Context: an optimization exercise on an open-source flow, tuned for small area, a short achievable clock period and few clock cycles. The choices shown serve that exercise and are no tape-out recipe. In this exercise RTL edits were held to simulation tests only and were not proved equivalent to the original. Some runs may be left out. An edit can pass the tests and still lose a function that they never use. Power is estimated from default activity; no workload was simulated.

run_1/drive_strength.png
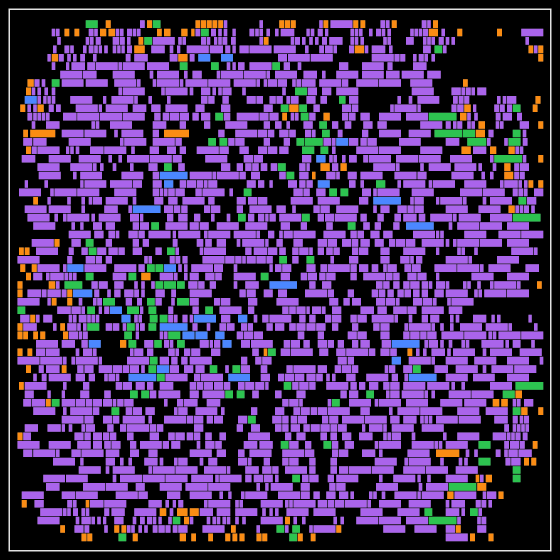
run_1/metal_stack.png
Bar = 50 um. Two of the layers only.
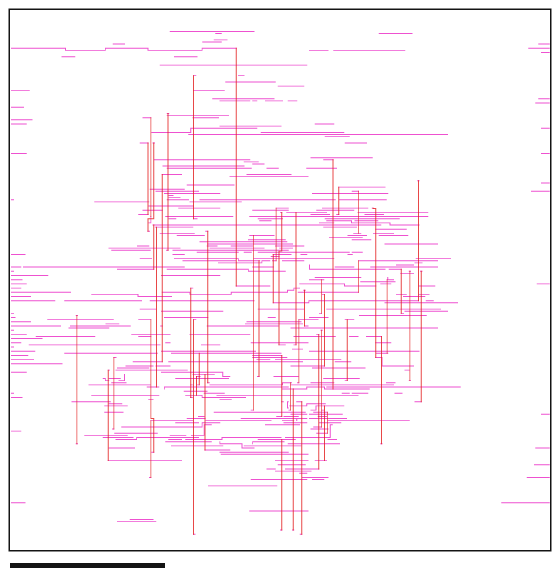
run_1/met1.png
Bar = 50 um. Supply wires on this layer in grey.
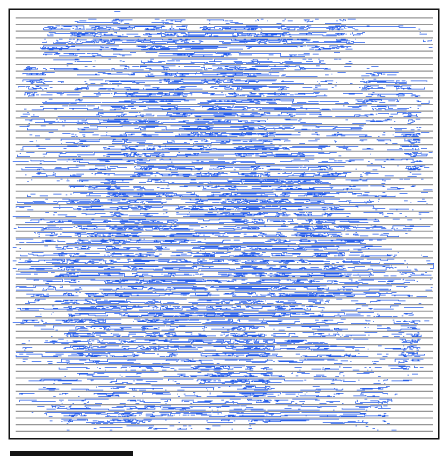
==> design/flow/config.mk <==
export PLATFORM = sky130hd
export DESIGN_NAME = booth_mul
export DESIGN_NICKNAME = booth_mul
export VERILOG_FILES = /design/flow/design.v
export SDC_FILE = /design/flow/constraint.sdc
export NUM_CORES = 4
export LEC_CHECK = 0
export ABC_AREA = 1
export CAP_MARGIN = 20
export CORE_MARGIN = 2
export CORE_UTILIZATION = 55
export SETUP_SLACK_MARGIN = 1.75
export SLEW_MARGIN = 20
==> design/flow/constraint.sdc <==
create_clock -name core_clock -period 6.0 [get_ports {CLK}]
set_input_delay 1.2000 -clock core_clock [delete_from_list [all_inputs] [get_ports {CLK}]]
set_output_delay 1.2000 -clock core_clock [all_outputs]
set_load 0.01 [all_outputs]
==> design/flow/design.v <==
module booth (res, m1, m2, CLK, BREQ, BACK, RSTn);
output [47:0] res;
input  [23:0] m1, m2;
input  CLK, BREQ, RSTn;
output BACK;
reg busy;
always @(posedge CLK) busy <= RSTn & BREQ;
assign BACK = busy;
wire one1;
wire two2;
wire pp3;
wire pp4;
wire pp5;
wire pp6;
wire pp7;
wire pp8;
wire pp9;
wire pp10;
wire pp11;
wire pp12;
wire pp13;
wire pp14;
wire pp15;
wire pp16;
wire pp17;
wire pp18;
wire pp19;
wire pp20;
wire pp21;
wire pp22;
wire pp23;
wire pp24;
wire pp25;
wire pp26;
wire pp27;
wire one28;
wire two29;
wire pp30;
wire pp31;
wire pp32;
wire pp33;
wire pp34;
wire pp35;
wire pp36;
wire pp37;
wire pp38;
wire pp39;
wire pp40;
wire pp41;
wire pp42;
wire pp43;
wire pp44;
wire pp45;
wire pp46;
wire pp47;
wire pp48;
wire pp49;
wire pp50;
wire pp51;
wire pp52;
wire pp53;
wire pp54;
wire one55;
wire two56;
wire pp57;
wire pp58;
wire pp59;
wire pp60;
wire pp61;
wire pp62;
wire pp63;
wire pp64;
wire pp65;
wire pp66;
wire pp67;
wire pp68;
wire pp69;
wire pp70;
wire pp71;
wire pp72;
wire pp73;
wire pp74;
wire pp75;
wire pp76;
wire pp77;
wire pp78;
wire pp79;
wire pp80;
wire pp81;
wire one82;
wire two83;
wire pp84;
wire pp85;
wire pp86;
wire pp87;
wire pp88;
wire pp89;
wire pp90;
wire pp91;
wire pp92;
wire pp93;
wire pp94;
wire pp95;
wire pp96;
wire pp97;
wire pp98;
wire pp99;
wire pp100;
wire pp101;
wire pp102;
wire pp103;
wire pp104;
wire pp105;
wire pp106;
wire pp107;
wire pp108;
wire one109;
wire two110;
wire pp111;
wire pp112;
wire pp113;
wire pp114;
wire pp115;
wire pp116;
wire pp117;
wire pp118;
wire pp119;
wire pp120;
wire pp121;
wire pp122;
wire pp123;
wire pp124;
wire pp125;
wire pp126;
wire pp127;
wire pp128;
wire pp129;
wire pp130;
wire pp131;
wire pp132;
wire pp133;
wire pp134;
wire pp135;
wire one136;
wire two137;
wire pp138;
wire pp139;
wire pp140;
wire pp141;
wire pp142;
wire pp143;
wire pp144;
wire pp145;
wire pp146;
wire pp147;
wire pp148;
wire pp149;
wire pp150;
wire pp151;
wire pp152;
wire pp153;
wire pp154;
wire pp155;
wire pp156;
wire pp157;
wire pp158;
wire pp159;
wire pp160;
wire pp161;
wire pp162;
wire one163;
wire two164;
wire pp165;
wire pp166;
wire pp167;
wire pp168;
wire pp169;
wire pp170;
wire pp171;
wire pp172;
wire pp173;
wire pp174;
wire pp175;
wire pp176;
wire pp177;
wire pp178;
wire pp179;
wire pp180;
wire pp181;
wire pp182;
wire pp183;
wire pp184;
wire pp185;
wire pp186;
wire pp187;
wire pp188;
wire pp189;
wire one190;
wire two191;
wire pp192;
wire pp193;
wire pp194;
wire pp195;
wire pp196;
wire pp197;
wire pp198;
wire pp199;
wire pp200;
wire pp201;
wire pp202;
wire pp203;
wire pp204;
wire pp205;
wire pp206;
wire pp207;
wire pp208;
wire pp209;
wire pp210;
wire pp211;
wire pp212;
wire pp213;
wire pp214;
wire pp215;
wire pp216;
wire one217;
wire two218;
wire pp219;
wire pp220;
wire pp221;
wire pp222;
wire pp223;
wire pp224;
wire pp225;
wire pp226;
wire pp227;
wire pp228;
wire pp229;
wire pp230;
wire pp231;
wire pp232;
wire pp233;
wire pp234;
wire pp235;
wire pp236;
wire pp237;
wire pp238;
wire pp239;
wire pp240;
wire pp241;
wire pp242;
wire pp243;
wire one244;
wire two245;
wire pp246;
wire pp247;
wire pp248;
wire pp249;
wire pp250;
wire pp251;
wire pp252;
wire pp253;
wire pp254;
wire pp255;
wire pp256;
wire pp257;
wire pp258;
wire pp259;
wire pp260;
wire pp261;
wire pp262;
wire pp263;
wire pp264;
wire pp265;
wire pp266;
wire pp267;
wire pp268;
wire pp269;
wire pp270;
wire one271;
wire two272;
wire pp273;
wire pp274;
wire pp275;
wire pp276;
wire pp277;
wire pp278;
wire pp279;
wire pp280;
wire pp281;
wire pp282;
wire pp283;
wire pp284;
wire pp285;
wire pp286;
wire pp287;
wire pp288;
wire pp289;
wire pp290;
wire pp291;
wire pp292;
wire pp293;
wire pp294;
wire pp295;
wire pp296;
wire pp297;
wire one298;
wire two299;
wire pp300;
wire pp301;
wire pp302;
wire pp303;
wire pp304;
wire pp305;
wire pp306;
wire pp307;
wire pp308;
wire pp309;
wire pp310;
wire pp311;
wire pp312;
wire pp313;
wire pp314;
wire pp315;
wire pp316;
wire pp317;
wire pp318;
wire pp319;
wire pp320;
wire pp321;
wire pp322;
wire pp323;
wire pp324;
wire s325;
wire c326;
wire s327;
wire c328;
wire s329;
wire c330;
wire s331;
wire c332;
wire s333;
wire c334;
wire s335;
wire c336;
wire s337;
wire c338;
wire s339;
wire c340;
wire s341;
wire c342;
wire s343;
wire c344;
wire s345;
wire c346;
wire s347;
wire c348;
wire s349;
wire c350;
wire s351;
wire c352;
wire s353;
wire c354;
wire s355;
wire c356;
wire s357;
wire c358;
wire s359;
wire c360;
wire s361;
wire c362;
wire s363;
wire c364;
wire s365;
wire c366;
wire s367;
wire c368;
wire s369;
wire c370;
wire s371;
wire c372;
wire s373;
wire c374;
wire s375;
wire c376;
wire s377;
wire c378;
wire s379;
wire c380;
wire s381;
wire c382;
wire s383;
wire c384;
wire s385;
wire c386;
wire s387;
wire c388;
wire s389;
wire c390;
wire s391;
wire c392;
wire s393;
wire c394;
wire s395;
wire c396;
wire s397;
wire c398;
wire s399;
wire c400;
wire s401;
wire c402;
wire s403;
wire c404;
wire s405;
wire c406;
wire s407;
wire c408;
wire s409;
wire c410;
wire s411;
wire c412;
wire s413;
wire c414;
wire s415;
wire c416;
wire s417;
wire c418;
wire s419;
wire c420;
wire s421;
wire c422;
wire s423;
wire c424;
wire s425;
wire c426;
wire s427;
wire c428;
wire s429;
wire c430;
wire s431;
wire c432;
wire s433;
wire c434;
wire s435;
wire c436;
wire s437;
wire c438;
wire s439;
wire c440;
wire s441;
wire c442;
wire s443;
wire c444;
wire s445;
wire c446;
wire s447;
wire c448;
wire s449;
wire c450;
wire s451;
wire c452;
wire s453;
wire c454;
wire s455;
wire c456;
wire s457;
wire c458;
wire s459;
wire c460;
wire s461;
wire c462;
wire s463;
wire c464;
wire s465;
wire c466;
wire s467;
wire c468;
wire s469;
wire c470;
wire s471;
wire c472;
wire s473;
wire c474;
wire s475;
wire c476;
wire s477;
wire c478;
wire s479;
wire c480;
wire s481;
wire c482;
wire s483;
wire c484;
wire s485;
wire c486;
wire s487;
wire c488;
wire s489;
wire c490;
wire s491;
wire c492;
wire s493;
wire c494;
wire s495;
wire c496;
wire s497;
wire c498;
wire s499;
wire c500;
wire s501;
wire c502;
wire s503;
wire c504;
wire s505;
wire c506;
wire s507;
wire c508;
wire s509;
wire c510;
wire s511;
wire c512;
wire s513;
wire c514;
wire s515;
wire c516;
wire s517;
wire c518;
wire s519;
wire c520;
wire s521;
wire c522;
wire s523;
wire c524;
wire s525;
wire c526;
wire s527;
wire c528;
wire s529;
wire c530;
wire s531;
wire c532;
wire s533;
wire c534;
wire s535;
wire c536;
wire s537;
wire c538;
wire s539;
wire c540;
wire s541;
wire c542;
wire s543;
wire c544;
wire s545;
wire c546;
wire s547;
wire c548;
wire s549;
wire c550;
wire s551;
wire c552;
wire s553;
wire c554;
wire s555;
wire c556;
wire s557;
wire c558;
wire s559;
wire c560;
wire s561;
wire c562;
wire s563;
wire c564;
wire s565;
wire c566;
wire s567;
wire c568;
wire s569;
wire c570;
wire s571;
wire c572;
wire s573;
wire c574;
wire s575;
wire c576;
wire s577;
wire c578;
wire s579;
wire c580;
wire s581;
wire c582;
wire s583;
wire c584;
wire s585;
wire c586;
wire s587;
wire c588;
wire s589;
wire c590;
wire s591;
wire c592;
wire s593;
wire c594;
wire s595;
wire c596;
wire s597;
wire c598;
wire s599;
wire c600;
wire s601;
wire c602;
wire s603;
wire c604;
wire s605;
wire c606;
wire s607;
wire c608;
wire s609;
wire c610;
wire s611;
wire c612;
wire s613;
wire c614;
wire s615;
wire c616;
wire s617;
wire c618;
wire s619;
wire c620;
wire s621;
wire c622;
wire s623;
wire c624;
wire s625;
wire c626;
wire s627;
wire c628;
wire s629;
wire c630;
wire s631;
wire c632;
wire s633;
wire c634;
wire s635;
wire c636;
wire s637;
wire c638;
wire s639;
wire c640;
wire s641;
wire c642;
wire s643;
wire c644;
wire s645;
wire c646;
wire s647;
wire c648;
wire s649;
wire c650;
wire s651;
wire c652;
wire s653;
wire c654;
wire s655;
wire c656;
wire s657;
wire c658;
wire s659;
wire c660;
wire s661;
wire c662;
wire s663;
wire c664;
wire s665;
wire c666;
wire s667;
wire c668;
wire s669;
wire c670;
wire s671;
wire c672;
wire s673;
wire c674;
wire s675;
wire c676;
wire s677;
wire c678;
wire s679;
wire c680;
wire s681;
wire c682;
wire s683;
wire c684;
wire s685;
wire c686;
wire s687;
wire c688;
wire s689;
wire c690;
wire s691;
wire c692;
wire s693;
wire c694;
wire s695;
wire c696;
wire s697;
wire c698;
wire s699;
wire c700;
wire s701;
wire c702;
wire s703;
wire c704;
wire s705;
wire c706;
wire s707;
wire c708;
wire s709;
wire c710;
wire s711;
wire c712;
wire s713;
wire c714;
wire s715;
wire c716;
wire s717;
wire c718;
wire s719;
wire c720;
wire s721;
wire c722;
wire s723;
wire c724;
wire s725;
wire c726;
wire s727;
wire c728;
wire s729;
wire c730;
wire s731;
wire c732;
wire s733;
wire c734;
wire s735;
wire c736;
wire s737;
wire c738;
wire s739;
wire c740;
wire s741;
wire c742;
wire s743;
wire c744;
wire s745;
wire c746;
wire s747;
wire c748;
wire s749;
wire c750;
wire s751;
wire c752;
wire s753;
wire c754;
wire s755;
wire c756;
wire s757;
wire c758;
wire s759;
wire c760;
wire s761;
wire c762;
wire s763;
wire c764;
wire s765;
wire c766;
wire s767;
wire c768;
wire s769;
wire c770;
wire s771;
wire c772;
wire s773;
wire c774;
wire s775;
wire c776;
wire s777;
wire c778;
wire s779;
wire c780;
wire s781;
wire c782;
wire s783;
wire c784;
wire s785;
wire c786;
wire s787;
wire c788;
wire s789;
wire c790;
wire s791;
wire c792;
wire s793;
wire c794;
wire s795;
wire c796;
wire s797;
wire c798;
wire s799;
wire c800;
wire s801;
wire c802;
wire s803;
wire c804;
wire s805;
wire c806;
wire s807;
wire c808;
wire s809;
wire c810;
wire s811;
wire c812;
wire s813;
wire c814;
wire s815;
wire c816;
wire s817;
wire c818;
wire s819;
wire c820;
wire s821;
wire c822;
wire s823;
wire c824;
wire s825;
wire c826;
wire s827;
wire c828;
wire s829;
wire c830;
wire s831;
wire c832;
wire s833;
wire c834;
wire s835;
wire c836;
wire s837;
wire c838;
wire s839;
wire c840;
wire s841;
wire c842;
wire s843;
wire c844;
wire s845;
wire c846;
wire s847;
wire c848;
wire s849;
wire c850;
wire s851;
wire c852;
wire g853;
wire p854;
wire g855;
wire p856;
wire g857;
wire p858;
wire g859;
wire p860;
wire g861;
wire p862;
wire g863;
wire p864;
wire g865;
wire p866;
wire g867;
wire p868;
wire g869;
wire p870;
wire g871;
wire p872;
wire g873;
wire p874;
wire g875;
wire p876;
wire g877;
wire p878;
wire g879;
wire p880;
wire g881;
wire p882;
wire g883;
wire p884;
wire g885;
wire p886;
wire g887;
wire p888;
wire g889;
wire p890;
wire g891;
wire p892;
wire g893;
wire p894;
wire g895;
wire p896;
wire g897;
wire p898;
wire g899;
wire p900;
wire g901;
wire p902;
wire g903;
wire p904;
wire g905;
wire p906;
wire g907;
wire p908;
wire g909;
wire p910;
wire g911;
wire p912;
wire g913;
wire p914;
wire g915;
wire p916;
wire g917;
wire p918;
wire g919;
wire p920;
wire g921;
wire p922;
wire g923;
wire p924;
wire g925;
wire p926;
wire g927;
wire p928;
wire g929;
wire p930;
wire g931;
wire p932;
wire g933;
wire p934;
wire g935;
wire p936;
wire g937;
wire p938;
wire g939;
wire p940;
wire g941;
wire p942;
wire g943;
wire p944;
wire G945;
wire G947;
wire P948;
wire G949;
wire P950;
wire G951;
wire P952;
wire G953;
wire P954;
wire G955;
wire P956;
wire G957;
wire P958;
wire G959;
wire P960;
wire G961;
wire P962;
wire G963;
wire P964;
wire G965;
wire P966;
wire G967;
wire P968;
wire G969;
wire P970;
wire G971;
wire P972;
wire G973;
wire P974;
wire G975;
wire P976;
wire G977;
wire P978;
wire G979;
wire P980;
wire G981;
wire P982;
wire G983;
wire P984;
wire G985;
wire P986;
wire G987;
wire P988;
wire G989;
wire P990;
wire G993;
wire G995;
wire G997;
wire P998;
wire G999;
wire P1000;
wire G1001;
wire P1002;
wire G1003;
wire P1004;
wire G1005;
wire P1006;
wire G1007;
wire P1008;
wire G1009;
wire P1010;
wire G1011;
wire P1012;
wire G1013;
wire P1014;
wire G1015;
wire P1016;
wire G1017;
wire P1018;
wire G1019;
wire P1020;
wire G1021;
wire P1022;
wire G1023;
wire P1024;
wire G1025;
wire P1026;
wire G1027;
wire P1028;
wire G1029;
wire P1030;
wire G1031;
wire P1032;
wire G1033;
wire P1034;
wire G1035;
wire P1036;
wire G1037;
wire P1038;
wire G1041;
wire G1043;
wire G1045;
wire G1047;
wire G1049;
wire P1050;
wire G1051;
wire P1052;
wire G1053;
wire P1054;
wire G1055;
wire P1056;
wire G1057;
wire P1058;
wire G1059;
wire P1060;
wire G1061;
wire P1062;
wire G1063;
wire P1064;
wire G1065;
wire P1066;
wire G1067;
wire P1068;
wire G1069;
wire P1070;
wire G1071;
wire P1072;
wire G1073;
wire P1074;
wire G1075;
wire P1076;
wire G1077;
wire P1078;
wire G1079;
wire P1080;
wire G1081;
wire P1082;
wire G1083;
wire P1084;
wire G1085;
wire P1086;
wire G1089;
wire G1091;
wire G1093;
wire G1095;
wire G1097;
wire G1099;
wire G1101;
wire G1103;
wire G1105;
wire P1106;
wire G1107;
wire P1108;
wire G1109;
wire P1110;
wire G1111;
wire P1112;
wire G1113;
wire P1114;
wire G1115;
wire P1116;
wire G1117;
wire P1118;
wire G1119;
wire P1120;
wire G1121;
wire P1122;
wire G1123;
wire P1124;
wire G1125;
wire P1126;
wire G1127;
wire P1128;
wire G1129;
wire P1130;
wire G1131;
wire P1132;
wire G1133;
wire P1134;
wire G1137;
wire G1139;
wire G1141;
wire G1143;
wire G1145;
wire G1147;
wire G1149;
wire G1151;
wire G1153;
wire G1155;
wire G1157;
wire G1159;
wire G1161;
wire G1163;
wire G1165;
wire G1167;
wire G1169;
wire G1171;
wire G1173;
wire G1175;
wire G1177;
wire G1179;
wire G1181;
wire G1183;
wire G1185;
wire G1187;
wire G1189;
wire G1191;
wire G1193;
wire G1195;
wire G1197;
wire r1201;
wire r1202;
wire r1203;
wire r1204;
wire r1205;
wire r1206;
wire r1207;
wire r1208;
wire r1209;
wire r1210;
wire r1211;
wire r1212;
wire r1213;
wire r1214;
wire r1215;
wire r1216;
wire r1217;
wire r1218;
wire r1219;
wire r1220;
wire r1221;
wire r1222;
wire r1223;
wire r1224;
wire r1225;
wire r1226;
wire r1227;
wire r1228;
wire r1229;
wire r1230;
wire r1231;
wire r1232;
wire r1233;
wire r1234;
wire r1235;
wire r1236;
wire r1237;
wire r1238;
wire r1239;
wire r1240;
wire r1241;
wire r1242;
wire r1243;
wire r1244;
wire r1245;
wire r1246;
wire r1247;
reg q_c710;
reg q_s591;
reg q_s711;
reg q_s595;
reg q_c712;
reg q_s713;
reg q_s599;
reg q_c714;
reg q_s715;
reg q_s603;
reg q_c716;
reg q_s717;
reg q_s607;
reg q_c718;
reg q_s719;
reg q_s611;
reg q_c720;
reg q_s721;
reg q_s615;
reg q_c722;
reg q_s723;
reg q_s619;
reg q_c724;
reg q_s725;
reg q_s623;
reg q_c726;
reg q_s727;
reg q_s627;
reg q_c728;
reg q_s729;
reg q_s631;
reg q_c730;
reg q_s731;
reg q_s635;
reg q_c732;
reg q_s733;
reg q_c636;
reg q_c734;
reg q_s735;
reg q_s643;
reg q_s737;
reg q_c736;
reg q_c644;
reg q_c738;
reg q_s739;
reg q_c648;
reg q_s741;
reg q_c740;
reg q_c652;
reg q_s743;
reg q_c742;
reg q_pp323;
reg q_c776;
reg q_s777;
reg q_c778;
reg q_s779;
reg q_c780;
reg q_s781;
reg q_c782;
reg q_s783;
reg q_c784;
reg q_s785;
reg q_c786;
reg q_s787;
reg q_c788;
reg q_s789;
reg q_c790;
reg q_s791;
reg q_c792;
reg q_s793;
reg q_c794;
reg q_s829;
reg q_s831;
reg q_c830;
reg q_s833;
reg q_c832;
reg q_c834;
reg q_s835;
reg q_s837;
reg q_c836;
reg q_s839;
reg q_c838;
reg q_s841;
reg q_c840;
reg q_c842;
reg q_s843;
reg q_s845;
reg q_c844;
reg q_s847;
reg q_c846;
reg q_s849;
reg q_c848;
reg q_c850;
reg q_pp324;
reg q_G1047;
reg q_p854;
reg q_r1201;
reg q_r1202;
reg q_r1203;
reg q_r1204;
reg q_r1205;
reg q_r1206;
reg q_r1207;
always @(posedge CLK) begin
	q_c710 <= c710;
	q_s591 <= s591;
	q_s711 <= s711;
	q_s595 <= s595;
	q_c712 <= c712;
	q_s713 <= s713;
	q_s599 <= s599;
	q_c714 <= c714;
	q_s715 <= s715;
	q_s603 <= s603;
	q_c716 <= c716;
	q_s717 <= s717;
	q_s607 <= s607;
	q_c718 <= c718;
	q_s719 <= s719;
	q_s611 <= s611;
	q_c720 <= c720;
	q_s721 <= s721;
	q_s615 <= s615;
	q_c722 <= c722;
	q_s723 <= s723;
	q_s619 <= s619;
	q_c724 <= c724;
	q_s725 <= s725;
	q_s623 <= s623;
	q_c726 <= c726;
	q_s727 <= s727;
	q_s627 <= s627;
	q_c728 <= c728;
	q_s729 <= s729;
	q_s631 <= s631;
	q_c730 <= c730;
	q_s731 <= s731;
	q_s635 <= s635;
	q_c732 <= c732;
	q_s733 <= s733;
	q_c636 <= c636;
	q_c734 <= c734;
	q_s735 <= s735;
	q_s643 <= s643;
	q_s737 <= s737;
	q_c736 <= c736;
	q_c644 <= c644;
	q_c738 <= c738;
	q_s739 <= s739;
	q_c648 <= c648;
	q_s741 <= s741;
	q_c740 <= c740;
	q_c652 <= c652;
	q_s743 <= s743;
	q_c742 <= c742;
	q_pp323 <= pp323;
	q_c776 <= c776;
	q_s777 <= s777;
	q_c778 <= c778;
	q_s779 <= s779;
	q_c780 <= c780;
	q_s781 <= s781;
	q_c782 <= c782;
	q_s783 <= s783;
	q_c784 <= c784;
	q_s785 <= s785;
	q_c786 <= c786;
	q_s787 <= s787;
	q_c788 <= c788;
	q_s789 <= s789;
	q_c790 <= c790;
	q_s791 <= s791;
	q_c792 <= c792;
	q_s793 <= s793;
	q_c794 <= c794;
	q_s829 <= s829;
	q_s831 <= s831;
	q_c830 <= c830;
	q_s833 <= s833;
	q_c832 <= c832;
	q_c834 <= c834;
	q_s835 <= s835;
	q_s837 <= s837;
	q_c836 <= c836;
	q_s839 <= s839;
	q_c838 <= c838;
	q_s841 <= s841;
	q_c840 <= c840;
	q_c842 <= c842;
	q_s843 <= s843;
	q_s845 <= s845;
	q_c844 <= c844;
	q_s847 <= s847;
	q_c846 <= c846;
	q_s849 <= s849;
	q_c848 <= c848;
	q_c850 <= c850;
	q_pp324 <= pp324;
	q_G1047 <= G1047;
	q_p854 <= p854;
	q_r1201 <= r1201;
	q_r1202 <= r1202;
	q_r1203 <= r1203;
	q_r1204 <= r1204;
	q_r1205 <= r1205;
	q_r1206 <= r1206;
	q_r1207 <= r1207;
end
assign one1 = m2[0];
assign two2 = m2[1] & ~m2[0];
assign pp3 = (one1 & m1[0]) ^ m2[1];
assign pp4 = ((one1 & m1[1]) | (two2 & m1[0])) ^ m2[1];
assign pp5 = ((one1 & m1[2]) | (two2 & m1[1])) ^ m2[1];
assign pp6 = ((one1 & m1[3]) | (two2 & m1[2])) ^ m2[1];
assign pp7 = ((one1 & m1[4]) | (two2 & m1[3])) ^ m2[1];
assign pp8 = ((one1 & m1[5]) | (two2 & m1[4])) ^ m2[1];
assign pp9 = ((one1 & m1[6]) | (two2 & m1[5])) ^ m2[1];
assign pp10 = ((one1 & m1[7]) | (two2 & m1[6])) ^ m2[1];
assign pp11 = ((one1 & m1[8]) | (two2 & m1[7])) ^ m2[1];
assign pp12 = ((one1 & m1[9]) | (two2 & m1[8])) ^ m2[1];
assign pp13 = ((one1 & m1[10]) | (two2 & m1[9])) ^ m2[1];
assign pp14 = ((one1 & m1[11]) | (two2 & m1[10])) ^ m2[1];
assign pp15 = ((one1 & m1[12]) | (two2 & m1[11])) ^ m2[1];
assign pp16 = ((one1 & m1[13]) | (two2 & m1[12])) ^ m2[1];
assign pp17 = ((one1 & m1[14]) | (two2 & m1[13])) ^ m2[1];
assign pp18 = ((one1 & m1[15]) | (two2 & m1[14])) ^ m2[1];
assign pp19 = ((one1 & m1[16]) | (two2 & m1[15])) ^ m2[1];
assign pp20 = ((one1 & m1[17]) | (two2 & m1[16])) ^ m2[1];
assign pp21 = ((one1 & m1[18]) | (two2 & m1[17])) ^ m2[1];
assign pp22 = ((one1 & m1[19]) | (two2 & m1[18])) ^ m2[1];
assign pp23 = ((one1 & m1[20]) | (two2 & m1[19])) ^ m2[1];
assign pp24 = ((one1 & m1[21]) | (two2 & m1[20])) ^ m2[1];
assign pp25 = ((one1 & m1[22]) | (two2 & m1[21])) ^ m2[1];
assign pp26 = ((one1 & m1[23]) | (two2 & m1[22])) ^ m2[1];
assign pp27 = ~(((one1 & m1[23]) | (two2 & m1[23])) ^ m2[1]);
assign one28 = m2[2] ^ m2[1];
assign two29 = (m2[3] & ~m2[2] & ~m2[1]) | (~m2[3] & m2[2] & m2[1]);
assign pp30 = (one28 & m1[0]) ^ m2[3];
assign pp31 = ((one28 & m1[1]) | (two29 & m1[0])) ^ m2[3];
assign pp32 = ((one28 & m1[2]) | (two29 & m1[1])) ^ m2[3];
assign pp33 = ((one28 & m1[3]) | (two29 & m1[2])) ^ m2[3];
assign pp34 = ((one28 & m1[4]) | (two29 & m1[3])) ^ m2[3];
assign pp35 = ((one28 & m1[5]) | (two29 & m1[4])) ^ m2[3];
assign pp36 = ((one28 & m1[6]) | (two29 & m1[5])) ^ m2[3];
assign pp37 = ((one28 & m1[7]) | (two29 & m1[6])) ^ m2[3];
assign pp38 = ((one28 & m1[8]) | (two29 & m1[7])) ^ m2[3];
assign pp39 = ((one28 & m1[9]) | (two29 & m1[8])) ^ m2[3];
assign pp40 = ((one28 & m1[10]) | (two29 & m1[9])) ^ m2[3];
assign pp41 = ((one28 & m1[11]) | (two29 & m1[10])) ^ m2[3];
assign pp42 = ((one28 & m1[12]) | (two29 & m1[11])) ^ m2[3];
assign pp43 = ((one28 & m1[13]) | (two29 & m1[12])) ^ m2[3];
assign pp44 = ((one28 & m1[14]) | (two29 & m1[13])) ^ m2[3];
assign pp45 = ((one28 & m1[15]) | (two29 & m1[14])) ^ m2[3];
assign pp46 = ((one28 & m1[16]) | (two29 & m1[15])) ^ m2[3];
assign pp47 = ((one28 & m1[17]) | (two29 & m1[16])) ^ m2[3];
assign pp48 = ((one28 & m1[18]) | (two29 & m1[17])) ^ m2[3];
assign pp49 = ((one28 & m1[19]) | (two29 & m1[18])) ^ m2[3];
assign pp50 = ((one28 & m1[20]) | (two29 & m1[19])) ^ m2[3];
assign pp51 = ((one28 & m1[21]) | (two29 & m1[20])) ^ m2[3];
assign pp52 = ((one28 & m1[22]) | (two29 & m1[21])) ^ m2[3];
assign pp53 = ((one28 & m1[23]) | (two29 & m1[22])) ^ m2[3];
assign pp54 = ~(((one28 & m1[23]) | (two29 & m1[23])) ^ m2[3]);
assign one55 = m2[4] ^ m2[3];
assign two56 = (m2[5] & ~m2[4] & ~m2[3]) | (~m2[5] & m2[4] & m2[3]);
assign pp57 = (one55 & m1[0]) ^ m2[5];
assign pp58 = ((one55 & m1[1]) | (two56 & m1[0])) ^ m2[5];
assign pp59 = ((one55 & m1[2]) | (two56 & m1[1])) ^ m2[5];
assign pp60 = ((one55 & m1[3]) | (two56 & m1[2])) ^ m2[5];
assign pp61 = ((one55 & m1[4]) | (two56 & m1[3])) ^ m2[5];
assign pp62 = ((one55 & m1[5]) | (two56 & m1[4])) ^ m2[5];
assign pp63 = ((one55 & m1[6]) | (two56 & m1[5])) ^ m2[5];
assign pp64 = ((one55 & m1[7]) | (two56 & m1[6])) ^ m2[5];
assign pp65 = ((one55 & m1[8]) | (two56 & m1[7])) ^ m2[5];
assign pp66 = ((one55 & m1[9]) | (two56 & m1[8])) ^ m2[5];
assign pp67 = ((one55 & m1[10]) | (two56 & m1[9])) ^ m2[5];
assign pp68 = ((one55 & m1[11]) | (two56 & m1[10])) ^ m2[5];
assign pp69 = ((one55 & m1[12]) | (two56 & m1[11])) ^ m2[5];
assign pp70 = ((one55 & m1[13]) | (two56 & m1[12])) ^ m2[5];
assign pp71 = ((one55 & m1[14]) | (two56 & m1[13])) ^ m2[5];
assign pp72 = ((one55 & m1[15]) | (two56 & m1[14])) ^ m2[5];
assign pp73 = ((one55 & m1[16]) | (two56 & m1[15])) ^ m2[5];
assign pp74 = ((one55 & m1[17]) | (two56 & m1[16])) ^ m2[5];
assign pp75 = ((one55 & m1[18]) | (two56 & m1[17])) ^ m2[5];
assign pp76 = ((one55 & m1[19]) | (two56 & m1[18])) ^ m2[5];
assign pp77 = ((one55 & m1[20]) | (two56 & m1[19])) ^ m2[5];
assign pp78 = ((one55 & m1[21]) | (two56 & m1[20])) ^ m2[5];
assign pp79 = ((one55 & m1[22]) | (two56 & m1[21])) ^ m2[5];
assign pp80 = ((one55 & m1[23]) | (two56 & m1[22])) ^ m2[5];
assign pp81 = ~(((one55 & m1[23]) | (two56 & m1[23])) ^ m2[5]);
assign one82 = m2[6] ^ m2[5];
assign two83 = (m2[7] & ~m2[6] & ~m2[5]) | (~m2[7] & m2[6] & m2[5]);
assign pp84 = (one82 & m1[0]) ^ m2[7];
assign pp85 = ((one82 & m1[1]) | (two83 & m1[0])) ^ m2[7];
assign pp86 = ((one82 & m1[2]) | (two83 & m1[1])) ^ m2[7];
assign pp87 = ((one82 & m1[3]) | (two83 & m1[2])) ^ m2[7];
assign pp88 = ((one82 & m1[4]) | (two83 & m1[3])) ^ m2[7];
assign pp89 = ((one82 & m1[5]) | (two83 & m1[4])) ^ m2[7];
assign pp90 = ((one82 & m1[6]) | (two83 & m1[5])) ^ m2[7];
assign pp91 = ((one82 & m1[7]) | (two83 & m1[6])) ^ m2[7];
assign pp92 = ((one82 & m1[8]) | (two83 & m1[7])) ^ m2[7];
assign pp93 = ((one82 & m1[9]) | (two83 & m1[8])) ^ m2[7];
assign pp94 = ((one82 & m1[10]) | (two83 & m1[9])) ^ m2[7];
assign pp95 = ((one82 & m1[11]) | (two83 & m1[10])) ^ m2[7];
assign pp96 = ((one82 & m1[12]) | (two83 & m1[11])) ^ m2[7];
assign pp97 = ((one82 & m1[13]) | (two83 & m1[12])) ^ m2[7];
assign pp98 = ((one82 & m1[14]) | (two83 & m1[13])) ^ m2[7];
assign pp99 = ((one82 & m1[15]) | (two83 & m1[14])) ^ m2[7];
assign pp100 = ((one82 & m1[16]) | (two83 & m1[15])) ^ m2[7];
assign pp101 = ((one82 & m1[17]) | (two83 & m1[16])) ^ m2[7];
assign pp102 = ((one82 & m1[18]) | (two83 & m1[17])) ^ m2[7];
assign pp103 = ((one82 & m1[19]) | (two83 & m1[18])) ^ m2[7];
assign pp104 = ((one82 & m1[20]) | (two83 & m1[19])) ^ m2[7];
assign pp105 = ((one82 & m1[21]) | (two83 & m1[20])) ^ m2[7];
assign pp106 = ((one82 & m1[22]) | (two83 & m1[21])) ^ m2[7];
assign pp107 = ((one82 & m1[23]) | (two83 & m1[22])) ^ m2[7];
assign pp108 = ~(((one82 & m1[23]) | (two83 & m1[23])) ^ m2[7]);
assign one109 = m2[8] ^ m2[7];
assign two110 = (m2[9] & ~m2[8] & ~m2[7]) | (~m2[9] & m2[8] & m2[7]);
assign pp111 = (one109 & m1[0]) ^ m2[9];
assign pp112 = ((one109 & m1[1]) | (two110 & m1[0])) ^ m2[9];
assign pp113 = ((one109 & m1[2]) | (two110 & m1[1])) ^ m2[9];
assign pp114 = ((one109 & m1[3]) | (two110 & m1[2])) ^ m2[9];
assign pp115 = ((one109 & m1[4]) | (two110 & m1[3])) ^ m2[9];
assign pp116 = ((one109 & m1[5]) | (two110 & m1[4])) ^ m2[9];
assign pp117 = ((one109 & m1[6]) | (two110 & m1[5])) ^ m2[9];
assign pp118 = ((one109 & m1[7]) | (two110 & m1[6])) ^ m2[9];
assign pp119 = ((one109 & m1[8]) | (two110 & m1[7])) ^ m2[9];
assign pp120 = ((one109 & m1[9]) | (two110 & m1[8])) ^ m2[9];
assign pp121 = ((one109 & m1[10]) | (two110 & m1[9])) ^ m2[9];
assign pp122 = ((one109 & m1[11]) | (two110 & m1[10])) ^ m2[9];
assign pp123 = ((one109 & m1[12]) | (two110 & m1[11])) ^ m2[9];
assign pp124 = ((one109 & m1[13]) | (two110 & m1[12])) ^ m2[9];
assign pp125 = ((one109 & m1[14]) | (two110 & m1[13])) ^ m2[9];
assign pp126 = ((one109 & m1[15]) | (two110 & m1[14])) ^ m2[9];
assign pp127 = ((one109 & m1[16]) | (two110 & m1[15])) ^ m2[9];
assign pp128 = ((one109 & m1[17]) | (two110 & m1[16])) ^ m2[9];
assign pp129 = ((one109 & m1[18]) | (two110 & m1[17])) ^ m2[9];
assign pp130 = ((one109 & m1[19]) | (two110 & m1[18])) ^ m2[9];
assign pp131 = ((one109 & m1[20]) | (two110 & m1[19])) ^ m2[9];
assign pp132 = ((one109 & m1[21]) | (two110 & m1[20])) ^ m2[9];
assign pp133 = ((one109 & m1[22]) | (two110 & m1[21])) ^ m2[9];
assign pp134 = ((one109 & m1[23]) | (two110 & m1[22])) ^ m2[9];
assign pp135 = ~(((one109 & m1[23]) | (two110 & m1[23])) ^ m2[9]);
assign one136 = m2[10] ^ m2[9];
assign two137 = (m2[11] & ~m2[10] & ~m2[9]) | (~m2[11] & m2[10] & m2[9]);
assign pp138 = (one136 & m1[0]) ^ m2[11];
assign pp139 = ((one136 & m1[1]) | (two137 & m1[0])) ^ m2[11];
assign pp140 = ((one136 & m1[2]) | (two137 & m1[1])) ^ m2[11];
assign pp141 = ((one136 & m1[3]) | (two137 & m1[2])) ^ m2[11];
assign pp142 = ((one136 & m1[4]) | (two137 & m1[3])) ^ m2[11];
assign pp143 = ((one136 & m1[5]) | (two137 & m1[4])) ^ m2[11];
assign pp144 = ((one136 & m1[6]) | (two137 & m1[5])) ^ m2[11];
assign pp145 = ((one136 & m1[7]) | (two137 & m1[6])) ^ m2[11];
assign pp146 = ((one136 & m1[8]) | (two137 & m1[7])) ^ m2[11];
assign pp147 = ((one136 & m1[9]) | (two137 & m1[8])) ^ m2[11];
assign pp148 = ((one136 & m1[10]) | (two137 & m1[9])) ^ m2[11];
assign pp149 = ((one136 & m1[11]) | (two137 & m1[10])) ^ m2[11];
assign pp150 = ((one136 & m1[12]) | (two137 & m1[11])) ^ m2[11];
assign pp151 = ((one136 & m1[13]) | (two137 & m1[12])) ^ m2[11];
assign pp152 = ((one136 & m1[14]) | (two137 & m1[13])) ^ m2[11];
assign pp153 = ((one136 & m1[15]) | (two137 & m1[14])) ^ m2[11];
assign pp154 = ((one136 & m1[16]) | (two137 & m1[15])) ^ m2[11];
assign pp155 = ((one136 & m1[17]) | (two137 & m1[16])) ^ m2[11];
assign pp156 = ((one136 & m1[18]) | (two137 & m1[17])) ^ m2[11];
assign pp157 = ((one136 & m1[19]) | (two137 & m1[18])) ^ m2[11];
assign pp158 = ((one136 & m1[20]) | (two137 & m1[19])) ^ m2[11];
assign pp159 = ((one136 & m1[21]) | (two137 & m1[20])) ^ m2[11];
assign pp160 = ((one136 & m1[22]) | (two137 & m1[21])) ^ m2[11];
assign pp161 = ((one136 & m1[23]) | (two137 & m1[22])) ^ m2[11];
assign pp162 = ~(((one136 & m1[23]) | (two137 & m1[23])) ^ m2[11]);
assign one163 = m2[12] ^ m2[11];
assign two164 = (m2[13] & ~m2[12] & ~m2[11]) | (~m2[13] & m2[12] & m2[11]);
assign pp165 = (one163 & m1[0]) ^ m2[13];
assign pp166 = ((one163 & m1[1]) | (two164 & m1[0])) ^ m2[13];
assign pp167 = ((one163 & m1[2]) | (two164 & m1[1])) ^ m2[13];
assign pp168 = ((one163 & m1[3]) | (two164 & m1[2])) ^ m2[13];
assign pp169 = ((one163 & m1[4]) | (two164 & m1[3])) ^ m2[13];
assign pp170 = ((one163 & m1[5]) | (two164 & m1[4])) ^ m2[13];
assign pp171 = ((one163 & m1[6]) | (two164 & m1[5])) ^ m2[13];
assign pp172 = ((one163 & m1[7]) | (two164 & m1[6])) ^ m2[13];
assign pp173 = ((one163 & m1[8]) | (two164 & m1[7])) ^ m2[13];
assign pp174 = ((one163 & m1[9]) | (two164 & m1[8])) ^ m2[13];
assign pp175 = ((one163 & m1[10]) | (two164 & m1[9])) ^ m2[13];
assign pp176 = ((one163 & m1[11]) | (two164 & m1[10])) ^ m2[13];
assign pp177 = ((one163 & m1[12]) | (two164 & m1[11])) ^ m2[13];
assign pp178 = ((one163 & m1[13]) | (two164 & m1[12])) ^ m2[13];
assign pp179 = ((one163 & m1[14]) | (two164 & m1[13])) ^ m2[13];
assign pp180 = ((one163 & m1[15]) | (two164 & m1[14])) ^ m2[13];
assign pp181 = ((one163 & m1[16]) | (two164 & m1[15])) ^ m2[13];
assign pp182 = ((one163 & m1[17]) | (two164 & m1[16])) ^ m2[13];
assign pp183 = ((one163 & m1[18]) | (two164 & m1[17])) ^ m2[13];
assign pp184 = ((one163 & m1[19]) | (two164 & m1[18])) ^ m2[13];
assign pp185 = ((one163 & m1[20]) | (two164 & m1[19])) ^ m2[13];
assign pp186 = ((one163 & m1[21]) | (two164 & m1[20])) ^ m2[13];
assign pp187 = ((one163 & m1[22]) | (two164 & m1[21])) ^ m2[13];
assign pp188 = ((one163 & m1[23]) | (two164 & m1[22])) ^ m2[13];
assign pp189 = ~(((one163 & m1[23]) | (two164 & m1[23])) ^ m2[13]);
assign one190 = m2[14] ^ m2[13];
assign two191 = (m2[15] & ~m2[14] & ~m2[13]) | (~m2[15] & m2[14] & m2[13]);
assign pp192 = (one190 & m1[0]) ^ m2[15];
assign pp193 = ((one190 & m1[1]) | (two191 & m1[0])) ^ m2[15];
assign pp194 = ((one190 & m1[2]) | (two191 & m1[1])) ^ m2[15];
assign pp195 = ((one190 & m1[3]) | (two191 & m1[2])) ^ m2[15];
assign pp196 = ((one190 & m1[4]) | (two191 & m1[3])) ^ m2[15];
assign pp197 = ((one190 & m1[5]) | (two191 & m1[4])) ^ m2[15];
assign pp198 = ((one190 & m1[6]) | (two191 & m1[5])) ^ m2[15];
assign pp199 = ((one190 & m1[7]) | (two191 & m1[6])) ^ m2[15];
assign pp200 = ((one190 & m1[8]) | (two191 & m1[7])) ^ m2[15];
assign pp201 = ((one190 & m1[9]) | (two191 & m1[8])) ^ m2[15];
assign pp202 = ((one190 & m1[10]) | (two191 & m1[9])) ^ m2[15];
assign pp203 = ((one190 & m1[11]) | (two191 & m1[10])) ^ m2[15];
assign pp204 = ((one190 & m1[12]) | (two191 & m1[11])) ^ m2[15];
assign pp205 = ((one190 & m1[13]) | (two191 & m1[12])) ^ m2[15];
assign pp206 = ((one190 & m1[14]) | (two191 & m1[13])) ^ m2[15];
assign pp207 = ((one190 & m1[15]) | (two191 & m1[14])) ^ m2[15];
assign pp208 = ((one190 & m1[16]) | (two191 & m1[15])) ^ m2[15];
assign pp209 = ((one190 & m1[17]) | (two191 & m1[16])) ^ m2[15];
assign pp210 = ((one190 & m1[18]) | (two191 & m1[17])) ^ m2[15];
assign pp211 = ((one190 & m1[19]) | (two191 & m1[18])) ^ m2[15];
assign pp212 = ((one190 & m1[20]) | (two191 & m1[19])) ^ m2[15];
assign pp213 = ((one190 & m1[21]) | (two191 & m1[20])) ^ m2[15];
assign pp214 = ((one190 & m1[22]) | (two191 & m1[21])) ^ m2[15];
assign pp215 = ((one190 & m1[23]) | (two191 & m1[22])) ^ m2[15];
assign pp216 = ~(((one190 & m1[23]) | (two191 & m1[23])) ^ m2[15]);
assign one217 = m2[16] ^ m2[15];
assign two218 = (m2[17] & ~m2[16] & ~m2[15]) | (~m2[17] & m2[16] & m2[15]);
assign pp219 = (one217 & m1[0]) ^ m2[17];
assign pp220 = ((one217 & m1[1]) | (two218 & m1[0])) ^ m2[17];
assign pp221 = ((one217 & m1[2]) | (two218 & m1[1])) ^ m2[17];
assign pp222 = ((one217 & m1[3]) | (two218 & m1[2])) ^ m2[17];
assign pp223 = ((one217 & m1[4]) | (two218 & m1[3])) ^ m2[17];
assign pp224 = ((one217 & m1[5]) | (two218 & m1[4])) ^ m2[17];
assign pp225 = ((one217 & m1[6]) | (two218 & m1[5])) ^ m2[17];
assign pp226 = ((one217 & m1[7]) | (two218 & m1[6])) ^ m2[17];
assign pp227 = ((one217 & m1[8]) | (two218 & m1[7])) ^ m2[17];
assign pp228 = ((one217 & m1[9]) | (two218 & m1[8])) ^ m2[17];
assign pp229 = ((one217 & m1[10]) | (two218 & m1[9])) ^ m2[17];
assign pp230 = ((one217 & m1[11]) | (two218 & m1[10])) ^ m2[17];
assign pp231 = ((one217 & m1[12]) | (two218 & m1[11])) ^ m2[17];
assign pp232 = ((one217 & m1[13]) | (two218 & m1[12])) ^ m2[17];
assign pp233 = ((one217 & m1[14]) | (two218 & m1[13])) ^ m2[17];
assign pp234 = ((one217 & m1[15]) | (two218 & m1[14])) ^ m2[17];
assign pp235 = ((one217 & m1[16]) | (two218 & m1[15])) ^ m2[17];
assign pp236 = ((one217 & m1[17]) | (two218 & m1[16])) ^ m2[17];
assign pp237 = ((one217 & m1[18]) | (two218 & m1[17])) ^ m2[17];
assign pp238 = ((one217 & m1[19]) | (two218 & m1[18])) ^ m2[17];
assign pp239 = ((one217 & m1[20]) | (two218 & m1[19])) ^ m2[17];
assign pp240 = ((one217 & m1[21]) | (two218 & m1[20])) ^ m2[17];
assign pp241 = ((one217 & m1[22]) | (two218 & m1[21])) ^ m2[17];
assign pp242 = ((one217 & m1[23]) | (two218 & m1[22])) ^ m2[17];
assign pp243 = ~(((one217 & m1[23]) | (two218 & m1[23])) ^ m2[17]);
assign one244 = m2[18] ^ m2[17];
assign two245 = (m2[19] & ~m2[18] & ~m2[17]) | (~m2[19] & m2[18] & m2[17]);
assign pp246 = (one244 & m1[0]) ^ m2[19];
assign pp247 = ((one244 & m1[1]) | (two245 & m1[0])) ^ m2[19];
assign pp248 = ((one244 & m1[2]) | (two245 & m1[1])) ^ m2[19];
assign pp249 = ((one244 & m1[3]) | (two245 & m1[2])) ^ m2[19];
assign pp250 = ((one244 & m1[4]) | (two245 & m1[3])) ^ m2[19];
assign pp251 = ((one244 & m1[5]) | (two245 & m1[4])) ^ m2[19];
assign pp252 = ((one244 & m1[6]) | (two245 & m1[5])) ^ m2[19];
assign pp253 = ((one244 & m1[7]) | (two245 & m1[6])) ^ m2[19];
assign pp254 = ((one244 & m1[8]) | (two245 & m1[7])) ^ m2[19];
assign pp255 = ((one244 & m1[9]) | (two245 & m1[8])) ^ m2[19];
assign pp256 = ((one244 & m1[10]) | (two245 & m1[9])) ^ m2[19];
assign pp257 = ((one244 & m1[11]) | (two245 & m1[10])) ^ m2[19];
assign pp258 = ((one244 & m1[12]) | (two245 & m1[11])) ^ m2[19];
assign pp259 = ((one244 & m1[13]) | (two245 & m1[12])) ^ m2[19];
assign pp260 = ((one244 & m1[14]) | (two245 & m1[13])) ^ m2[19];
assign pp261 = ((one244 & m1[15]) | (two245 & m1[14])) ^ m2[19];
assign pp262 = ((one244 & m1[16]) | (two245 & m1[15])) ^ m2[19];
assign pp263 = ((one244 & m1[17]) | (two245 & m1[16])) ^ m2[19];
assign pp264 = ((one244 & m1[18]) | (two245 & m1[17])) ^ m2[19];
assign pp265 = ((one244 & m1[19]) | (two245 & m1[18])) ^ m2[19];
assign pp266 = ((one244 & m1[20]) | (two245 & m1[19])) ^ m2[19];
assign pp267 = ((one244 & m1[21]) | (two245 & m1[20])) ^ m2[19];
assign pp268 = ((one244 & m1[22]) | (two245 & m1[21])) ^ m2[19];
assign pp269 = ((one244 & m1[23]) | (two245 & m1[22])) ^ m2[19];
assign pp270 = ~(((one244 & m1[23]) | (two245 & m1[23])) ^ m2[19]);
assign one271 = m2[20] ^ m2[19];
assign two272 = (m2[21] & ~m2[20] & ~m2[19]) | (~m2[21] & m2[20] & m2[19]);
assign pp273 = (one271 & m1[0]) ^ m2[21];
assign pp274 = ((one271 & m1[1]) | (two272 & m1[0])) ^ m2[21];
assign pp275 = ((one271 & m1[2]) | (two272 & m1[1])) ^ m2[21];
assign pp276 = ((one271 & m1[3]) | (two272 & m1[2])) ^ m2[21];
assign pp277 = ((one271 & m1[4]) | (two272 & m1[3])) ^ m2[21];
assign pp278 = ((one271 & m1[5]) | (two272 & m1[4])) ^ m2[21];
assign pp279 = ((one271 & m1[6]) | (two272 & m1[5])) ^ m2[21];
assign pp280 = ((one271 & m1[7]) | (two272 & m1[6])) ^ m2[21];
assign pp281 = ((one271 & m1[8]) | (two272 & m1[7])) ^ m2[21];
assign pp282 = ((one271 & m1[9]) | (two272 & m1[8])) ^ m2[21];
assign pp283 = ((one271 & m1[10]) | (two272 & m1[9])) ^ m2[21];
assign pp284 = ((one271 & m1[11]) | (two272 & m1[10])) ^ m2[21];
assign pp285 = ((one271 & m1[12]) | (two272 & m1[11])) ^ m2[21];
assign pp286 = ((one271 & m1[13]) | (two272 & m1[12])) ^ m2[21];
assign pp287 = ((one271 & m1[14]) | (two272 & m1[13])) ^ m2[21];
assign pp288 = ((one271 & m1[15]) | (two272 & m1[14])) ^ m2[21];
assign pp289 = ((one271 & m1[16]) | (two272 & m1[15])) ^ m2[21];
assign pp290 = ((one271 & m1[17]) | (two272 & m1[16])) ^ m2[21];
assign pp291 = ((one271 & m1[18]) | (two272 & m1[17])) ^ m2[21];
assign pp292 = ((one271 & m1[19]) | (two272 & m1[18])) ^ m2[21];
assign pp293 = ((one271 & m1[20]) | (two272 & m1[19])) ^ m2[21];
assign pp294 = ((one271 & m1[21]) | (two272 & m1[20])) ^ m2[21];
assign pp295 = ((one271 & m1[22]) | (two272 & m1[21])) ^ m2[21];
assign pp296 = ((one271 & m1[23]) | (two272 & m1[22])) ^ m2[21];
assign pp297 = ~(((one271 & m1[23]) | (two272 & m1[23])) ^ m2[21]);
assign one298 = m2[22] ^ m2[21];
assign two299 = (m2[23] & ~m2[22] & ~m2[21]) | (~m2[23] & m2[22] & m2[21]);
assign pp300 = (one298 & m1[0]) ^ m2[23];
assign pp301 = ((one298 & m1[1]) | (two299 & m1[0])) ^ m2[23];
assign pp302 = ((one298 & m1[2]) | (two299 & m1[1])) ^ m2[23];
assign pp303 = ((one298 & m1[3]) | (two299 & m1[2])) ^ m2[23];
assign pp304 = ((one298 & m1[4]) | (two299 & m1[3])) ^ m2[23];
assign pp305 = ((one298 & m1[5]) | (two299 & m1[4])) ^ m2[23];
assign pp306 = ((one298 & m1[6]) | (two299 & m1[5])) ^ m2[23];
assign pp307 = ((one298 & m1[7]) | (two299 & m1[6])) ^ m2[23];
assign pp308 = ((one298 & m1[8]) | (two299 & m1[7])) ^ m2[23];
assign pp309 = ((one298 & m1[9]) | (two299 & m1[8])) ^ m2[23];
assign pp310 = ((one298 & m1[10]) | (two299 & m1[9])) ^ m2[23];
assign pp311 = ((one298 & m1[11]) | (two299 & m1[10])) ^ m2[23];
assign pp312 = ((one298 & m1[12]) | (two299 & m1[11])) ^ m2[23];
assign pp313 = ((one298 & m1[13]) | (two299 & m1[12])) ^ m2[23];
assign pp314 = ((one298 & m1[14]) | (two299 & m1[13])) ^ m2[23];
assign pp315 = ((one298 & m1[15]) | (two299 & m1[14])) ^ m2[23];
assign pp316 = ((one298 & m1[16]) | (two299 & m1[15])) ^ m2[23];
assign pp317 = ((one298 & m1[17]) | (two299 & m1[16])) ^ m2[23];
assign pp318 = ((one298 & m1[18]) | (two299 & m1[17])) ^ m2[23];
assign pp319 = ((one298 & m1[19]) | (two299 & m1[18])) ^ m2[23];
assign pp320 = ((one298 & m1[20]) | (two299 & m1[19])) ^ m2[23];
assign pp321 = ((one298 & m1[21]) | (two299 & m1[20])) ^ m2[23];
assign pp322 = ((one298 & m1[22]) | (two299 & m1[21])) ^ m2[23];
assign pp323 = ((one298 & m1[23]) | (two299 & m1[22])) ^ m2[23];
assign pp324 = ~(((one298 & m1[23]) | (two299 & m1[23])) ^ m2[23]);
assign s325 = m2[17] ^ pp19;
assign c326 = m2[17] & pp19;
assign s327 = pp20 ^ pp45;
assign c328 = pp20 & pp45;
assign s329 = m2[19] ^ pp21 ^ pp46;
assign c330 = (m2[19] & pp21) | (pp46 & (m2[19] ^ pp21));
assign s331 = pp71 ^ pp96;
assign c332 = pp71 & pp96;
assign s333 = pp22 ^ pp47 ^ pp72;
assign c334 = (pp22 & pp47) | (pp72 & (pp22 ^ pp47));
assign s335 = pp97 ^ pp122;
assign c336 = pp97 & pp122;
assign s337 = m2[21] ^ pp23 ^ pp48;
assign c338 = (m2[21] & pp23) | (pp48 & (m2[21] ^ pp23));
assign s339 = pp73 ^ pp98 ^ pp123;
assign c340 = (pp73 & pp98) | (pp123 & (pp73 ^ pp98));
assign s341 = pp148 ^ pp173;
assign c342 = pp148 & pp173;
assign s343 = pp24 ^ pp49 ^ pp74;
assign c344 = (pp24 & pp49) | (pp74 & (pp24 ^ pp49));
assign s345 = pp99 ^ pp124 ^ pp149;
assign c346 = (pp99 & pp124) | (pp149 & (pp99 ^ pp124));
assign s347 = pp174 ^ pp199;
assign c348 = pp174 & pp199;
assign s349 = m2[23] ^ pp25 ^ pp50;
assign c350 = (m2[23] & pp25) | (pp50 & (m2[23] ^ pp25));
assign s351 = pp75 ^ pp100 ^ pp125;
assign c352 = (pp75 & pp100) | (pp125 & (pp75 ^ pp100));
assign s353 = pp150 ^ pp175 ^ pp200;
assign c354 = (pp150 & pp175) | (pp200 & (pp150 ^ pp175));
assign s355 = pp225 ^ pp250;
assign c356 = pp225 & pp250;
assign s357 = pp26 ^ pp51 ^ pp76;
assign c358 = (pp26 & pp51) | (pp76 & (pp26 ^ pp51));
assign s359 = pp101 ^ pp126 ^ pp151;
assign c360 = (pp101 & pp126) | (pp151 & (pp101 ^ pp126));
assign s361 = pp176 ^ pp201 ^ pp226;
assign c362 = (pp176 & pp201) | (pp226 & (pp176 ^ pp201));
assign s363 = pp251 ^ pp276;
assign c364 = pp251 & pp276;
assign s365 = ~(pp27 ^ pp52);
assign c366 = pp27 | pp52;
assign s367 = pp77 ^ pp102 ^ pp127;
assign c368 = (pp77 & pp102) | (pp127 & (pp77 ^ pp102));
assign s369 = pp152 ^ pp177 ^ pp202;
assign c370 = (pp152 & pp177) | (pp202 & (pp152 ^ pp177));
assign s371 = pp227 ^ pp252 ^ pp277;
assign c372 = (pp227 & pp252) | (pp277 & (pp227 ^ pp252));
assign s373 = ~(pp53 ^ pp78);
assign c374 = pp53 | pp78;
assign s375 = pp103 ^ pp128 ^ pp153;
assign c376 = (pp103 & pp128) | (pp153 & (pp103 ^ pp128));
assign s377 = pp178 ^ pp203 ^ pp228;
assign c378 = (pp178 & pp203) | (pp228 & (pp178 ^ pp203));
assign s379 = pp253 ^ pp278;
assign c380 = pp253 & pp278;
assign s381 = pp54 ^ pp79 ^ pp104;
assign c382 = (pp54 & pp79) | (pp104 & (pp54 ^ pp79));
assign s383 = pp129 ^ pp154 ^ pp179;
assign c384 = (pp129 & pp154) | (pp179 & (pp129 ^ pp154));
assign s385 = pp204 ^ pp229 ^ pp254;
assign c386 = (pp204 & pp229) | (pp254 & (pp204 ^ pp229));
assign s387 = ~(pp80 ^ pp105);
assign c388 = pp80 | pp105;
assign s389 = pp130 ^ pp155 ^ pp180;
assign c390 = (pp130 & pp155) | (pp180 & (pp130 ^ pp155));
assign s391 = pp205 ^ pp230;
assign c392 = pp205 & pp230;
assign s393 = pp81 ^ pp106 ^ pp131;
assign c394 = (pp81 & pp106) | (pp131 & (pp81 ^ pp106));
assign s395 = pp156 ^ pp181 ^ pp206;
assign c396 = (pp156 & pp181) | (pp206 & (pp156 ^ pp181));
assign s397 = ~(pp107 ^ pp132);
assign c398 = pp107 | pp132;
assign s399 = pp157 ^ pp182;
assign c400 = pp157 & pp182;
assign s401 = pp108 ^ pp133 ^ pp158;
assign c402 = (pp108 & pp133) | (pp158 & (pp108 ^ pp133));
assign s403 = 1'b1 ^ pp134;
assign c404 = 1'b1 & pp134;
assign s405 = m2[11] ^ pp13;
assign c406 = m2[11] & pp13;
assign s407 = pp14 ^ pp39;
assign c408 = pp14 & pp39;
assign s409 = m2[13] ^ pp15 ^ pp40;
assign c410 = (m2[13] & pp15) | (pp40 & (m2[13] ^ pp15));
assign s411 = pp65 ^ pp90;
assign c412 = pp65 & pp90;
assign s413 = pp16 ^ pp41 ^ pp66;
assign c414 = (pp16 & pp41) | (pp66 & (pp16 ^ pp41));
assign s415 = pp91 ^ pp116;
assign c416 = pp91 & pp116;
assign s417 = m2[15] ^ pp17 ^ pp42;
assign c418 = (m2[15] & pp17) | (pp42 & (m2[15] ^ pp17));
assign s419 = pp67 ^ pp92 ^ pp117;
assign c420 = (pp67 & pp92) | (pp117 & (pp67 ^ pp92));
assign s421 = pp142 ^ pp167;
assign c422 = pp142 & pp167;
assign s423 = pp18 ^ pp43 ^ pp68;
assign c424 = (pp18 & pp43) | (pp68 & (pp18 ^ pp43));
assign s425 = pp93 ^ pp118 ^ pp143;
assign c426 = (pp93 & pp118) | (pp143 & (pp93 ^ pp118));
assign s427 = pp168 ^ pp193;
assign c428 = pp168 & pp193;
assign s429 = pp44 ^ pp69 ^ pp94;
assign c430 = (pp44 & pp69) | (pp94 & (pp44 ^ pp69));
assign s431 = pp119 ^ pp144 ^ pp169;
assign c432 = (pp119 & pp144) | (pp169 & (pp119 ^ pp144));
assign s433 = pp194 ^ pp219 ^ s325;
assign c434 = (pp194 & pp219) | (s325 & (pp194 ^ pp219));
assign s435 = pp70 ^ pp95 ^ pp120;
assign c436 = (pp70 & pp95) | (pp120 & (pp70 ^ pp95));
assign s437 = pp145 ^ pp170 ^ pp195;
assign c438 = (pp145 & pp170) | (pp195 & (pp145 ^ pp170));
assign s439 = pp220 ^ c326 ^ s327;
assign c440 = (pp220 & c326) | (s327 & (pp220 ^ c326));
assign s441 = pp121 ^ pp146 ^ pp171;
assign c442 = (pp121 & pp146) | (pp171 & (pp121 ^ pp146));
assign s443 = pp196 ^ pp221 ^ pp246;
assign c444 = (pp196 & pp221) | (pp246 & (pp196 ^ pp221));
assign s445 = c328 ^ s331 ^ s329;
assign c446 = (c328 & s331) | (s329 & (c328 ^ s331));
assign s447 = pp147 ^ pp172 ^ pp197;
assign c448 = (pp147 & pp172) | (pp197 & (pp147 ^ pp172));
assign s449 = pp222 ^ pp247 ^ c332;
assign c450 = (pp222 & pp247) | (c332 & (pp222 ^ pp247));
assign s451 = s335 ^ c330 ^ s333;
assign c452 = (s335 & c330) | (s333 & (s335 ^ c330));
assign s453 = pp198 ^ pp223 ^ pp248;
assign c454 = (pp198 & pp223) | (pp248 & (pp198 ^ pp223));
assign s455 = pp273 ^ c336 ^ s341;
assign c456 = (pp273 & c336) | (s341 & (pp273 ^ c336));
assign s457 = c334 ^ s337 ^ s339;
assign c458 = (c334 & s337) | (s339 & (c334 ^ s337));
assign s459 = pp224 ^ pp249 ^ pp274;
assign c460 = (pp224 & pp249) | (pp274 & (pp224 ^ pp249));
assign s461 = c342 ^ s347 ^ c338;
assign c462 = (c342 & s347) | (c338 & (c342 ^ s347));
assign s463 = c340 ^ s343 ^ s345;
assign c464 = (c340 & s343) | (s345 & (c340 ^ s343));
assign s465 = pp275 ^ pp300 ^ c348;
assign c466 = (pp275 & pp300) | (c348 & (pp275 ^ pp300));
assign s467 = s355 ^ c344 ^ c346;
assign c468 = (s355 & c344) | (c346 & (s355 ^ c344));
assign s469 = s349 ^ s351 ^ s353;
assign c470 = (s349 & s351) | (s353 & (s349 ^ s351));
assign s471 = pp301 ^ c356 ^ s363;
assign c472 = (pp301 & c356) | (s363 & (pp301 ^ c356));
assign s473 = c350 ^ c352 ^ c354;
assign c474 = (c350 & c352) | (c354 & (c350 ^ c352));
assign s475 = s357 ^ s359 ^ s361;
assign c476 = (s357 & s359) | (s361 & (s357 ^ s359));
assign s477 = pp302 ^ s365 ^ c364;
assign c478 = (pp302 & s365) | (c364 & (pp302 ^ s365));
assign s479 = c358 ^ c360 ^ c362;
assign c480 = (c358 & c360) | (c362 & (c358 ^ c360));
assign s481 = s367 ^ s369 ^ s371;
assign c482 = (s367 & s369) | (s371 & (s367 ^ s369));
assign s483 = pp303 ^ c366 ^ s373;
assign c484 = (pp303 & c366) | (s373 & (pp303 ^ c366));
assign s485 = s379 ^ c368 ^ c370;
assign c486 = (s379 & c368) | (c370 & (s379 ^ c368));
assign s487 = c372 ^ s375 ^ s377;
assign c488 = (c372 & s375) | (s377 & (c372 ^ s375));
assign s489 = pp279 ^ pp304 ^ c374;
assign c490 = (pp279 & pp304) | (c374 & (pp279 ^ pp304));
assign s491 = c380 ^ c376 ^ c378;
assign c492 = (c380 & c376) | (c378 & (c380 ^ c376));
assign s493 = s381 ^ s383 ^ s385;
assign c494 = (s381 & s383) | (s385 & (s381 ^ s383));
assign s495 = pp255 ^ pp280 ^ pp305;
assign c496 = (pp255 & pp280) | (pp305 & (pp255 ^ pp280));
assign s497 = s387 ^ s391 ^ c382;
assign c498 = (s387 & s391) | (c382 & (s387 ^ s391));
assign s499 = c384 ^ c386 ^ s389;
assign c500 = (c384 & c386) | (s389 & (c384 ^ c386));
assign s501 = pp231 ^ pp256 ^ pp281;
assign c502 = (pp231 & pp256) | (pp281 & (pp231 ^ pp256));
assign s503 = pp306 ^ c388 ^ c392;
assign c504 = (pp306 & c388) | (c392 & (pp306 ^ c388));
assign s505 = c390 ^ s393 ^ s395;
assign c506 = (c390 & s393) | (s395 & (c390 ^ s393));
assign s507 = pp207 ^ pp232 ^ pp257;
assign c508 = (pp207 & pp232) | (pp257 & (pp207 ^ pp232));
assign s509 = pp282 ^ pp307 ^ s397;
assign c510 = (pp282 & pp307) | (s397 & (pp282 ^ pp307));
assign s511 = s399 ^ c394 ^ c396;
assign c512 = (s399 & c394) | (c396 & (s399 ^ c394));
assign s513 = pp183 ^ pp208 ^ pp233;
assign c514 = (pp183 & pp208) | (pp233 & (pp183 ^ pp208));
assign s515 = pp258 ^ pp283 ^ pp308;
assign c516 = (pp258 & pp283) | (pp308 & (pp258 ^ pp283));
assign s517 = c398 ^ c400 ^ s401;
assign c518 = (c398 & c400) | (s401 & (c398 ^ c400));
assign s519 = pp159 ^ pp184 ^ pp209;
assign c520 = (pp159 & pp184) | (pp209 & (pp159 ^ pp184));
assign s521 = pp234 ^ pp259 ^ pp284;
assign c522 = (pp234 & pp259) | (pp284 & (pp234 ^ pp259));
assign s523 = pp309 ^ s403 ^ c402;
assign c524 = (pp309 & s403) | (c402 & (pp309 ^ s403));
assign s525 = pp135 ^ pp160 ^ pp185;
assign c526 = (pp135 & pp160) | (pp185 & (pp135 ^ pp160));
assign s527 = pp210 ^ pp235 ^ pp260;
assign c528 = (pp210 & pp235) | (pp260 & (pp210 ^ pp235));
assign s529 = pp285 ^ pp310 ^ c404;
assign c530 = (pp285 & pp310) | (c404 & (pp285 ^ pp310));
assign s531 = ~(pp161 ^ pp186);
assign c532 = pp161 | pp186;
assign s533 = pp211 ^ pp236 ^ pp261;
assign c534 = (pp211 & pp236) | (pp261 & (pp211 ^ pp236));
assign s535 = pp286 ^ pp311;
assign c536 = pp286 & pp311;
assign s537 = pp162 ^ pp187 ^ pp212;
assign c538 = (pp162 & pp187) | (pp212 & (pp162 ^ pp187));
assign s539 = pp237 ^ pp262 ^ pp287;
assign c540 = (pp237 & pp262) | (pp287 & (pp237 ^ pp262));
assign s541 = ~(pp188 ^ pp213);
assign c542 = pp188 | pp213;
assign s543 = pp238 ^ pp263;
assign c544 = pp238 & pp263;
assign s545 = pp189 ^ pp214 ^ pp239;
assign c546 = (pp189 & pp214) | (pp239 & (pp189 ^ pp214));
assign s547 = 1'b1 ^ pp215;
assign c548 = 1'b1 & pp215;
assign s549 = m2[7] ^ pp9;
assign c550 = m2[7] & pp9;
assign s551 = pp10 ^ pp35;
assign c552 = pp10 & pp35;
assign s553 = m2[9] ^ pp11 ^ pp36;
assign c554 = (m2[9] & pp11) | (pp36 & (m2[9] ^ pp11));
assign s555 = pp61 ^ pp86;
assign c556 = pp61 & pp86;
assign s557 = pp12 ^ pp37 ^ pp62;
assign c558 = (pp12 & pp37) | (pp62 & (pp12 ^ pp37));
assign s559 = pp87 ^ pp112;
assign c560 = pp87 & pp112;
assign s561 = pp38 ^ pp63 ^ pp88;
assign c562 = (pp38 & pp63) | (pp88 & (pp38 ^ pp63));
assign s563 = pp113 ^ pp138 ^ s405;
assign c564 = (pp113 & pp138) | (s405 & (pp113 ^ pp138));
assign s565 = pp64 ^ pp89 ^ pp114;
assign c566 = (pp64 & pp89) | (pp114 & (pp64 ^ pp89));
assign s567 = pp139 ^ c406 ^ s407;
assign c568 = (pp139 & c406) | (s407 & (pp139 ^ c406));
assign s569 = pp115 ^ pp140 ^ pp165;
assign c570 = (pp115 & pp140) | (pp165 & (pp115 ^ pp140));
assign s571 = c408 ^ s411 ^ s409;
assign c572 = (c408 & s411) | (s409 & (c408 ^ s411));
assign s573 = pp141 ^ pp166 ^ c412;
assign c574 = (pp141 & pp166) | (c412 & (pp141 ^ pp166));
assign s575 = s415 ^ c410 ^ s413;
assign c576 = (s415 & c410) | (s413 & (s415 ^ c410));
assign s577 = pp192 ^ c416 ^ s421;
assign c578 = (pp192 & c416) | (s421 & (pp192 ^ c416));
assign s579 = c414 ^ s417 ^ s419;
assign c580 = (c414 & s417) | (s419 & (c414 ^ s417));
assign s581 = c422 ^ s427 ^ c418;
assign c582 = (c422 & s427) | (c418 & (c422 ^ s427));
assign s583 = c420 ^ s423 ^ s425;
assign c584 = (c420 & s423) | (s425 & (c420 ^ s423));
assign s585 = c428 ^ c424 ^ c426;
assign c586 = (c428 & c424) | (c426 & (c428 ^ c424));
assign s587 = s429 ^ s431 ^ s433;
assign c588 = (s429 & s431) | (s433 & (s429 ^ s431));
assign s589 = c430 ^ c432 ^ s435;
assign c590 = (c430 & c432) | (s435 & (c430 ^ c432));
assign s591 = s437 ^ c434 ^ s439;
assign c592 = (s437 & c434) | (s439 & (s437 ^ c434));
assign s593 = c436 ^ c438 ^ s441;
assign c594 = (c436 & c438) | (s441 & (c436 ^ c438));
assign s595 = s443 ^ c440 ^ s445;
assign c596 = (s443 & c440) | (s445 & (s443 ^ c440));
assign s597 = c442 ^ c444 ^ s447;
assign c598 = (c442 & c444) | (s447 & (c442 ^ c444));
assign s599 = s449 ^ c446 ^ s451;
assign c600 = (s449 & c446) | (s451 & (s449 ^ c446));
assign s601 = c448 ^ s453 ^ c450;
assign c602 = (c448 & s453) | (c450 & (c448 ^ s453));
assign s603 = s455 ^ c452 ^ s457;
assign c604 = (s455 & c452) | (s457 & (s455 ^ c452));
assign s605 = c454 ^ s459 ^ c456;
assign c606 = (c454 & s459) | (c456 & (c454 ^ s459));
assign s607 = s461 ^ c458 ^ s463;
assign c608 = (s461 & c458) | (s463 & (s461 ^ c458));
assign s609 = c460 ^ s465 ^ c462;
assign c610 = (c460 & s465) | (c462 & (c460 ^ s465));
assign s611 = s467 ^ c464 ^ s469;
assign c612 = (s467 & c464) | (s469 & (s467 ^ c464));
assign s613 = c466 ^ c468 ^ s471;
assign c614 = (c466 & c468) | (s471 & (c466 ^ c468));
assign s615 = s473 ^ c470 ^ s475;
assign c616 = (s473 & c470) | (s475 & (s473 ^ c470));
assign s617 = s477 ^ c472 ^ c474;
assign c618 = (s477 & c472) | (c474 & (s477 ^ c472));
assign s619 = s479 ^ c476 ^ s481;
assign c620 = (s479 & c476) | (s481 & (s479 ^ c476));
assign s621 = c478 ^ s483 ^ c480;
assign c622 = (c478 & s483) | (c480 & (c478 ^ s483));
assign s623 = s485 ^ c482 ^ s487;
assign c624 = (s485 & c482) | (s487 & (s485 ^ c482));
assign s625 = c484 ^ s489 ^ c486;
assign c626 = (c484 & s489) | (c486 & (c484 ^ s489));
assign s627 = s491 ^ c488 ^ s493;
assign c628 = (s491 & c488) | (s493 & (s491 ^ c488));
assign s629 = s495 ^ c490 ^ c492;
assign c630 = (s495 & c490) | (c492 & (s495 ^ c490));
assign s631 = s497 ^ c494 ^ s499;
assign c632 = (s497 & c494) | (s499 & (s497 ^ c494));
assign s633 = c496 ^ s501 ^ s503;
assign c634 = (c496 & s501) | (s503 & (c496 ^ s501));
assign s635 = c498 ^ c500 ^ s505;
assign c636 = (c498 & c500) | (s505 & (c498 ^ c500));
assign s637 = c502 ^ s507 ^ c504;
assign c638 = (c502 & s507) | (c504 & (c502 ^ s507));
assign s639 = s509 ^ s511 ^ c506;
assign c640 = (s509 & s511) | (c506 & (s509 ^ s511));
assign s641 = c508 ^ s513 ^ s515;
assign c642 = (c508 & s513) | (s515 & (c508 ^ s513));
assign s643 = c510 ^ c512 ^ s517;
assign c644 = (c510 & c512) | (s517 & (c510 ^ c512));
assign s645 = c514 ^ c516 ^ s519;
assign c646 = (c514 & c516) | (s519 & (c514 ^ c516));
assign s647 = s521 ^ s523 ^ c518;
assign c648 = (s521 & s523) | (c518 & (s521 ^ s523));
assign s649 = c520 ^ c522 ^ s525;
assign c650 = (c520 & c522) | (s525 & (c520 ^ c522));
assign s651 = s527 ^ s529 ^ c524;
assign c652 = (s527 & s529) | (c524 & (s527 ^ s529));
assign s653 = s531 ^ s535 ^ c526;
assign c654 = (s531 & s535) | (c526 & (s531 ^ s535));
assign s655 = c528 ^ s533 ^ c530;
assign c656 = (c528 & s533) | (c530 & (c528 ^ s533));
assign s657 = pp312 ^ c532 ^ c536;
assign c658 = (pp312 & c532) | (c536 & (pp312 ^ c532));
assign s659 = c534 ^ s537 ^ s539;
assign c660 = (c534 & s537) | (s539 & (c534 ^ s537));
assign s661 = pp288 ^ pp313 ^ s541;
assign c662 = (pp288 & pp313) | (s541 & (pp288 ^ pp313));
assign s663 = s543 ^ c538 ^ c540;
assign c664 = (s543 & c538) | (c540 & (s543 ^ c538));
assign s665 = pp264 ^ pp289 ^ pp314;
assign c666 = (pp264 & pp289) | (pp314 & (pp264 ^ pp289));
assign s667 = c542 ^ c544 ^ s545;
assign c668 = (c542 & c544) | (s545 & (c542 ^ c544));
assign s669 = pp240 ^ pp265 ^ pp290;
assign c670 = (pp240 & pp265) | (pp290 & (pp240 ^ pp265));
assign s671 = pp315 ^ s547 ^ c546;
assign c672 = (pp315 & s547) | (c546 & (pp315 ^ s547));
assign s673 = pp216 ^ pp241 ^ pp266;
assign c674 = (pp216 & pp241) | (pp266 & (pp216 ^ pp241));
assign s675 = pp291 ^ pp316 ^ c548;
assign c676 = (pp291 & pp316) | (c548 & (pp291 ^ pp316));
assign s677 = ~(pp242 ^ pp267);
assign c678 = pp242 | pp267;
assign s679 = pp292 ^ pp317;
assign c680 = pp292 & pp317;
assign s681 = pp243 ^ pp268 ^ pp293;
assign c682 = (pp243 & pp268) | (pp293 & (pp243 ^ pp268));
assign s683 = 1'b1 ^ pp269;
assign c684 = 1'b1 & pp269;
assign s685 = m2[5] ^ pp7;
assign c686 = m2[5] & pp7;
assign s687 = pp8 ^ pp33;
assign c688 = pp8 & pp33;
assign s689 = pp34 ^ pp59 ^ pp84;
assign c690 = (pp34 & pp59) | (pp84 & (pp34 ^ pp59));
assign s691 = pp60 ^ pp85 ^ c550;
assign c692 = (pp60 & pp85) | (c550 & (pp60 ^ pp85));
assign s693 = pp111 ^ c552 ^ s555;
assign c694 = (pp111 & c552) | (s555 & (pp111 ^ c552));
assign s695 = c556 ^ s559 ^ c554;
assign c696 = (c556 & s559) | (c554 & (c556 ^ s559));
assign s697 = c560 ^ c558 ^ s561;
assign c698 = (c560 & c558) | (s561 & (c560 ^ c558));
assign s699 = c562 ^ s565 ^ c564;
assign c700 = (c562 & s565) | (c564 & (c562 ^ s565));
assign s701 = c566 ^ s569 ^ c568;
assign c702 = (c566 & s569) | (c568 & (c566 ^ s569));
assign s703 = c570 ^ s573 ^ c572;
assign c704 = (c570 & s573) | (c572 & (c570 ^ s573));
assign s705 = c574 ^ s577 ^ c576;
assign c706 = (c574 & s577) | (c576 & (c574 ^ s577));
assign s707 = c578 ^ s581 ^ c580;
assign c708 = (c578 & s581) | (c580 & (c578 ^ s581));
assign s709 = c582 ^ s585 ^ c584;
assign c710 = (c582 & s585) | (c584 & (c582 ^ s585));
assign s711 = c586 ^ s589 ^ c588;
assign c712 = (c586 & s589) | (c588 & (c586 ^ s589));
assign s713 = c590 ^ s593 ^ c592;
assign c714 = (c590 & s593) | (c592 & (c590 ^ s593));
assign s715 = c594 ^ s597 ^ c596;
assign c716 = (c594 & s597) | (c596 & (c594 ^ s597));
assign s717 = c598 ^ s601 ^ c600;
assign c718 = (c598 & s601) | (c600 & (c598 ^ s601));
assign s719 = c602 ^ s605 ^ c604;
assign c720 = (c602 & s605) | (c604 & (c602 ^ s605));
assign s721 = c606 ^ s609 ^ c608;
assign c722 = (c606 & s609) | (c608 & (c606 ^ s609));
assign s723 = c610 ^ s613 ^ c612;
assign c724 = (c610 & s613) | (c612 & (c610 ^ s613));
assign s725 = c614 ^ s617 ^ c616;
assign c726 = (c614 & s617) | (c616 & (c614 ^ s617));
assign s727 = c618 ^ s621 ^ c620;
assign c728 = (c618 & s621) | (c620 & (c618 ^ s621));
assign s729 = c622 ^ s625 ^ c624;
assign c730 = (c622 & s625) | (c624 & (c622 ^ s625));
assign s731 = c626 ^ s629 ^ c628;
assign c732 = (c626 & s629) | (c628 & (c626 ^ s629));
assign s733 = s633 ^ c630 ^ c632;
assign c734 = (s633 & c630) | (c632 & (s633 ^ c630));
assign s735 = s637 ^ c634 ^ s639;
assign c736 = (s637 & c634) | (s639 & (s637 ^ c634));
assign s737 = s641 ^ c638 ^ c640;
assign c738 = (s641 & c638) | (c640 & (s641 ^ c638));
assign s739 = c642 ^ s645 ^ s647;
assign c740 = (c642 & s645) | (s647 & (c642 ^ s645));
assign s741 = c646 ^ s649 ^ s651;
assign c742 = (c646 & s649) | (s651 & (c646 ^ s649));
assign s743 = s653 ^ c650 ^ s655;
assign c744 = (s653 & c650) | (s655 & (s653 ^ c650));
assign s745 = s657 ^ c654 ^ s659;
assign c746 = (s657 & c654) | (s659 & (s657 ^ c654));
assign s747 = c658 ^ s661 ^ s663;
assign c748 = (c658 & s661) | (s663 & (c658 ^ s661));
assign s749 = s665 ^ c662 ^ c664;
assign c750 = (s665 & c662) | (c664 & (s665 ^ c662));
assign s751 = c666 ^ s669 ^ s671;
assign c752 = (c666 & s669) | (s671 & (c666 ^ s669));
assign s753 = c670 ^ s673 ^ s675;
assign c754 = (c670 & s673) | (s675 & (c670 ^ s673));
assign s755 = s677 ^ s679 ^ c674;
assign c756 = (s677 & s679) | (c674 & (s677 ^ s679));
assign s757 = pp318 ^ c678 ^ c680;
assign c758 = (pp318 & c678) | (c680 & (pp318 ^ c678));
assign s759 = pp294 ^ pp319 ^ s683;
assign c760 = (pp294 & pp319) | (s683 & (pp294 ^ pp319));
assign s761 = pp270 ^ pp295 ^ pp320;
assign c762 = (pp270 & pp295) | (pp320 & (pp270 ^ pp295));
assign s763 = 1'b1 ^ pp296;
assign c764 = 1'b1 & pp296;
assign s765 = m2[3] ^ pp5;
assign c766 = m2[3] & pp5;
assign s767 = pp6 ^ pp31;
assign c768 = pp6 & pp31;
assign s769 = pp32 ^ pp57 ^ s685;
assign c770 = (pp32 & pp57) | (s685 & (pp32 ^ pp57));
assign s771 = pp58 ^ c686 ^ s687;
assign c772 = (pp58 & c686) | (s687 & (pp58 ^ c686));
assign s773 = c688 ^ s549 ^ s689;
assign c774 = (c688 & s549) | (s689 & (c688 ^ s549));
assign s775 = s551 ^ c690 ^ s691;
assign c776 = (s551 & c690) | (s691 & (s551 ^ c690));
assign s777 = s553 ^ c692 ^ s693;
assign c778 = (s553 & c692) | (s693 & (s553 ^ c692));
assign s779 = s557 ^ c694 ^ s695;
assign c780 = (s557 & c694) | (s695 & (s557 ^ c694));
assign s781 = c696 ^ s563 ^ s697;
assign c782 = (c696 & s563) | (s697 & (c696 ^ s563));
assign s783 = s567 ^ c698 ^ s699;
assign c784 = (s567 & c698) | (s699 & (s567 ^ c698));
assign s785 = s571 ^ c700 ^ s701;
assign c786 = (s571 & c700) | (s701 & (s571 ^ c700));
assign s787 = s575 ^ c702 ^ s703;
assign c788 = (s575 & c702) | (s703 & (s575 ^ c702));
assign s789 = s579 ^ c704 ^ s705;
assign c790 = (s579 & c704) | (s705 & (s579 ^ c704));
assign s791 = s583 ^ c706 ^ s707;
assign c792 = (s583 & c706) | (s707 & (s583 ^ c706));
assign s793 = c708 ^ s587 ^ s709;
assign c794 = (c708 & s587) | (s709 & (c708 ^ s587));
assign s795 = q_c710 ^ q_s591 ^ q_s711;
assign c796 = (q_c710 & q_s591) | (q_s711 & (q_c710 ^ q_s591));
assign s797 = q_s595 ^ q_c712 ^ q_s713;
assign c798 = (q_s595 & q_c712) | (q_s713 & (q_s595 ^ q_c712));
assign s799 = q_s599 ^ q_c714 ^ q_s715;
assign c800 = (q_s599 & q_c714) | (q_s715 & (q_s599 ^ q_c714));
assign s801 = q_s603 ^ q_c716 ^ q_s717;
assign c802 = (q_s603 & q_c716) | (q_s717 & (q_s603 ^ q_c716));
assign s803 = q_s607 ^ q_c718 ^ q_s719;
assign c804 = (q_s607 & q_c718) | (q_s719 & (q_s607 ^ q_c718));
assign s805 = q_s611 ^ q_c720 ^ q_s721;
assign c806 = (q_s611 & q_c720) | (q_s721 & (q_s611 ^ q_c720));
assign s807 = q_s615 ^ q_c722 ^ q_s723;
assign c808 = (q_s615 & q_c722) | (q_s723 & (q_s615 ^ q_c722));
assign s809 = q_s619 ^ q_c724 ^ q_s725;
assign c810 = (q_s619 & q_c724) | (q_s725 & (q_s619 ^ q_c724));
assign s811 = q_s623 ^ q_c726 ^ q_s727;
assign c812 = (q_s623 & q_c726) | (q_s727 & (q_s623 ^ q_c726));
assign s813 = q_s627 ^ q_c728 ^ q_s729;
assign c814 = (q_s627 & q_c728) | (q_s729 & (q_s627 ^ q_c728));
assign s815 = q_s631 ^ q_c730 ^ q_s731;
assign c816 = (q_s631 & q_c730) | (q_s731 & (q_s631 ^ q_c730));
assign s817 = q_s635 ^ q_c732 ^ q_s733;
assign c818 = (q_s635 & q_c732) | (q_s733 & (q_s635 ^ q_c732));
assign s819 = q_c636 ^ q_c734 ^ q_s735;
assign c820 = (q_c636 & q_c734) | (q_s735 & (q_c636 ^ q_c734));
assign s821 = q_s643 ^ q_s737 ^ q_c736;
assign c822 = (q_s643 & q_s737) | (q_c736 & (q_s643 ^ q_s737));
assign s823 = q_c644 ^ q_c738 ^ q_s739;
assign c824 = (q_c644 & q_c738) | (q_s739 & (q_c644 ^ q_c738));
assign s825 = q_c648 ^ q_s741 ^ q_c740;
assign c826 = (q_c648 & q_s741) | (q_c740 & (q_c648 ^ q_s741));
assign s827 = q_c652 ^ q_s743 ^ q_c742;
assign c828 = (q_c652 & q_s743) | (q_c742 & (q_c652 ^ q_s743));
assign s829 = c656 ^ s745 ^ c744;
assign c830 = (c656 & s745) | (c744 & (c656 ^ s745));
assign s831 = c660 ^ s747 ^ c746;
assign c832 = (c660 & s747) | (c746 & (c660 ^ s747));
assign s833 = s667 ^ s749 ^ c748;
assign c834 = (s667 & s749) | (c748 & (s667 ^ s749));
assign s835 = c668 ^ c750 ^ s751;
assign c836 = (c668 & c750) | (s751 & (c668 ^ c750));
assign s837 = c672 ^ s753 ^ c752;
assign c838 = (c672 & s753) | (c752 & (c672 ^ s753));
assign s839 = c676 ^ s755 ^ c754;
assign c840 = (c676 & s755) | (c754 & (c676 ^ s755));
assign s841 = s681 ^ s757 ^ c756;
assign c842 = (s681 & s757) | (c756 & (s681 ^ s757));
assign s843 = c682 ^ c758 ^ s759;
assign c844 = (c682 & c758) | (s759 & (c682 ^ c758));
assign s845 = c684 ^ s761 ^ c760;
assign c846 = (c684 & s761) | (c760 & (c684 ^ s761));
assign s847 = pp321 ^ s763 ^ c762;
assign c848 = (pp321 & s763) | (c762 & (pp321 ^ s763));
assign s849 = pp297 ^ pp322 ^ c764;
assign c850 = (pp297 & pp322) | (c764 & (pp297 ^ pp322));
assign s851 = 1'b1 ^ q_pp323;
assign c852 = 1'b1 & q_pp323;
assign g853 = m2[1] & pp3;
assign p854 = m2[1] ^ pp3;
assign g855 = pp30 & s765;
assign p856 = pp30 ^ s765;
assign g857 = c766 & s767;
assign p858 = c766 ^ s767;
assign g859 = c768 & s769;
assign p860 = c768 ^ s769;
assign g861 = c770 & s771;
assign p862 = c770 ^ s771;
assign g863 = c772 & s773;
assign p864 = c772 ^ s773;
assign g865 = c774 & s775;
assign p866 = c774 ^ s775;
assign g867 = q_c776 & q_s777;
assign p868 = q_c776 ^ q_s777;
assign g869 = q_c778 & q_s779;
assign p870 = q_c778 ^ q_s779;
assign g871 = q_c780 & q_s781;
assign p872 = q_c780 ^ q_s781;
assign g873 = q_c782 & q_s783;
assign p874 = q_c782 ^ q_s783;
assign g875 = q_c784 & q_s785;
assign p876 = q_c784 ^ q_s785;
assign g877 = q_c786 & q_s787;
assign p878 = q_c786 ^ q_s787;
assign g879 = q_c788 & q_s789;
assign p880 = q_c788 ^ q_s789;
assign g881 = q_c790 & q_s791;
assign p882 = q_c790 ^ q_s791;
assign g883 = q_c792 & q_s793;
assign p884 = q_c792 ^ q_s793;
assign g885 = q_c794 & s795;
assign p886 = q_c794 ^ s795;
assign g887 = c796 & s797;
assign p888 = c796 ^ s797;
assign g889 = c798 & s799;
assign p890 = c798 ^ s799;
assign g891 = c800 & s801;
assign p892 = c800 ^ s801;
assign g893 = c802 & s803;
assign p894 = c802 ^ s803;
assign g895 = c804 & s805;
assign p896 = c804 ^ s805;
assign g897 = c806 & s807;
assign p898 = c806 ^ s807;
assign g899 = c808 & s809;
assign p900 = c808 ^ s809;
assign g901 = c810 & s811;
assign p902 = c810 ^ s811;
assign g903 = c812 & s813;
assign p904 = c812 ^ s813;
assign g905 = c814 & s815;
assign p906 = c814 ^ s815;
assign g907 = c816 & s817;
assign p908 = c816 ^ s817;
assign g909 = c818 & s819;
assign p910 = c818 ^ s819;
assign g911 = s821 & c820;
assign p912 = s821 ^ c820;
assign g913 = c822 & s823;
assign p914 = c822 ^ s823;
assign g915 = s825 & c824;
assign p916 = s825 ^ c824;
assign g917 = s827 & c826;
assign p918 = s827 ^ c826;
assign g919 = q_s829 & c828;
assign p920 = q_s829 ^ c828;
assign g921 = q_s831 & q_c830;
assign p922 = q_s831 ^ q_c830;
assign g923 = q_s833 & q_c832;
assign p924 = q_s833 ^ q_c832;
assign g925 = q_c834 & q_s835;
assign p926 = q_c834 ^ q_s835;
assign g927 = q_s837 & q_c836;
assign p928 = q_s837 ^ q_c836;
assign g929 = q_s839 & q_c838;
assign p930 = q_s839 ^ q_c838;
assign g931 = q_s841 & q_c840;
assign p932 = q_s841 ^ q_c840;
assign g933 = q_c842 & q_s843;
assign p934 = q_c842 ^ q_s843;
assign g935 = q_s845 & q_c844;
assign p936 = q_s845 ^ q_c844;
assign g937 = q_s847 & q_c846;
assign p938 = q_s847 ^ q_c846;
assign g939 = q_s849 & q_c848;
assign p940 = q_s849 ^ q_c848;
assign g941 = s851 & q_c850;
assign p942 = s851 ^ q_c850;
assign g943 = q_pp324 & c852;
assign p944 = q_pp324 ^ c852;
assign G945 = 1'b0 | (pp4 & g853);
assign G947 = g857 | (p858 & g855);
assign P948 = p858 & p856;
assign G949 = g861 | (p862 & g859);
assign P950 = p862 & p860;
assign G951 = g865 | (p866 & g863);
assign P952 = p866 & p864;
assign G953 = g869 | (p870 & g867);
assign P954 = p870 & p868;
assign G955 = g873 | (p874 & g871);
assign P956 = p874 & p872;
assign G957 = g877 | (p878 & g875);
assign P958 = p878 & p876;
assign G959 = g881 | (p882 & g879);
assign P960 = p882 & p880;
assign G961 = g885 | (p886 & g883);
assign P962 = p886 & p884;
assign G963 = g889 | (p890 & g887);
assign P964 = p890 & p888;
assign G965 = g893 | (p894 & g891);
assign P966 = p894 & p892;
assign G967 = g897 | (p898 & g895);
assign P968 = p898 & p896;
assign G969 = g901 | (p902 & g899);
assign P970 = p902 & p900;
assign G971 = g905 | (p906 & g903);
assign P972 = p906 & p904;
assign G973 = g909 | (p910 & g907);
assign P974 = p910 & p908;
assign G975 = g913 | (p914 & g911);
assign P976 = p914 & p912;
assign G977 = g917 | (p918 & g915);
assign P978 = p918 & p916;
assign G979 = g921 | (p922 & g919);
assign P980 = p922 & p920;
assign G981 = g925 | (p926 & g923);
assign P982 = p926 & p924;
assign G983 = g929 | (p930 & g927);
assign P984 = p930 & p928;
assign G985 = g933 | (p934 & g931);
assign P986 = p934 & p932;
assign G987 = g937 | (p938 & g935);
assign P988 = p938 & p936;
assign G989 = g941 | (p942 & g939);
assign P990 = p942 & p940;
assign G993 = g855 | (p856 & G945);
assign G995 = G947 | (P948 & G945);
assign G997 = g863 | (p864 & G949);
assign P998 = p864 & P950;
assign G999 = G951 | (P952 & G949);
assign P1000 = P952 & P950;
assign G1001 = g871 | (p872 & G953);
assign P1002 = p872 & P954;
assign G1003 = G955 | (P956 & G953);
assign P1004 = P956 & P954;
assign G1005 = g879 | (p880 & G957);
assign P1006 = p880 & P958;
assign G1007 = G959 | (P960 & G957);
assign P1008 = P960 & P958;
assign G1009 = g887 | (p888 & G961);
assign P1010 = p888 & P962;
assign G1011 = G963 | (P964 & G961);
assign P1012 = P964 & P962;
assign G1013 = g895 | (p896 & G965);
assign P1014 = p896 & P966;
assign G1015 = G967 | (P968 & G965);
assign P1016 = P968 & P966;
assign G1017 = g903 | (p904 & G969);
assign P1018 = p904 & P970;
assign G1019 = G971 | (P972 & G969);
assign P1020 = P972 & P970;
assign G1021 = g911 | (p912 & G973);
assign P1022 = p912 & P974;
assign G1023 = G975 | (P976 & G973);
assign P1024 = P976 & P974;
assign G1025 = g919 | (p920 & G977);
assign P1026 = p920 & P978;
assign G1027 = G979 | (P980 & G977);
assign P1028 = P980 & P978;
assign G1029 = g927 | (p928 & G981);
assign P1030 = p928 & P982;
assign G1031 = G983 | (P984 & G981);
assign P1032 = P984 & P982;
assign G1033 = g935 | (p936 & G985);
assign P1034 = p936 & P986;
assign G1035 = G987 | (P988 & G985);
assign P1036 = P988 & P986;
assign G1037 = g943 | (p944 & G989);
assign P1038 = p944 & P990;
assign G1041 = g859 | (p860 & G995);
assign G1043 = G949 | (P950 & G995);
assign G1045 = G997 | (P998 & G995);
assign G1047 = G999 | (P1000 & G995);
assign G1049 = g875 | (p876 & G1003);
assign P1050 = p876 & P1004;
assign G1051 = G957 | (P958 & G1003);
assign P1052 = P958 & P1004;
assign G1053 = G1005 | (P1006 & G1003);
assign P1054 = P1006 & P1004;
assign G1055 = G1007 | (P1008 & G1003);
assign P1056 = P1008 & P1004;
assign G1057 = g891 | (p892 & G1011);
assign P1058 = p892 & P1012;
assign G1059 = G965 | (P966 & G1011);
assign P1060 = P966 & P1012;
assign G1061 = G1013 | (P1014 & G1011);
assign P1062 = P1014 & P1012;
assign G1063 = G1015 | (P1016 & G1011);
assign P1064 = P1016 & P1012;
assign G1065 = g907 | (p908 & G1019);
assign P1066 = p908 & P1020;
assign G1067 = G973 | (P974 & G1019);
assign P1068 = P974 & P1020;
assign G1069 = G1021 | (P1022 & G1019);
assign P1070 = P1022 & P1020;
assign G1071 = G1023 | (P1024 & G1019);
assign P1072 = P1024 & P1020;
assign G1073 = g923 | (p924 & G1027);
assign P1074 = p924 & P1028;
assign G1075 = G981 | (P982 & G1027);
assign P1076 = P982 & P1028;
assign G1077 = G1029 | (P1030 & G1027);
assign P1078 = P1030 & P1028;
assign G1079 = G1031 | (P1032 & G1027);
assign P1080 = P1032 & P1028;
assign G1081 = g939 | (p940 & G1035);
assign P1082 = p940 & P1036;
assign G1083 = G989 | (P990 & G1035);
assign P1084 = P990 & P1036;
assign G1085 = G1037 | (P1038 & G1035);
assign P1086 = P1038 & P1036;
assign G1089 = g867 | (p868 & q_G1047);
assign G1091 = G953 | (P954 & q_G1047);
assign G1093 = G1001 | (P1002 & q_G1047);
assign G1095 = G1003 | (P1004 & q_G1047);
assign G1097 = G1049 | (P1050 & q_G1047);
assign G1099 = G1051 | (P1052 & q_G1047);
assign G1101 = G1053 | (P1054 & q_G1047);
assign G1103 = G1055 | (P1056 & q_G1047);
assign G1105 = g899 | (p900 & G1063);
assign P1106 = p900 & P1064;
assign G1107 = G969 | (P970 & G1063);
assign P1108 = P970 & P1064;
assign G1109 = G1017 | (P1018 & G1063);
assign P1110 = P1018 & P1064;
assign G1111 = G1019 | (P1020 & G1063);
assign P1112 = P1020 & P1064;
assign G1113 = G1065 | (P1066 & G1063);
assign P1114 = P1066 & P1064;
assign G1115 = G1067 | (P1068 & G1063);
assign P1116 = P1068 & P1064;
assign G1117 = G1069 | (P1070 & G1063);
assign P1118 = P1070 & P1064;
assign G1119 = G1071 | (P1072 & G1063);
assign P1120 = P1072 & P1064;
assign G1121 = g931 | (p932 & G1079);
assign P1122 = p932 & P1080;
assign G1123 = G985 | (P986 & G1079);
assign P1124 = P986 & P1080;
assign G1125 = G1033 | (P1034 & G1079);
assign P1126 = P1034 & P1080;
assign G1127 = G1035 | (P1036 & G1079);
assign P1128 = P1036 & P1080;
assign G1129 = G1081 | (P1082 & G1079);
assign P1130 = P1082 & P1080;
assign G1131 = G1083 | (P1084 & G1079);
assign P1132 = P1084 & P1080;
assign G1133 = G1085 | (P1086 & G1079);
assign P1134 = P1086 & P1080;
assign G1137 = g883 | (p884 & G1103);
assign G1139 = G961 | (P962 & G1103);
assign G1141 = G1009 | (P1010 & G1103);
assign G1143 = G1011 | (P1012 & G1103);
assign G1145 = G1057 | (P1058 & G1103);
assign G1147 = G1059 | (P1060 & G1103);
assign G1149 = G1061 | (P1062 & G1103);
assign G1151 = G1063 | (P1064 & G1103);
assign G1153 = G1105 | (P1106 & G1103);
assign G1155 = G1107 | (P1108 & G1103);
assign G1157 = G1109 | (P1110 & G1103);
assign G1159 = G1111 | (P1112 & G1103);
assign G1161 = G1113 | (P1114 & G1103);
assign G1163 = G1115 | (P1116 & G1103);
assign G1165 = G1117 | (P1118 & G1103);
assign G1167 = G1119 | (P1120 & G1103);
assign G1169 = g915 | (p916 & G1167);
assign G1171 = G977 | (P978 & G1167);
assign G1173 = G1025 | (P1026 & G1167);
assign G1175 = G1027 | (P1028 & G1167);
assign G1177 = G1073 | (P1074 & G1167);
assign G1179 = G1075 | (P1076 & G1167);
assign G1181 = G1077 | (P1078 & G1167);
assign G1183 = G1079 | (P1080 & G1167);
assign G1185 = G1121 | (P1122 & G1167);
assign G1187 = G1123 | (P1124 & G1167);
assign G1189 = G1125 | (P1126 & G1167);
assign G1191 = G1127 | (P1128 & G1167);
assign G1193 = G1129 | (P1130 & G1167);
assign G1195 = G1131 | (P1132 & G1167);
assign G1197 = G1133 | (P1134 & G1167);
assign r1201 = pp4 ^ g853;
assign r1202 = p856 ^ G945;
assign r1203 = p858 ^ G993;
assign r1204 = p860 ^ G995;
assign r1205 = p862 ^ G1041;
assign r1206 = p864 ^ G1043;
assign r1207 = p866 ^ G1045;
assign r1208 = p868 ^ q_G1047;
assign r1209 = p870 ^ G1089;
assign r1210 = p872 ^ G1091;
assign r1211 = p874 ^ G1093;
assign r1212 = p876 ^ G1095;
assign r1213 = p878 ^ G1097;
assign r1214 = p880 ^ G1099;
assign r1215 = p882 ^ G1101;
assign r1216 = p884 ^ G1103;
assign r1217 = p886 ^ G1137;
assign r1218 = p888 ^ G1139;
assign r1219 = p890 ^ G1141;
assign r1220 = p892 ^ G1143;
assign r1221 = p894 ^ G1145;
assign r1222 = p896 ^ G1147;
assign r1223 = p898 ^ G1149;
assign r1224 = p900 ^ G1151;
assign r1225 = p902 ^ G1153;
assign r1226 = p904 ^ G1155;
assign r1227 = p906 ^ G1157;
assign r1228 = p908 ^ G1159;
assign r1229 = p910 ^ G1161;
assign r1230 = p912 ^ G1163;
assign r1231 = p914 ^ G1165;
assign r1232 = p916 ^ G1167;
assign r1233 = p918 ^ G1169;
assign r1234 = p920 ^ G1171;
assign r1235 = p922 ^ G1173;
assign r1236 = p924 ^ G1175;
assign r1237 = p926 ^ G1177;
assign r1238 = p928 ^ G1179;
assign r1239 = p930 ^ G1181;
assign r1240 = p932 ^ G1183;
assign r1241 = p934 ^ G1185;
assign r1242 = p936 ^ G1187;
assign r1243 = p938 ^ G1189;
assign r1244 = p940 ^ G1191;
assign r1245 = p942 ^ G1193;
assign r1246 = p944 ^ G1195;
assign r1247 = 1'b1 ^ G1197;
assign res = {r1247, r1246, r1245, r1244, r1243, r1242, r1241, r1240, r1239, r1238, r1237, r1236, r1235, r1234, r1233, r1232, r1231, r1230, r1229, r1228, r1227, r1226, r1225, r1224, r1223, r1222, r1221, r1220, r1219, r1218, r1217, r1216, r1215, r1214, r1213, r1212, r1211, r1210, r1209, r1208, q_r1207, q_r1206, q_r1205, q_r1204, q_r1203, q_r1202, q_r1201, q_p854};
endmodule
module booth_mul (
    input             CLK ,
    input             RSTn ,
    input      [23:0] m1 ,
    input      [23:0] m2 ,
    input             BREQ ,
    output     [47:0] res ,
    output            BACK
);
booth u_booth (
    .res  (res),
    .m1   (m1),
    .m2   (m2),
    .CLK  (CLK),
    .BREQ (BREQ),
    .BACK (BACK),
    .RSTn (RSTn)
);
endmodule
==> design/flow/flow/run.sh <==
#!/bin/bash
# The standard layout (standard.sh, which runs ORFS with the standard flow's settings), with one
# change: the ports get plain buffers (buf_2, which the resizer may size up) instead
# of the delay cells buffer_ports picks on its own.
set -euo pipefail
bash standard.sh 'BUFFER_PORTS_ARGS=-buffer_cell sky130_fd_sc_hd__buf_2' finish > standard_make.log 2>&1
==> design/flow/standard.sh <==
#!/bin/bash
# synth_recipe.tcl (not shown) runs the flow's synth.tcl, then flattens the netlist and writes it again
# the make line also repeats each setting of config.mk as NAME=value (left out here)
make -C /OpenROAD-flow-scripts/flow DESIGN_CONFIG=/design/flow/config.mk WORK_HOME=/design/flow/orfs CLKGATE_MAP_FILE= SYNTH_SCRIPT=/design/flow/synth_recipe.tcl "${@:-finish}"
==> qor.yml, run 1 <==
cells_and_area:
  area_growth_pct: 8.52
  multi_input_cells: 1251
  multi_input_area_um2: 12000
  drive_gt1_share_pct: 15.0
  buffers: 185
  inverters_excl_clock: 340
  regArea_um2: 2080
  non_clock_buffer_area_share_pct: 7.08
synth:
  synth_cells: 1873
  synth-async-reset-ratio_pct: 0
  synth_edf_count: 0
  synthSimpleGateAreaFrac_pct: 7.06
  synth_area_per_cell_um2: 8.54
  yosysTopAreaCellShare_pct: 28.7
  synth_compound_area_share_pct: 13.8
  netlist_top_cells_count: "328 x inv_1, 309 x xor2_1, 275 x o22ai_1, 229 x fa_1, 146 x nand2_1"
  synthAdderAreaFrac_pct: 35.1
  synth_xor_area_share_pct: 17.1
  synth.ff_latch_count: 104
  synth.area.mux_share_pct: 0
cts:
  cts_resized: 36
  numCtsBuffers: 9
  postCtsSetupRepairBufs: 5
  cts-root-buf: "clkbuf_16"
  clkTransAtPathRegs_ns: 0.08
power:
  power.share.clock_pct: 5.8
  p_comb_share_pct: 81.9
  powerDensity_nw_per_um2: 605
  p_comb_mw: 8.60
floorplan:
  nWellTaps: 384
  start_util_pct: 55.7
  die-area_um2: 30500
sta:
  fin_hold_ws_ns: 1.00
  setup_viol: 0
  slew_headroom_pct: 39.1
  setup_tns_ns: 0
  rsz0062_at_grt: "true"
  max_freq_ghz: 0.239
  fin_crit_ns: 4.19
global_routing:
  grt.met1_usage_pct: 46.1
  grt_overflow_total: 0
  grt_pass1_wl_um: 74600
  met2_usage_pct: 48.1
setup_path:
  endpoint_kind: "flop"
  worstPathArrival_ns: 4.41
min_path:
  whs_endpoint: "u_booth.busy"
  hold_depth: 3
  hold_path_class: "in2reg"
drt:
  wl_met3_um: 4520
  topRoutingLayerUsed: "met4"
  drt-initial-drc-count: 1476
placed_design:
  place_worst_setup_slack_ns: 0.965
  postPlaceCellArea_um2: 16500
job:
  maxCapViolations: 0
run_status:
  status: "no timing/DRC/antenna violations"
Testbench counts for the RTL of run 1, summed over its fixed seeds: cycles 32,000.
-- drive_strength.png (at the start) --
- orange: drive 2 (cells 141; share 7.4%)
- green: drive 3 to 4 (cells 112; share 5.9%)
- purple: drive 1 or less (cells 1612; share 85%)
- blue: drive 6 and up (cells 31; share 1.6%)

-- metal_stack.png (at the start) --
- magenta: met3 (wire length 4520 um)
- red: met4 (wire length 1620 um)
wire length per cell: 20.8 um
vias post-DR: 13300
routed wire length: 47500 um
overall routing resource usage: 31.5%

-- met1.png (at the start) --
- share of all routed wire: 43%
- nets with wire on the layer: 2092

--- run 2 (diff from run 1) ---
--- a/design/flow/config.mk
+++ b/design/flow/config.mk
@@ -9,5 +9,5 @@
 export CAP_MARGIN = 20
 export CORE_MARGIN = 2
 export CORE_UTILIZATION = 55
-export SETUP_SLACK_MARGIN = 1.75
+export SETUP_SLACK_MARGIN = 2.0
 export SLEW_MARGIN = 20
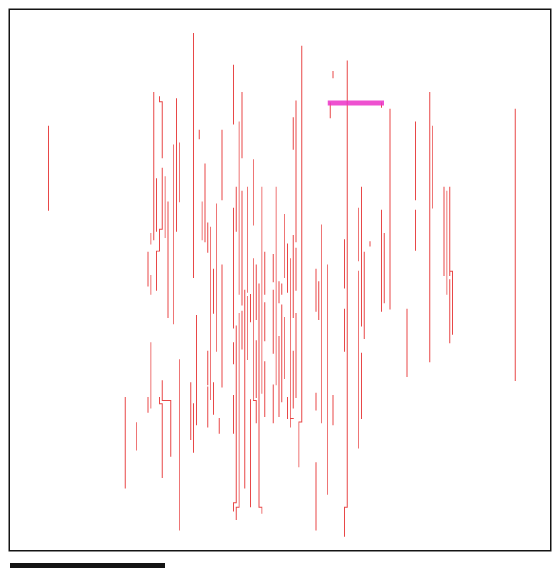
run_2/metal_stack.png
Bar = 50 um. Two of the layers only.
- red: met4 (wire length 3390 um)
- magenta: met5 (wire length 16.6 um)

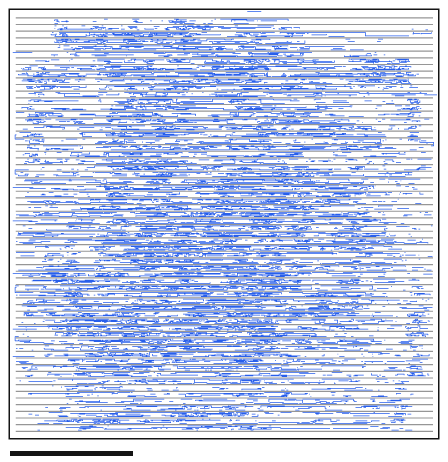
run_2/met1.png
Bar = 50 um. Supply wires on this layer in grey.
- wire length on this layer: 21.2 mm
- nets with wire on the layer: 2129
- share of all routed wire: 40%
- main direction: horizontal

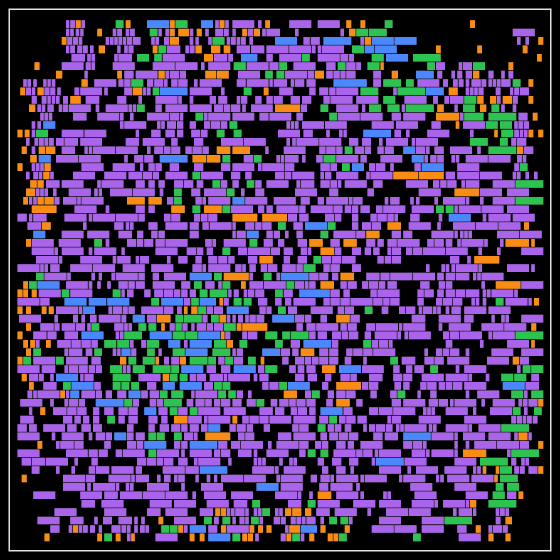
run_2/drive_strength.png
- green: drive 3 to 4 (cells 204; share 10%)
- orange: drive 2 (cells 200; share 10%)
- purple: drive 1 or less (cells 1483; share 76%)
- blue: drive 6 and up (cells 74; share 3.8%)
design area: 19100 um^2
setup ws final: 1.87 ns
non-clock buffer count: 230

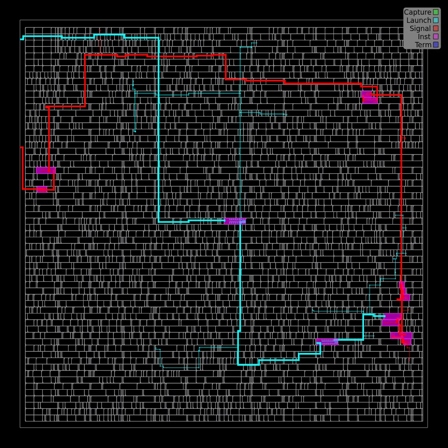
run_2/final_worst_path.png
Layout Cells excl Fill: 2345
Setup TNS: 0 ns
Tmin final: 4.13 ns
fin util: 66.6%

==> qor.yml, run 2 <==
synth:
  synth_xor_area_share_pct: 17.1
  synthAdderAreaFrac_pct: 35.1
  synth.area.mux_share_pct: 0
  synth_area_per_cell_um2: 8.54
  synth-async-reset-ratio_pct: 0
  synthSimpleGateAreaFrac_pct: 7.06
  yosysTopAreaCellShare_pct: 28.7
floorplan:
  die-area_um2: 30500
  start_util_pct: 55.7
  nWellTaps: 384
drt:
  vias: 14100
  routedWlPerCell_um: 22.8
  wirelength_um: 53400
  drt-initial-drc-count: 1591
  topRoutingLayerUsed: "met5"
min_path:
  hold_depth: 3
  whs_endpoint: "u_booth.busy"
  hold_path_class: "in2reg"
job:
  maxCapViolations: 0
sta:
  rsz0062_at_grt: "true"
  setup_viol: 0
  max_freq_ghz: 0.242
cells_and_area:
  area_growth_pct: 19.5
  drive_gt1_share_pct: 24.4
  multi_input_area_um2: 12800
  multi_input_cells: 1259
  non_clock_buffer_area_share_pct: 10.3
cts:
  clkTransAtPathRegs_ns: 0.08
  postCtsSetupRepairBufs: 42
  cts-root-buf: "clkbuf_16"
  cts_resized: 126
global_routing:
  track_usage_pct: 33.0
placed_design:
  place_worst_setup_slack_ns: 0.984
  postPlaceCellArea_um2: 16700
power:
  powerDensity_nw_per_um2: 590
  p_comb_mw: 9.38
run_status:
  status: "no timing/DRC/antenna violations"
setup_path:
  worstPathArrival_ns: 2.93
--- run 3 (diff from run 2) ---
--- a/design/flow/config.mk
+++ b/design/flow/config.mk
@@ -9,5 +9,5 @@
 export CAP_MARGIN = 20
 export CORE_MARGIN = 2
 export CORE_UTILIZATION = 55
-export SETUP_SLACK_MARGIN = 2.0
+export SETUP_SLACK_MARGIN = 1.9
 export SLEW_MARGIN = 20
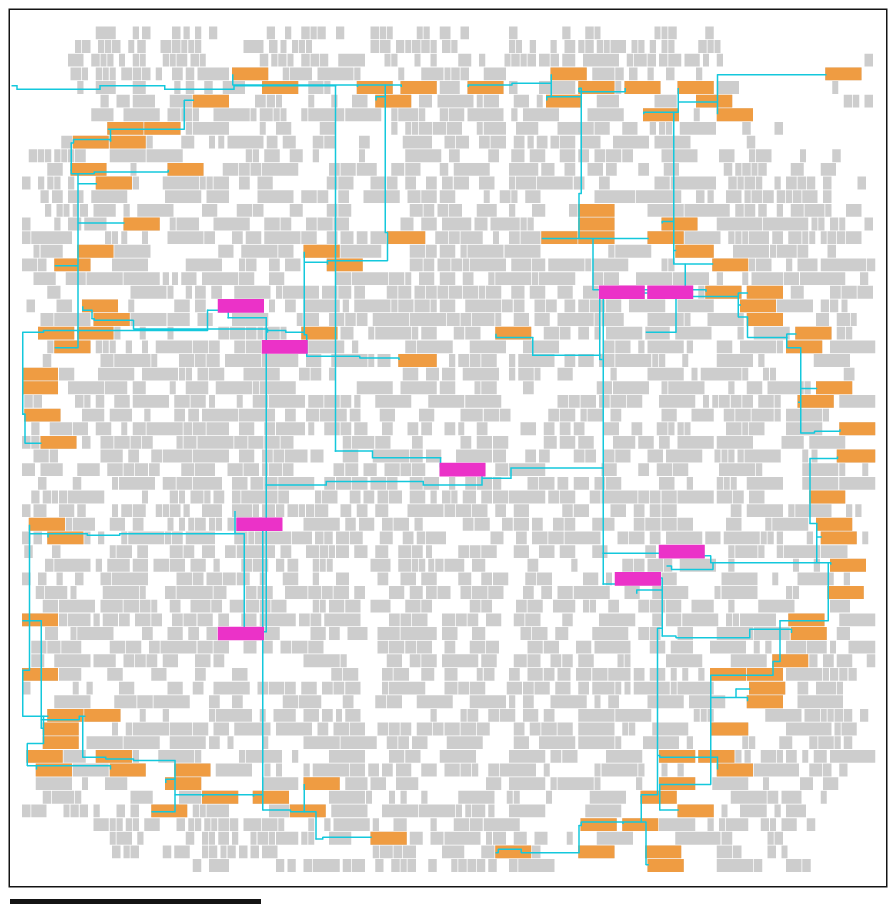
run_3/clock_map.png
Bar = 50 um.
- cyan: clock wires (length 1800 um)
- orange: flip-flops (count 104)
- magenta: cells driving clock nets (count 9)
- routed clock nets: 10

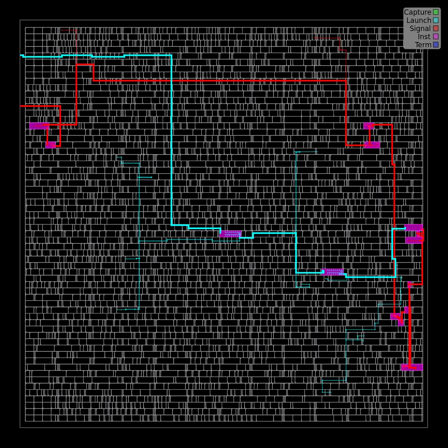
run_3/final_worst_path.png
Layout Cells excl Fill: 2322
fin util: 63.5%
setup ws final: 1.89 ns
Tmin final: 4.11 ns

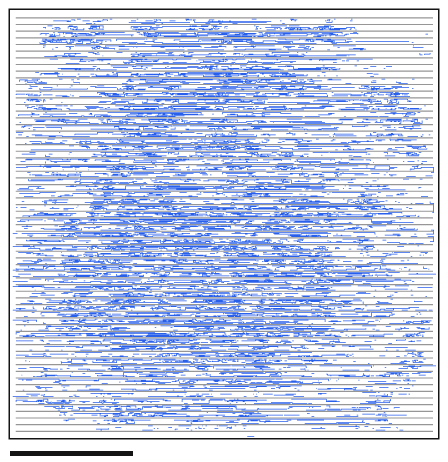
run_3/met1.png
Bar = 50 um. Supply wires on this layer in grey.
- wire length on this layer: 20.8 mm
- main direction: horizontal
vias post-DR: 13600
met1 usage: 45.8%
routed wire length: 49700 um

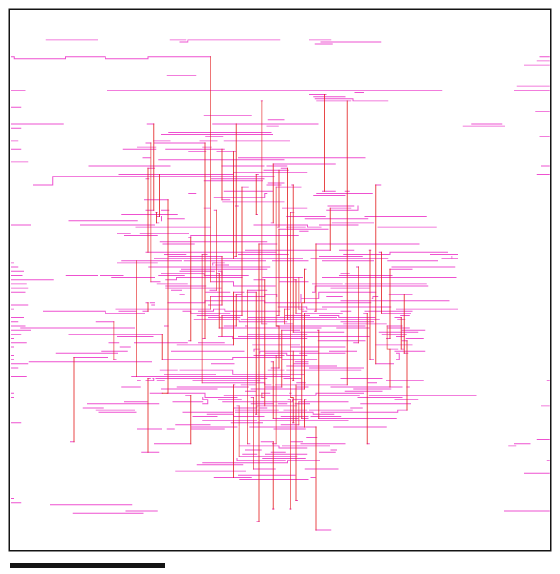
run_3/metal_stack.png
Bar = 50 um. Two of the layers only.
- red: met4 (wire length 2200 um)
- magenta: met3 (wire length 5350 um)
overall routing resource usage: 32.1%
wire length per cell: 21.4 um

==> qor.yml, run 3 <==
run_status:
  status: "no timing/DRC/antenna violations"
cells_and_area:
  buffers: 222
  inverters_excl_clock: 344
  seq_share_pct: 11.5
  non_clock_buffer_area_share_pct: 9.17
  multi_input_cells: 1252
  regArea_um2: 2090
  area_growth_pct: 13.9
  postLayoutCellArea_um2: 18200
  multi_input_area_um2: 12300
  drive_gt1_share_pct: 20.5
synth:
  synth_area_per_cell_um2: 8.54
  synth_xor_area_share_pct: 17.1
  synth_cells: 1873
  synth_compound_area_share_pct: 13.8
  synth.area.mux_share_pct: 0
  synth.ff_latch_count: 104
  synth-async-reset-ratio_pct: 0
  yosysTopAreaCellShare_pct: 28.7
  synth_edf_count: 0
  synthAdderAreaFrac_pct: 35.1
  synthSimpleGateAreaFrac_pct: 7.06
setup_path:
  endpoint_kind: "output port"
  worstPathArrival_ns: 2.91
power:
  p_comb_share_pct: 82.6
  power.share.clock_pct: 5.6
  p_comb_mw: 9.11
  powerDensity_nw_per_um2: 605
drt:
  wl_met3_um: 5350
  drt-initial-drc-count: 1449
  topRoutingLayerUsed: "met4"
floorplan:
  nWellTaps: 384
  die-area_um2: 30500
  start_util_pct: 55.7
sta:
  fin_hold_ws_ns: 1.01
  setup_viol: 0
  max_freq_ghz: 0.243
  setup_tns_ns: 0
  slew_headroom_pct: 53.1
  rsz0062_at_grt: "true"
min_path:
  whs_endpoint: "u_booth.busy"
  hold_path_class: "in2reg"
  hold_depth: 3
cts:
  postCtsSetupRepairBufs: 31
  cts.sinks: 104
  cts-root-buf: "clkbuf_16"
  numCtsBuffers: 9
  cts_resized: 95
placed_design:
  place_worst_setup_slack_ns: 0.919
  postPlaceCellArea_um2: 16500
global_routing:
  met2_usage_pct: 49.2
  grt_pass1_wl_um: 75400
job:
  maxCapViolations: 0
--- run 4 (diff from run 3) ---
--- a/design/flow/config.mk
+++ b/design/flow/config.mk
@@ -8,6 +8,6 @@
 export ABC_AREA = 1
 export CAP_MARGIN = 20
 export CORE_MARGIN = 2
-export CORE_UTILIZATION = 55
-export SETUP_SLACK_MARGIN = 1.9
+export CORE_UTILIZATION = 70
+export SETUP_SLACK_MARGIN = 1.75
 export SLEW_MARGIN = 20
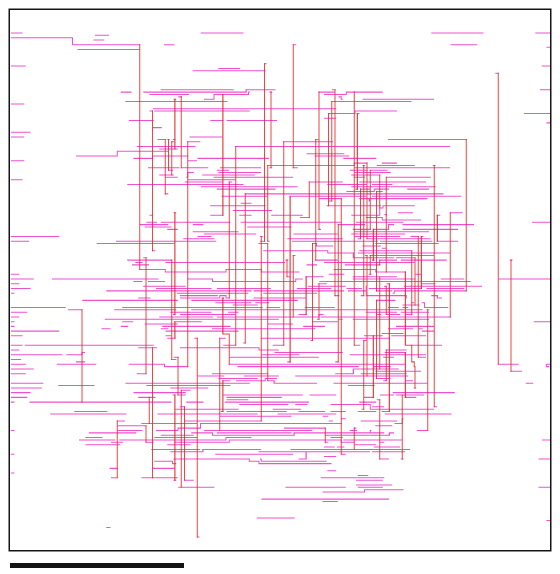
run_4/metal_stack.png
Bar = 50 um. Two of the layers only.
- magenta: met3 (wire length 5280 um)
- red: met4 (wire length 2420 um)

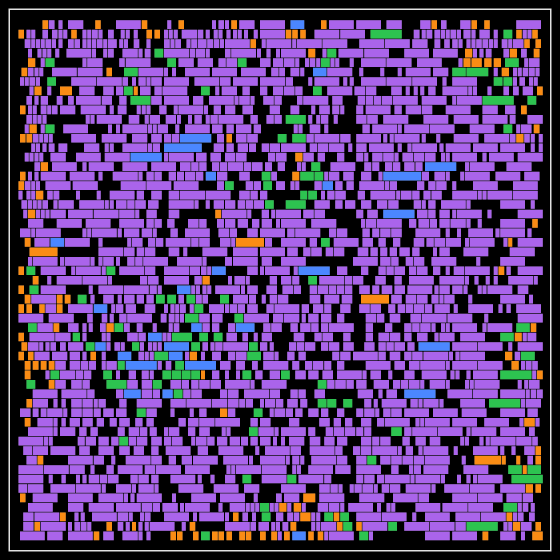
run_4/drive_strength.png
- green: drive 3 to 4 (cells 105; share 5.6%)
- purple: drive 1 or less (cells 1603; share 85%)
- orange: drive 2 (cells 138; share 7.4%)
- blue: drive 6 and up (cells 29; share 1.5%)

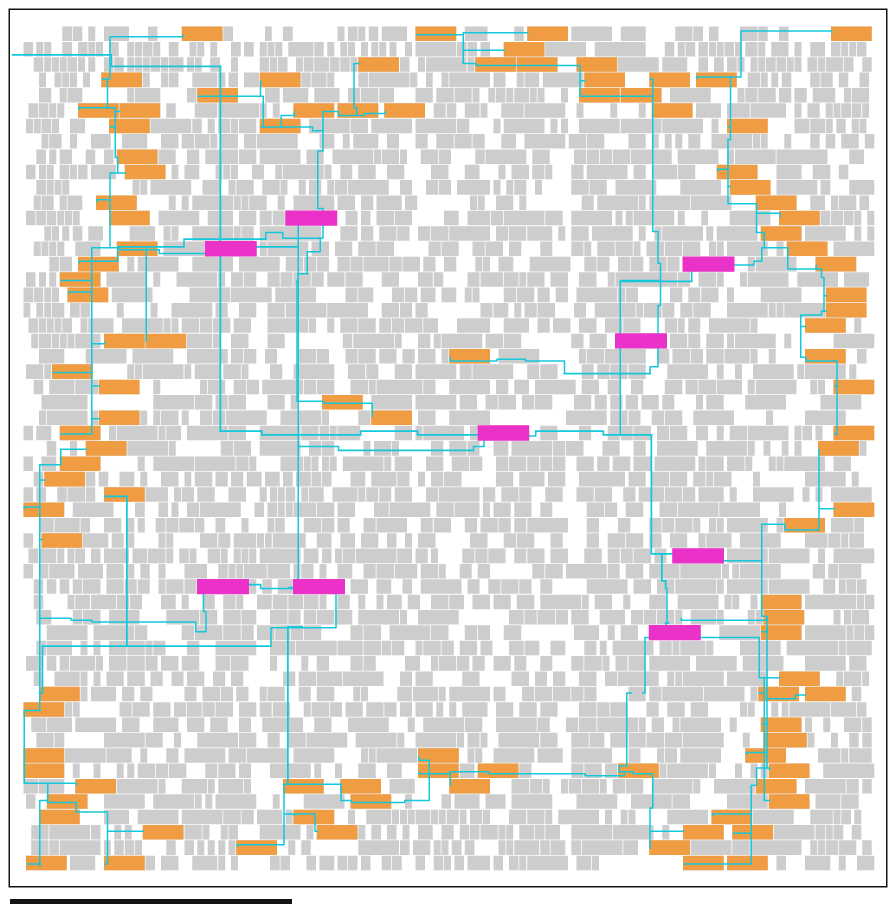
run_4/clock_map.png
Bar = 50 um.
- cyan: clock wires (length 1780 um)
- magenta: cells driving clock nets (count 9)
- orange: flip-flops (count 104)
- flops lie: spread over the die
- routed clock nets: 10

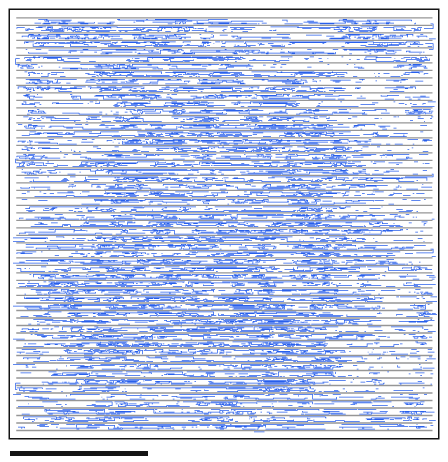
run_4/met1.png
Bar = 50 um. Supply wires on this layer in grey.
- main direction: horizontal
- nets with wire on the layer: 2064
- share of all routed wire: 39%
- wire length on this layer: 17800 um

==> qor.yml, run 4 <==
run_status:
  status: "no timing/DRC/antenna violations"
global_routing:
  grt.met1_usage_pct: 52.9
  met2_usage_pct: 60.4
  track_usage_pct: 39.1
  grt_pass1_wl_um: 72500
synth:
  synth_edf_count: 0
  synthSimpleGateAreaFrac_pct: 7.06
  synth_area_per_cell_um2: 8.54
  synth-async-reset-ratio_pct: 0
  synth_xor_area_share_pct: 17.1
  synth_cells: 1873
  synth_compound_area_share_pct: 13.8
sta:
  slew_headroom_pct: 35.2
  fin_ws_ns: 1.81
  fin_hold_ws_ns: 1.01
  fin_crit_ns: 4.19
  max_freq_ghz: 0.238
  setup_viol: 0
  rsz0062_at_grt: "false"
min_path:
  hold_path_class: "in2reg"
  hold_depth: 3
  whs_endpoint: "u_booth.busy"
drt:
  topRoutingLayerUsed: "met4"
  routedWlPerCell_um: 21.2
  vias: 13400
  wl_met3_um: 5280
floorplan:
  start_util_pct: 70.9
  nWellTaps: 285
cts:
  cts.sinks: 104
  cts_resized: 37
  numCtsBuffers: 9
cells_and_area:
  multi_input_cells: 1251
  drive_gt1_share_pct: 14.5
  non_clock_buffer_area_share_pct: 6.10
  postLayoutCellArea_um2: 17100
  instances_no_fill: 2160
  area_growth_pct: 7.11
  buffers: 164
  finalCoreUtilization_pct: 75.9
  multi_input_area_um2: 12000
job:
  maxCapViolations: 0
placed_design:
  postPlaceCellArea_um2: 16300
setup_path:
  worstPathArrival_ns: 2.99
--- run 5 (diff from run 4) ---
==> design/flow/flow/run.sh (replaced) <==
#!/bin/bash
# The standard layout (standard.sh, which runs ORFS with the standard flow's settings), with two
# changes: the ports get plain buffers (buf_2, which the resizer may size up) instead
# of the delay cells buffer_ports picks on its own, and after the timing repair at
# global route the resizer downsizes gates on paths that are not critical.
set -euo pipefail
bash standard.sh 'BUFFER_PORTS_ARGS=-buffer_cell sky130_fd_sc_hd__buf_2' 'RECOVER_POWER=100' finish > standard_make.log 2>&1
--- a/design/flow/config.mk
+++ b/design/flow/config.mk
@@ -8,6 +8,6 @@
 export ABC_AREA = 1
 export CAP_MARGIN = 20
 export CORE_MARGIN = 2
-export CORE_UTILIZATION = 70
-export SETUP_SLACK_MARGIN = 1.75
+export CORE_UTILIZATION = 55
+export SETUP_SLACK_MARGIN = 2.0
 export SLEW_MARGIN = 20
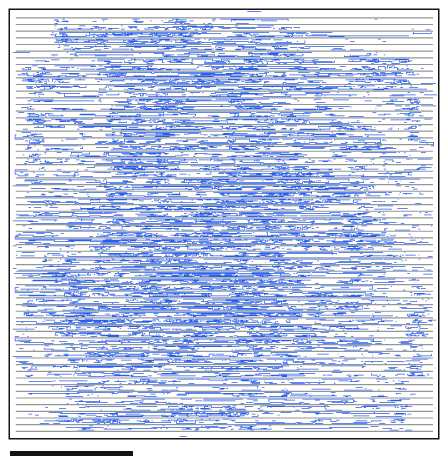
run_5/met1.png
Bar = 50 um. Supply wires on this layer in grey.
- nets with wire on the layer: 2146
- longest straight run: 52.4 um
- wire length on this layer: 21.2 mm
- main direction: horizontal

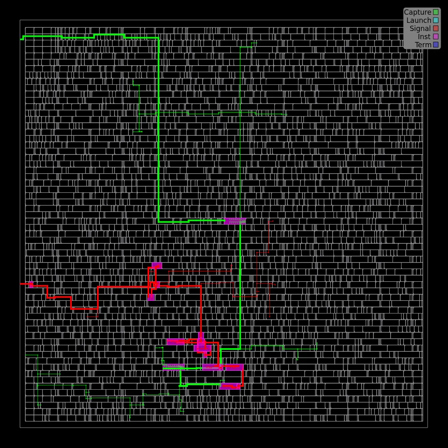
run_5/final_worst_path.png
Tmin final: 5.03 ns
Layout Cells excl Fill: 2345

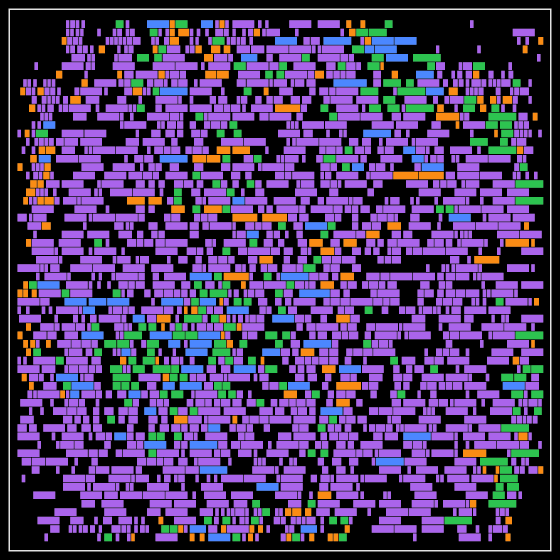
run_5/drive_strength.png
- green: drive 3 to 4 (cells 194; share 9.9%)
- blue: drive 6 and up (cells 72; share 3.7%)
- purple: drive 1 or less (cells 1543; share 79%)
- orange: drive 2 (cells 152; share 7.8%)

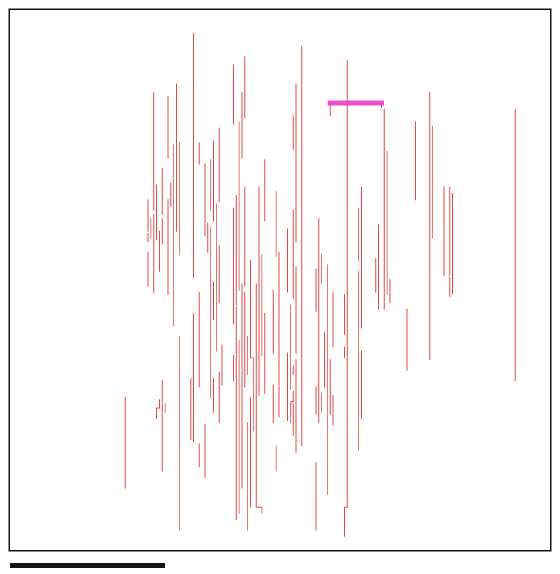
run_5/metal_stack.png
Bar = 50 um. Two of the layers only.
- magenta: met5 (wire length 16.6 um)
- red: met4 (wire length 3330 um)
wire length per cell: 22.8 um
vias post-DR: 14000

==> qor.yml, run 5 <==
power:
  p_comb_share_pct: 82.7
  powerDensity_nw_per_um2: 581
run_status:
  failed_checks: "capacitance limit, slew limit"
  status: "finished with violations"
cts:
  cts-root-buf: "clkbuf_16"
  clkTransAtPathRegs_ns: 0.08
  cts_resized: 126
synth:
  netlist_top_cells_count: "328 x inv_1, 309 x xor2_1, 275 x o22ai_1, 229 x fa_1, 146 x nand2_1"
  yosysTopAreaCellShare_pct: 28.7
  synth.ff_latch_count: 104
  synth_edf_count: 0
  synthSimpleGateAreaFrac_pct: 7.06
sta:
  fin_ws_ns: 0.973
  slew_violations: 12
  max_freq_ghz: 0.199
  setup_viol: 0
cells_and_area:
  multi_input_cells: 1259
  non_clock_buffer_area_share_pct: 9.84
placed_design:
  place_worst_setup_slack_ns: 0.984
drt:
  wirelength_um: 53600
  drt-initial-drc-count: 1528
  wl_met3_um: 6320
global_routing:
  met2_usage_pct: 51.0
  grt.met1_usage_pct: 46.0
setup_path:
  worstPathArrival_ns: 5.30
floorplan:
  die-area_um2: 30500
min_path:
  hold_path_class: "in2reg"
job:
  maxCapViolations: 1
--- run 6 (diff from run 5) ---
==> design/flow/flow/run.sh (replaced) <==
#!/bin/bash
# The standard layout (standard.sh: ORFS with the standard flow's settings) with two changes:
#  - the ports get plain buffers (buf_2, which the resizer may size up) instead of
#    the delay cells buffer_ports picks on its own;
#  - after the standard synthesis, fa_polarity.py removes inverters between full
#    adders (it flips full adders' polarity, same function and registers), and the
#    netlist is read in again before the floorplan.
set -euo pipefail
A='BUFFER_PORTS_ARGS=-buffer_cell sky130_fd_sc_hd__buf_2'
bash standard.sh "$A" synth > make_synth.log 2>&1
net=orfs/results/$FLOW_PLATFORM/booth_mul/base/1_2_yosys.v
python3 flow/fa_polarity.py "$net" > fa_polarity.log 2>&1
bash standard.sh "$A" do-1_synth > make_synth_odb.log 2>&1
bash standard.sh "$A" finish > make_finish.log 2>&1
==> design/flow/flow/fa_polarity.py (new file) <==
#!/usr/bin/env python3
"""Remove inverters between full adders in a Yosys netlist of sky130hd cells.

FA(~a, ~b, ~c) = (~SUM, ~COUT): a full adder may take all of its inputs inverted if its
outputs are read inverted.  An XOR2/XNOR2 takes its inputs in either polarity and gives
its output in either polarity by becoming the other of the two (same size).  This picks
by local search which full adders to flip and which polarities the XOR2/XNOR2 cells give,
so that the fewest inverters are needed, and rewrites the netlist in place with the same
function and the same registers.  Usage: fa_polarity.py NETLIST
"""
import re
import sys
import random
import collections

path = sys.argv[1]
text = open(path).read()
head_end = text.index('\n  sky130_fd_sc_hd__')
head = text[:head_end + 1]
body = text[head_end + 1:]
tail_idx = body.rindex('endmodule')
tail = body[tail_idx:]
cell_re = re.compile(r'  (\S+) (\S+)\s+\((.*?)\n  \);\n', re.S)
cells = []
for mm in cell_re.finditer(body[:tail_idx]):
    typ, name, pins = mm.group(1), mm.group(2), mm.group(3)
    pl = [[pm.group(1), pm.group(2)] for pm in re.finditer(r'\.(\w+)\((.*?)\)(?=,?\n|,?\s*$)', pins)]
    cells.append({'type': typ, 'name': name, 'pins': pl})
assert len(cells) == len(re.findall(r'^  sky130_fd_sc_hd__\w+ ', body, re.M)), 'netlist parse'
assert len(cells) == body[:tail_idx].count(');\n'), 'netlist parse'
OUTP = {'X', 'Y', 'Q', 'Q_N', 'SUM', 'COUT', 'HI', 'LO'}
ports = set()
for dm in re.finditer(r'^\s*(input|output|inout)\s*(\[\d+:\d+\])?\s*(\S+);', head, re.M):
    rng, nm = dm.group(2), dm.group(3)
    if rng:
        hi, lo = map(int, rng[1:-1].split(':'))
        for i in range(min(hi, lo), max(hi, lo) + 1):
            ports.add('%s[%d]' % (nm, i))
    else:
        ports.add(nm)


def is_fa(c): return re.match(r'sky130_fd_sc_hd__fa_\d+$', c['type']) is not None
def is_x(c): return re.match(r'sky130_fd_sc_hd__x(n)?or2_\d+$', c['type']) is not None
def is_inv(c): return re.match(r'sky130_fd_sc_hd__(clk)?inv_\d+$', c['type']) is not None


FA = [is_fa(c) for c in cells]
XO = [is_x(c) for c in cells]
driver = {}
loads = collections.defaultdict(list)
for ci, c in enumerate(cells):
    for pi, (p, n) in enumerate(c['pins']):
        if p in OUTP:
            driver[n] = (ci, pi)
        else:
            loads[n].append((ci, pi))

groups = []
for n in sorted(set(list(driver.keys()) + list(loads.keys()))):
    if n in driver and is_inv(cells[driver[n][0]]):
        continue
    g = {'root': n, 'loads': [], 'invs': [], 'port': n in ports}
    stack = [(n, 0)]
    while stack:
        net, par = stack.pop()
        for (ci, pi) in loads[net]:
            c = cells[ci]
            if is_inv(c):
                y = dict(c['pins'])['Y']
                g['invs'].append((ci, net, y, par))
                if y in ports:
                    g['port'] = True
                stack.append((y, par ^ 1))
            else:
                g['loads'].append((ci, pi, par))
    d = driver.get(n)
    g['drv'] = d[0] if d is not None and not g['port'] and (FA[d[0]] or XO[d[0]]) else None
    groups.append(g)

flip = [0] * len(cells)     # FA: inputs and outputs inverted; XOR: output inverted


def need(g):
    p = flip[g['drv']] if g['drv'] is not None else 0
    for (ci, pi, par) in g['loads']:
        if XO[ci]:
            continue
        q = par ^ (flip[ci] if FA[ci] else 0)
        if q != p:
            return 1
    return 0


gof = collections.defaultdict(set)
for gi, g in enumerate(groups):
    if g['drv'] is not None:
        gof[g['drv']].add(gi)
    for (ci, pi, par) in g['loads']:
        if FA[ci]:
            gof[ci].add(gi)
vars_ = sorted(gof.keys())
gof = {k: sorted(v) for k, v in gof.items()}


def descend(rng):
    cur = [need(g) for g in groups]
    order = list(vars_)
    for _ in range(100):
        rng.shuffle(order)
        better = False
        for v in order:
            gs = gof[v]
            old = sum(cur[gi] for gi in gs)
            flip[v] ^= 1
            new = [need(groups[gi]) for gi in gs]
            if sum(new) < old or (sum(new) == old and rng.random() < 0.3):
                if sum(new) < old:
                    better = True
                for gi, x in zip(gs, new):
                    cur[gi] = x
            else:
                flip[v] ^= 1
        if not better:
            break
    return sum(cur)


before = sum(need(g) for g in groups)
rng = random.Random(1)
best = None
for trial in range(12):
    for v in vars_:
        flip[v] = 0 if trial == 0 else rng.randint(0, 1)
    cost = descend(rng)
    if best is None or cost < best[0]:
        best = (cost, list(flip))
flip = best[1]
after = best[0]

newnets = []
newcells = []
kill = set()
inpol = collections.defaultdict(dict)     # XOR cell -> pin index -> polarity of what it now reads
cnt = [0]
for gi, g in enumerate(groups):
    p = flip[g['drv']] if g['drv'] is not None else 0
    root = g['root']
    if g['port']:
        # nets that are ports stay as they are; only full adder loads may move
        true_net = {0: root}
        for (ci, net, y, par) in g['invs']:
            true_net.setdefault(par ^ 1, y)
        for (ci, pi, par) in g['loads']:
            if FA[ci] and flip[ci]:
                q = par ^ 1
                if q not in true_net:
                    cnt[0] += 1
                    other = '_polnet%d_' % cnt[0]
                    newnets.append(other)
                    newcells.append('  sky130_fd_sc_hd__inv_1 _polinv%d_ (\n    .A(%s),\n    .Y(%s)\n  );\n' % (cnt[0], root, other))
                    true_net[1] = other
                cells[ci]['pins'][pi][1] = true_net[q]
        continue
    if not g['invs'] and not need(g):
        for (ci, pi, par) in g['loads']:
            if XO[ci]:
                inpol[ci][pi] = par ^ p
        continue
    for (ci, net, y, par) in g['invs']:
        kill.add(ci)
    net_of = {p: root}
    if need(g):
        reuse = [(ci, y) for (ci, net, y, par) in g['invs'] if net == root]
        if reuse:
            ci, y = reuse[0]
            kill.discard(ci)
            other = y
        else:
            cnt[0] += 1
            other = '_polnet%d_' % cnt[0]
            newnets.append(other)
            newcells.append('  sky130_fd_sc_hd__inv_1 _polinv%d_ (\n    .A(%s),\n    .Y(%s)\n  );\n' % (cnt[0], root, other))
        net_of[p ^ 1] = other
    for (ci, pi, par) in g['loads']:
        if XO[ci]:
            cells[ci]['pins'][pi][1] = root
            inpol[ci][pi] = par ^ p
            continue
        q = par ^ (flip[ci] if FA[ci] else 0)
        cells[ci]['pins'][pi][1] = net_of[q]
for ci, c in enumerate(cells):
    if not XO[ci]:
        continue
    k = 1 if 'xnor2' in c['type'] else 0
    k2 = k ^ flip[ci] ^ sum(inpol[ci].values()) % 2
    if k2 != k:
        if k2:
            c['type'] = c['type'].replace('xor2', 'xnor2')
            c['pins'] = [[('Y' if p == 'X' else p), n] for p, n in c['pins']]
        else:
            c['type'] = c['type'].replace('xnor2', 'xor2')
            c['pins'] = [[('X' if p == 'Y' else p), n] for p, n in c['pins']]

out = [head]
for nn in newnets:
    out.append('  wire %s;\n' % nn)
for ci, c in enumerate(cells):
    if ci in kill:
        continue
    pins = ',\n'.join('    .%s(%s)' % (p, n) for p, n in c['pins'])
    out.append('  %s %s (\n%s\n  );\n' % (c['type'], c['name'], pins))
out.extend(newcells)
out.append(tail)
open(path, 'w').write(''.join(out))
ninv = sum(1 for ci, c in enumerate(cells) if is_inv(c) and ci not in kill) + len(newcells)
print('inverters: %d before, %d after; groups needing one: %d before, %d after; %d full adders flipped' % (
    sum(1 for c in cells if is_inv(c)), ninv, before, after, sum(flip[v] for v in vars_ if FA[v])))
--- a/design/flow/config.mk
+++ b/design/flow/config.mk
@@ -8,6 +8,6 @@
 export ABC_AREA = 1
 export CAP_MARGIN = 20
 export CORE_MARGIN = 2
-export CORE_UTILIZATION = 55
-export SETUP_SLACK_MARGIN = 2.0
+export CORE_UTILIZATION = 70
+export SETUP_SLACK_MARGIN = 1.75
 export SLEW_MARGIN = 20
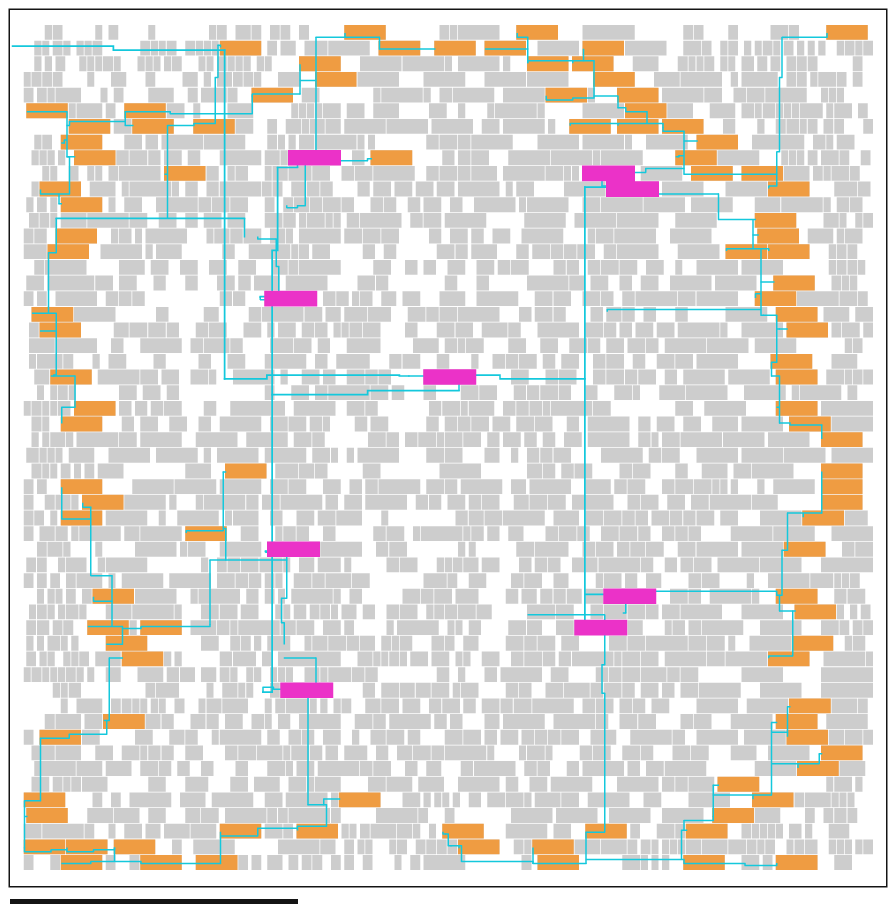
run_6/clock_map.png
Bar = 50 um.
- orange: flip-flops (count 104)
- cyan: clock wires (length 1540 um)
- magenta: cells driving clock nets (count 9)
- flops lie: spread over the die
- routed clock nets: 10

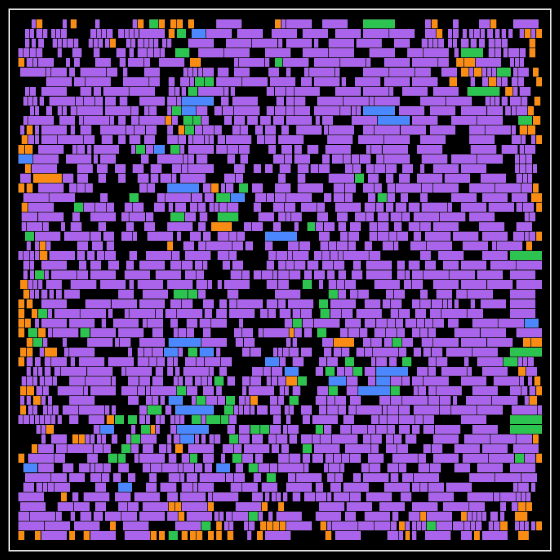
run_6/drive_strength.png
- orange: drive 2 (cells 133; share 7.8%)
- blue: drive 6 and up (cells 28; share 1.6%)
- purple: drive 1 or less (cells 1453; share 85%)
- green: drive 3 to 4 (cells 86; share 5.1%)

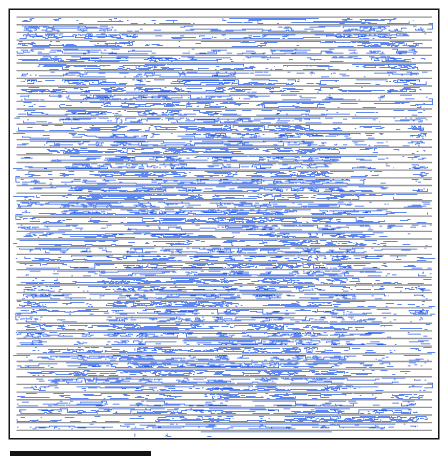
run_6/met1.png
Bar = 50 um. Supply wires on this layer in grey.
- longest straight run: 76.4 um
- nets with wire on the layer: 1843
- share of all routed wire: 38%
- main direction: horizontal

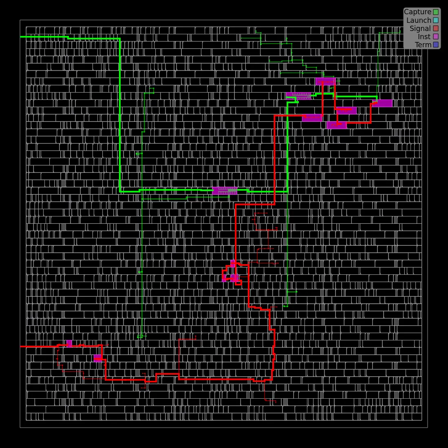
run_6/final_worst_path.png
Tmin final: 4.23 ns
fin util: 75.3%
Layout Cells excl Fill: 1980
setup ws final: 1.77 ns

==> qor.yml, run 6 <==
placed_design:
  place_worst_setup_slack_ns: 0.883
  postPlaceCellArea_um2: 15600
drt:
  wirelength_um: 44300
  drt-initial-drc-count: 1534
  topRoutingLayerUsed: "met4"
  vias: 12800
  wl_met3_um: 5060
cells_and_area:
  seq_share_pct: 12.7
  multi_input_area_um2: 11900
  fin_nets: 2057
  regArea_um2: 2080
  non_clock_buffer_area_share_pct: 6.20
  buffers: 159
  multi_input_cells: 1251
  area_growth_pct: 6.31
  inverters_excl_clock: 170
floorplan:
  die-area_um2: 23100
  nWellTaps: 280
  start_util_pct: 70.8
sta:
  rsz0062_at_grt: "true"
  setup_viol: 0
  fin_hold_ws_ns: 1.01
  slew_headroom_pct: 33.9
  slew_violations: 0
  max_freq_ghz: 0.237
  setup_tns_ns: 0
cts:
  cts.sinks: 104
  cts-root-buf: "clkbuf_16"
  postCtsSetupRepairBufs: 6
  clkTransAtPathRegs_ns: 0.08
  cts_resized: 26
  numCtsBuffers: 9
power:
  power.share.clock_pct: 6.4
  powerDensity_nw_per_um2: 614
  maxPowerGroup: "combinational logic"
  p_comb_mw: 8.08
  p_comb_share_pct: 80.6
setup_path:
  worstPathArrival_ns: 4.47
  endpoint_kind: "flop"
  critPathLaunchType: "input port"
synth:
  yosys_warnings: 1
  synth_area_per_cell_um2: 9.02
  synth_cells: 1703
run_status:
  status: "no timing/DRC/antenna violations"
global_routing:
  grt_pass1_wl_um: 71100
  track_usage_pct: 39.0
  grt_overflow_total: 0
job:
  maxCapViolations: 0
min_path:
  hold_depth: 3
  whs_endpoint: "u_booth.busy"
--- run 7 (diff from run 6) ---
--- a/design/flow/config.mk
+++ b/design/flow/config.mk
@@ -9,5 +9,5 @@
 export CAP_MARGIN = 20
 export CORE_MARGIN = 2
 export CORE_UTILIZATION = 70
-export SETUP_SLACK_MARGIN = 1.75
+export SETUP_SLACK_MARGIN = 2.0
 export SLEW_MARGIN = 20
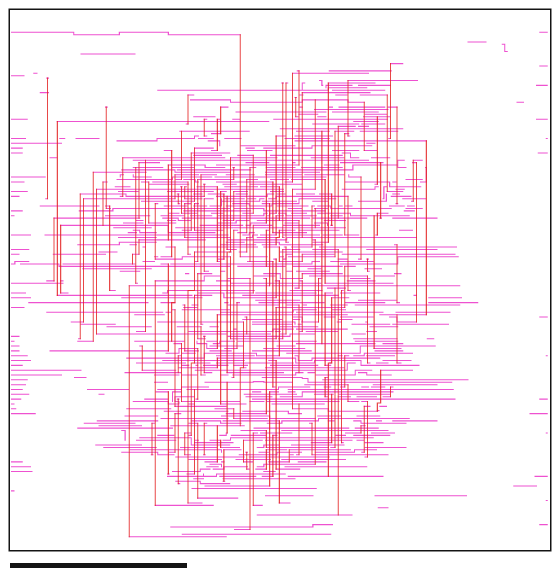
run_7/metal_stack.png
Bar = 50 um. Two of the layers only.
- red: met4 (wire length 3700 um)
- magenta: met3 (wire length 7400 um)

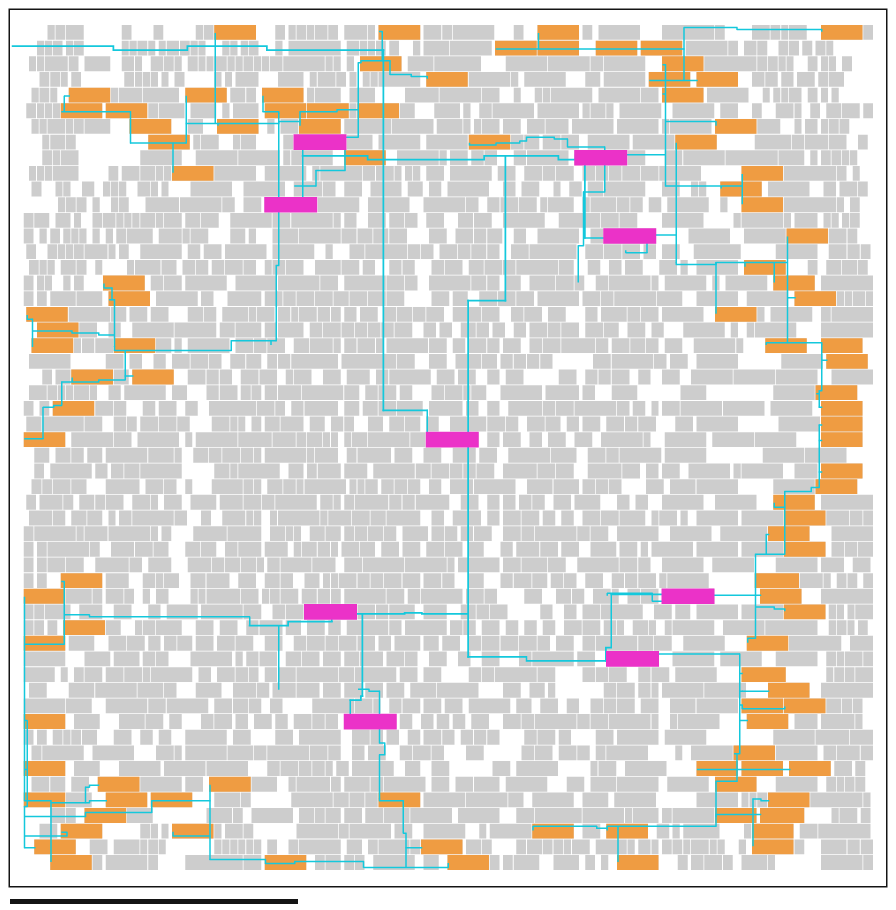
run_7/clock_map.png
Bar = 50 um.
- orange: flip-flops (count 104)
- magenta: cells driving clock nets (count 9)
- cyan: clock wires (length 1570 um)
- routed clock nets: 10

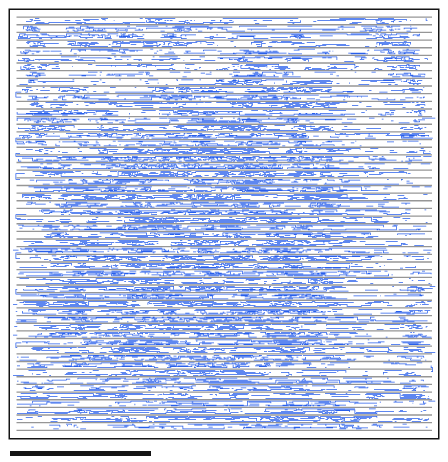
run_7/met1.png
Bar = 50 um. Supply wires on this layer in grey.
- main direction: horizontal
- wire length on this layer: 17900 um
- longest straight run: 61.6 um
- share of all routed wire: 35%
- nets with wire on the layer: 1933
routed wire length: 50600 um
vias post-DR: 13900
met1 usage: 53.6%

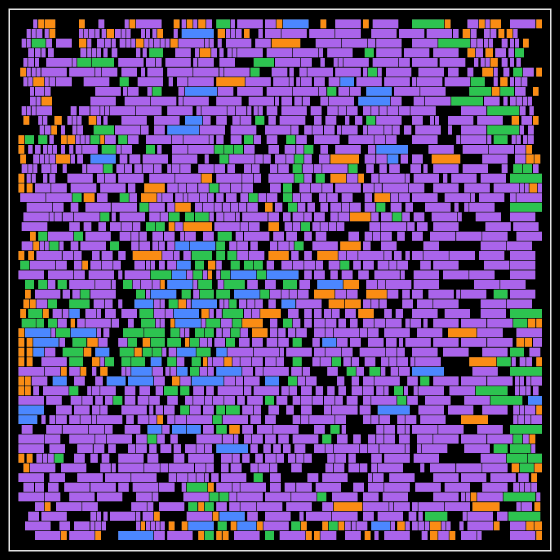
run_7/drive_strength.png
- green: drive 3 to 4 (cells 191; share 11%)
- blue: drive 6 and up (cells 58; share 3.3%)
- purple: drive 1 or less (cells 1336; share 76%)
- orange: drive 2 (cells 179; share 10%)

==> qor.yml, run 7 <==
sta:
  fin_hold_ws_ns: 0.996
  slew_violations: 0
  max_freq_ghz: 0.245
  setup_viol: 0
  slew_headroom_pct: 29.4
  setup_tns_ns: 0
cells_and_area:
  buffers: 211
  area_growth_pct: 16.3
  fin_nets: 2121
  instances_no_fill: 2044
  inverters_excl_clock: 176
  seq_share_pct: 11.7
  postLayoutCellArea_um2: 17900
  drive_gt1_share_pct: 24.3
  finalCoreUtilization_pct: 82.3
  multi_input_area_um2: 12700
cts:
  postCtsSetupRepairBufs: 35
  cts_resized: 118
  numCtsBuffers: 9
global_routing:
  met2_usage_pct: 61.6
  grt_pass1_wl_um: 73000
  grt_overflow_total: 0
floorplan:
  nWellTaps: 280
  die-area_um2: 23100
placed_design:
  postPlaceCellArea_um2: 15800
  place_worst_setup_slack_ns: 0.861
synth:
  synth_area_per_cell_um2: 9.02
  synth_cells: 1703
  yosys_warnings: 1
power:
  p_comb_mw: 9.12
  p_comb_share_pct: 82.7
  power.share.clock_pct: 5.5
run_status:
  status: "no timing/DRC/antenna violations"
drt:
  drt-initial-drc-count: 2500
  topRoutingLayerUsed: "met4"
  routedWlPerCell_um: 24.8
min_path:
  whs_endpoint: "u_booth.busy"
job:
  maxCapViolations: 0
setup_path:
  critPathLaunchType: "input port"
--- run 8 (diff from run 7) ---
--- a/design/flow/config.mk
+++ b/design/flow/config.mk
@@ -9,5 +9,5 @@
 export CAP_MARGIN = 20
 export CORE_MARGIN = 2
 export CORE_UTILIZATION = 70
-export SETUP_SLACK_MARGIN = 2.0
+export SETUP_SLACK_MARGIN = 1.5
 export SLEW_MARGIN = 20
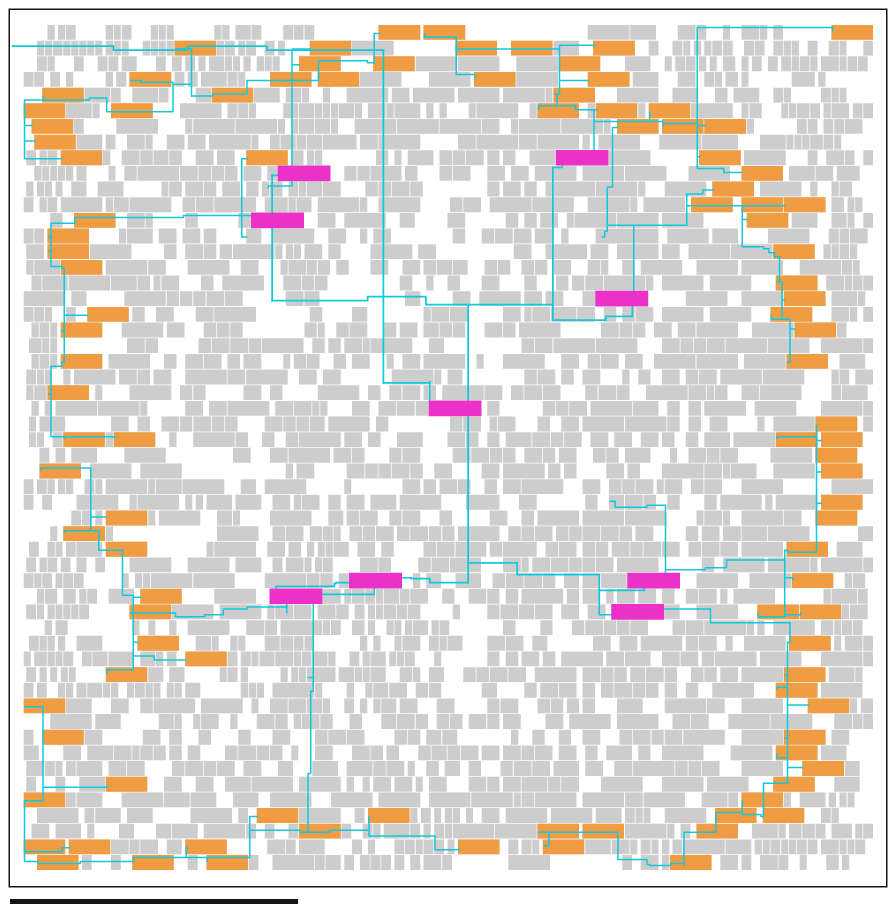
run_8/clock_map.png
Bar = 50 um.
- magenta: cells driving clock nets (count 9)
- cyan: clock wires (length 1520 um)
- orange: flip-flops (count 104)
- routed clock nets: 10
- flops lie: spread over the die

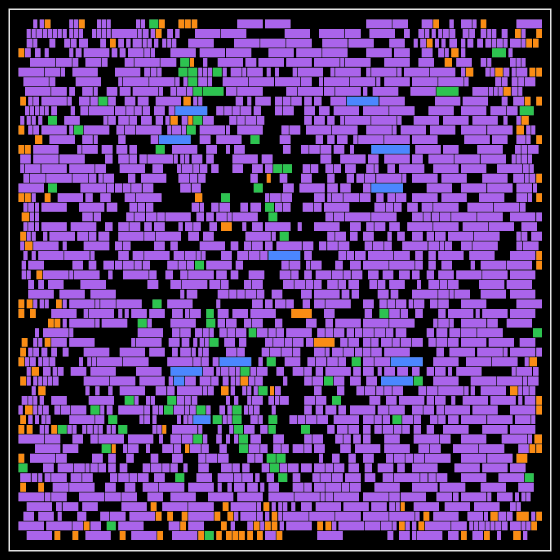
run_8/drive_strength.png
- green: drive 3 to 4 (cells 71; share 4.2%)
- purple: drive 1 or less (cells 1481; share 87%)
- orange: drive 2 (cells 129; share 7.6%)
- blue: drive 6 and up (cells 12; share 0.71%)
non-clock buffer count: 154
setup ws final: 1.56 ns

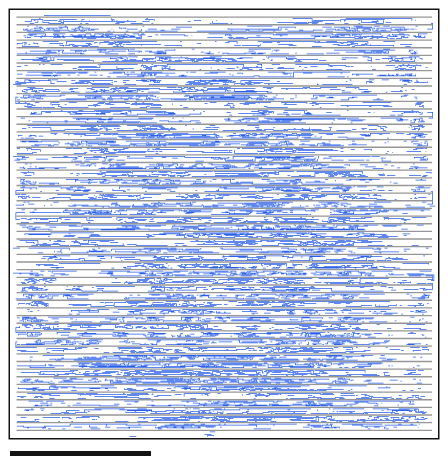
run_8/met1.png
Bar = 50 um. Supply wires on this layer in grey.
- wire length on this layer: 16600 um
- main direction: horizontal
- longest straight run: 54.3 um

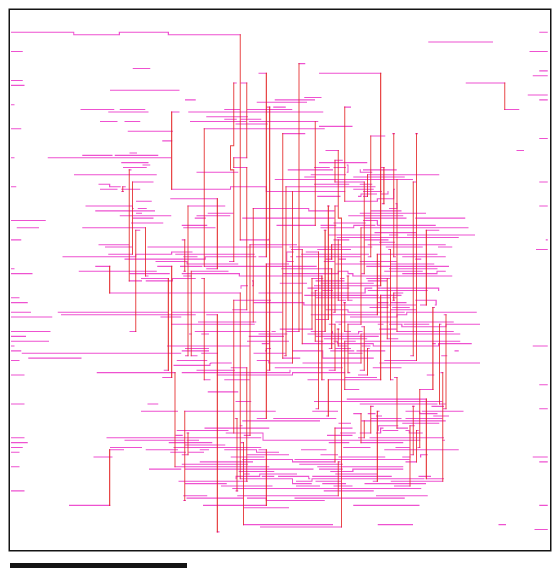
run_8/metal_stack.png
Bar = 50 um. Two of the layers only.
- red: met4 (wire length 2580 um)
- magenta: met3 (wire length 4970 um)

==> qor.yml, run 8 <==
run_status:
  status: "no timing/DRC/antenna violations"
synth:
  yosys_warnings: 1
  synth_area_per_cell_um2: 9.02
placed_design:
  place_worst_setup_slack_ns: 0.882
  postPlaceCellArea_um2: 15600
cells_and_area:
  drive_gt1_share_pct: 12.5
  instances_no_fill: 1973
  multi_input_cells: 1251
  regArea_um2: 2080
  postLayoutCellArea_um2: 16000
  non_clock_buffer_area_share_pct: 5.76
  inverters_excl_clock: 169
  fin_nets: 2051
floorplan:
  start_util_pct: 70.8
  nWellTaps: 280
  die-area_um2: 23100
sta:
  max_freq_ghz: 0.225
  setup_tns_ns: 0
  fin_hold_ws_ns: 1.01
  slew_violations: 0
  setup_viol: 0
  slew_headroom_pct: 32.4
  rsz0062_at_grt: "true"
cts:
  cts-root-buf: "clkbuf_16"
  clkTransAtPathRegs_ns: 0.07
  postCtsSetupRepairBufs: 1
setup_path:
  critPathLaunchType: "input port"
  endpoint_kind: "flop"
  crit_path_top_delay_cell: "fa_1"
  worstPathArrival_ns: 4.71
drt:
  wirelength_um: 43200
  vias: 12600
  wl_met3_um: 4970
global_routing:
  grt_overflow_total: 0
  grt_pass1_wl_um: 69300
  track_usage_pct: 38.2
power:
  power.share.clock_pct: 6.5
  p_comb_mw: 7.66
  p_sw_mw: 4.90
job:
  maxCapViolations: 0
min_path:
  whs_endpoint: "u_booth.busy"
  hold_path_class: "in2reg"
--- run 9 (diff from run 8) ---
--- a/design/flow/config.mk
+++ b/design/flow/config.mk
@@ -9,5 +9,6 @@
 export CAP_MARGIN = 20
 export CORE_MARGIN = 2
 export CORE_UTILIZATION = 70
-export SETUP_SLACK_MARGIN = 1.5
+export CTS_BUF_LIST = sky130_fd_sc_hd__clkbuf_4 sky130_fd_sc_hd__clkbuf_8
+export SETUP_SLACK_MARGIN = 1.75
 export SLEW_MARGIN = 20
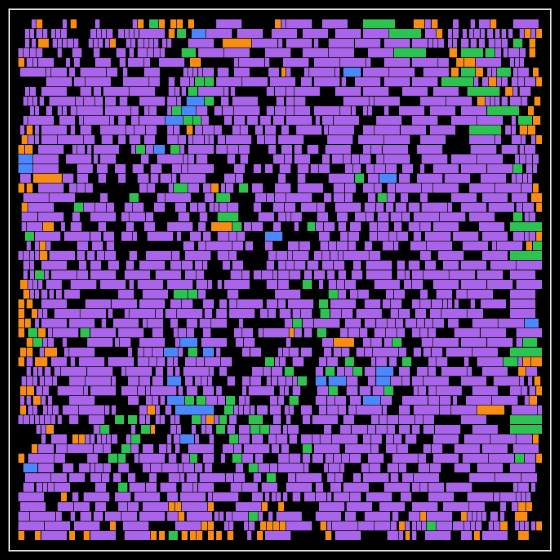
run_9/drive_strength.png
- orange: drive 2 (cells 137; share 8.0%)
- blue: drive 6 and up (cells 24; share 1.4%)
- green: drive 3 to 4 (cells 99; share 5.8%)
- purple: drive 1 or less (cells 1443; share 85%)

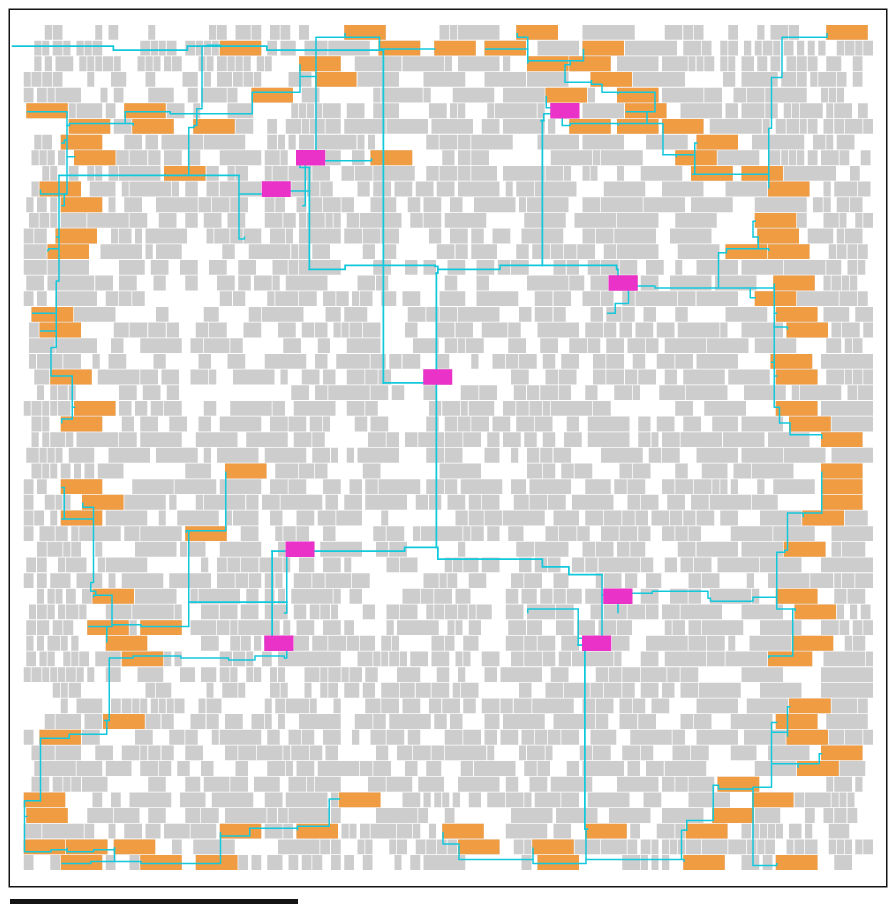
run_9/clock_map.png
Bar = 50 um.
- cyan: clock wires (length 1510 um)
- magenta: cells driving clock nets (count 9)
- orange: flip-flops (count 104)
- flops lie: spread over the die

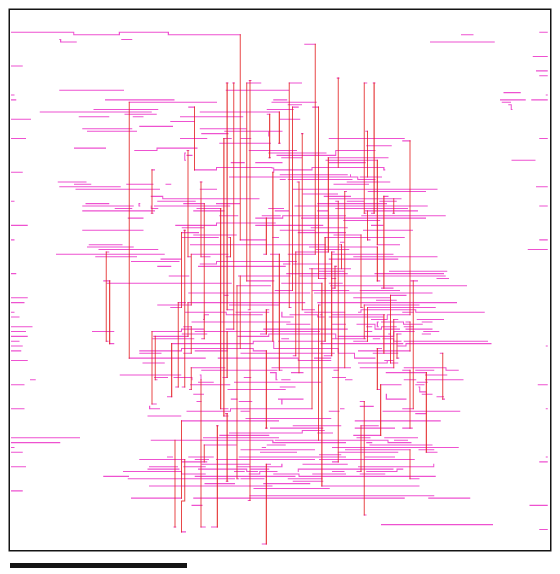
run_9/metal_stack.png
Bar = 50 um. Two of the layers only.
- red: met4 (wire length 2530 um)
- magenta: met3 (wire length 4850 um)
routed wire length: 43900 um
wire length per cell: 22.1 um
overall routing resource usage: 38.8%

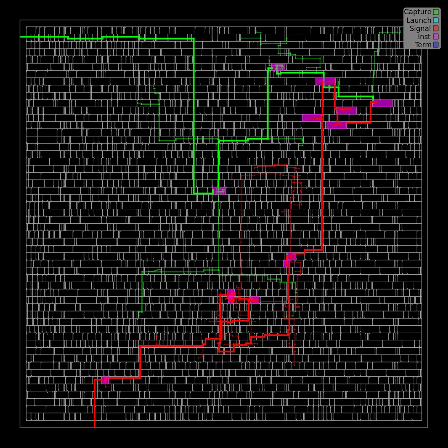
run_9/final_worst_path.png
fin util: 75.3%
setup ws final: 1.77 ns

==> qor.yml, run 9 <==
run_status:
  status: "no timing/DRC/antenna violations"
min_path:
  hold_depth: 3
  whs_endpoint: "u_booth.busy"
  hold_path_class: "in2reg"
floorplan:
  start_util_pct: 70.8
  die-area_um2: 23100
  dieHeight_um: 152
sta:
  fin_hold_ws_ns: 0.963
  fin_crit_ns: 4.23
  slew_violations: 0
  rsz0062_at_grt: "true"
  slew_headroom_pct: 32.1
  max_freq_ghz: 0.236
  setup_viol: 0
  setup_tns_ns: 0
synth:
  synth_cells: 1703
  yosys_warnings: 1
  synth_area_per_cell_um2: 9.02
cells_and_area:
  buffers: 163
  inverters_excl_clock: 169
  fin_nets: 2060
  postLayoutCellArea_um2: 16300
  regArea_um2: 2080
  seq_share_pct: 12.8
  drive_gt1_share_pct: 15.3
  multi_input_cells: 1251
global_routing:
  grt.met1_usage_pct: 52.0
  grt_pass1_wl_um: 70700
  met2_usage_pct: 60.4
  grt_overflow_total: 0
drt:
  topRoutingLayerUsed: "met4"
  vias: 12700
  drt-initial-drc-count: 1515
placed_design:
  place_worst_setup_slack_ns: 0.883
  postPlaceCellArea_um2: 15600
cts:
  cts_resized: 24
  postCtsSetupRepairBufs: 6
  cts.sinks: 104
  cts_tree: "done"
  numCtsBuffers: 9
  cts-root-buf: "clkbuf_8"
  clkTransAtPathRegs_ns: 0.11
job:
  maxCapViolations: 0
power:
  p_comb_share_pct: 82.5
  power.share.clock_pct: 4.8
  p_sw_mw: 5.21
  maxPowerGroup: "combinational logic"
  p_comb_mw: 8.47
setup_path:
  crit_path_top_delay_cell: "fa_1"
  endpoint_kind: "flop"
  critPathLaunchType: "input port"
--- run 10 (diff from run 9) ---
==> design/flow/flow/run.sh (replaced) <==
#!/bin/bash
# The standard layout (standard.sh: ORFS with the standard flow's settings) with two changes:
#  - the ports get plain buffers (buf_1, which the resizer may size up) instead of
#    the delay cells buffer_ports picks on its own;
#  - after the standard synthesis, fa_polarity.py removes inverters between full
#    adders (it flips full adders' polarity, same function and registers), and the
#    netlist is read in again before the floorplan.
set -euo pipefail
A='BUFFER_PORTS_ARGS=-buffer_cell sky130_fd_sc_hd__buf_1'
bash standard.sh "$A" synth > make_synth.log 2>&1
net=orfs/results/$FLOW_PLATFORM/booth_mul/base/1_2_yosys.v
python3 flow/fa_polarity.py "$net" > fa_polarity.log 2>&1
bash standard.sh "$A" do-1_synth > make_synth_odb.log 2>&1
bash standard.sh "$A" finish > make_finish.log 2>&1
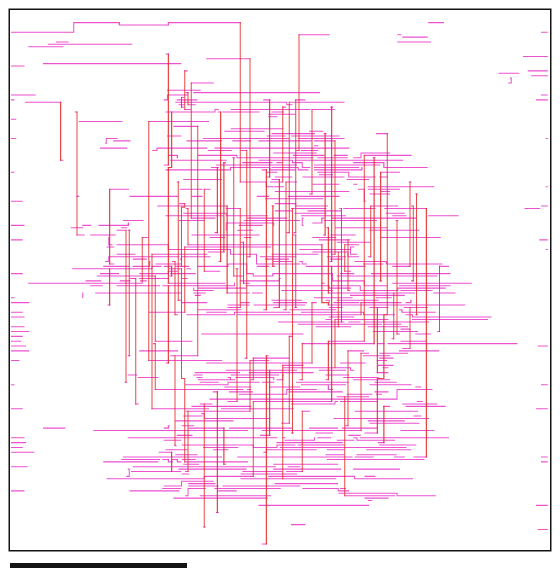
run_10/metal_stack.png
Bar = 50 um. Two of the layers only.
- red: met4 (wire length 2700 um)
- magenta: met3 (wire length 5190 um)

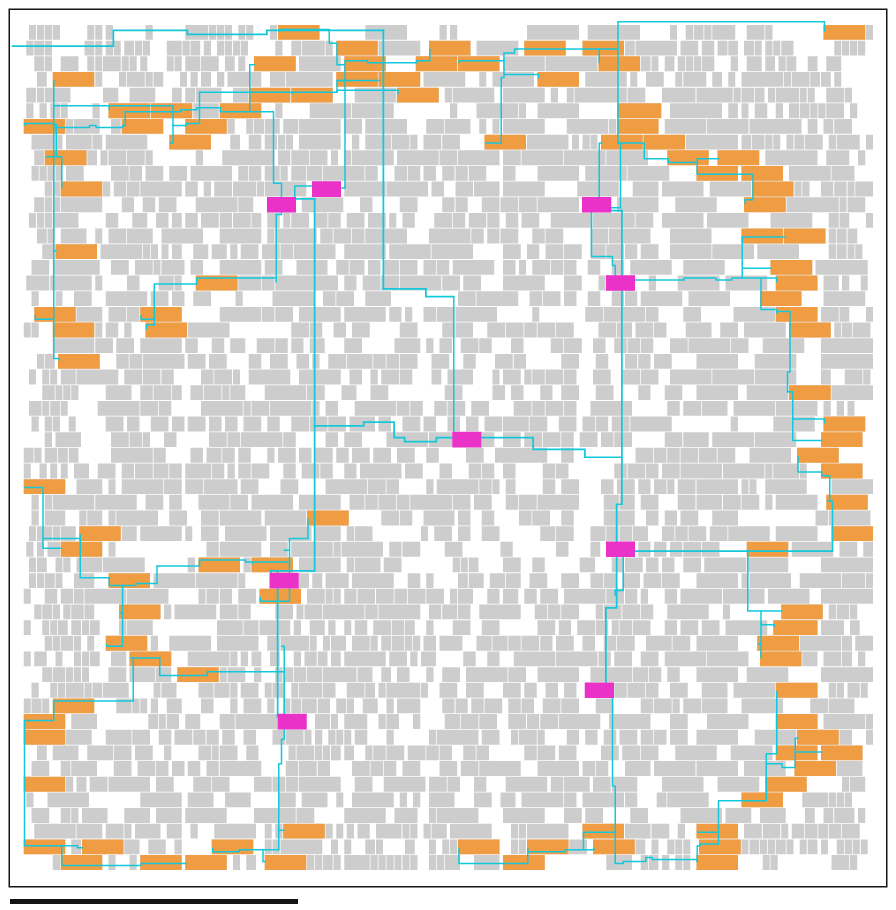
run_10/clock_map.png
Bar = 50 um.
- orange: flip-flops (count 104)
- cyan: clock wires (length 1600 um)
- magenta: cells driving clock nets (count 9)
- routed clock nets: 10
- flops lie: spread over the die

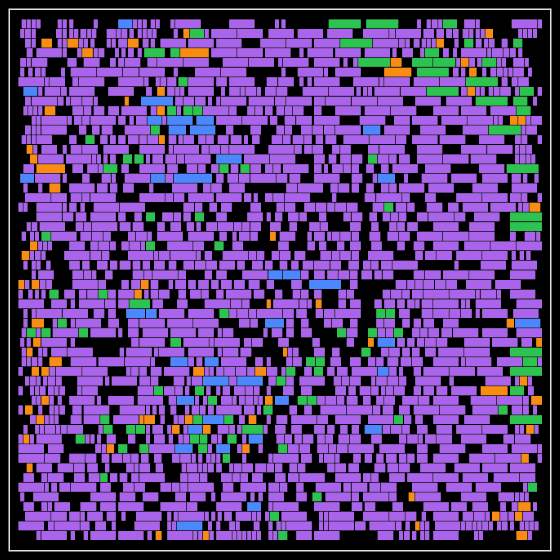
run_10/drive_strength.png
- green: drive 3 to 4 (cells 97; share 5.7%)
- orange: drive 2 (cells 73; share 4.3%)
- blue: drive 6 and up (cells 37; share 2.2%)
- purple: drive 1 or less (cells 1509; share 88%)
design area: 16600 um^2
Area Overhead vs Synth: 7.77%
non-clock buffer count: 178
setup ws final: 1.81 ns

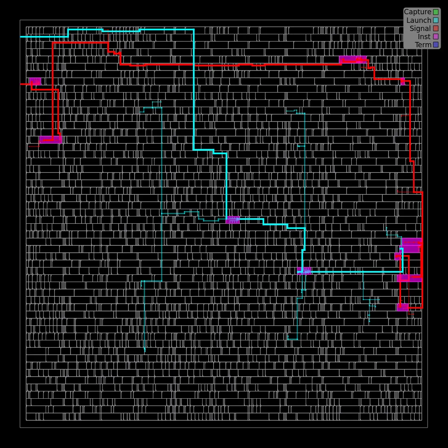
run_10/final_worst_path.png
Tmin final: 4.19 ns
Layout Cells excl Fill: 1997
fin util: 76.3%

==> qor.yml, run 10 <==
run_status:
  status: "no timing/DRC/antenna violations"
setup_path:
  critPathLaunchType: "flop"
  worstPathArrival_ns: 2.99
  crit_path_top_delay_cell: "fa_1"
  endpoint_kind: "output port"
cells_and_area:
  fin_nets: 2075
  seq_share_pct: 12.6
  regArea_um2: 2080
  multi_input_area_um2: 12100
job:
  maxCapViolations: 0
global_routing:
  met2_usage_pct: 60.2
  grt_overflow_total: 0
power:
  powerDensity_nw_per_um2: 625
  p_sw_mw: 5.41
cts:
  numCtsBuffers: 9
  cts-root-buf: "clkbuf_8"
  cts.sinks: 104
  clkTransAtPathRegs_ns: 0.11
  cts_tree: "done"
sta:
  fin_hold_ws_ns: 0.958
  max_freq_ghz: 0.239
floorplan:
  dieHeight_um: 152
  die-area_um2: 23100
drt:
  vias: 13000
placed_design:
  place_worst_setup_slack_ns: 0.963
--- run 11 (diff from run 10) ---
--- a/design/flow/design.v
+++ b/design/flow/design.v
@@ -1248,6 +1248,9 @@
 reg q_c652;
 reg q_s743;
 reg q_c742;
+reg q_c656;
+reg q_s745;
+reg q_c744;
 reg q_pp323;
 reg q_c776;
 reg q_s777;
@@ -1268,9 +1271,7 @@
 reg q_c792;
 reg q_s793;
 reg q_c794;
-reg q_s829;
 reg q_s831;
-reg q_c830;
 reg q_s833;
 reg q_c832;
 reg q_c834;
@@ -1352,6 +1353,9 @@
 	q_c652 <= c652;
 	q_s743 <= s743;
 	q_c742 <= c742;
+	q_c656 <= c656;
+	q_s745 <= s745;
+	q_c744 <= c744;
 	q_pp323 <= pp323;
 	q_c776 <= c776;
 	q_s777 <= s777;
@@ -1372,9 +1376,7 @@
 	q_c792 <= c792;
 	q_s793 <= s793;
 	q_c794 <= c794;
-	q_s829 <= s829;
 	q_s831 <= s831;
-	q_c830 <= c830;
 	q_s833 <= s833;
 	q_c832 <= c832;
 	q_c834 <= c834;
@@ -2233,8 +2235,8 @@
 assign c826 = (q_c648 & q_s741) | (q_c740 & (q_c648 ^ q_s741));
 assign s827 = q_c652 ^ q_s743 ^ q_c742;
 assign c828 = (q_c652 & q_s743) | (q_c742 & (q_c652 ^ q_s743));
-assign s829 = c656 ^ s745 ^ c744;
-assign c830 = (c656 & s745) | (c744 & (c656 ^ s745));
+assign s829 = q_c656 ^ q_s745 ^ q_c744;
+assign c830 = (q_c656 & q_s745) | (q_c744 & (q_c656 ^ q_s745));
 assign s831 = c660 ^ s747 ^ c746;
 assign c832 = (c660 & s747) | (c746 & (c660 ^ s747));
 assign s833 = s667 ^ s749 ^ c748;
@@ -2323,10 +2325,10 @@
 assign p916 = s825 ^ c824;
 assign g917 = s827 & c826;
 assign p918 = s827 ^ c826;
-assign g919 = q_s829 & c828;
-assign p920 = q_s829 ^ c828;
-assign g921 = q_s831 & q_c830;
-assign p922 = q_s831 ^ q_c830;
+assign g919 = s829 & c828;
+assign p920 = s829 ^ c828;
+assign g921 = q_s831 & c830;
+assign p922 = q_s831 ^ c830;
 assign g923 = q_s833 & q_c832;
 assign p924 = q_s833 ^ q_c832;
 assign g925 = q_c834 & q_s835;
==> design/flow/flow/run.sh (replaced) <==
#!/bin/bash
# The standard layout (standard.sh: ORFS with the standard flow's settings) with two changes:
#  - the ports get plain buffers (buf_2, which the resizer may size up) instead of
#    the delay cells buffer_ports picks on its own;
#  - after the standard synthesis, fa_polarity.py removes inverters between full
#    adders (it flips full adders' polarity, same function and registers), and the
#    netlist is read in again before the floorplan.
set -euo pipefail
A='BUFFER_PORTS_ARGS=-buffer_cell sky130_fd_sc_hd__buf_2'
bash standard.sh "$A" synth > make_synth.log 2>&1
net=orfs/results/$FLOW_PLATFORM/booth_mul/base/1_2_yosys.v
python3 flow/fa_polarity.py "$net" > fa_polarity.log 2>&1
bash standard.sh "$A" do-1_synth > make_synth_odb.log 2>&1
bash standard.sh "$A" finish > make_finish.log 2>&1
--- a/design/flow/config.mk
+++ b/design/flow/config.mk
@@ -9,6 +9,5 @@
 export CAP_MARGIN = 20
 export CORE_MARGIN = 2
 export CORE_UTILIZATION = 70
-export CTS_BUF_LIST = sky130_fd_sc_hd__clkbuf_4 sky130_fd_sc_hd__clkbuf_8
 export SETUP_SLACK_MARGIN = 1.75
 export SLEW_MARGIN = 20
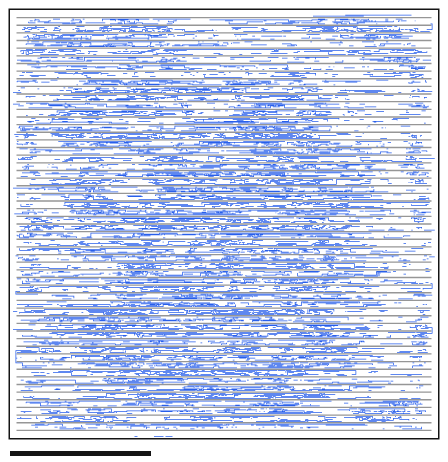
run_11/met1.png
Bar = 50 um. Supply wires on this layer in grey.
- nets with wire on the layer: 1884
- share of all routed wire: 39%
routed wire length: 44100 um
vias post-DR: 12700
met1 usage: 52.1%

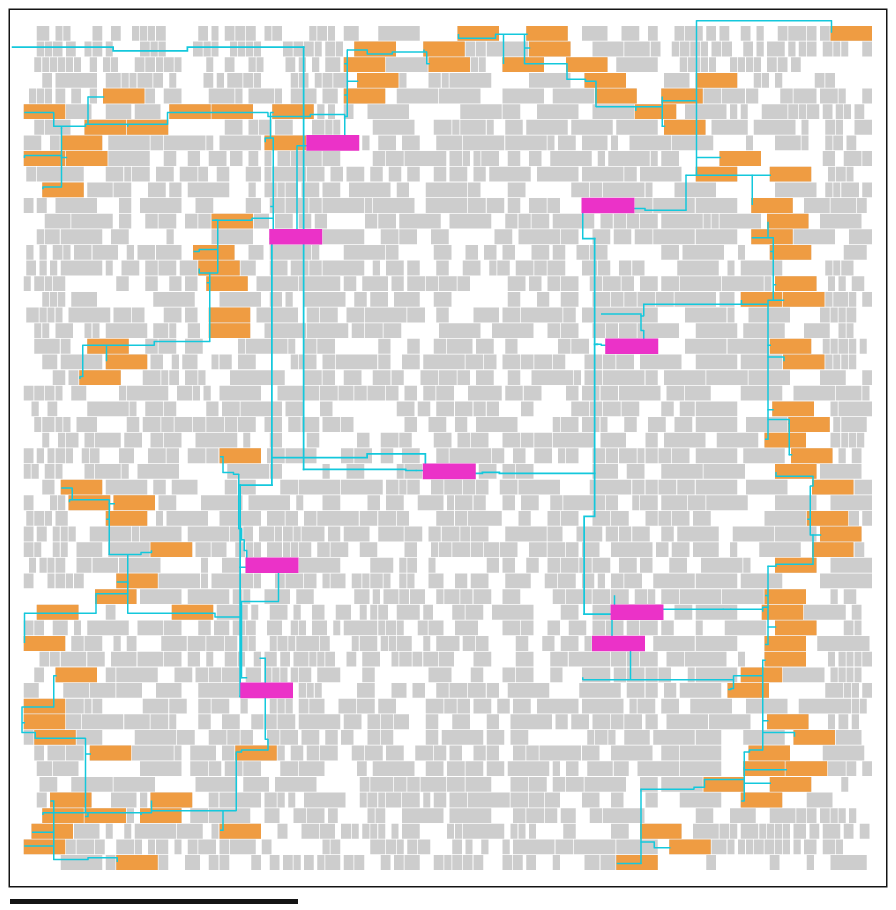
run_11/clock_map.png
Bar = 50 um.
- orange: flip-flops (count 105)
- cyan: clock wires (length 1420 um)
- magenta: cells driving clock nets (count 9)
- flops lie: spread over the die
clock share of power: 6.2%
P_clk: 0.607 mW

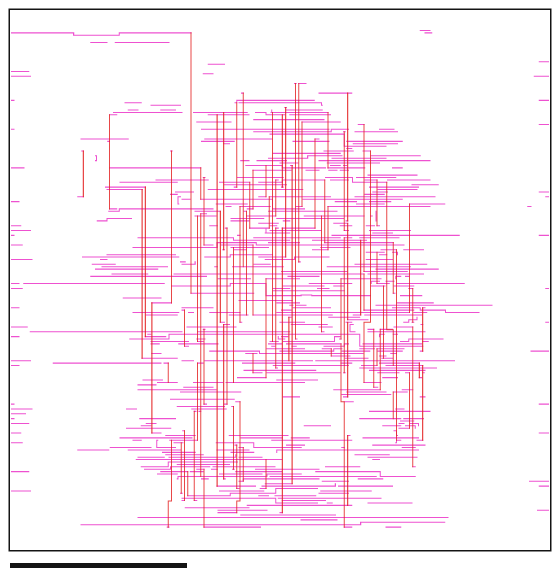
run_11/metal_stack.png
Bar = 50 um. Two of the layers only.
- red: met4 (wire length 2530 um)
- magenta: met3 (wire length 5030 um)
overall routing resource usage: 38.6%
wire length per cell: 22.3 um

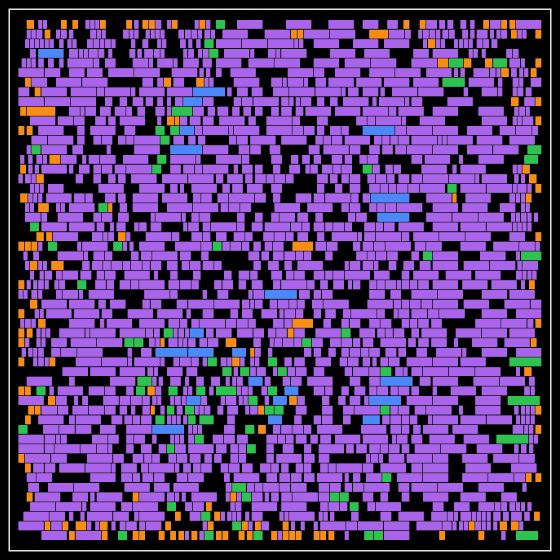
run_11/drive_strength.png
- purple: drive 1 or less (cells 1468; share 86%)
- green: drive 3 to 4 (cells 75; share 4.4%)
- orange: drive 2 (cells 137; share 8.0%)
- blue: drive 6 and up (cells 22; share 1.3%)
design area: 16300 um^2
non-clock buffer count: 155

==> qor.yml, run 11 <==
floorplan:
  start_util_pct: 71.0
  die-area_um2: 23200
  nWellTaps: 280
cells_and_area:
  instances_no_fill: 1982
  non_clock_buffer_area_share_pct: 6.07
  inverters_excl_clock: 171
  multi_input_area_um2: 11900
  regArea_um2: 2100
  seq_share_pct: 12.9
sta:
  setup_tns_ns: 0
  fin_hold_ws_ns: 1.01
  fin_crit_ns: 4.24
  rsz0062_at_grt: "true"
run_status:
  status: "no timing/DRC/antenna violations"
global_routing:
  met2_usage_pct: 59.4
  grt_pass1_wl_um: 70100
setup_path:
  endpoint_kind: "flop"
  crit_path_top_delay_cell: "fa_1"
  critPathLaunchType: "input port"
  worstPathArrival_ns: 4.47
drt:
  topRoutingLayerUsed: "met4"
  wl_met3_um: 5030
power:
  p_sw_mw: 5.03
  powerDensity_nw_per_um2: 607
  p_comb_share_pct: 80.6
cts:
  cts_tree: "done"
  cts_resized: 18
  cts-root-buf: "clkbuf_16"
  clkTransAtPathRegs_ns: 0.07
  cts.sinks: 105
  numCtsBuffers: 9
  postCtsSetupRepairBufs: 3
job:
  maxCapViolations: 0
min_path:
  whs_endpoint: "u_booth.busy"
  hold_path_class: "in2reg"
  hold_depth: 3
synth:
  synth_area_per_cell_um2: 9.01
  yosys_warnings: 1
placed_design:
  place_worst_setup_slack_ns: 1.07
Testbench counts for the RTL of run 11, summed over its fixed seeds: cycles 32,000.
--- run 12 (diff from run 11) ---
--- a/design/flow/design.v
+++ b/design/flow/design.v
@@ -1197,69 +1197,7 @@
 wire r1245;
 wire r1246;
 wire r1247;
-reg q_c710;
-reg q_s591;
-reg q_s711;
-reg q_s595;
-reg q_c712;
-reg q_s713;
-reg q_s599;
-reg q_c714;
-reg q_s715;
-reg q_s603;
-reg q_c716;
-reg q_s717;
-reg q_s607;
-reg q_c718;
-reg q_s719;
-reg q_s611;
-reg q_c720;
-reg q_s721;
-reg q_s615;
-reg q_c722;
-reg q_s723;
-reg q_s619;
-reg q_c724;
-reg q_s725;
-reg q_s623;
-reg q_c726;
-reg q_s727;
-reg q_s627;
-reg q_c728;
-reg q_s729;
-reg q_s631;
-reg q_c730;
-reg q_s731;
-reg q_s635;
-reg q_c732;
-reg q_s733;
-reg q_c636;
-reg q_c734;
-reg q_s735;
-reg q_s643;
-reg q_s737;
-reg q_c736;
-reg q_c644;
-reg q_c738;
-reg q_s739;
-reg q_c648;
-reg q_s741;
-reg q_c740;
-reg q_c652;
-reg q_s743;
-reg q_c742;
-reg q_c656;
-reg q_s745;
-reg q_c744;
 reg q_pp323;
-reg q_c776;
-reg q_s777;
-reg q_c778;
-reg q_s779;
-reg q_c780;
-reg q_s781;
-reg q_c782;
-reg q_s783;
 reg q_c784;
 reg q_s785;
 reg q_c786;
@@ -1271,7 +1209,43 @@
 reg q_c792;
 reg q_s793;
 reg q_c794;
+reg q_s795;
+reg q_c796;
+reg q_s797;
+reg q_c798;
+reg q_s799;
+reg q_c800;
+reg q_s801;
+reg q_c802;
+reg q_s803;
+reg q_c804;
+reg q_s805;
+reg q_c806;
+reg q_s807;
+reg q_c808;
+reg q_s809;
+reg q_c810;
+reg q_s811;
+reg q_c812;
+reg q_s813;
+reg q_c814;
+reg q_s815;
+reg q_c816;
+reg q_s817;
+reg q_c818;
+reg q_s819;
+reg q_s821;
+reg q_c820;
+reg q_c822;
+reg q_s823;
+reg q_s825;
+reg q_c824;
+reg q_s827;
+reg q_c826;
+reg q_s829;
+reg q_c828;
 reg q_s831;
+reg q_c830;
 reg q_s833;
 reg q_c832;
 reg q_c834;
@@ -1292,7 +1266,10 @@
 reg q_c848;
 reg q_c850;
 reg q_pp324;
+reg q_G1003;
+reg q_P1004;
 reg q_G1047;
+reg q_p868;
 reg q_p854;
 reg q_r1201;
 reg q_r1202;
@@ -1301,70 +1278,11 @@
 reg q_r1205;
 reg q_r1206;
 reg q_r1207;
+reg q_r1209;
+reg q_r1210;
+reg q_r1211;
 always @(posedge CLK) begin
-	q_c710 <= c710;
-	q_s591 <= s591;
-	q_s711 <= s711;
-	q_s595 <= s595;
-	q_c712 <= c712;
-	q_s713 <= s713;
-	q_s599 <= s599;
-	q_c714 <= c714;
-	q_s715 <= s715;
-	q_s603 <= s603;
-	q_c716 <= c716;
-	q_s717 <= s717;
-	q_s607 <= s607;
-	q_c718 <= c718;
-	q_s719 <= s719;
-	q_s611 <= s611;
-	q_c720 <= c720;
-	q_s721 <= s721;
-	q_s615 <= s615;
-	q_c722 <= c722;
-	q_s723 <= s723;
-	q_s619 <= s619;
-	q_c724 <= c724;
-	q_s725 <= s725;
-	q_s623 <= s623;
-	q_c726 <= c726;
-	q_s727 <= s727;
-	q_s627 <= s627;
-	q_c728 <= c728;
-	q_s729 <= s729;
-	q_s631 <= s631;
-	q_c730 <= c730;
-	q_s731 <= s731;
-	q_s635 <= s635;
-	q_c732 <= c732;
-	q_s733 <= s733;
-	q_c636 <= c636;
-	q_c734 <= c734;
-	q_s735 <= s735;
-	q_s643 <= s643;
-	q_s737 <= s737;
-	q_c736 <= c736;
-	q_c644 <= c644;
-	q_c738 <= c738;
-	q_s739 <= s739;
-	q_c648 <= c648;
-	q_s741 <= s741;
-	q_c740 <= c740;
-	q_c652 <= c652;
-	q_s743 <= s743;
-	q_c742 <= c742;
-	q_c656 <= c656;
-	q_s745 <= s745;
-	q_c744 <= c744;
 	q_pp323 <= pp323;
-	q_c776 <= c776;
-	q_s777 <= s777;
-	q_c778 <= c778;
-	q_s779 <= s779;
-	q_c780 <= c780;
-	q_s781 <= s781;
-	q_c782 <= c782;
-	q_s783 <= s783;
 	q_c784 <= c784;
 	q_s785 <= s785;
 	q_c786 <= c786;
@@ -1376,7 +1294,43 @@
 	q_c792 <= c792;
 	q_s793 <= s793;
 	q_c794 <= c794;
+	q_s795 <= s795;
+	q_c796 <= c796;
+	q_s797 <= s797;
+	q_c798 <= c798;
+	q_s799 <= s799;
+	q_c800 <= c800;
+	q_s801 <= s801;
+	q_c802 <= c802;
+	q_s803 <= s803;
+	q_c804 <= c804;
+	q_s805 <= s805;
+	q_c806 <= c806;
+	q_s807 <= s807;
+	q_c808 <= c808;
+	q_s809 <= s809;
+	q_c810 <= c810;
+	q_s811 <= s811;
+	q_c812 <= c812;
+	q_s813 <= s813;
+	q_c814 <= c814;
+	q_s815 <= s815;
+	q_c816 <= c816;
+	q_s817 <= s817;
+	q_c818 <= c818;
+	q_s819 <= s819;
+	q_s821 <= s821;
+	q_c820 <= c820;
+	q_c822 <= c822;
+	q_s823 <= s823;
+	q_s825 <= s825;
+	q_c824 <= c824;
+	q_s827 <= s827;
+	q_c826 <= c826;
+	q_s829 <= s829;
+	q_c828 <= c828;
 	q_s831 <= s831;
+	q_c830 <= c830;
 	q_s833 <= s833;
 	q_c832 <= c832;
 	q_c834 <= c834;
@@ -1397,7 +1351,10 @@
 	q_c848 <= c848;
 	q_c850 <= c850;
 	q_pp324 <= pp324;
+	q_G1003 <= G1003;
+	q_P1004 <= P1004;
 	q_G1047 <= G1047;
+	q_p868 <= p868;
 	q_p854 <= p854;
 	q_r1201 <= r1201;
 	q_r1202 <= r1202;
@@ -1406,6 +1363,9 @@
 	q_r1205 <= r1205;
 	q_r1206 <= r1206;
 	q_r1207 <= r1207;
+	q_r1209 <= r1209;
+	q_r1210 <= r1210;
+	q_r1211 <= r1211;
 end
 assign one1 = m2[0];
 assign two2 = m2[1] & ~m2[0];
@@ -2201,42 +2161,42 @@
 assign c792 = (s583 & c706) | (s707 & (s583 ^ c706));
 assign s793 = c708 ^ s587 ^ s709;
 assign c794 = (c708 & s587) | (s709 & (c708 ^ s587));
-assign s795 = q_c710 ^ q_s591 ^ q_s711;
-assign c796 = (q_c710 & q_s591) | (q_s711 & (q_c710 ^ q_s591));
-assign s797 = q_s595 ^ q_c712 ^ q_s713;
-assign c798 = (q_s595 & q_c712) | (q_s713 & (q_s595 ^ q_c712));
-assign s799 = q_s599 ^ q_c714 ^ q_s715;
-assign c800 = (q_s599 & q_c714) | (q_s715 & (q_s599 ^ q_c714));
-assign s801 = q_s603 ^ q_c716 ^ q_s717;
-assign c802 = (q_s603 & q_c716) | (q_s717 & (q_s603 ^ q_c716));
-assign s803 = q_s607 ^ q_c718 ^ q_s719;
-assign c804 = (q_s607 & q_c718) | (q_s719 & (q_s607 ^ q_c718));
-assign s805 = q_s611 ^ q_c720 ^ q_s721;
-assign c806 = (q_s611 & q_c720) | (q_s721 & (q_s611 ^ q_c720));
-assign s807 = q_s615 ^ q_c722 ^ q_s723;
-assign c808 = (q_s615 & q_c722) | (q_s723 & (q_s615 ^ q_c722));
-assign s809 = q_s619 ^ q_c724 ^ q_s725;
-assign c810 = (q_s619 & q_c724) | (q_s725 & (q_s619 ^ q_c724));
-assign s811 = q_s623 ^ q_c726 ^ q_s727;
-assign c812 = (q_s623 & q_c726) | (q_s727 & (q_s623 ^ q_c726));
-assign s813 = q_s627 ^ q_c728 ^ q_s729;
-assign c814 = (q_s627 & q_c728) | (q_s729 & (q_s627 ^ q_c728));
-assign s815 = q_s631 ^ q_c730 ^ q_s731;
-assign c816 = (q_s631 & q_c730) | (q_s731 & (q_s631 ^ q_c730));
-assign s817 = q_s635 ^ q_c732 ^ q_s733;
-assign c818 = (q_s635 & q_c732) | (q_s733 & (q_s635 ^ q_c732));
-assign s819 = q_c636 ^ q_c734 ^ q_s735;
-assign c820 = (q_c636 & q_c734) | (q_s735 & (q_c636 ^ q_c734));
-assign s821 = q_s643 ^ q_s737 ^ q_c736;
-assign c822 = (q_s643 & q_s737) | (q_c736 & (q_s643 ^ q_s737));
-assign s823 = q_c644 ^ q_c738 ^ q_s739;
-assign c824 = (q_c644 & q_c738) | (q_s739 & (q_c644 ^ q_c738));
-assign s825 = q_c648 ^ q_s741 ^ q_c740;
-assign c826 = (q_c648 & q_s741) | (q_c740 & (q_c648 ^ q_s741));
-assign s827 = q_c652 ^ q_s743 ^ q_c742;
-assign c828 = (q_c652 & q_s743) | (q_c742 & (q_c652 ^ q_s743));
-assign s829 = q_c656 ^ q_s745 ^ q_c744;
-assign c830 = (q_c656 & q_s745) | (q_c744 & (q_c656 ^ q_s745));
+assign s795 = c710 ^ s591 ^ s711;
+assign c796 = (c710 & s591) | (s711 & (c710 ^ s591));
+assign s797 = s595 ^ c712 ^ s713;
+assign c798 = (s595 & c712) | (s713 & (s595 ^ c712));
+assign s799 = s599 ^ c714 ^ s715;
+assign c800 = (s599 & c714) | (s715 & (s599 ^ c714));
+assign s801 = s603 ^ c716 ^ s717;
+assign c802 = (s603 & c716) | (s717 & (s603 ^ c716));
+assign s803 = s607 ^ c718 ^ s719;
+assign c804 = (s607 & c718) | (s719 & (s607 ^ c718));
+assign s805 = s611 ^ c720 ^ s721;
+assign c806 = (s611 & c720) | (s721 & (s611 ^ c720));
+assign s807 = s615 ^ c722 ^ s723;
+assign c808 = (s615 & c722) | (s723 & (s615 ^ c722));
+assign s809 = s619 ^ c724 ^ s725;
+assign c810 = (s619 & c724) | (s725 & (s619 ^ c724));
+assign s811 = s623 ^ c726 ^ s727;
+assign c812 = (s623 & c726) | (s727 & (s623 ^ c726));
+assign s813 = s627 ^ c728 ^ s729;
+assign c814 = (s627 & c728) | (s729 & (s627 ^ c728));
+assign s815 = s631 ^ c730 ^ s731;
+assign c816 = (s631 & c730) | (s731 & (s631 ^ c730));
+assign s817 = s635 ^ c732 ^ s733;
+assign c818 = (s635 & c732) | (s733 & (s635 ^ c732));
+assign s819 = c636 ^ c734 ^ s735;
+assign c820 = (c636 & c734) | (s735 & (c636 ^ c734));
+assign s821 = s643 ^ s737 ^ c736;
+assign c822 = (s643 & s737) | (c736 & (s643 ^ s737));
+assign s823 = c644 ^ c738 ^ s739;
+assign c824 = (c644 & c738) | (s739 & (c644 ^ c738));
+assign s825 = c648 ^ s741 ^ c740;
+assign c826 = (c648 & s741) | (c740 & (c648 ^ s741));
+assign s827 = c652 ^ s743 ^ c742;
+assign c828 = (c652 & s743) | (c742 & (c652 ^ s743));
+assign s829 = c656 ^ s745 ^ c744;
+assign c830 = (c656 & s745) | (c744 & (c656 ^ s745));
 assign s831 = c660 ^ s747 ^ c746;
 assign c832 = (c660 & s747) | (c746 & (c660 ^ s747));
 assign s833 = s667 ^ s749 ^ c748;
@@ -2273,14 +2233,14 @@
 assign p864 = c772 ^ s773;
 assign g865 = c774 & s775;
 assign p866 = c774 ^ s775;
-assign g867 = q_c776 & q_s777;
-assign p868 = q_c776 ^ q_s777;
-assign g869 = q_c778 & q_s779;
-assign p870 = q_c778 ^ q_s779;
-assign g871 = q_c780 & q_s781;
-assign p872 = q_c780 ^ q_s781;
-assign g873 = q_c782 & q_s783;
-assign p874 = q_c782 ^ q_s783;
+assign g867 = c776 & s777;
+assign p868 = c776 ^ s777;
+assign g869 = c778 & s779;
+assign p870 = c778 ^ s779;
+assign g871 = c780 & s781;
+assign p872 = c780 ^ s781;
+assign g873 = c782 & s783;
+assign p874 = c782 ^ s783;
 assign g875 = q_c784 & q_s785;
 assign p876 = q_c784 ^ q_s785;
 assign g877 = q_c786 & q_s787;
@@ -2291,44 +2251,44 @@
 assign p882 = q_c790 ^ q_s791;
 assign g883 = q_c792 & q_s793;
 assign p884 = q_c792 ^ q_s793;
-assign g885 = q_c794 & s795;
-assign p886 = q_c794 ^ s795;
-assign g887 = c796 & s797;
-assign p888 = c796 ^ s797;
-assign g889 = c798 & s799;
-assign p890 = c798 ^ s799;
-assign g891 = c800 & s801;
-assign p892 = c800 ^ s801;
-assign g893 = c802 & s803;
-assign p894 = c802 ^ s803;
-assign g895 = c804 & s805;
-assign p896 = c804 ^ s805;
-assign g897 = c806 & s807;
-assign p898 = c806 ^ s807;
-assign g899 = c808 & s809;
-assign p900 = c808 ^ s809;
-assign g901 = c810 & s811;
-assign p902 = c810 ^ s811;
-assign g903 = c812 & s813;
-assign p904 = c812 ^ s813;
-assign g905 = c814 & s815;
-assign p906 = c814 ^ s815;
-assign g907 = c816 & s817;
-assign p908 = c816 ^ s817;
-assign g909 = c818 & s819;
-assign p910 = c818 ^ s819;
-assign g911 = s821 & c820;
-assign p912 = s821 ^ c820;
-assign g913 = c822 & s823;
-assign p914 = c822 ^ s823;
-assign g915 = s825 & c824;
-assign p916 = s825 ^ c824;
-assign g917 = s827 & c826;
-assign p918 = s827 ^ c826;
-assign g919 = s829 & c828;
-assign p920 = s829 ^ c828;
-assign g921 = q_s831 & c830;
-assign p922 = q_s831 ^ c830;
+assign g885 = q_c794 & q_s795;
+assign p886 = q_c794 ^ q_s795;
+assign g887 = q_c796 & q_s797;
+assign p888 = q_c796 ^ q_s797;
+assign g889 = q_c798 & q_s799;
+assign p890 = q_c798 ^ q_s799;
+assign g891 = q_c800 & q_s801;
+assign p892 = q_c800 ^ q_s801;
+assign g893 = q_c802 & q_s803;
+assign p894 = q_c802 ^ q_s803;
+assign g895 = q_c804 & q_s805;
+assign p896 = q_c804 ^ q_s805;
+assign g897 = q_c806 & q_s807;
+assign p898 = q_c806 ^ q_s807;
+assign g899 = q_c808 & q_s809;
+assign p900 = q_c808 ^ q_s809;
+assign g901 = q_c810 & q_s811;
+assign p902 = q_c810 ^ q_s811;
+assign g903 = q_c812 & q_s813;
+assign p904 = q_c812 ^ q_s813;
+assign g905 = q_c814 & q_s815;
+assign p906 = q_c814 ^ q_s815;
+assign g907 = q_c816 & q_s817;
+assign p908 = q_c816 ^ q_s817;
+assign g909 = q_c818 & q_s819;
+assign p910 = q_c818 ^ q_s819;
+assign g911 = q_s821 & q_c820;
+assign p912 = q_s821 ^ q_c820;
+assign g913 = q_c822 & q_s823;
+assign p914 = q_c822 ^ q_s823;
+assign g915 = q_s825 & q_c824;
+assign p916 = q_s825 ^ q_c824;
+assign g917 = q_s827 & q_c826;
+assign p918 = q_s827 ^ q_c826;
+assign g919 = q_s829 & q_c828;
+assign p920 = q_s829 ^ q_c828;
+assign g921 = q_s831 & q_c830;
+assign p922 = q_s831 ^ q_c830;
 assign g923 = q_s833 & q_c832;
 assign p924 = q_s833 ^ q_c832;
 assign g925 = q_c834 & q_s835;
@@ -2444,14 +2404,14 @@
 assign G1043 = G949 | (P950 & G995);
 assign G1045 = G997 | (P998 & G995);
 assign G1047 = G999 | (P1000 & G995);
-assign G1049 = g875 | (p876 & G1003);
-assign P1050 = p876 & P1004;
-assign G1051 = G957 | (P958 & G1003);
-assign P1052 = P958 & P1004;
-assign G1053 = G1005 | (P1006 & G1003);
-assign P1054 = P1006 & P1004;
-assign G1055 = G1007 | (P1008 & G1003);
-assign P1056 = P1008 & P1004;
+assign G1049 = g875 | (p876 & q_G1003);
+assign P1050 = p876 & q_P1004;
+assign G1051 = G957 | (P958 & q_G1003);
+assign P1052 = P958 & q_P1004;
+assign G1053 = G1005 | (P1006 & q_G1003);
+assign P1054 = P1006 & q_P1004;
+assign G1055 = G1007 | (P1008 & q_G1003);
+assign P1056 = P1008 & q_P1004;
 assign G1057 = g891 | (p892 & G1011);
 assign P1058 = p892 & P1012;
 assign G1059 = G965 | (P966 & G1011);
@@ -2482,10 +2442,10 @@
 assign P1084 = P990 & P1036;
 assign G1085 = G1037 | (P1038 & G1035);
 assign P1086 = P1038 & P1036;
-assign G1089 = g867 | (p868 & q_G1047);
-assign G1091 = G953 | (P954 & q_G1047);
-assign G1093 = G1001 | (P1002 & q_G1047);
-assign G1095 = G1003 | (P1004 & q_G1047);
+assign G1089 = g867 | (p868 & G1047);
+assign G1091 = G953 | (P954 & G1047);
+assign G1093 = G1001 | (P1002 & G1047);
+assign G1095 = q_G1003 | (q_P1004 & q_G1047);
 assign G1097 = G1049 | (P1050 & q_G1047);
 assign G1099 = G1051 | (P1052 & q_G1047);
 assign G1101 = G1053 | (P1054 & q_G1047);
@@ -2558,7 +2518,7 @@
 assign r1205 = p862 ^ G1041;
 assign r1206 = p864 ^ G1043;
 assign r1207 = p866 ^ G1045;
-assign r1208 = p868 ^ q_G1047;
+assign r1208 = q_p868 ^ q_G1047;
 assign r1209 = p870 ^ G1089;
 assign r1210 = p872 ^ G1091;
 assign r1211 = p874 ^ G1093;
@@ -2598,7 +2558,7 @@
 assign r1245 = p942 ^ G1193;
 assign r1246 = p944 ^ G1195;
 assign r1247 = 1'b1 ^ G1197;
-assign res = {r1247, r1246, r1245, r1244, r1243, r1242, r1241, r1240, r1239, r1238, r1237, r1236, r1235, r1234, r1233, r1232, r1231, r1230, r1229, r1228, r1227, r1226, r1225, r1224, r1223, r1222, r1221, r1220, r1219, r1218, r1217, r1216, r1215, r1214, r1213, r1212, r1211, r1210, r1209, r1208, q_r1207, q_r1206, q_r1205, q_r1204, q_r1203, q_r1202, q_r1201, q_p854};
+assign res = {r1247, r1246, r1245, r1244, r1243, r1242, r1241, r1240, r1239, r1238, r1237, r1236, r1235, r1234, r1233, r1232, r1231, r1230, r1229, r1228, r1227, r1226, r1225, r1224, r1223, r1222, r1221, r1220, r1219, r1218, r1217, r1216, r1215, r1214, r1213, r1212, q_r1211, q_r1210, q_r1209, r1208, q_r1207, q_r1206, q_r1205, q_r1204, q_r1203, q_r1202, q_r1201, q_p854};
 endmodule
 module booth_mul (
     input             CLK ,
==> design/flow/run.sh (new file) <==
#!/bin/bash
# synth_recipe.tcl (not shown) runs the flow's synth.tcl, then flattens the netlist and writes it again
# the make line also repeats each setting of config.mk as NAME=value (left out here)
make -C /OpenROAD-flow-scripts/flow DESIGN_CONFIG=/design/flow/config.mk WORK_HOME=/design/flow/orfs CLKGATE_MAP_FILE= SYNTH_SCRIPT=/design/flow/synth_recipe.tcl finish
--- a/design/flow/config.mk
+++ b/design/flow/config.mk
@@ -8,6 +8,6 @@
 export ABC_AREA = 1
 export CAP_MARGIN = 20
 export CORE_MARGIN = 2
-export CORE_UTILIZATION = 70
-export SETUP_SLACK_MARGIN = 1.75
+export CORE_UTILIZATION = 55
+export SETUP_SLACK_MARGIN = 1.5
 export SLEW_MARGIN = 20
removed: design/flow/flow/run.sh
removed: design/flow/flow/fa_polarity.py
removed: design/flow/standard.sh
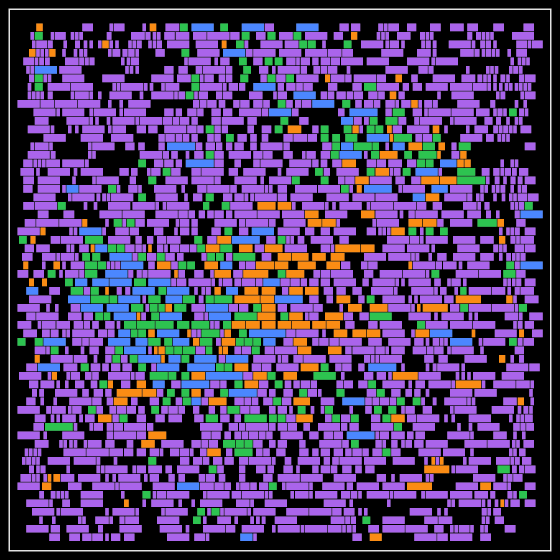
run_12/drive_strength.png
- green: drive 3 to 4 (cells 219; share 11%)
- orange: drive 2 (cells 155; share 7.7%)
- blue: drive 6 and up (cells 80; share 4.0%)
- purple: drive 1 or less (cells 1568; share 78%)

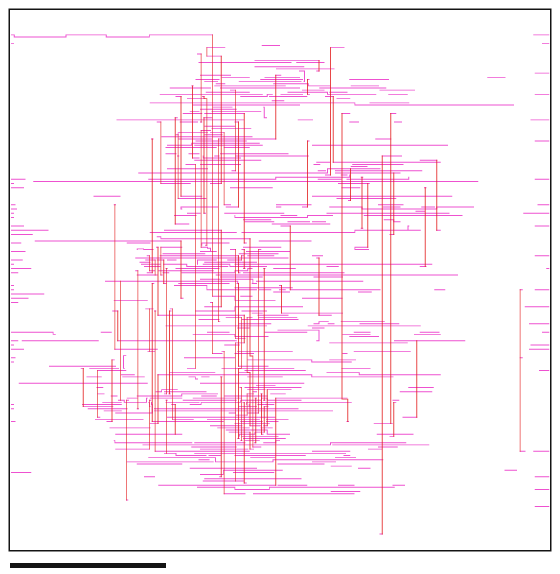
run_12/metal_stack.png
Bar = 50 um. Two of the layers only.
- red: met4 (wire length 2510 um)
- magenta: met3 (wire length 5840 um)
wire length per cell: 21.5 um
vias post-DR: 14100
routed wire length: 51500 um
overall routing resource usage: 33.3%

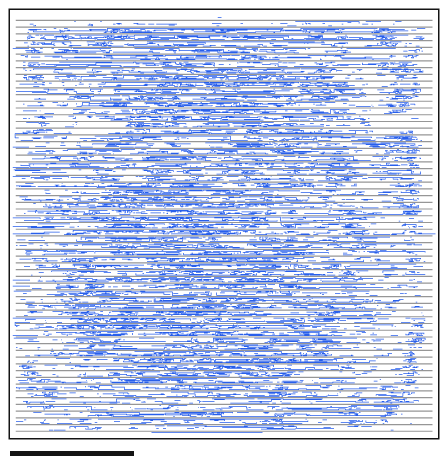
run_12/met1.png
Bar = 50 um. Supply wires on this layer in grey.
- main direction: horizontal
- share of all routed wire: 40%
met1 usage: 45.8%

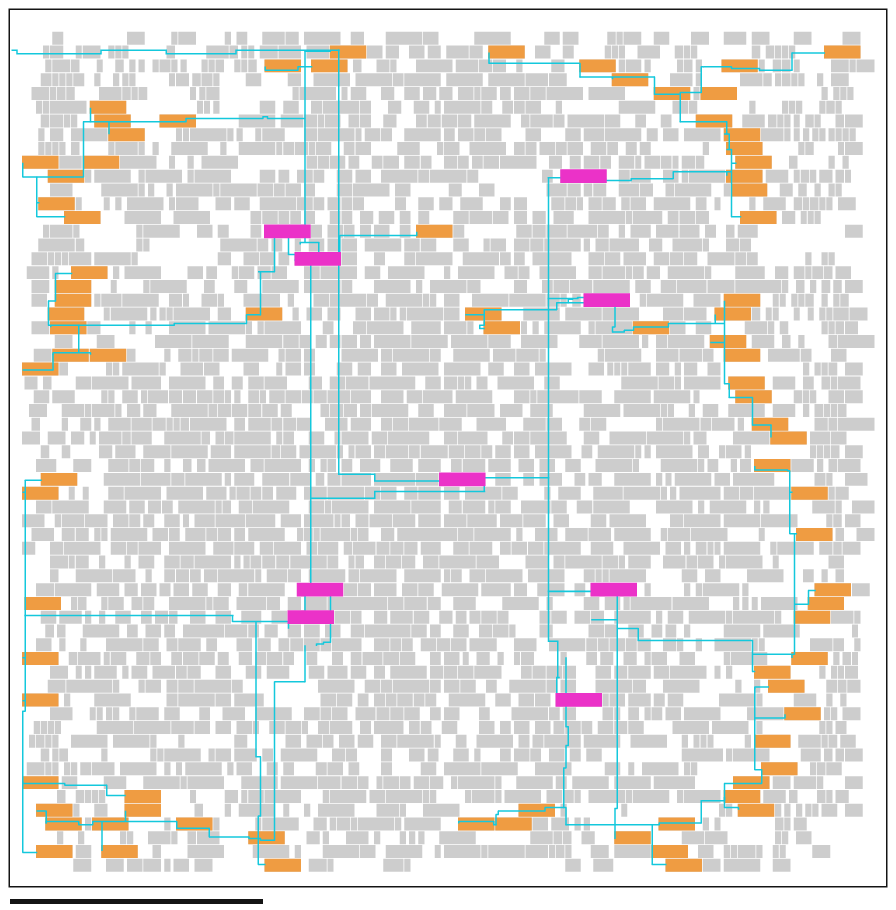
run_12/clock_map.png
Bar = 50 um.
- magenta: cells driving clock nets (count 9)
- cyan: clock wires (length 1620 um)
- orange: flip-flops (count 85)
- routed clock nets: 10
- flops lie: spread over the die
P_clk: 0.556 mW
clock share of power: 5.7%

==> qor.yml, run 12 <==
min_path:
  hold_depth: 2
  hold_path_class: "in2reg"
  whs_endpoint: "u_booth.q_p854"
setup_path:
  crit_path_top_delay_cell: "fa_1"
  critPathLaunchType: "input port"
  worstPathArrival_ns: 4.72
  endpoint_kind: "flop"
synth:
  synth.area.mux_share_pct: 0
  yosysTopAreaCellShare_pct: 29.1
  synthAdderAreaFrac_pct: 35.6
  synth_compound_area_share_pct: 13.9
  synth_xor_area_share_pct: 17.3
  yosys_warnings: 1
  synthSimpleGateAreaFrac_pct: 7.59
floorplan:
  nWellTaps: 378
  start_util_pct: 56.1
  dieHeight_um: 173
sta:
  fin_ws_ns: 1.53
  max_freq_ghz: 0.224
  fin_crit_ns: 4.47
power:
  p_sw_mw: 4.80
cts:
  cts_resized: 198
  postCtsSetupRepairBufs: 82
global_routing:
  grt_overflow_total: 0
cells_and_area:
  finalCoreUtilization_pct: 70.7
  drive_gt1_share_pct: 22.5
  fin_nets: 2378
  non_clock_buffer_area_share_pct: 15.0
drt:
  wl_met3_um: 5840
run_status:
  status: "no timing/DRC/antenna violations"
Testbench counts for the RTL of run 12, summed over its fixed seeds: cycles 32,000.
## Run 13: files that changed since run 12, shown whole
==> design/flow/design.v <==
module booth (res, m1 , m2, CLK,  BREQ, BACK, RSTn);
parameter R = 2;
localparam STEPS = 12 / R;
localparam AW = 25;                   
output [47:0] res;
input  [23:0] m1, m2;
input  CLK, BREQ, RSTn;
output BACK;
reg busy, done;
reg [3:0] count;
reg signed [AW-1:0] A;
reg [23:0] M, Q;
reg qm1;
wire [2*R:0] qb = {Q[2*R-1:0], qm1};
reg signed [AW+2*R-1:0] acc;
reg signed [AW+2*R-1:0] row;
reg one, two, neg;
integer r;
always @(*) begin
	acc = A;
	for (r = 0; r < R; r = r + 1) begin
		one = qb[2*r+1] ^ qb[2*r];
		two = (qb[2*r+2] & ~qb[2*r+1] & ~qb[2*r]) | (~qb[2*r+2] & qb[2*r+1] & qb[2*r]);
		neg = qb[2*r+2];
		row = 0;
		if (one) row = {{(AW+2*R-24){M[23]}}, M};
		if (two) row = {{(AW+2*R-25){M[23]}}, M, 1'b0};
		if (neg) row = ~row;
		acc = acc + (row <<< (2 * r)) + (neg << (2 * r));
	end
end
wire [AW-1:0] A_next = acc[AW+2*R-1:2*R];
wire [23:0]   Q_next = {acc[2*R-1:0], Q[23:2*R]};
always @(posedge CLK) begin
	if (!RSTn) begin
		busy <= 1'b0;
		done <= 1'b0;
		count <= 4'd0;
	end else begin
		done <= 1'b0;
		if (!busy) begin
			if (BREQ) begin
				busy <= 1'b1;
				count <= 4'd0;
			end
		end else begin
			count <= count + 4'd1;
			if (count == STEPS - 1) begin
				busy <= 1'b0;
				done <= 1'b1;
			end
		end
	end
end
always @(posedge CLK) begin
	if (!busy) begin
		M <= m1;
		Q <= m2;
		qm1 <= 1'b0;
		A <= 0;
	end else begin
		A <= A_next;
		Q <= Q_next;
		qm1 <= Q[2*R-1];
	end
end
assign res  = {A[23:0], Q};
assign BACK = done;
endmodule
module booth_mul (
    input             CLK ,
    input             RSTn ,
    input      [23:0] m1 ,
    input      [23:0] m2 ,
    input             BREQ ,
    output     [47:0] res ,
    output            BACK
);
booth u_booth (
    .res  (res),
    .m1   (m1),
    .m2   (m2),
    .CLK  (CLK),
    .BREQ (BREQ),
    .BACK (BACK),
    .RSTn (RSTn)
);
endmodule
==> design/flow/config.mk <==
export PLATFORM = sky130hd
export DESIGN_NAME = booth_mul
export DESIGN_NICKNAME = booth_mul
export VERILOG_FILES = /design/flow/design.v
export SDC_FILE = /design/flow/constraint.sdc
export NUM_CORES = 4
export LEC_CHECK = 0
export CAP_MARGIN = 20
export CORE_MARGIN = 2
export CORE_UTILIZATION = 40
export SETUP_SLACK_MARGIN = 2.5
export SLEW_MARGIN = 20
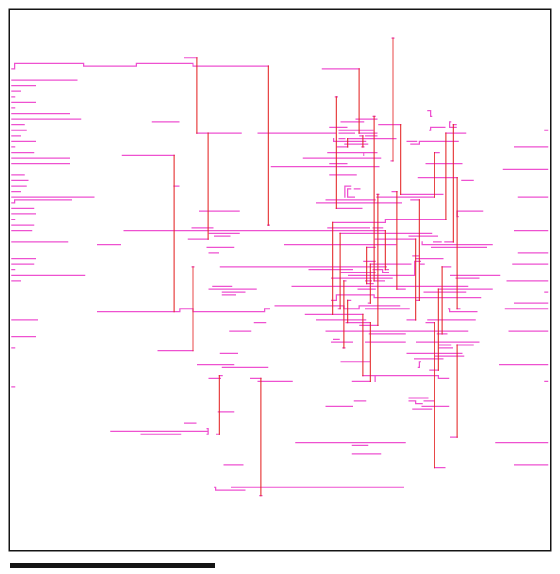
run_13/metal_stack.png
Bar = 50 um. Two of the layers only.
- magenta: met3 (wire length 1820 um)
- red: met4 (wire length 725 um)

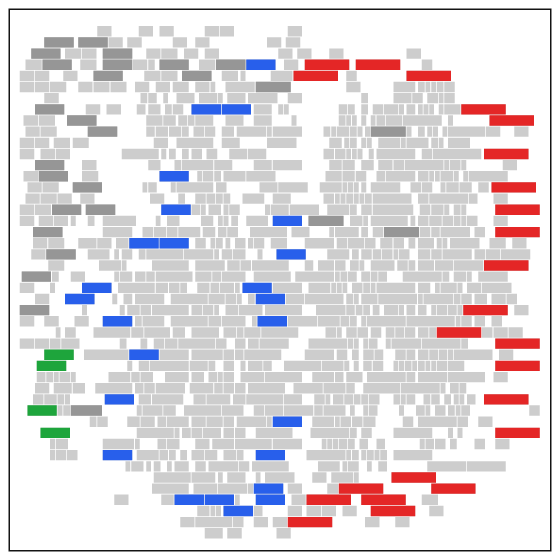
run_13/registers.png
Other sequential cells in the stronger grey, the rest of the logic in the fainter grey.
- green: u_booth.count (placed flops 4)
- blue: u_booth.A (placed flops 25)
- red: u_booth.M (placed flops 24)

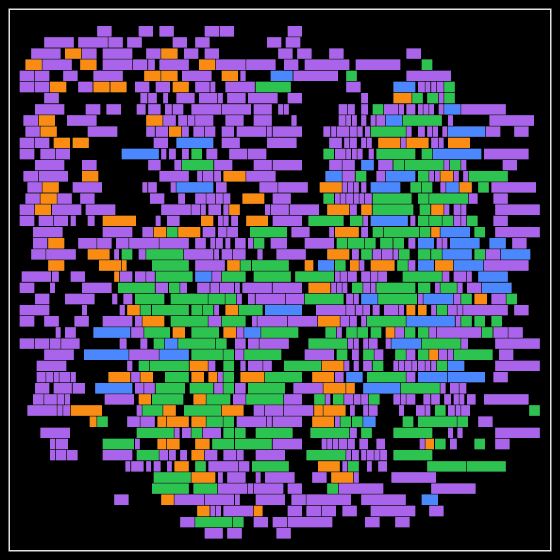
run_13/drive_strength.png
- purple: drive 1 or less (cells 579; share 64%)
- green: drive 3 to 4 (cells 174; share 19%)
- blue: drive 6 and up (cells 45; share 5.0%)
- orange: drive 2 (cells 100; share 11%)

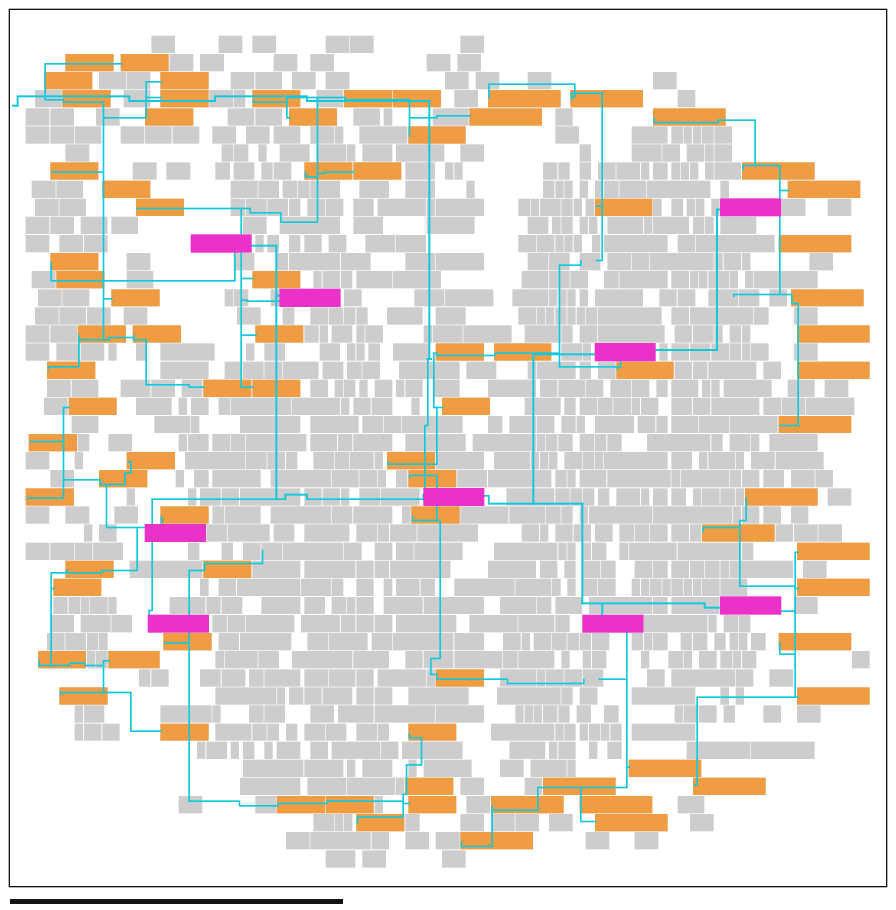
run_13/clock_map.png
Bar = 50 um.
- cyan: clock wires (length 1370 um)
- orange: flip-flops (count 80)
- magenta: cells driving clock nets (count 9)
- flops lie: spread over the die

==> qor.yml, run 13 <==
job:
  maxCapViolations: 0
drt:
  wirelength_um: 22400
  routedWlPerCell_um: 20.1
  wl_met3_um: 1820
cts:
  numCtsBuffers: 9
  clkTransAtPathRegs_ns: 0.07
  cts.sinks: 80
cells_and_area:
  drive_gt1_share_pct: 35.5
  regArea_um2: 1860
  multi_input_cells: 568
  seq_share_pct: 18.4
  buffers: 217
  non_clock_buffer_area_share_pct: 20.9
sta:
  slew_headroom_pct: 41.0
  setup_tns_ns: 0
  setup_viol: 0
  fin_hold_ws_ns: 0.489
synth:
  synthSimpleGateAreaFrac_pct: 14.7
  yosysTopAreaCellShare_pct: 17.2
  synthAdderAreaFrac_pct: 18.5
  yosys_warnings: 1
  synth_cells: 757
setup_path:
  endpoint_kind: "flop"
  crit_path_top_delay_cell: "fa_1"
global_routing:
  grt_pass1_wl_um: 34100
  met2_usage_pct: 39.8
  grt_overflow_total: 0
placed_design:
  postPlaceCellArea_um2: 7530
  place_worst_setup_slack_ns: 1.38
floorplan:
  start_util_pct: 41.0
  dieHeight_um: 132
power:
  p_comb_mw: 4.02
  clock_power_mw: 0.622
run_status:
  status: "no timing/DRC/antenna violations"
min_path:
  hold_path_class: "reg2reg"
Testbench counts for the RTL of run 13, summed over its fixed seeds: cycles 128,000.
==> run 14: too many edits to list; what changed since run 13 <==
design/flow/design.v: 88 -> 4469 lines; modules unchanged: 1
  booth: edited, 69 -> 4450 lines
--- a/design/flow/config.mk
+++ b/design/flow/config.mk
@@ -9,4 +9,4 @@
 export CORE_MARGIN = 2
 export CORE_UTILIZATION = 40
-export SETUP_SLACK_MARGIN = 2.5
+export SETUP_SLACK_MARGIN = 1.5
 export SLEW_MARGIN = 20
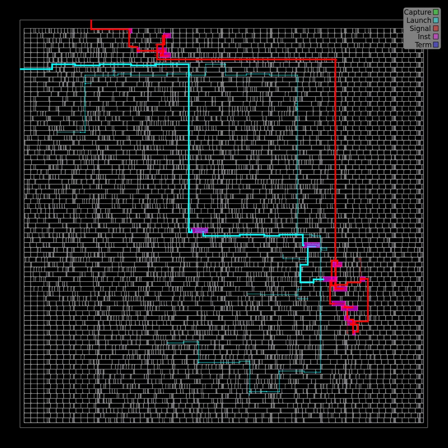
run_14/final_worst_path.png
fin util: 47.3%
Tmin final: 4.89 ns
setup ws final: 1.11 ns
Layout Cells excl Fill: 2907

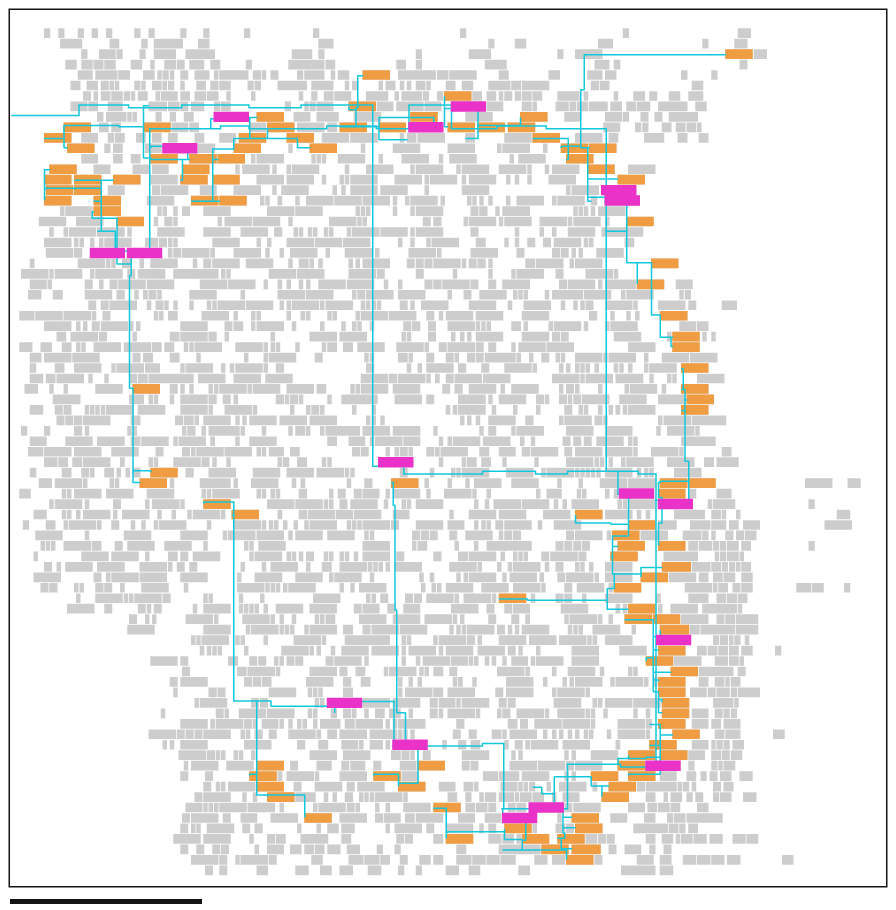
run_14/clock_map.png
Bar = 50 um.
- orange: flip-flops (count 113)
- cyan: clock wires (length 1970 um)
- magenta: cells driving clock nets (count 17)
- flops lie: spread over the die
P_clk: 1.01 mW
clock share of power: 6.9%

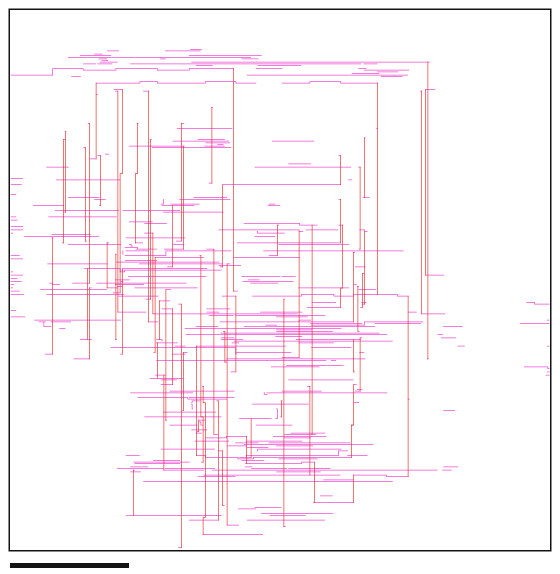
run_14/metal_stack.png
Bar = 50 um. Two of the layers only.
- magenta: met3 (wire length 5350 um)
- red: met4 (wire length 3100 um)
vias post-DR: 14800
overall routing resource usage: 25.0%
routed wire length: 62500 um
wire length per cell: 21.5 um

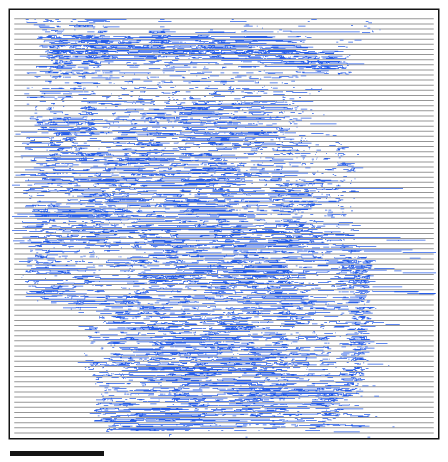
run_14/met1.png
Bar = 50 um. Supply wires on this layer in grey.
- wire length on this layer: 24.9 mm
- share of all routed wire: 40%

==> qor.yml, run 14 <==
run_status:
  status: "no timing/DRC/antenna violations"
sta:
  setup_viol: 0
  rsz0062_at_grt: "true"
  setup_tns_ns: 0
  fin_hold_ws_ns: 1.29
  slew_headroom_pct: 41.9
placed_design:
  place_worst_setup_slack_ns: 0.530
  postPlaceCellArea_um2: 21700
power:
  p_comb_share_pct: 83.7
  maxPowerGroup: "combinational logic"
  p_sw_mw: 7.41
  p_comb_mw: 12.2
global_routing:
  grt.met1_usage_pct: 31.6
  grt_pass1_wl_um: 96700
  grt_overflow_total: 0
  met2_usage_pct: 40.5
cells_and_area:
  regArea_um2: 2270
  buffers: 227
  area_growth_pct: 16.2
  seq_share_pct: 9.75
  postLayoutCellArea_um2: 23300
  multi_input_area_um2: 15800
  non_clock_buffer_area_share_pct: 8.81
cts:
  postCtsSetupRepairBufs: 25
  numCtsBuffers: 17
  cts.sinks: 113
  clkTransAtPathRegs_ns: 0.06
  cts-root-buf: "clkbuf_16"
  cts_resized: 256
setup_path:
  crit_path_top_delay_cell: "fa_1"
  endpoint_kind: "output port"
  critPathLaunchType: "flop"
drt:
  drt-initial-drc-count: 1087
  topRoutingLayerUsed: "met4"
synth:
  synth_xor_area_share_pct: 1.84
  netlist_top_cells_count: "484 x fa_1, 455 x inv_1, 345 x nand2_1, 263 x and2_1, 113 x dfxtp_1"
  synthSimpleGateAreaFrac_pct: 16.3
  synthAdderAreaFrac_pct: 52.7
  synth.area.mux_share_pct: 0
  synth_area_per_cell_um2: 9.34
  synth_cells: 2143
  synth_edf_count: 0
min_path:
  hold_depth: 2
  whs_endpoint: "u_booth.q_m1_2"
floorplan:
  start_util_pct: 40.7
job:
  maxCapViolations: 0
Testbench counts for the RTL of run 14, summed over its fixed seeds: cycles 32,000.
--- run 15 (diff from run 14) ---
--- a/design/flow/config.mk
+++ b/design/flow/config.mk
@@ -5,6 +5,7 @@
 export SDC_FILE = /design/flow/constraint.sdc
 export NUM_CORES = 4
 export LEC_CHECK = 0
+export ABC_AREA = 1
 export CAP_MARGIN = 20
 export CORE_MARGIN = 2
 export CORE_UTILIZATION = 40
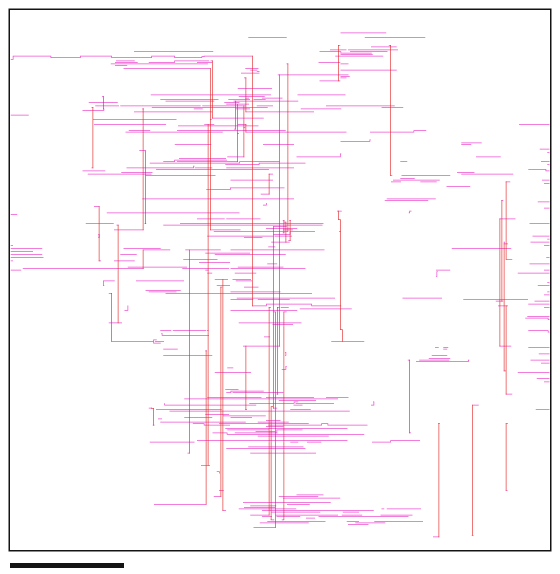
run_15/metal_stack.png
Bar = 50 um. Two of the layers only.
- magenta: met3 (wire length 5300 um)
- red: met4 (wire length 2230 um)

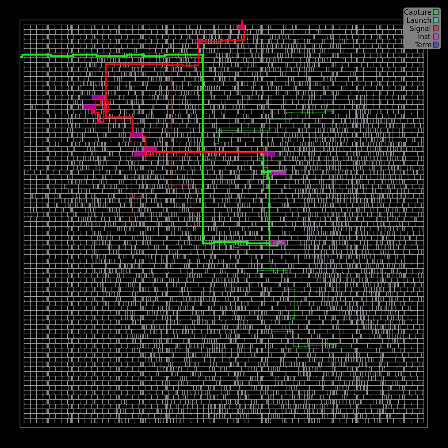
run_15/final_worst_path.png
Tmin final: 4.42 ns
Layout Cells excl Fill: 3631
fin util: 45.2%
setup ws final: 1.58 ns

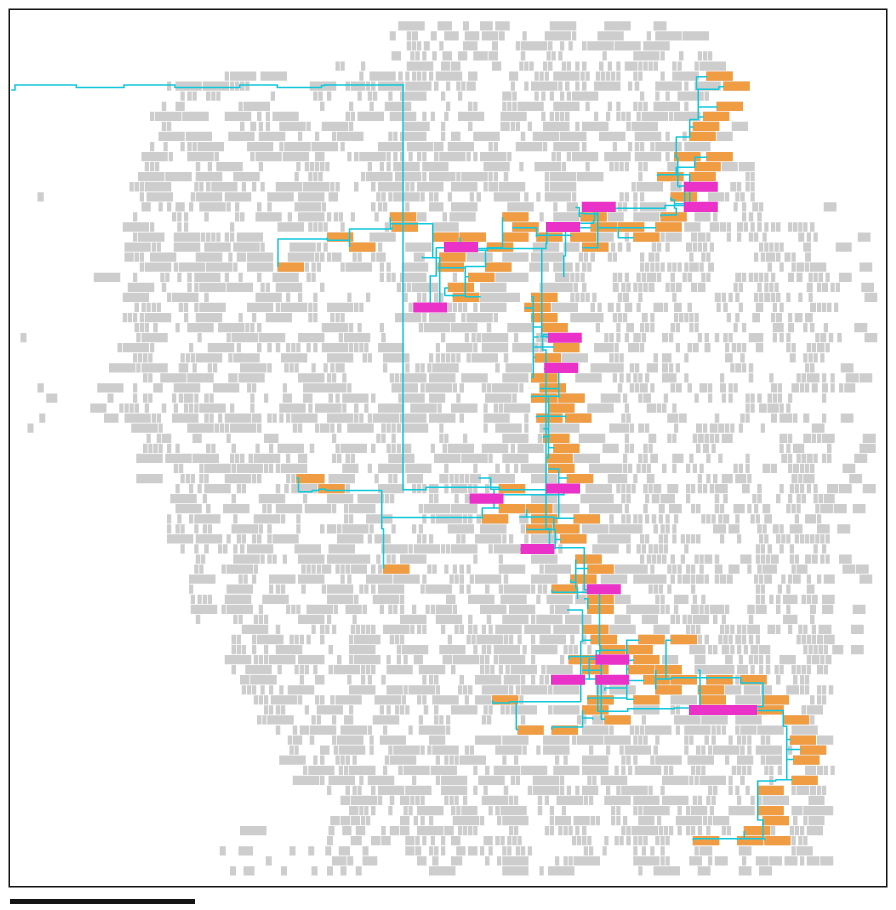
run_15/clock_map.png
Bar = 50 um.
- magenta: cells driving clock nets (count 17)
- cyan: clock wires (length 1580 um)
- orange: flip-flops (count 113)
- routed clock nets: 18

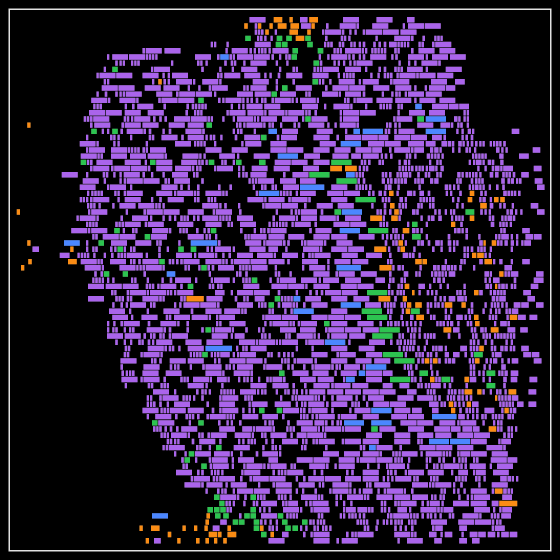
run_15/drive_strength.png
- green: drive 3 to 4 (cells 99; share 3.4%)
- purple: drive 1 or less (cells 2699; share 92%)
- orange: drive 2 (cells 103; share 3.5%)
- blue: drive 6 and up (cells 34; share 1.2%)
Area Overhead vs Synth: 11.9%
non-clock buffer count: 180
design area: 24300 um^2

==> qor.yml, run 15 <==
floorplan:
  start_util_pct: 40.4
drt:
  vias: 17200
  wirelength_um: 62500
  wl_met3_um: 5300
global_routing:
  track_usage_pct: 23.3
  grt.met1_usage_pct: 30.6
  grt_overflow_total: 0
  grt_pass1_wl_um: 100000
min_path:
  hold_path_class: "in2reg"
  hold_depth: 3
  whs_endpoint: "u_booth.busy"
placed_design:
  place_worst_setup_slack_ns: 0.463
cts:
  cts_tree: "done"
  clkTransAtPathRegs_ns: 0.06
  cts-root-buf: "clkbuf_16"
  numCtsBuffers: 17
power:
  powerDensity_nw_per_um2: 571
  p_sw_mw: 7.21
synth:
  yosysTopAreaCellShare_pct: 44.7
  synthSimpleGateAreaFrac_pct: 20.2
  synth.area.mux_share_pct: 0
  synth_compound_area_share_pct: 0.912
  synth_xor_area_share_pct: 1.01
job:
  maxCapViolations: 0
run_status:
  status: "no timing/DRC/antenna violations"
setup_path:
  worstPathArrival_ns: 4.68
sta:
  setup_viol: 0
cells_and_area:
  regArea_um2: 2260
  multi_input_cells: 1718
  non_clock_buffer_area_share_pct: 6.39
--- run 16 (diff from run 15) ---
--- a/design/flow/config.mk
+++ b/design/flow/config.mk
@@ -9,5 +9,5 @@
 export CAP_MARGIN = 20
 export CORE_MARGIN = 2
 export CORE_UTILIZATION = 40
-export SETUP_SLACK_MARGIN = 1.5
+export SETUP_SLACK_MARGIN = 2.0
 export SLEW_MARGIN = 20
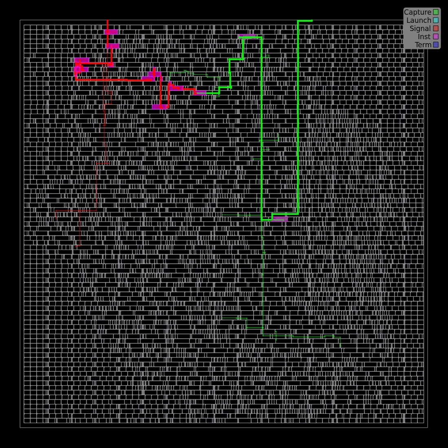
run_16/final_worst_path.png
Layout Cells excl Fill: 3718
fin util: 50.2%

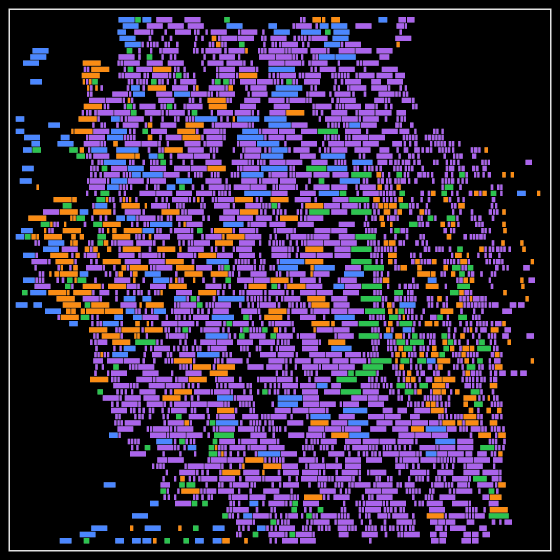
run_16/drive_strength.png
- blue: drive 6 and up (cells 151; share 5.0%)
- orange: drive 2 (cells 312; share 10%)
- green: drive 3 to 4 (cells 152; share 5.0%)
- purple: drive 1 or less (cells 2407; share 80%)

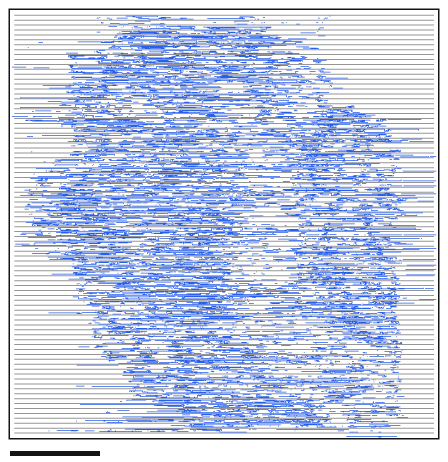
run_16/met1.png
Bar = 50 um. Supply wires on this layer in grey.
- nets with wire on the layer: 3378
- longest straight run: 45.5 um
- wire length on this layer: 28.7 mm
met1 usage: 33.7%
routed wire length: 70900 um
vias post-DR: 17900

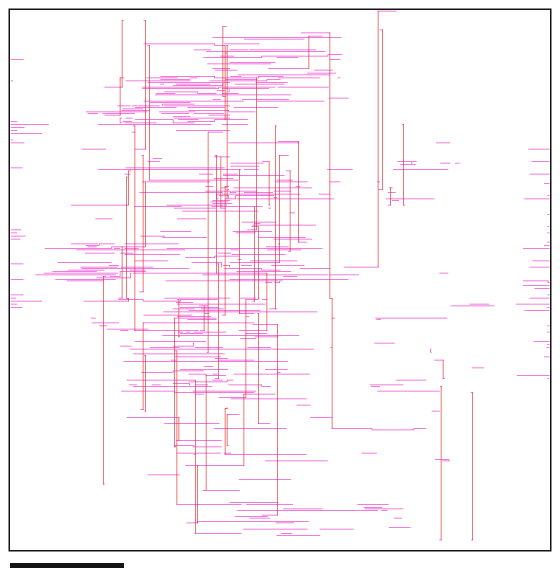
run_16/metal_stack.png
Bar = 50 um. Two of the layers only.
- red: met4 (wire length 2550 um)
- magenta: met3 (wire length 6230 um)

==> qor.yml, run 16 <==
run_status:
  status: "no timing/DRC/antenna violations"
synth:
  yosysTopAreaCellShare_pct: 44.7
  yosys_warnings: 1
  synthSimpleGateAreaFrac_pct: 20.2
  netlist_top_cells_count: "944 x nand2_1, 888 x inv_1, 484 x fa_1, 113 x dfxtp_1, 96 x clkbuf_1"
  synth_compound_area_share_pct: 0.912
  synthAdderAreaFrac_pct: 48.7
  synth_xor_area_share_pct: 1.01
  synth_edf_count: 0
  synth_cells: 2867
  synth.ff_latch_count: 113
global_routing:
  grt_pass1_wl_um: 109000
  track_usage_pct: 25.9
  met2_usage_pct: 43.1
  grt_overflow_total: 0
placed_design:
  postPlaceCellArea_um2: 23600
  place_worst_setup_slack_ns: 0.584
cells_and_area:
  buffers: 268
  non_clock_buffer_area_share_pct: 12.4
  regArea_um2: 2270
  postLayoutCellArea_um2: 27000
  multi_input_area_um2: 16500
  area_growth_pct: 24.4
  seq_share_pct: 8.41
  fin_nets: 3614
  multi_input_cells: 1718
  drive_gt1_share_pct: 20.4
drt:
  wl_met3_um: 6230
  routedWlPerCell_um: 19.1
  drt-initial-drc-count: 1353
floorplan:
  die-area_um2: 56100
  start_util_pct: 40.4
  nWellTaps: 696
setup_path:
  endpoint_kind: "flop"
  worstPathArrival_ns: 4.47
  critPathLaunchType: "input port"
  crit_path_top_delay_cell: "fa_2"
power:
  p_comb_share_pct: 84.0
  powerDensity_nw_per_um2: 566
  clock_power_mw: 1.08
  p_sw_mw: 8.09
  p_comb_mw: 12.8
  maxPowerGroup: "combinational logic"
  power.share.clock_pct: 7.1
cts:
  postCtsSetupRepairBufs: 48
  cts.sinks: 113
  numCtsBuffers: 17
min_path:
  whs_endpoint: "u_booth.q_m1_0"
  hold_depth: 2
sta:
  slew_headroom_pct: 76.7
  rsz0062_at_grt: "true"
  fin_hold_ws_ns: 1.14
  max_freq_ghz: 0.244
  fin_ws_ns: 1.90
job:
  maxCapViolations: 0

[separate check: timing with driven ports]
How much do the figures lean on ideal ports? The routed layouts below were timed once more, with nothing changed but the port constraints. Step 1, drivers: a clkbuf_16 drives CLK and a buf_2 each remaining input, both assumed. Step 2 also shifts input and output timing later by t, the mid clock arrival at the registers, as if the neighbouring blocks saw the same clock. Slacks: ideal / step 1 / step 2; pairs: ideal / step 1.
run | t (ns) | slack for setup (ns) | latest minus earliest clock arrival (ns)
run 1 | 0.421 | 1.807 / 1.805 / 1.417 | 0.007 / 0.007
run 2 | 0.424 | 1.872 / 1.817 / 1.526 | 0.013 / 0.013
run 3 | 0.421 | 1.885 / 1.833 / 1.502 | 0.009 / 0.009
run 4 | 0.422 | 1.805 / 1.753 / 1.424 | 0.013 / 0.014
run 5 | 0.425 | 0.973 / 1.003 / 0.578 | 0.013 / 0.014
run 6 | 0.414 | 1.774 / 1.788 / 1.374 | 0.015 / 0.015
run 7 | 0.416 | 1.920 / 1.901 / 1.501 | 0.015 / 0.015
run 8 | 0.413 | 1.558 / 1.578 / 1.165 | 0.017 / 0.017
run 9 | 0.449 | 1.771 / 1.779 / 1.330 | 0.023 / 0.023
run 10 | 0.448 | 1.813 / 1.769 / 1.379 | 0.016 / 0.016
run 11 | 0.410 | 1.764 / 1.796 / 1.386 | 0.011 / 0.011
run 12 | 0.414 | 1.527 / 1.555 / 1.140 | 0.011 / 0.011
run 13 | 0.398 | 2.105 / 2.105 / 2.105 | 0.011 / 0.011
run 14 | 0.510 | 1.113 / 1.057 / 1.063 | 0.015 / 0.015
run 15 | 0.476 | 1.580 / 1.521 / 1.146 | 0.010 / 0.011
run 16 | 0.461 | 1.896 / 1.798 / 1.337 | 0.016 / 0.016
The setup slack of run 16, which loses most, moves by -0.098 ns with the drivers and by -0.559 ns with both steps.
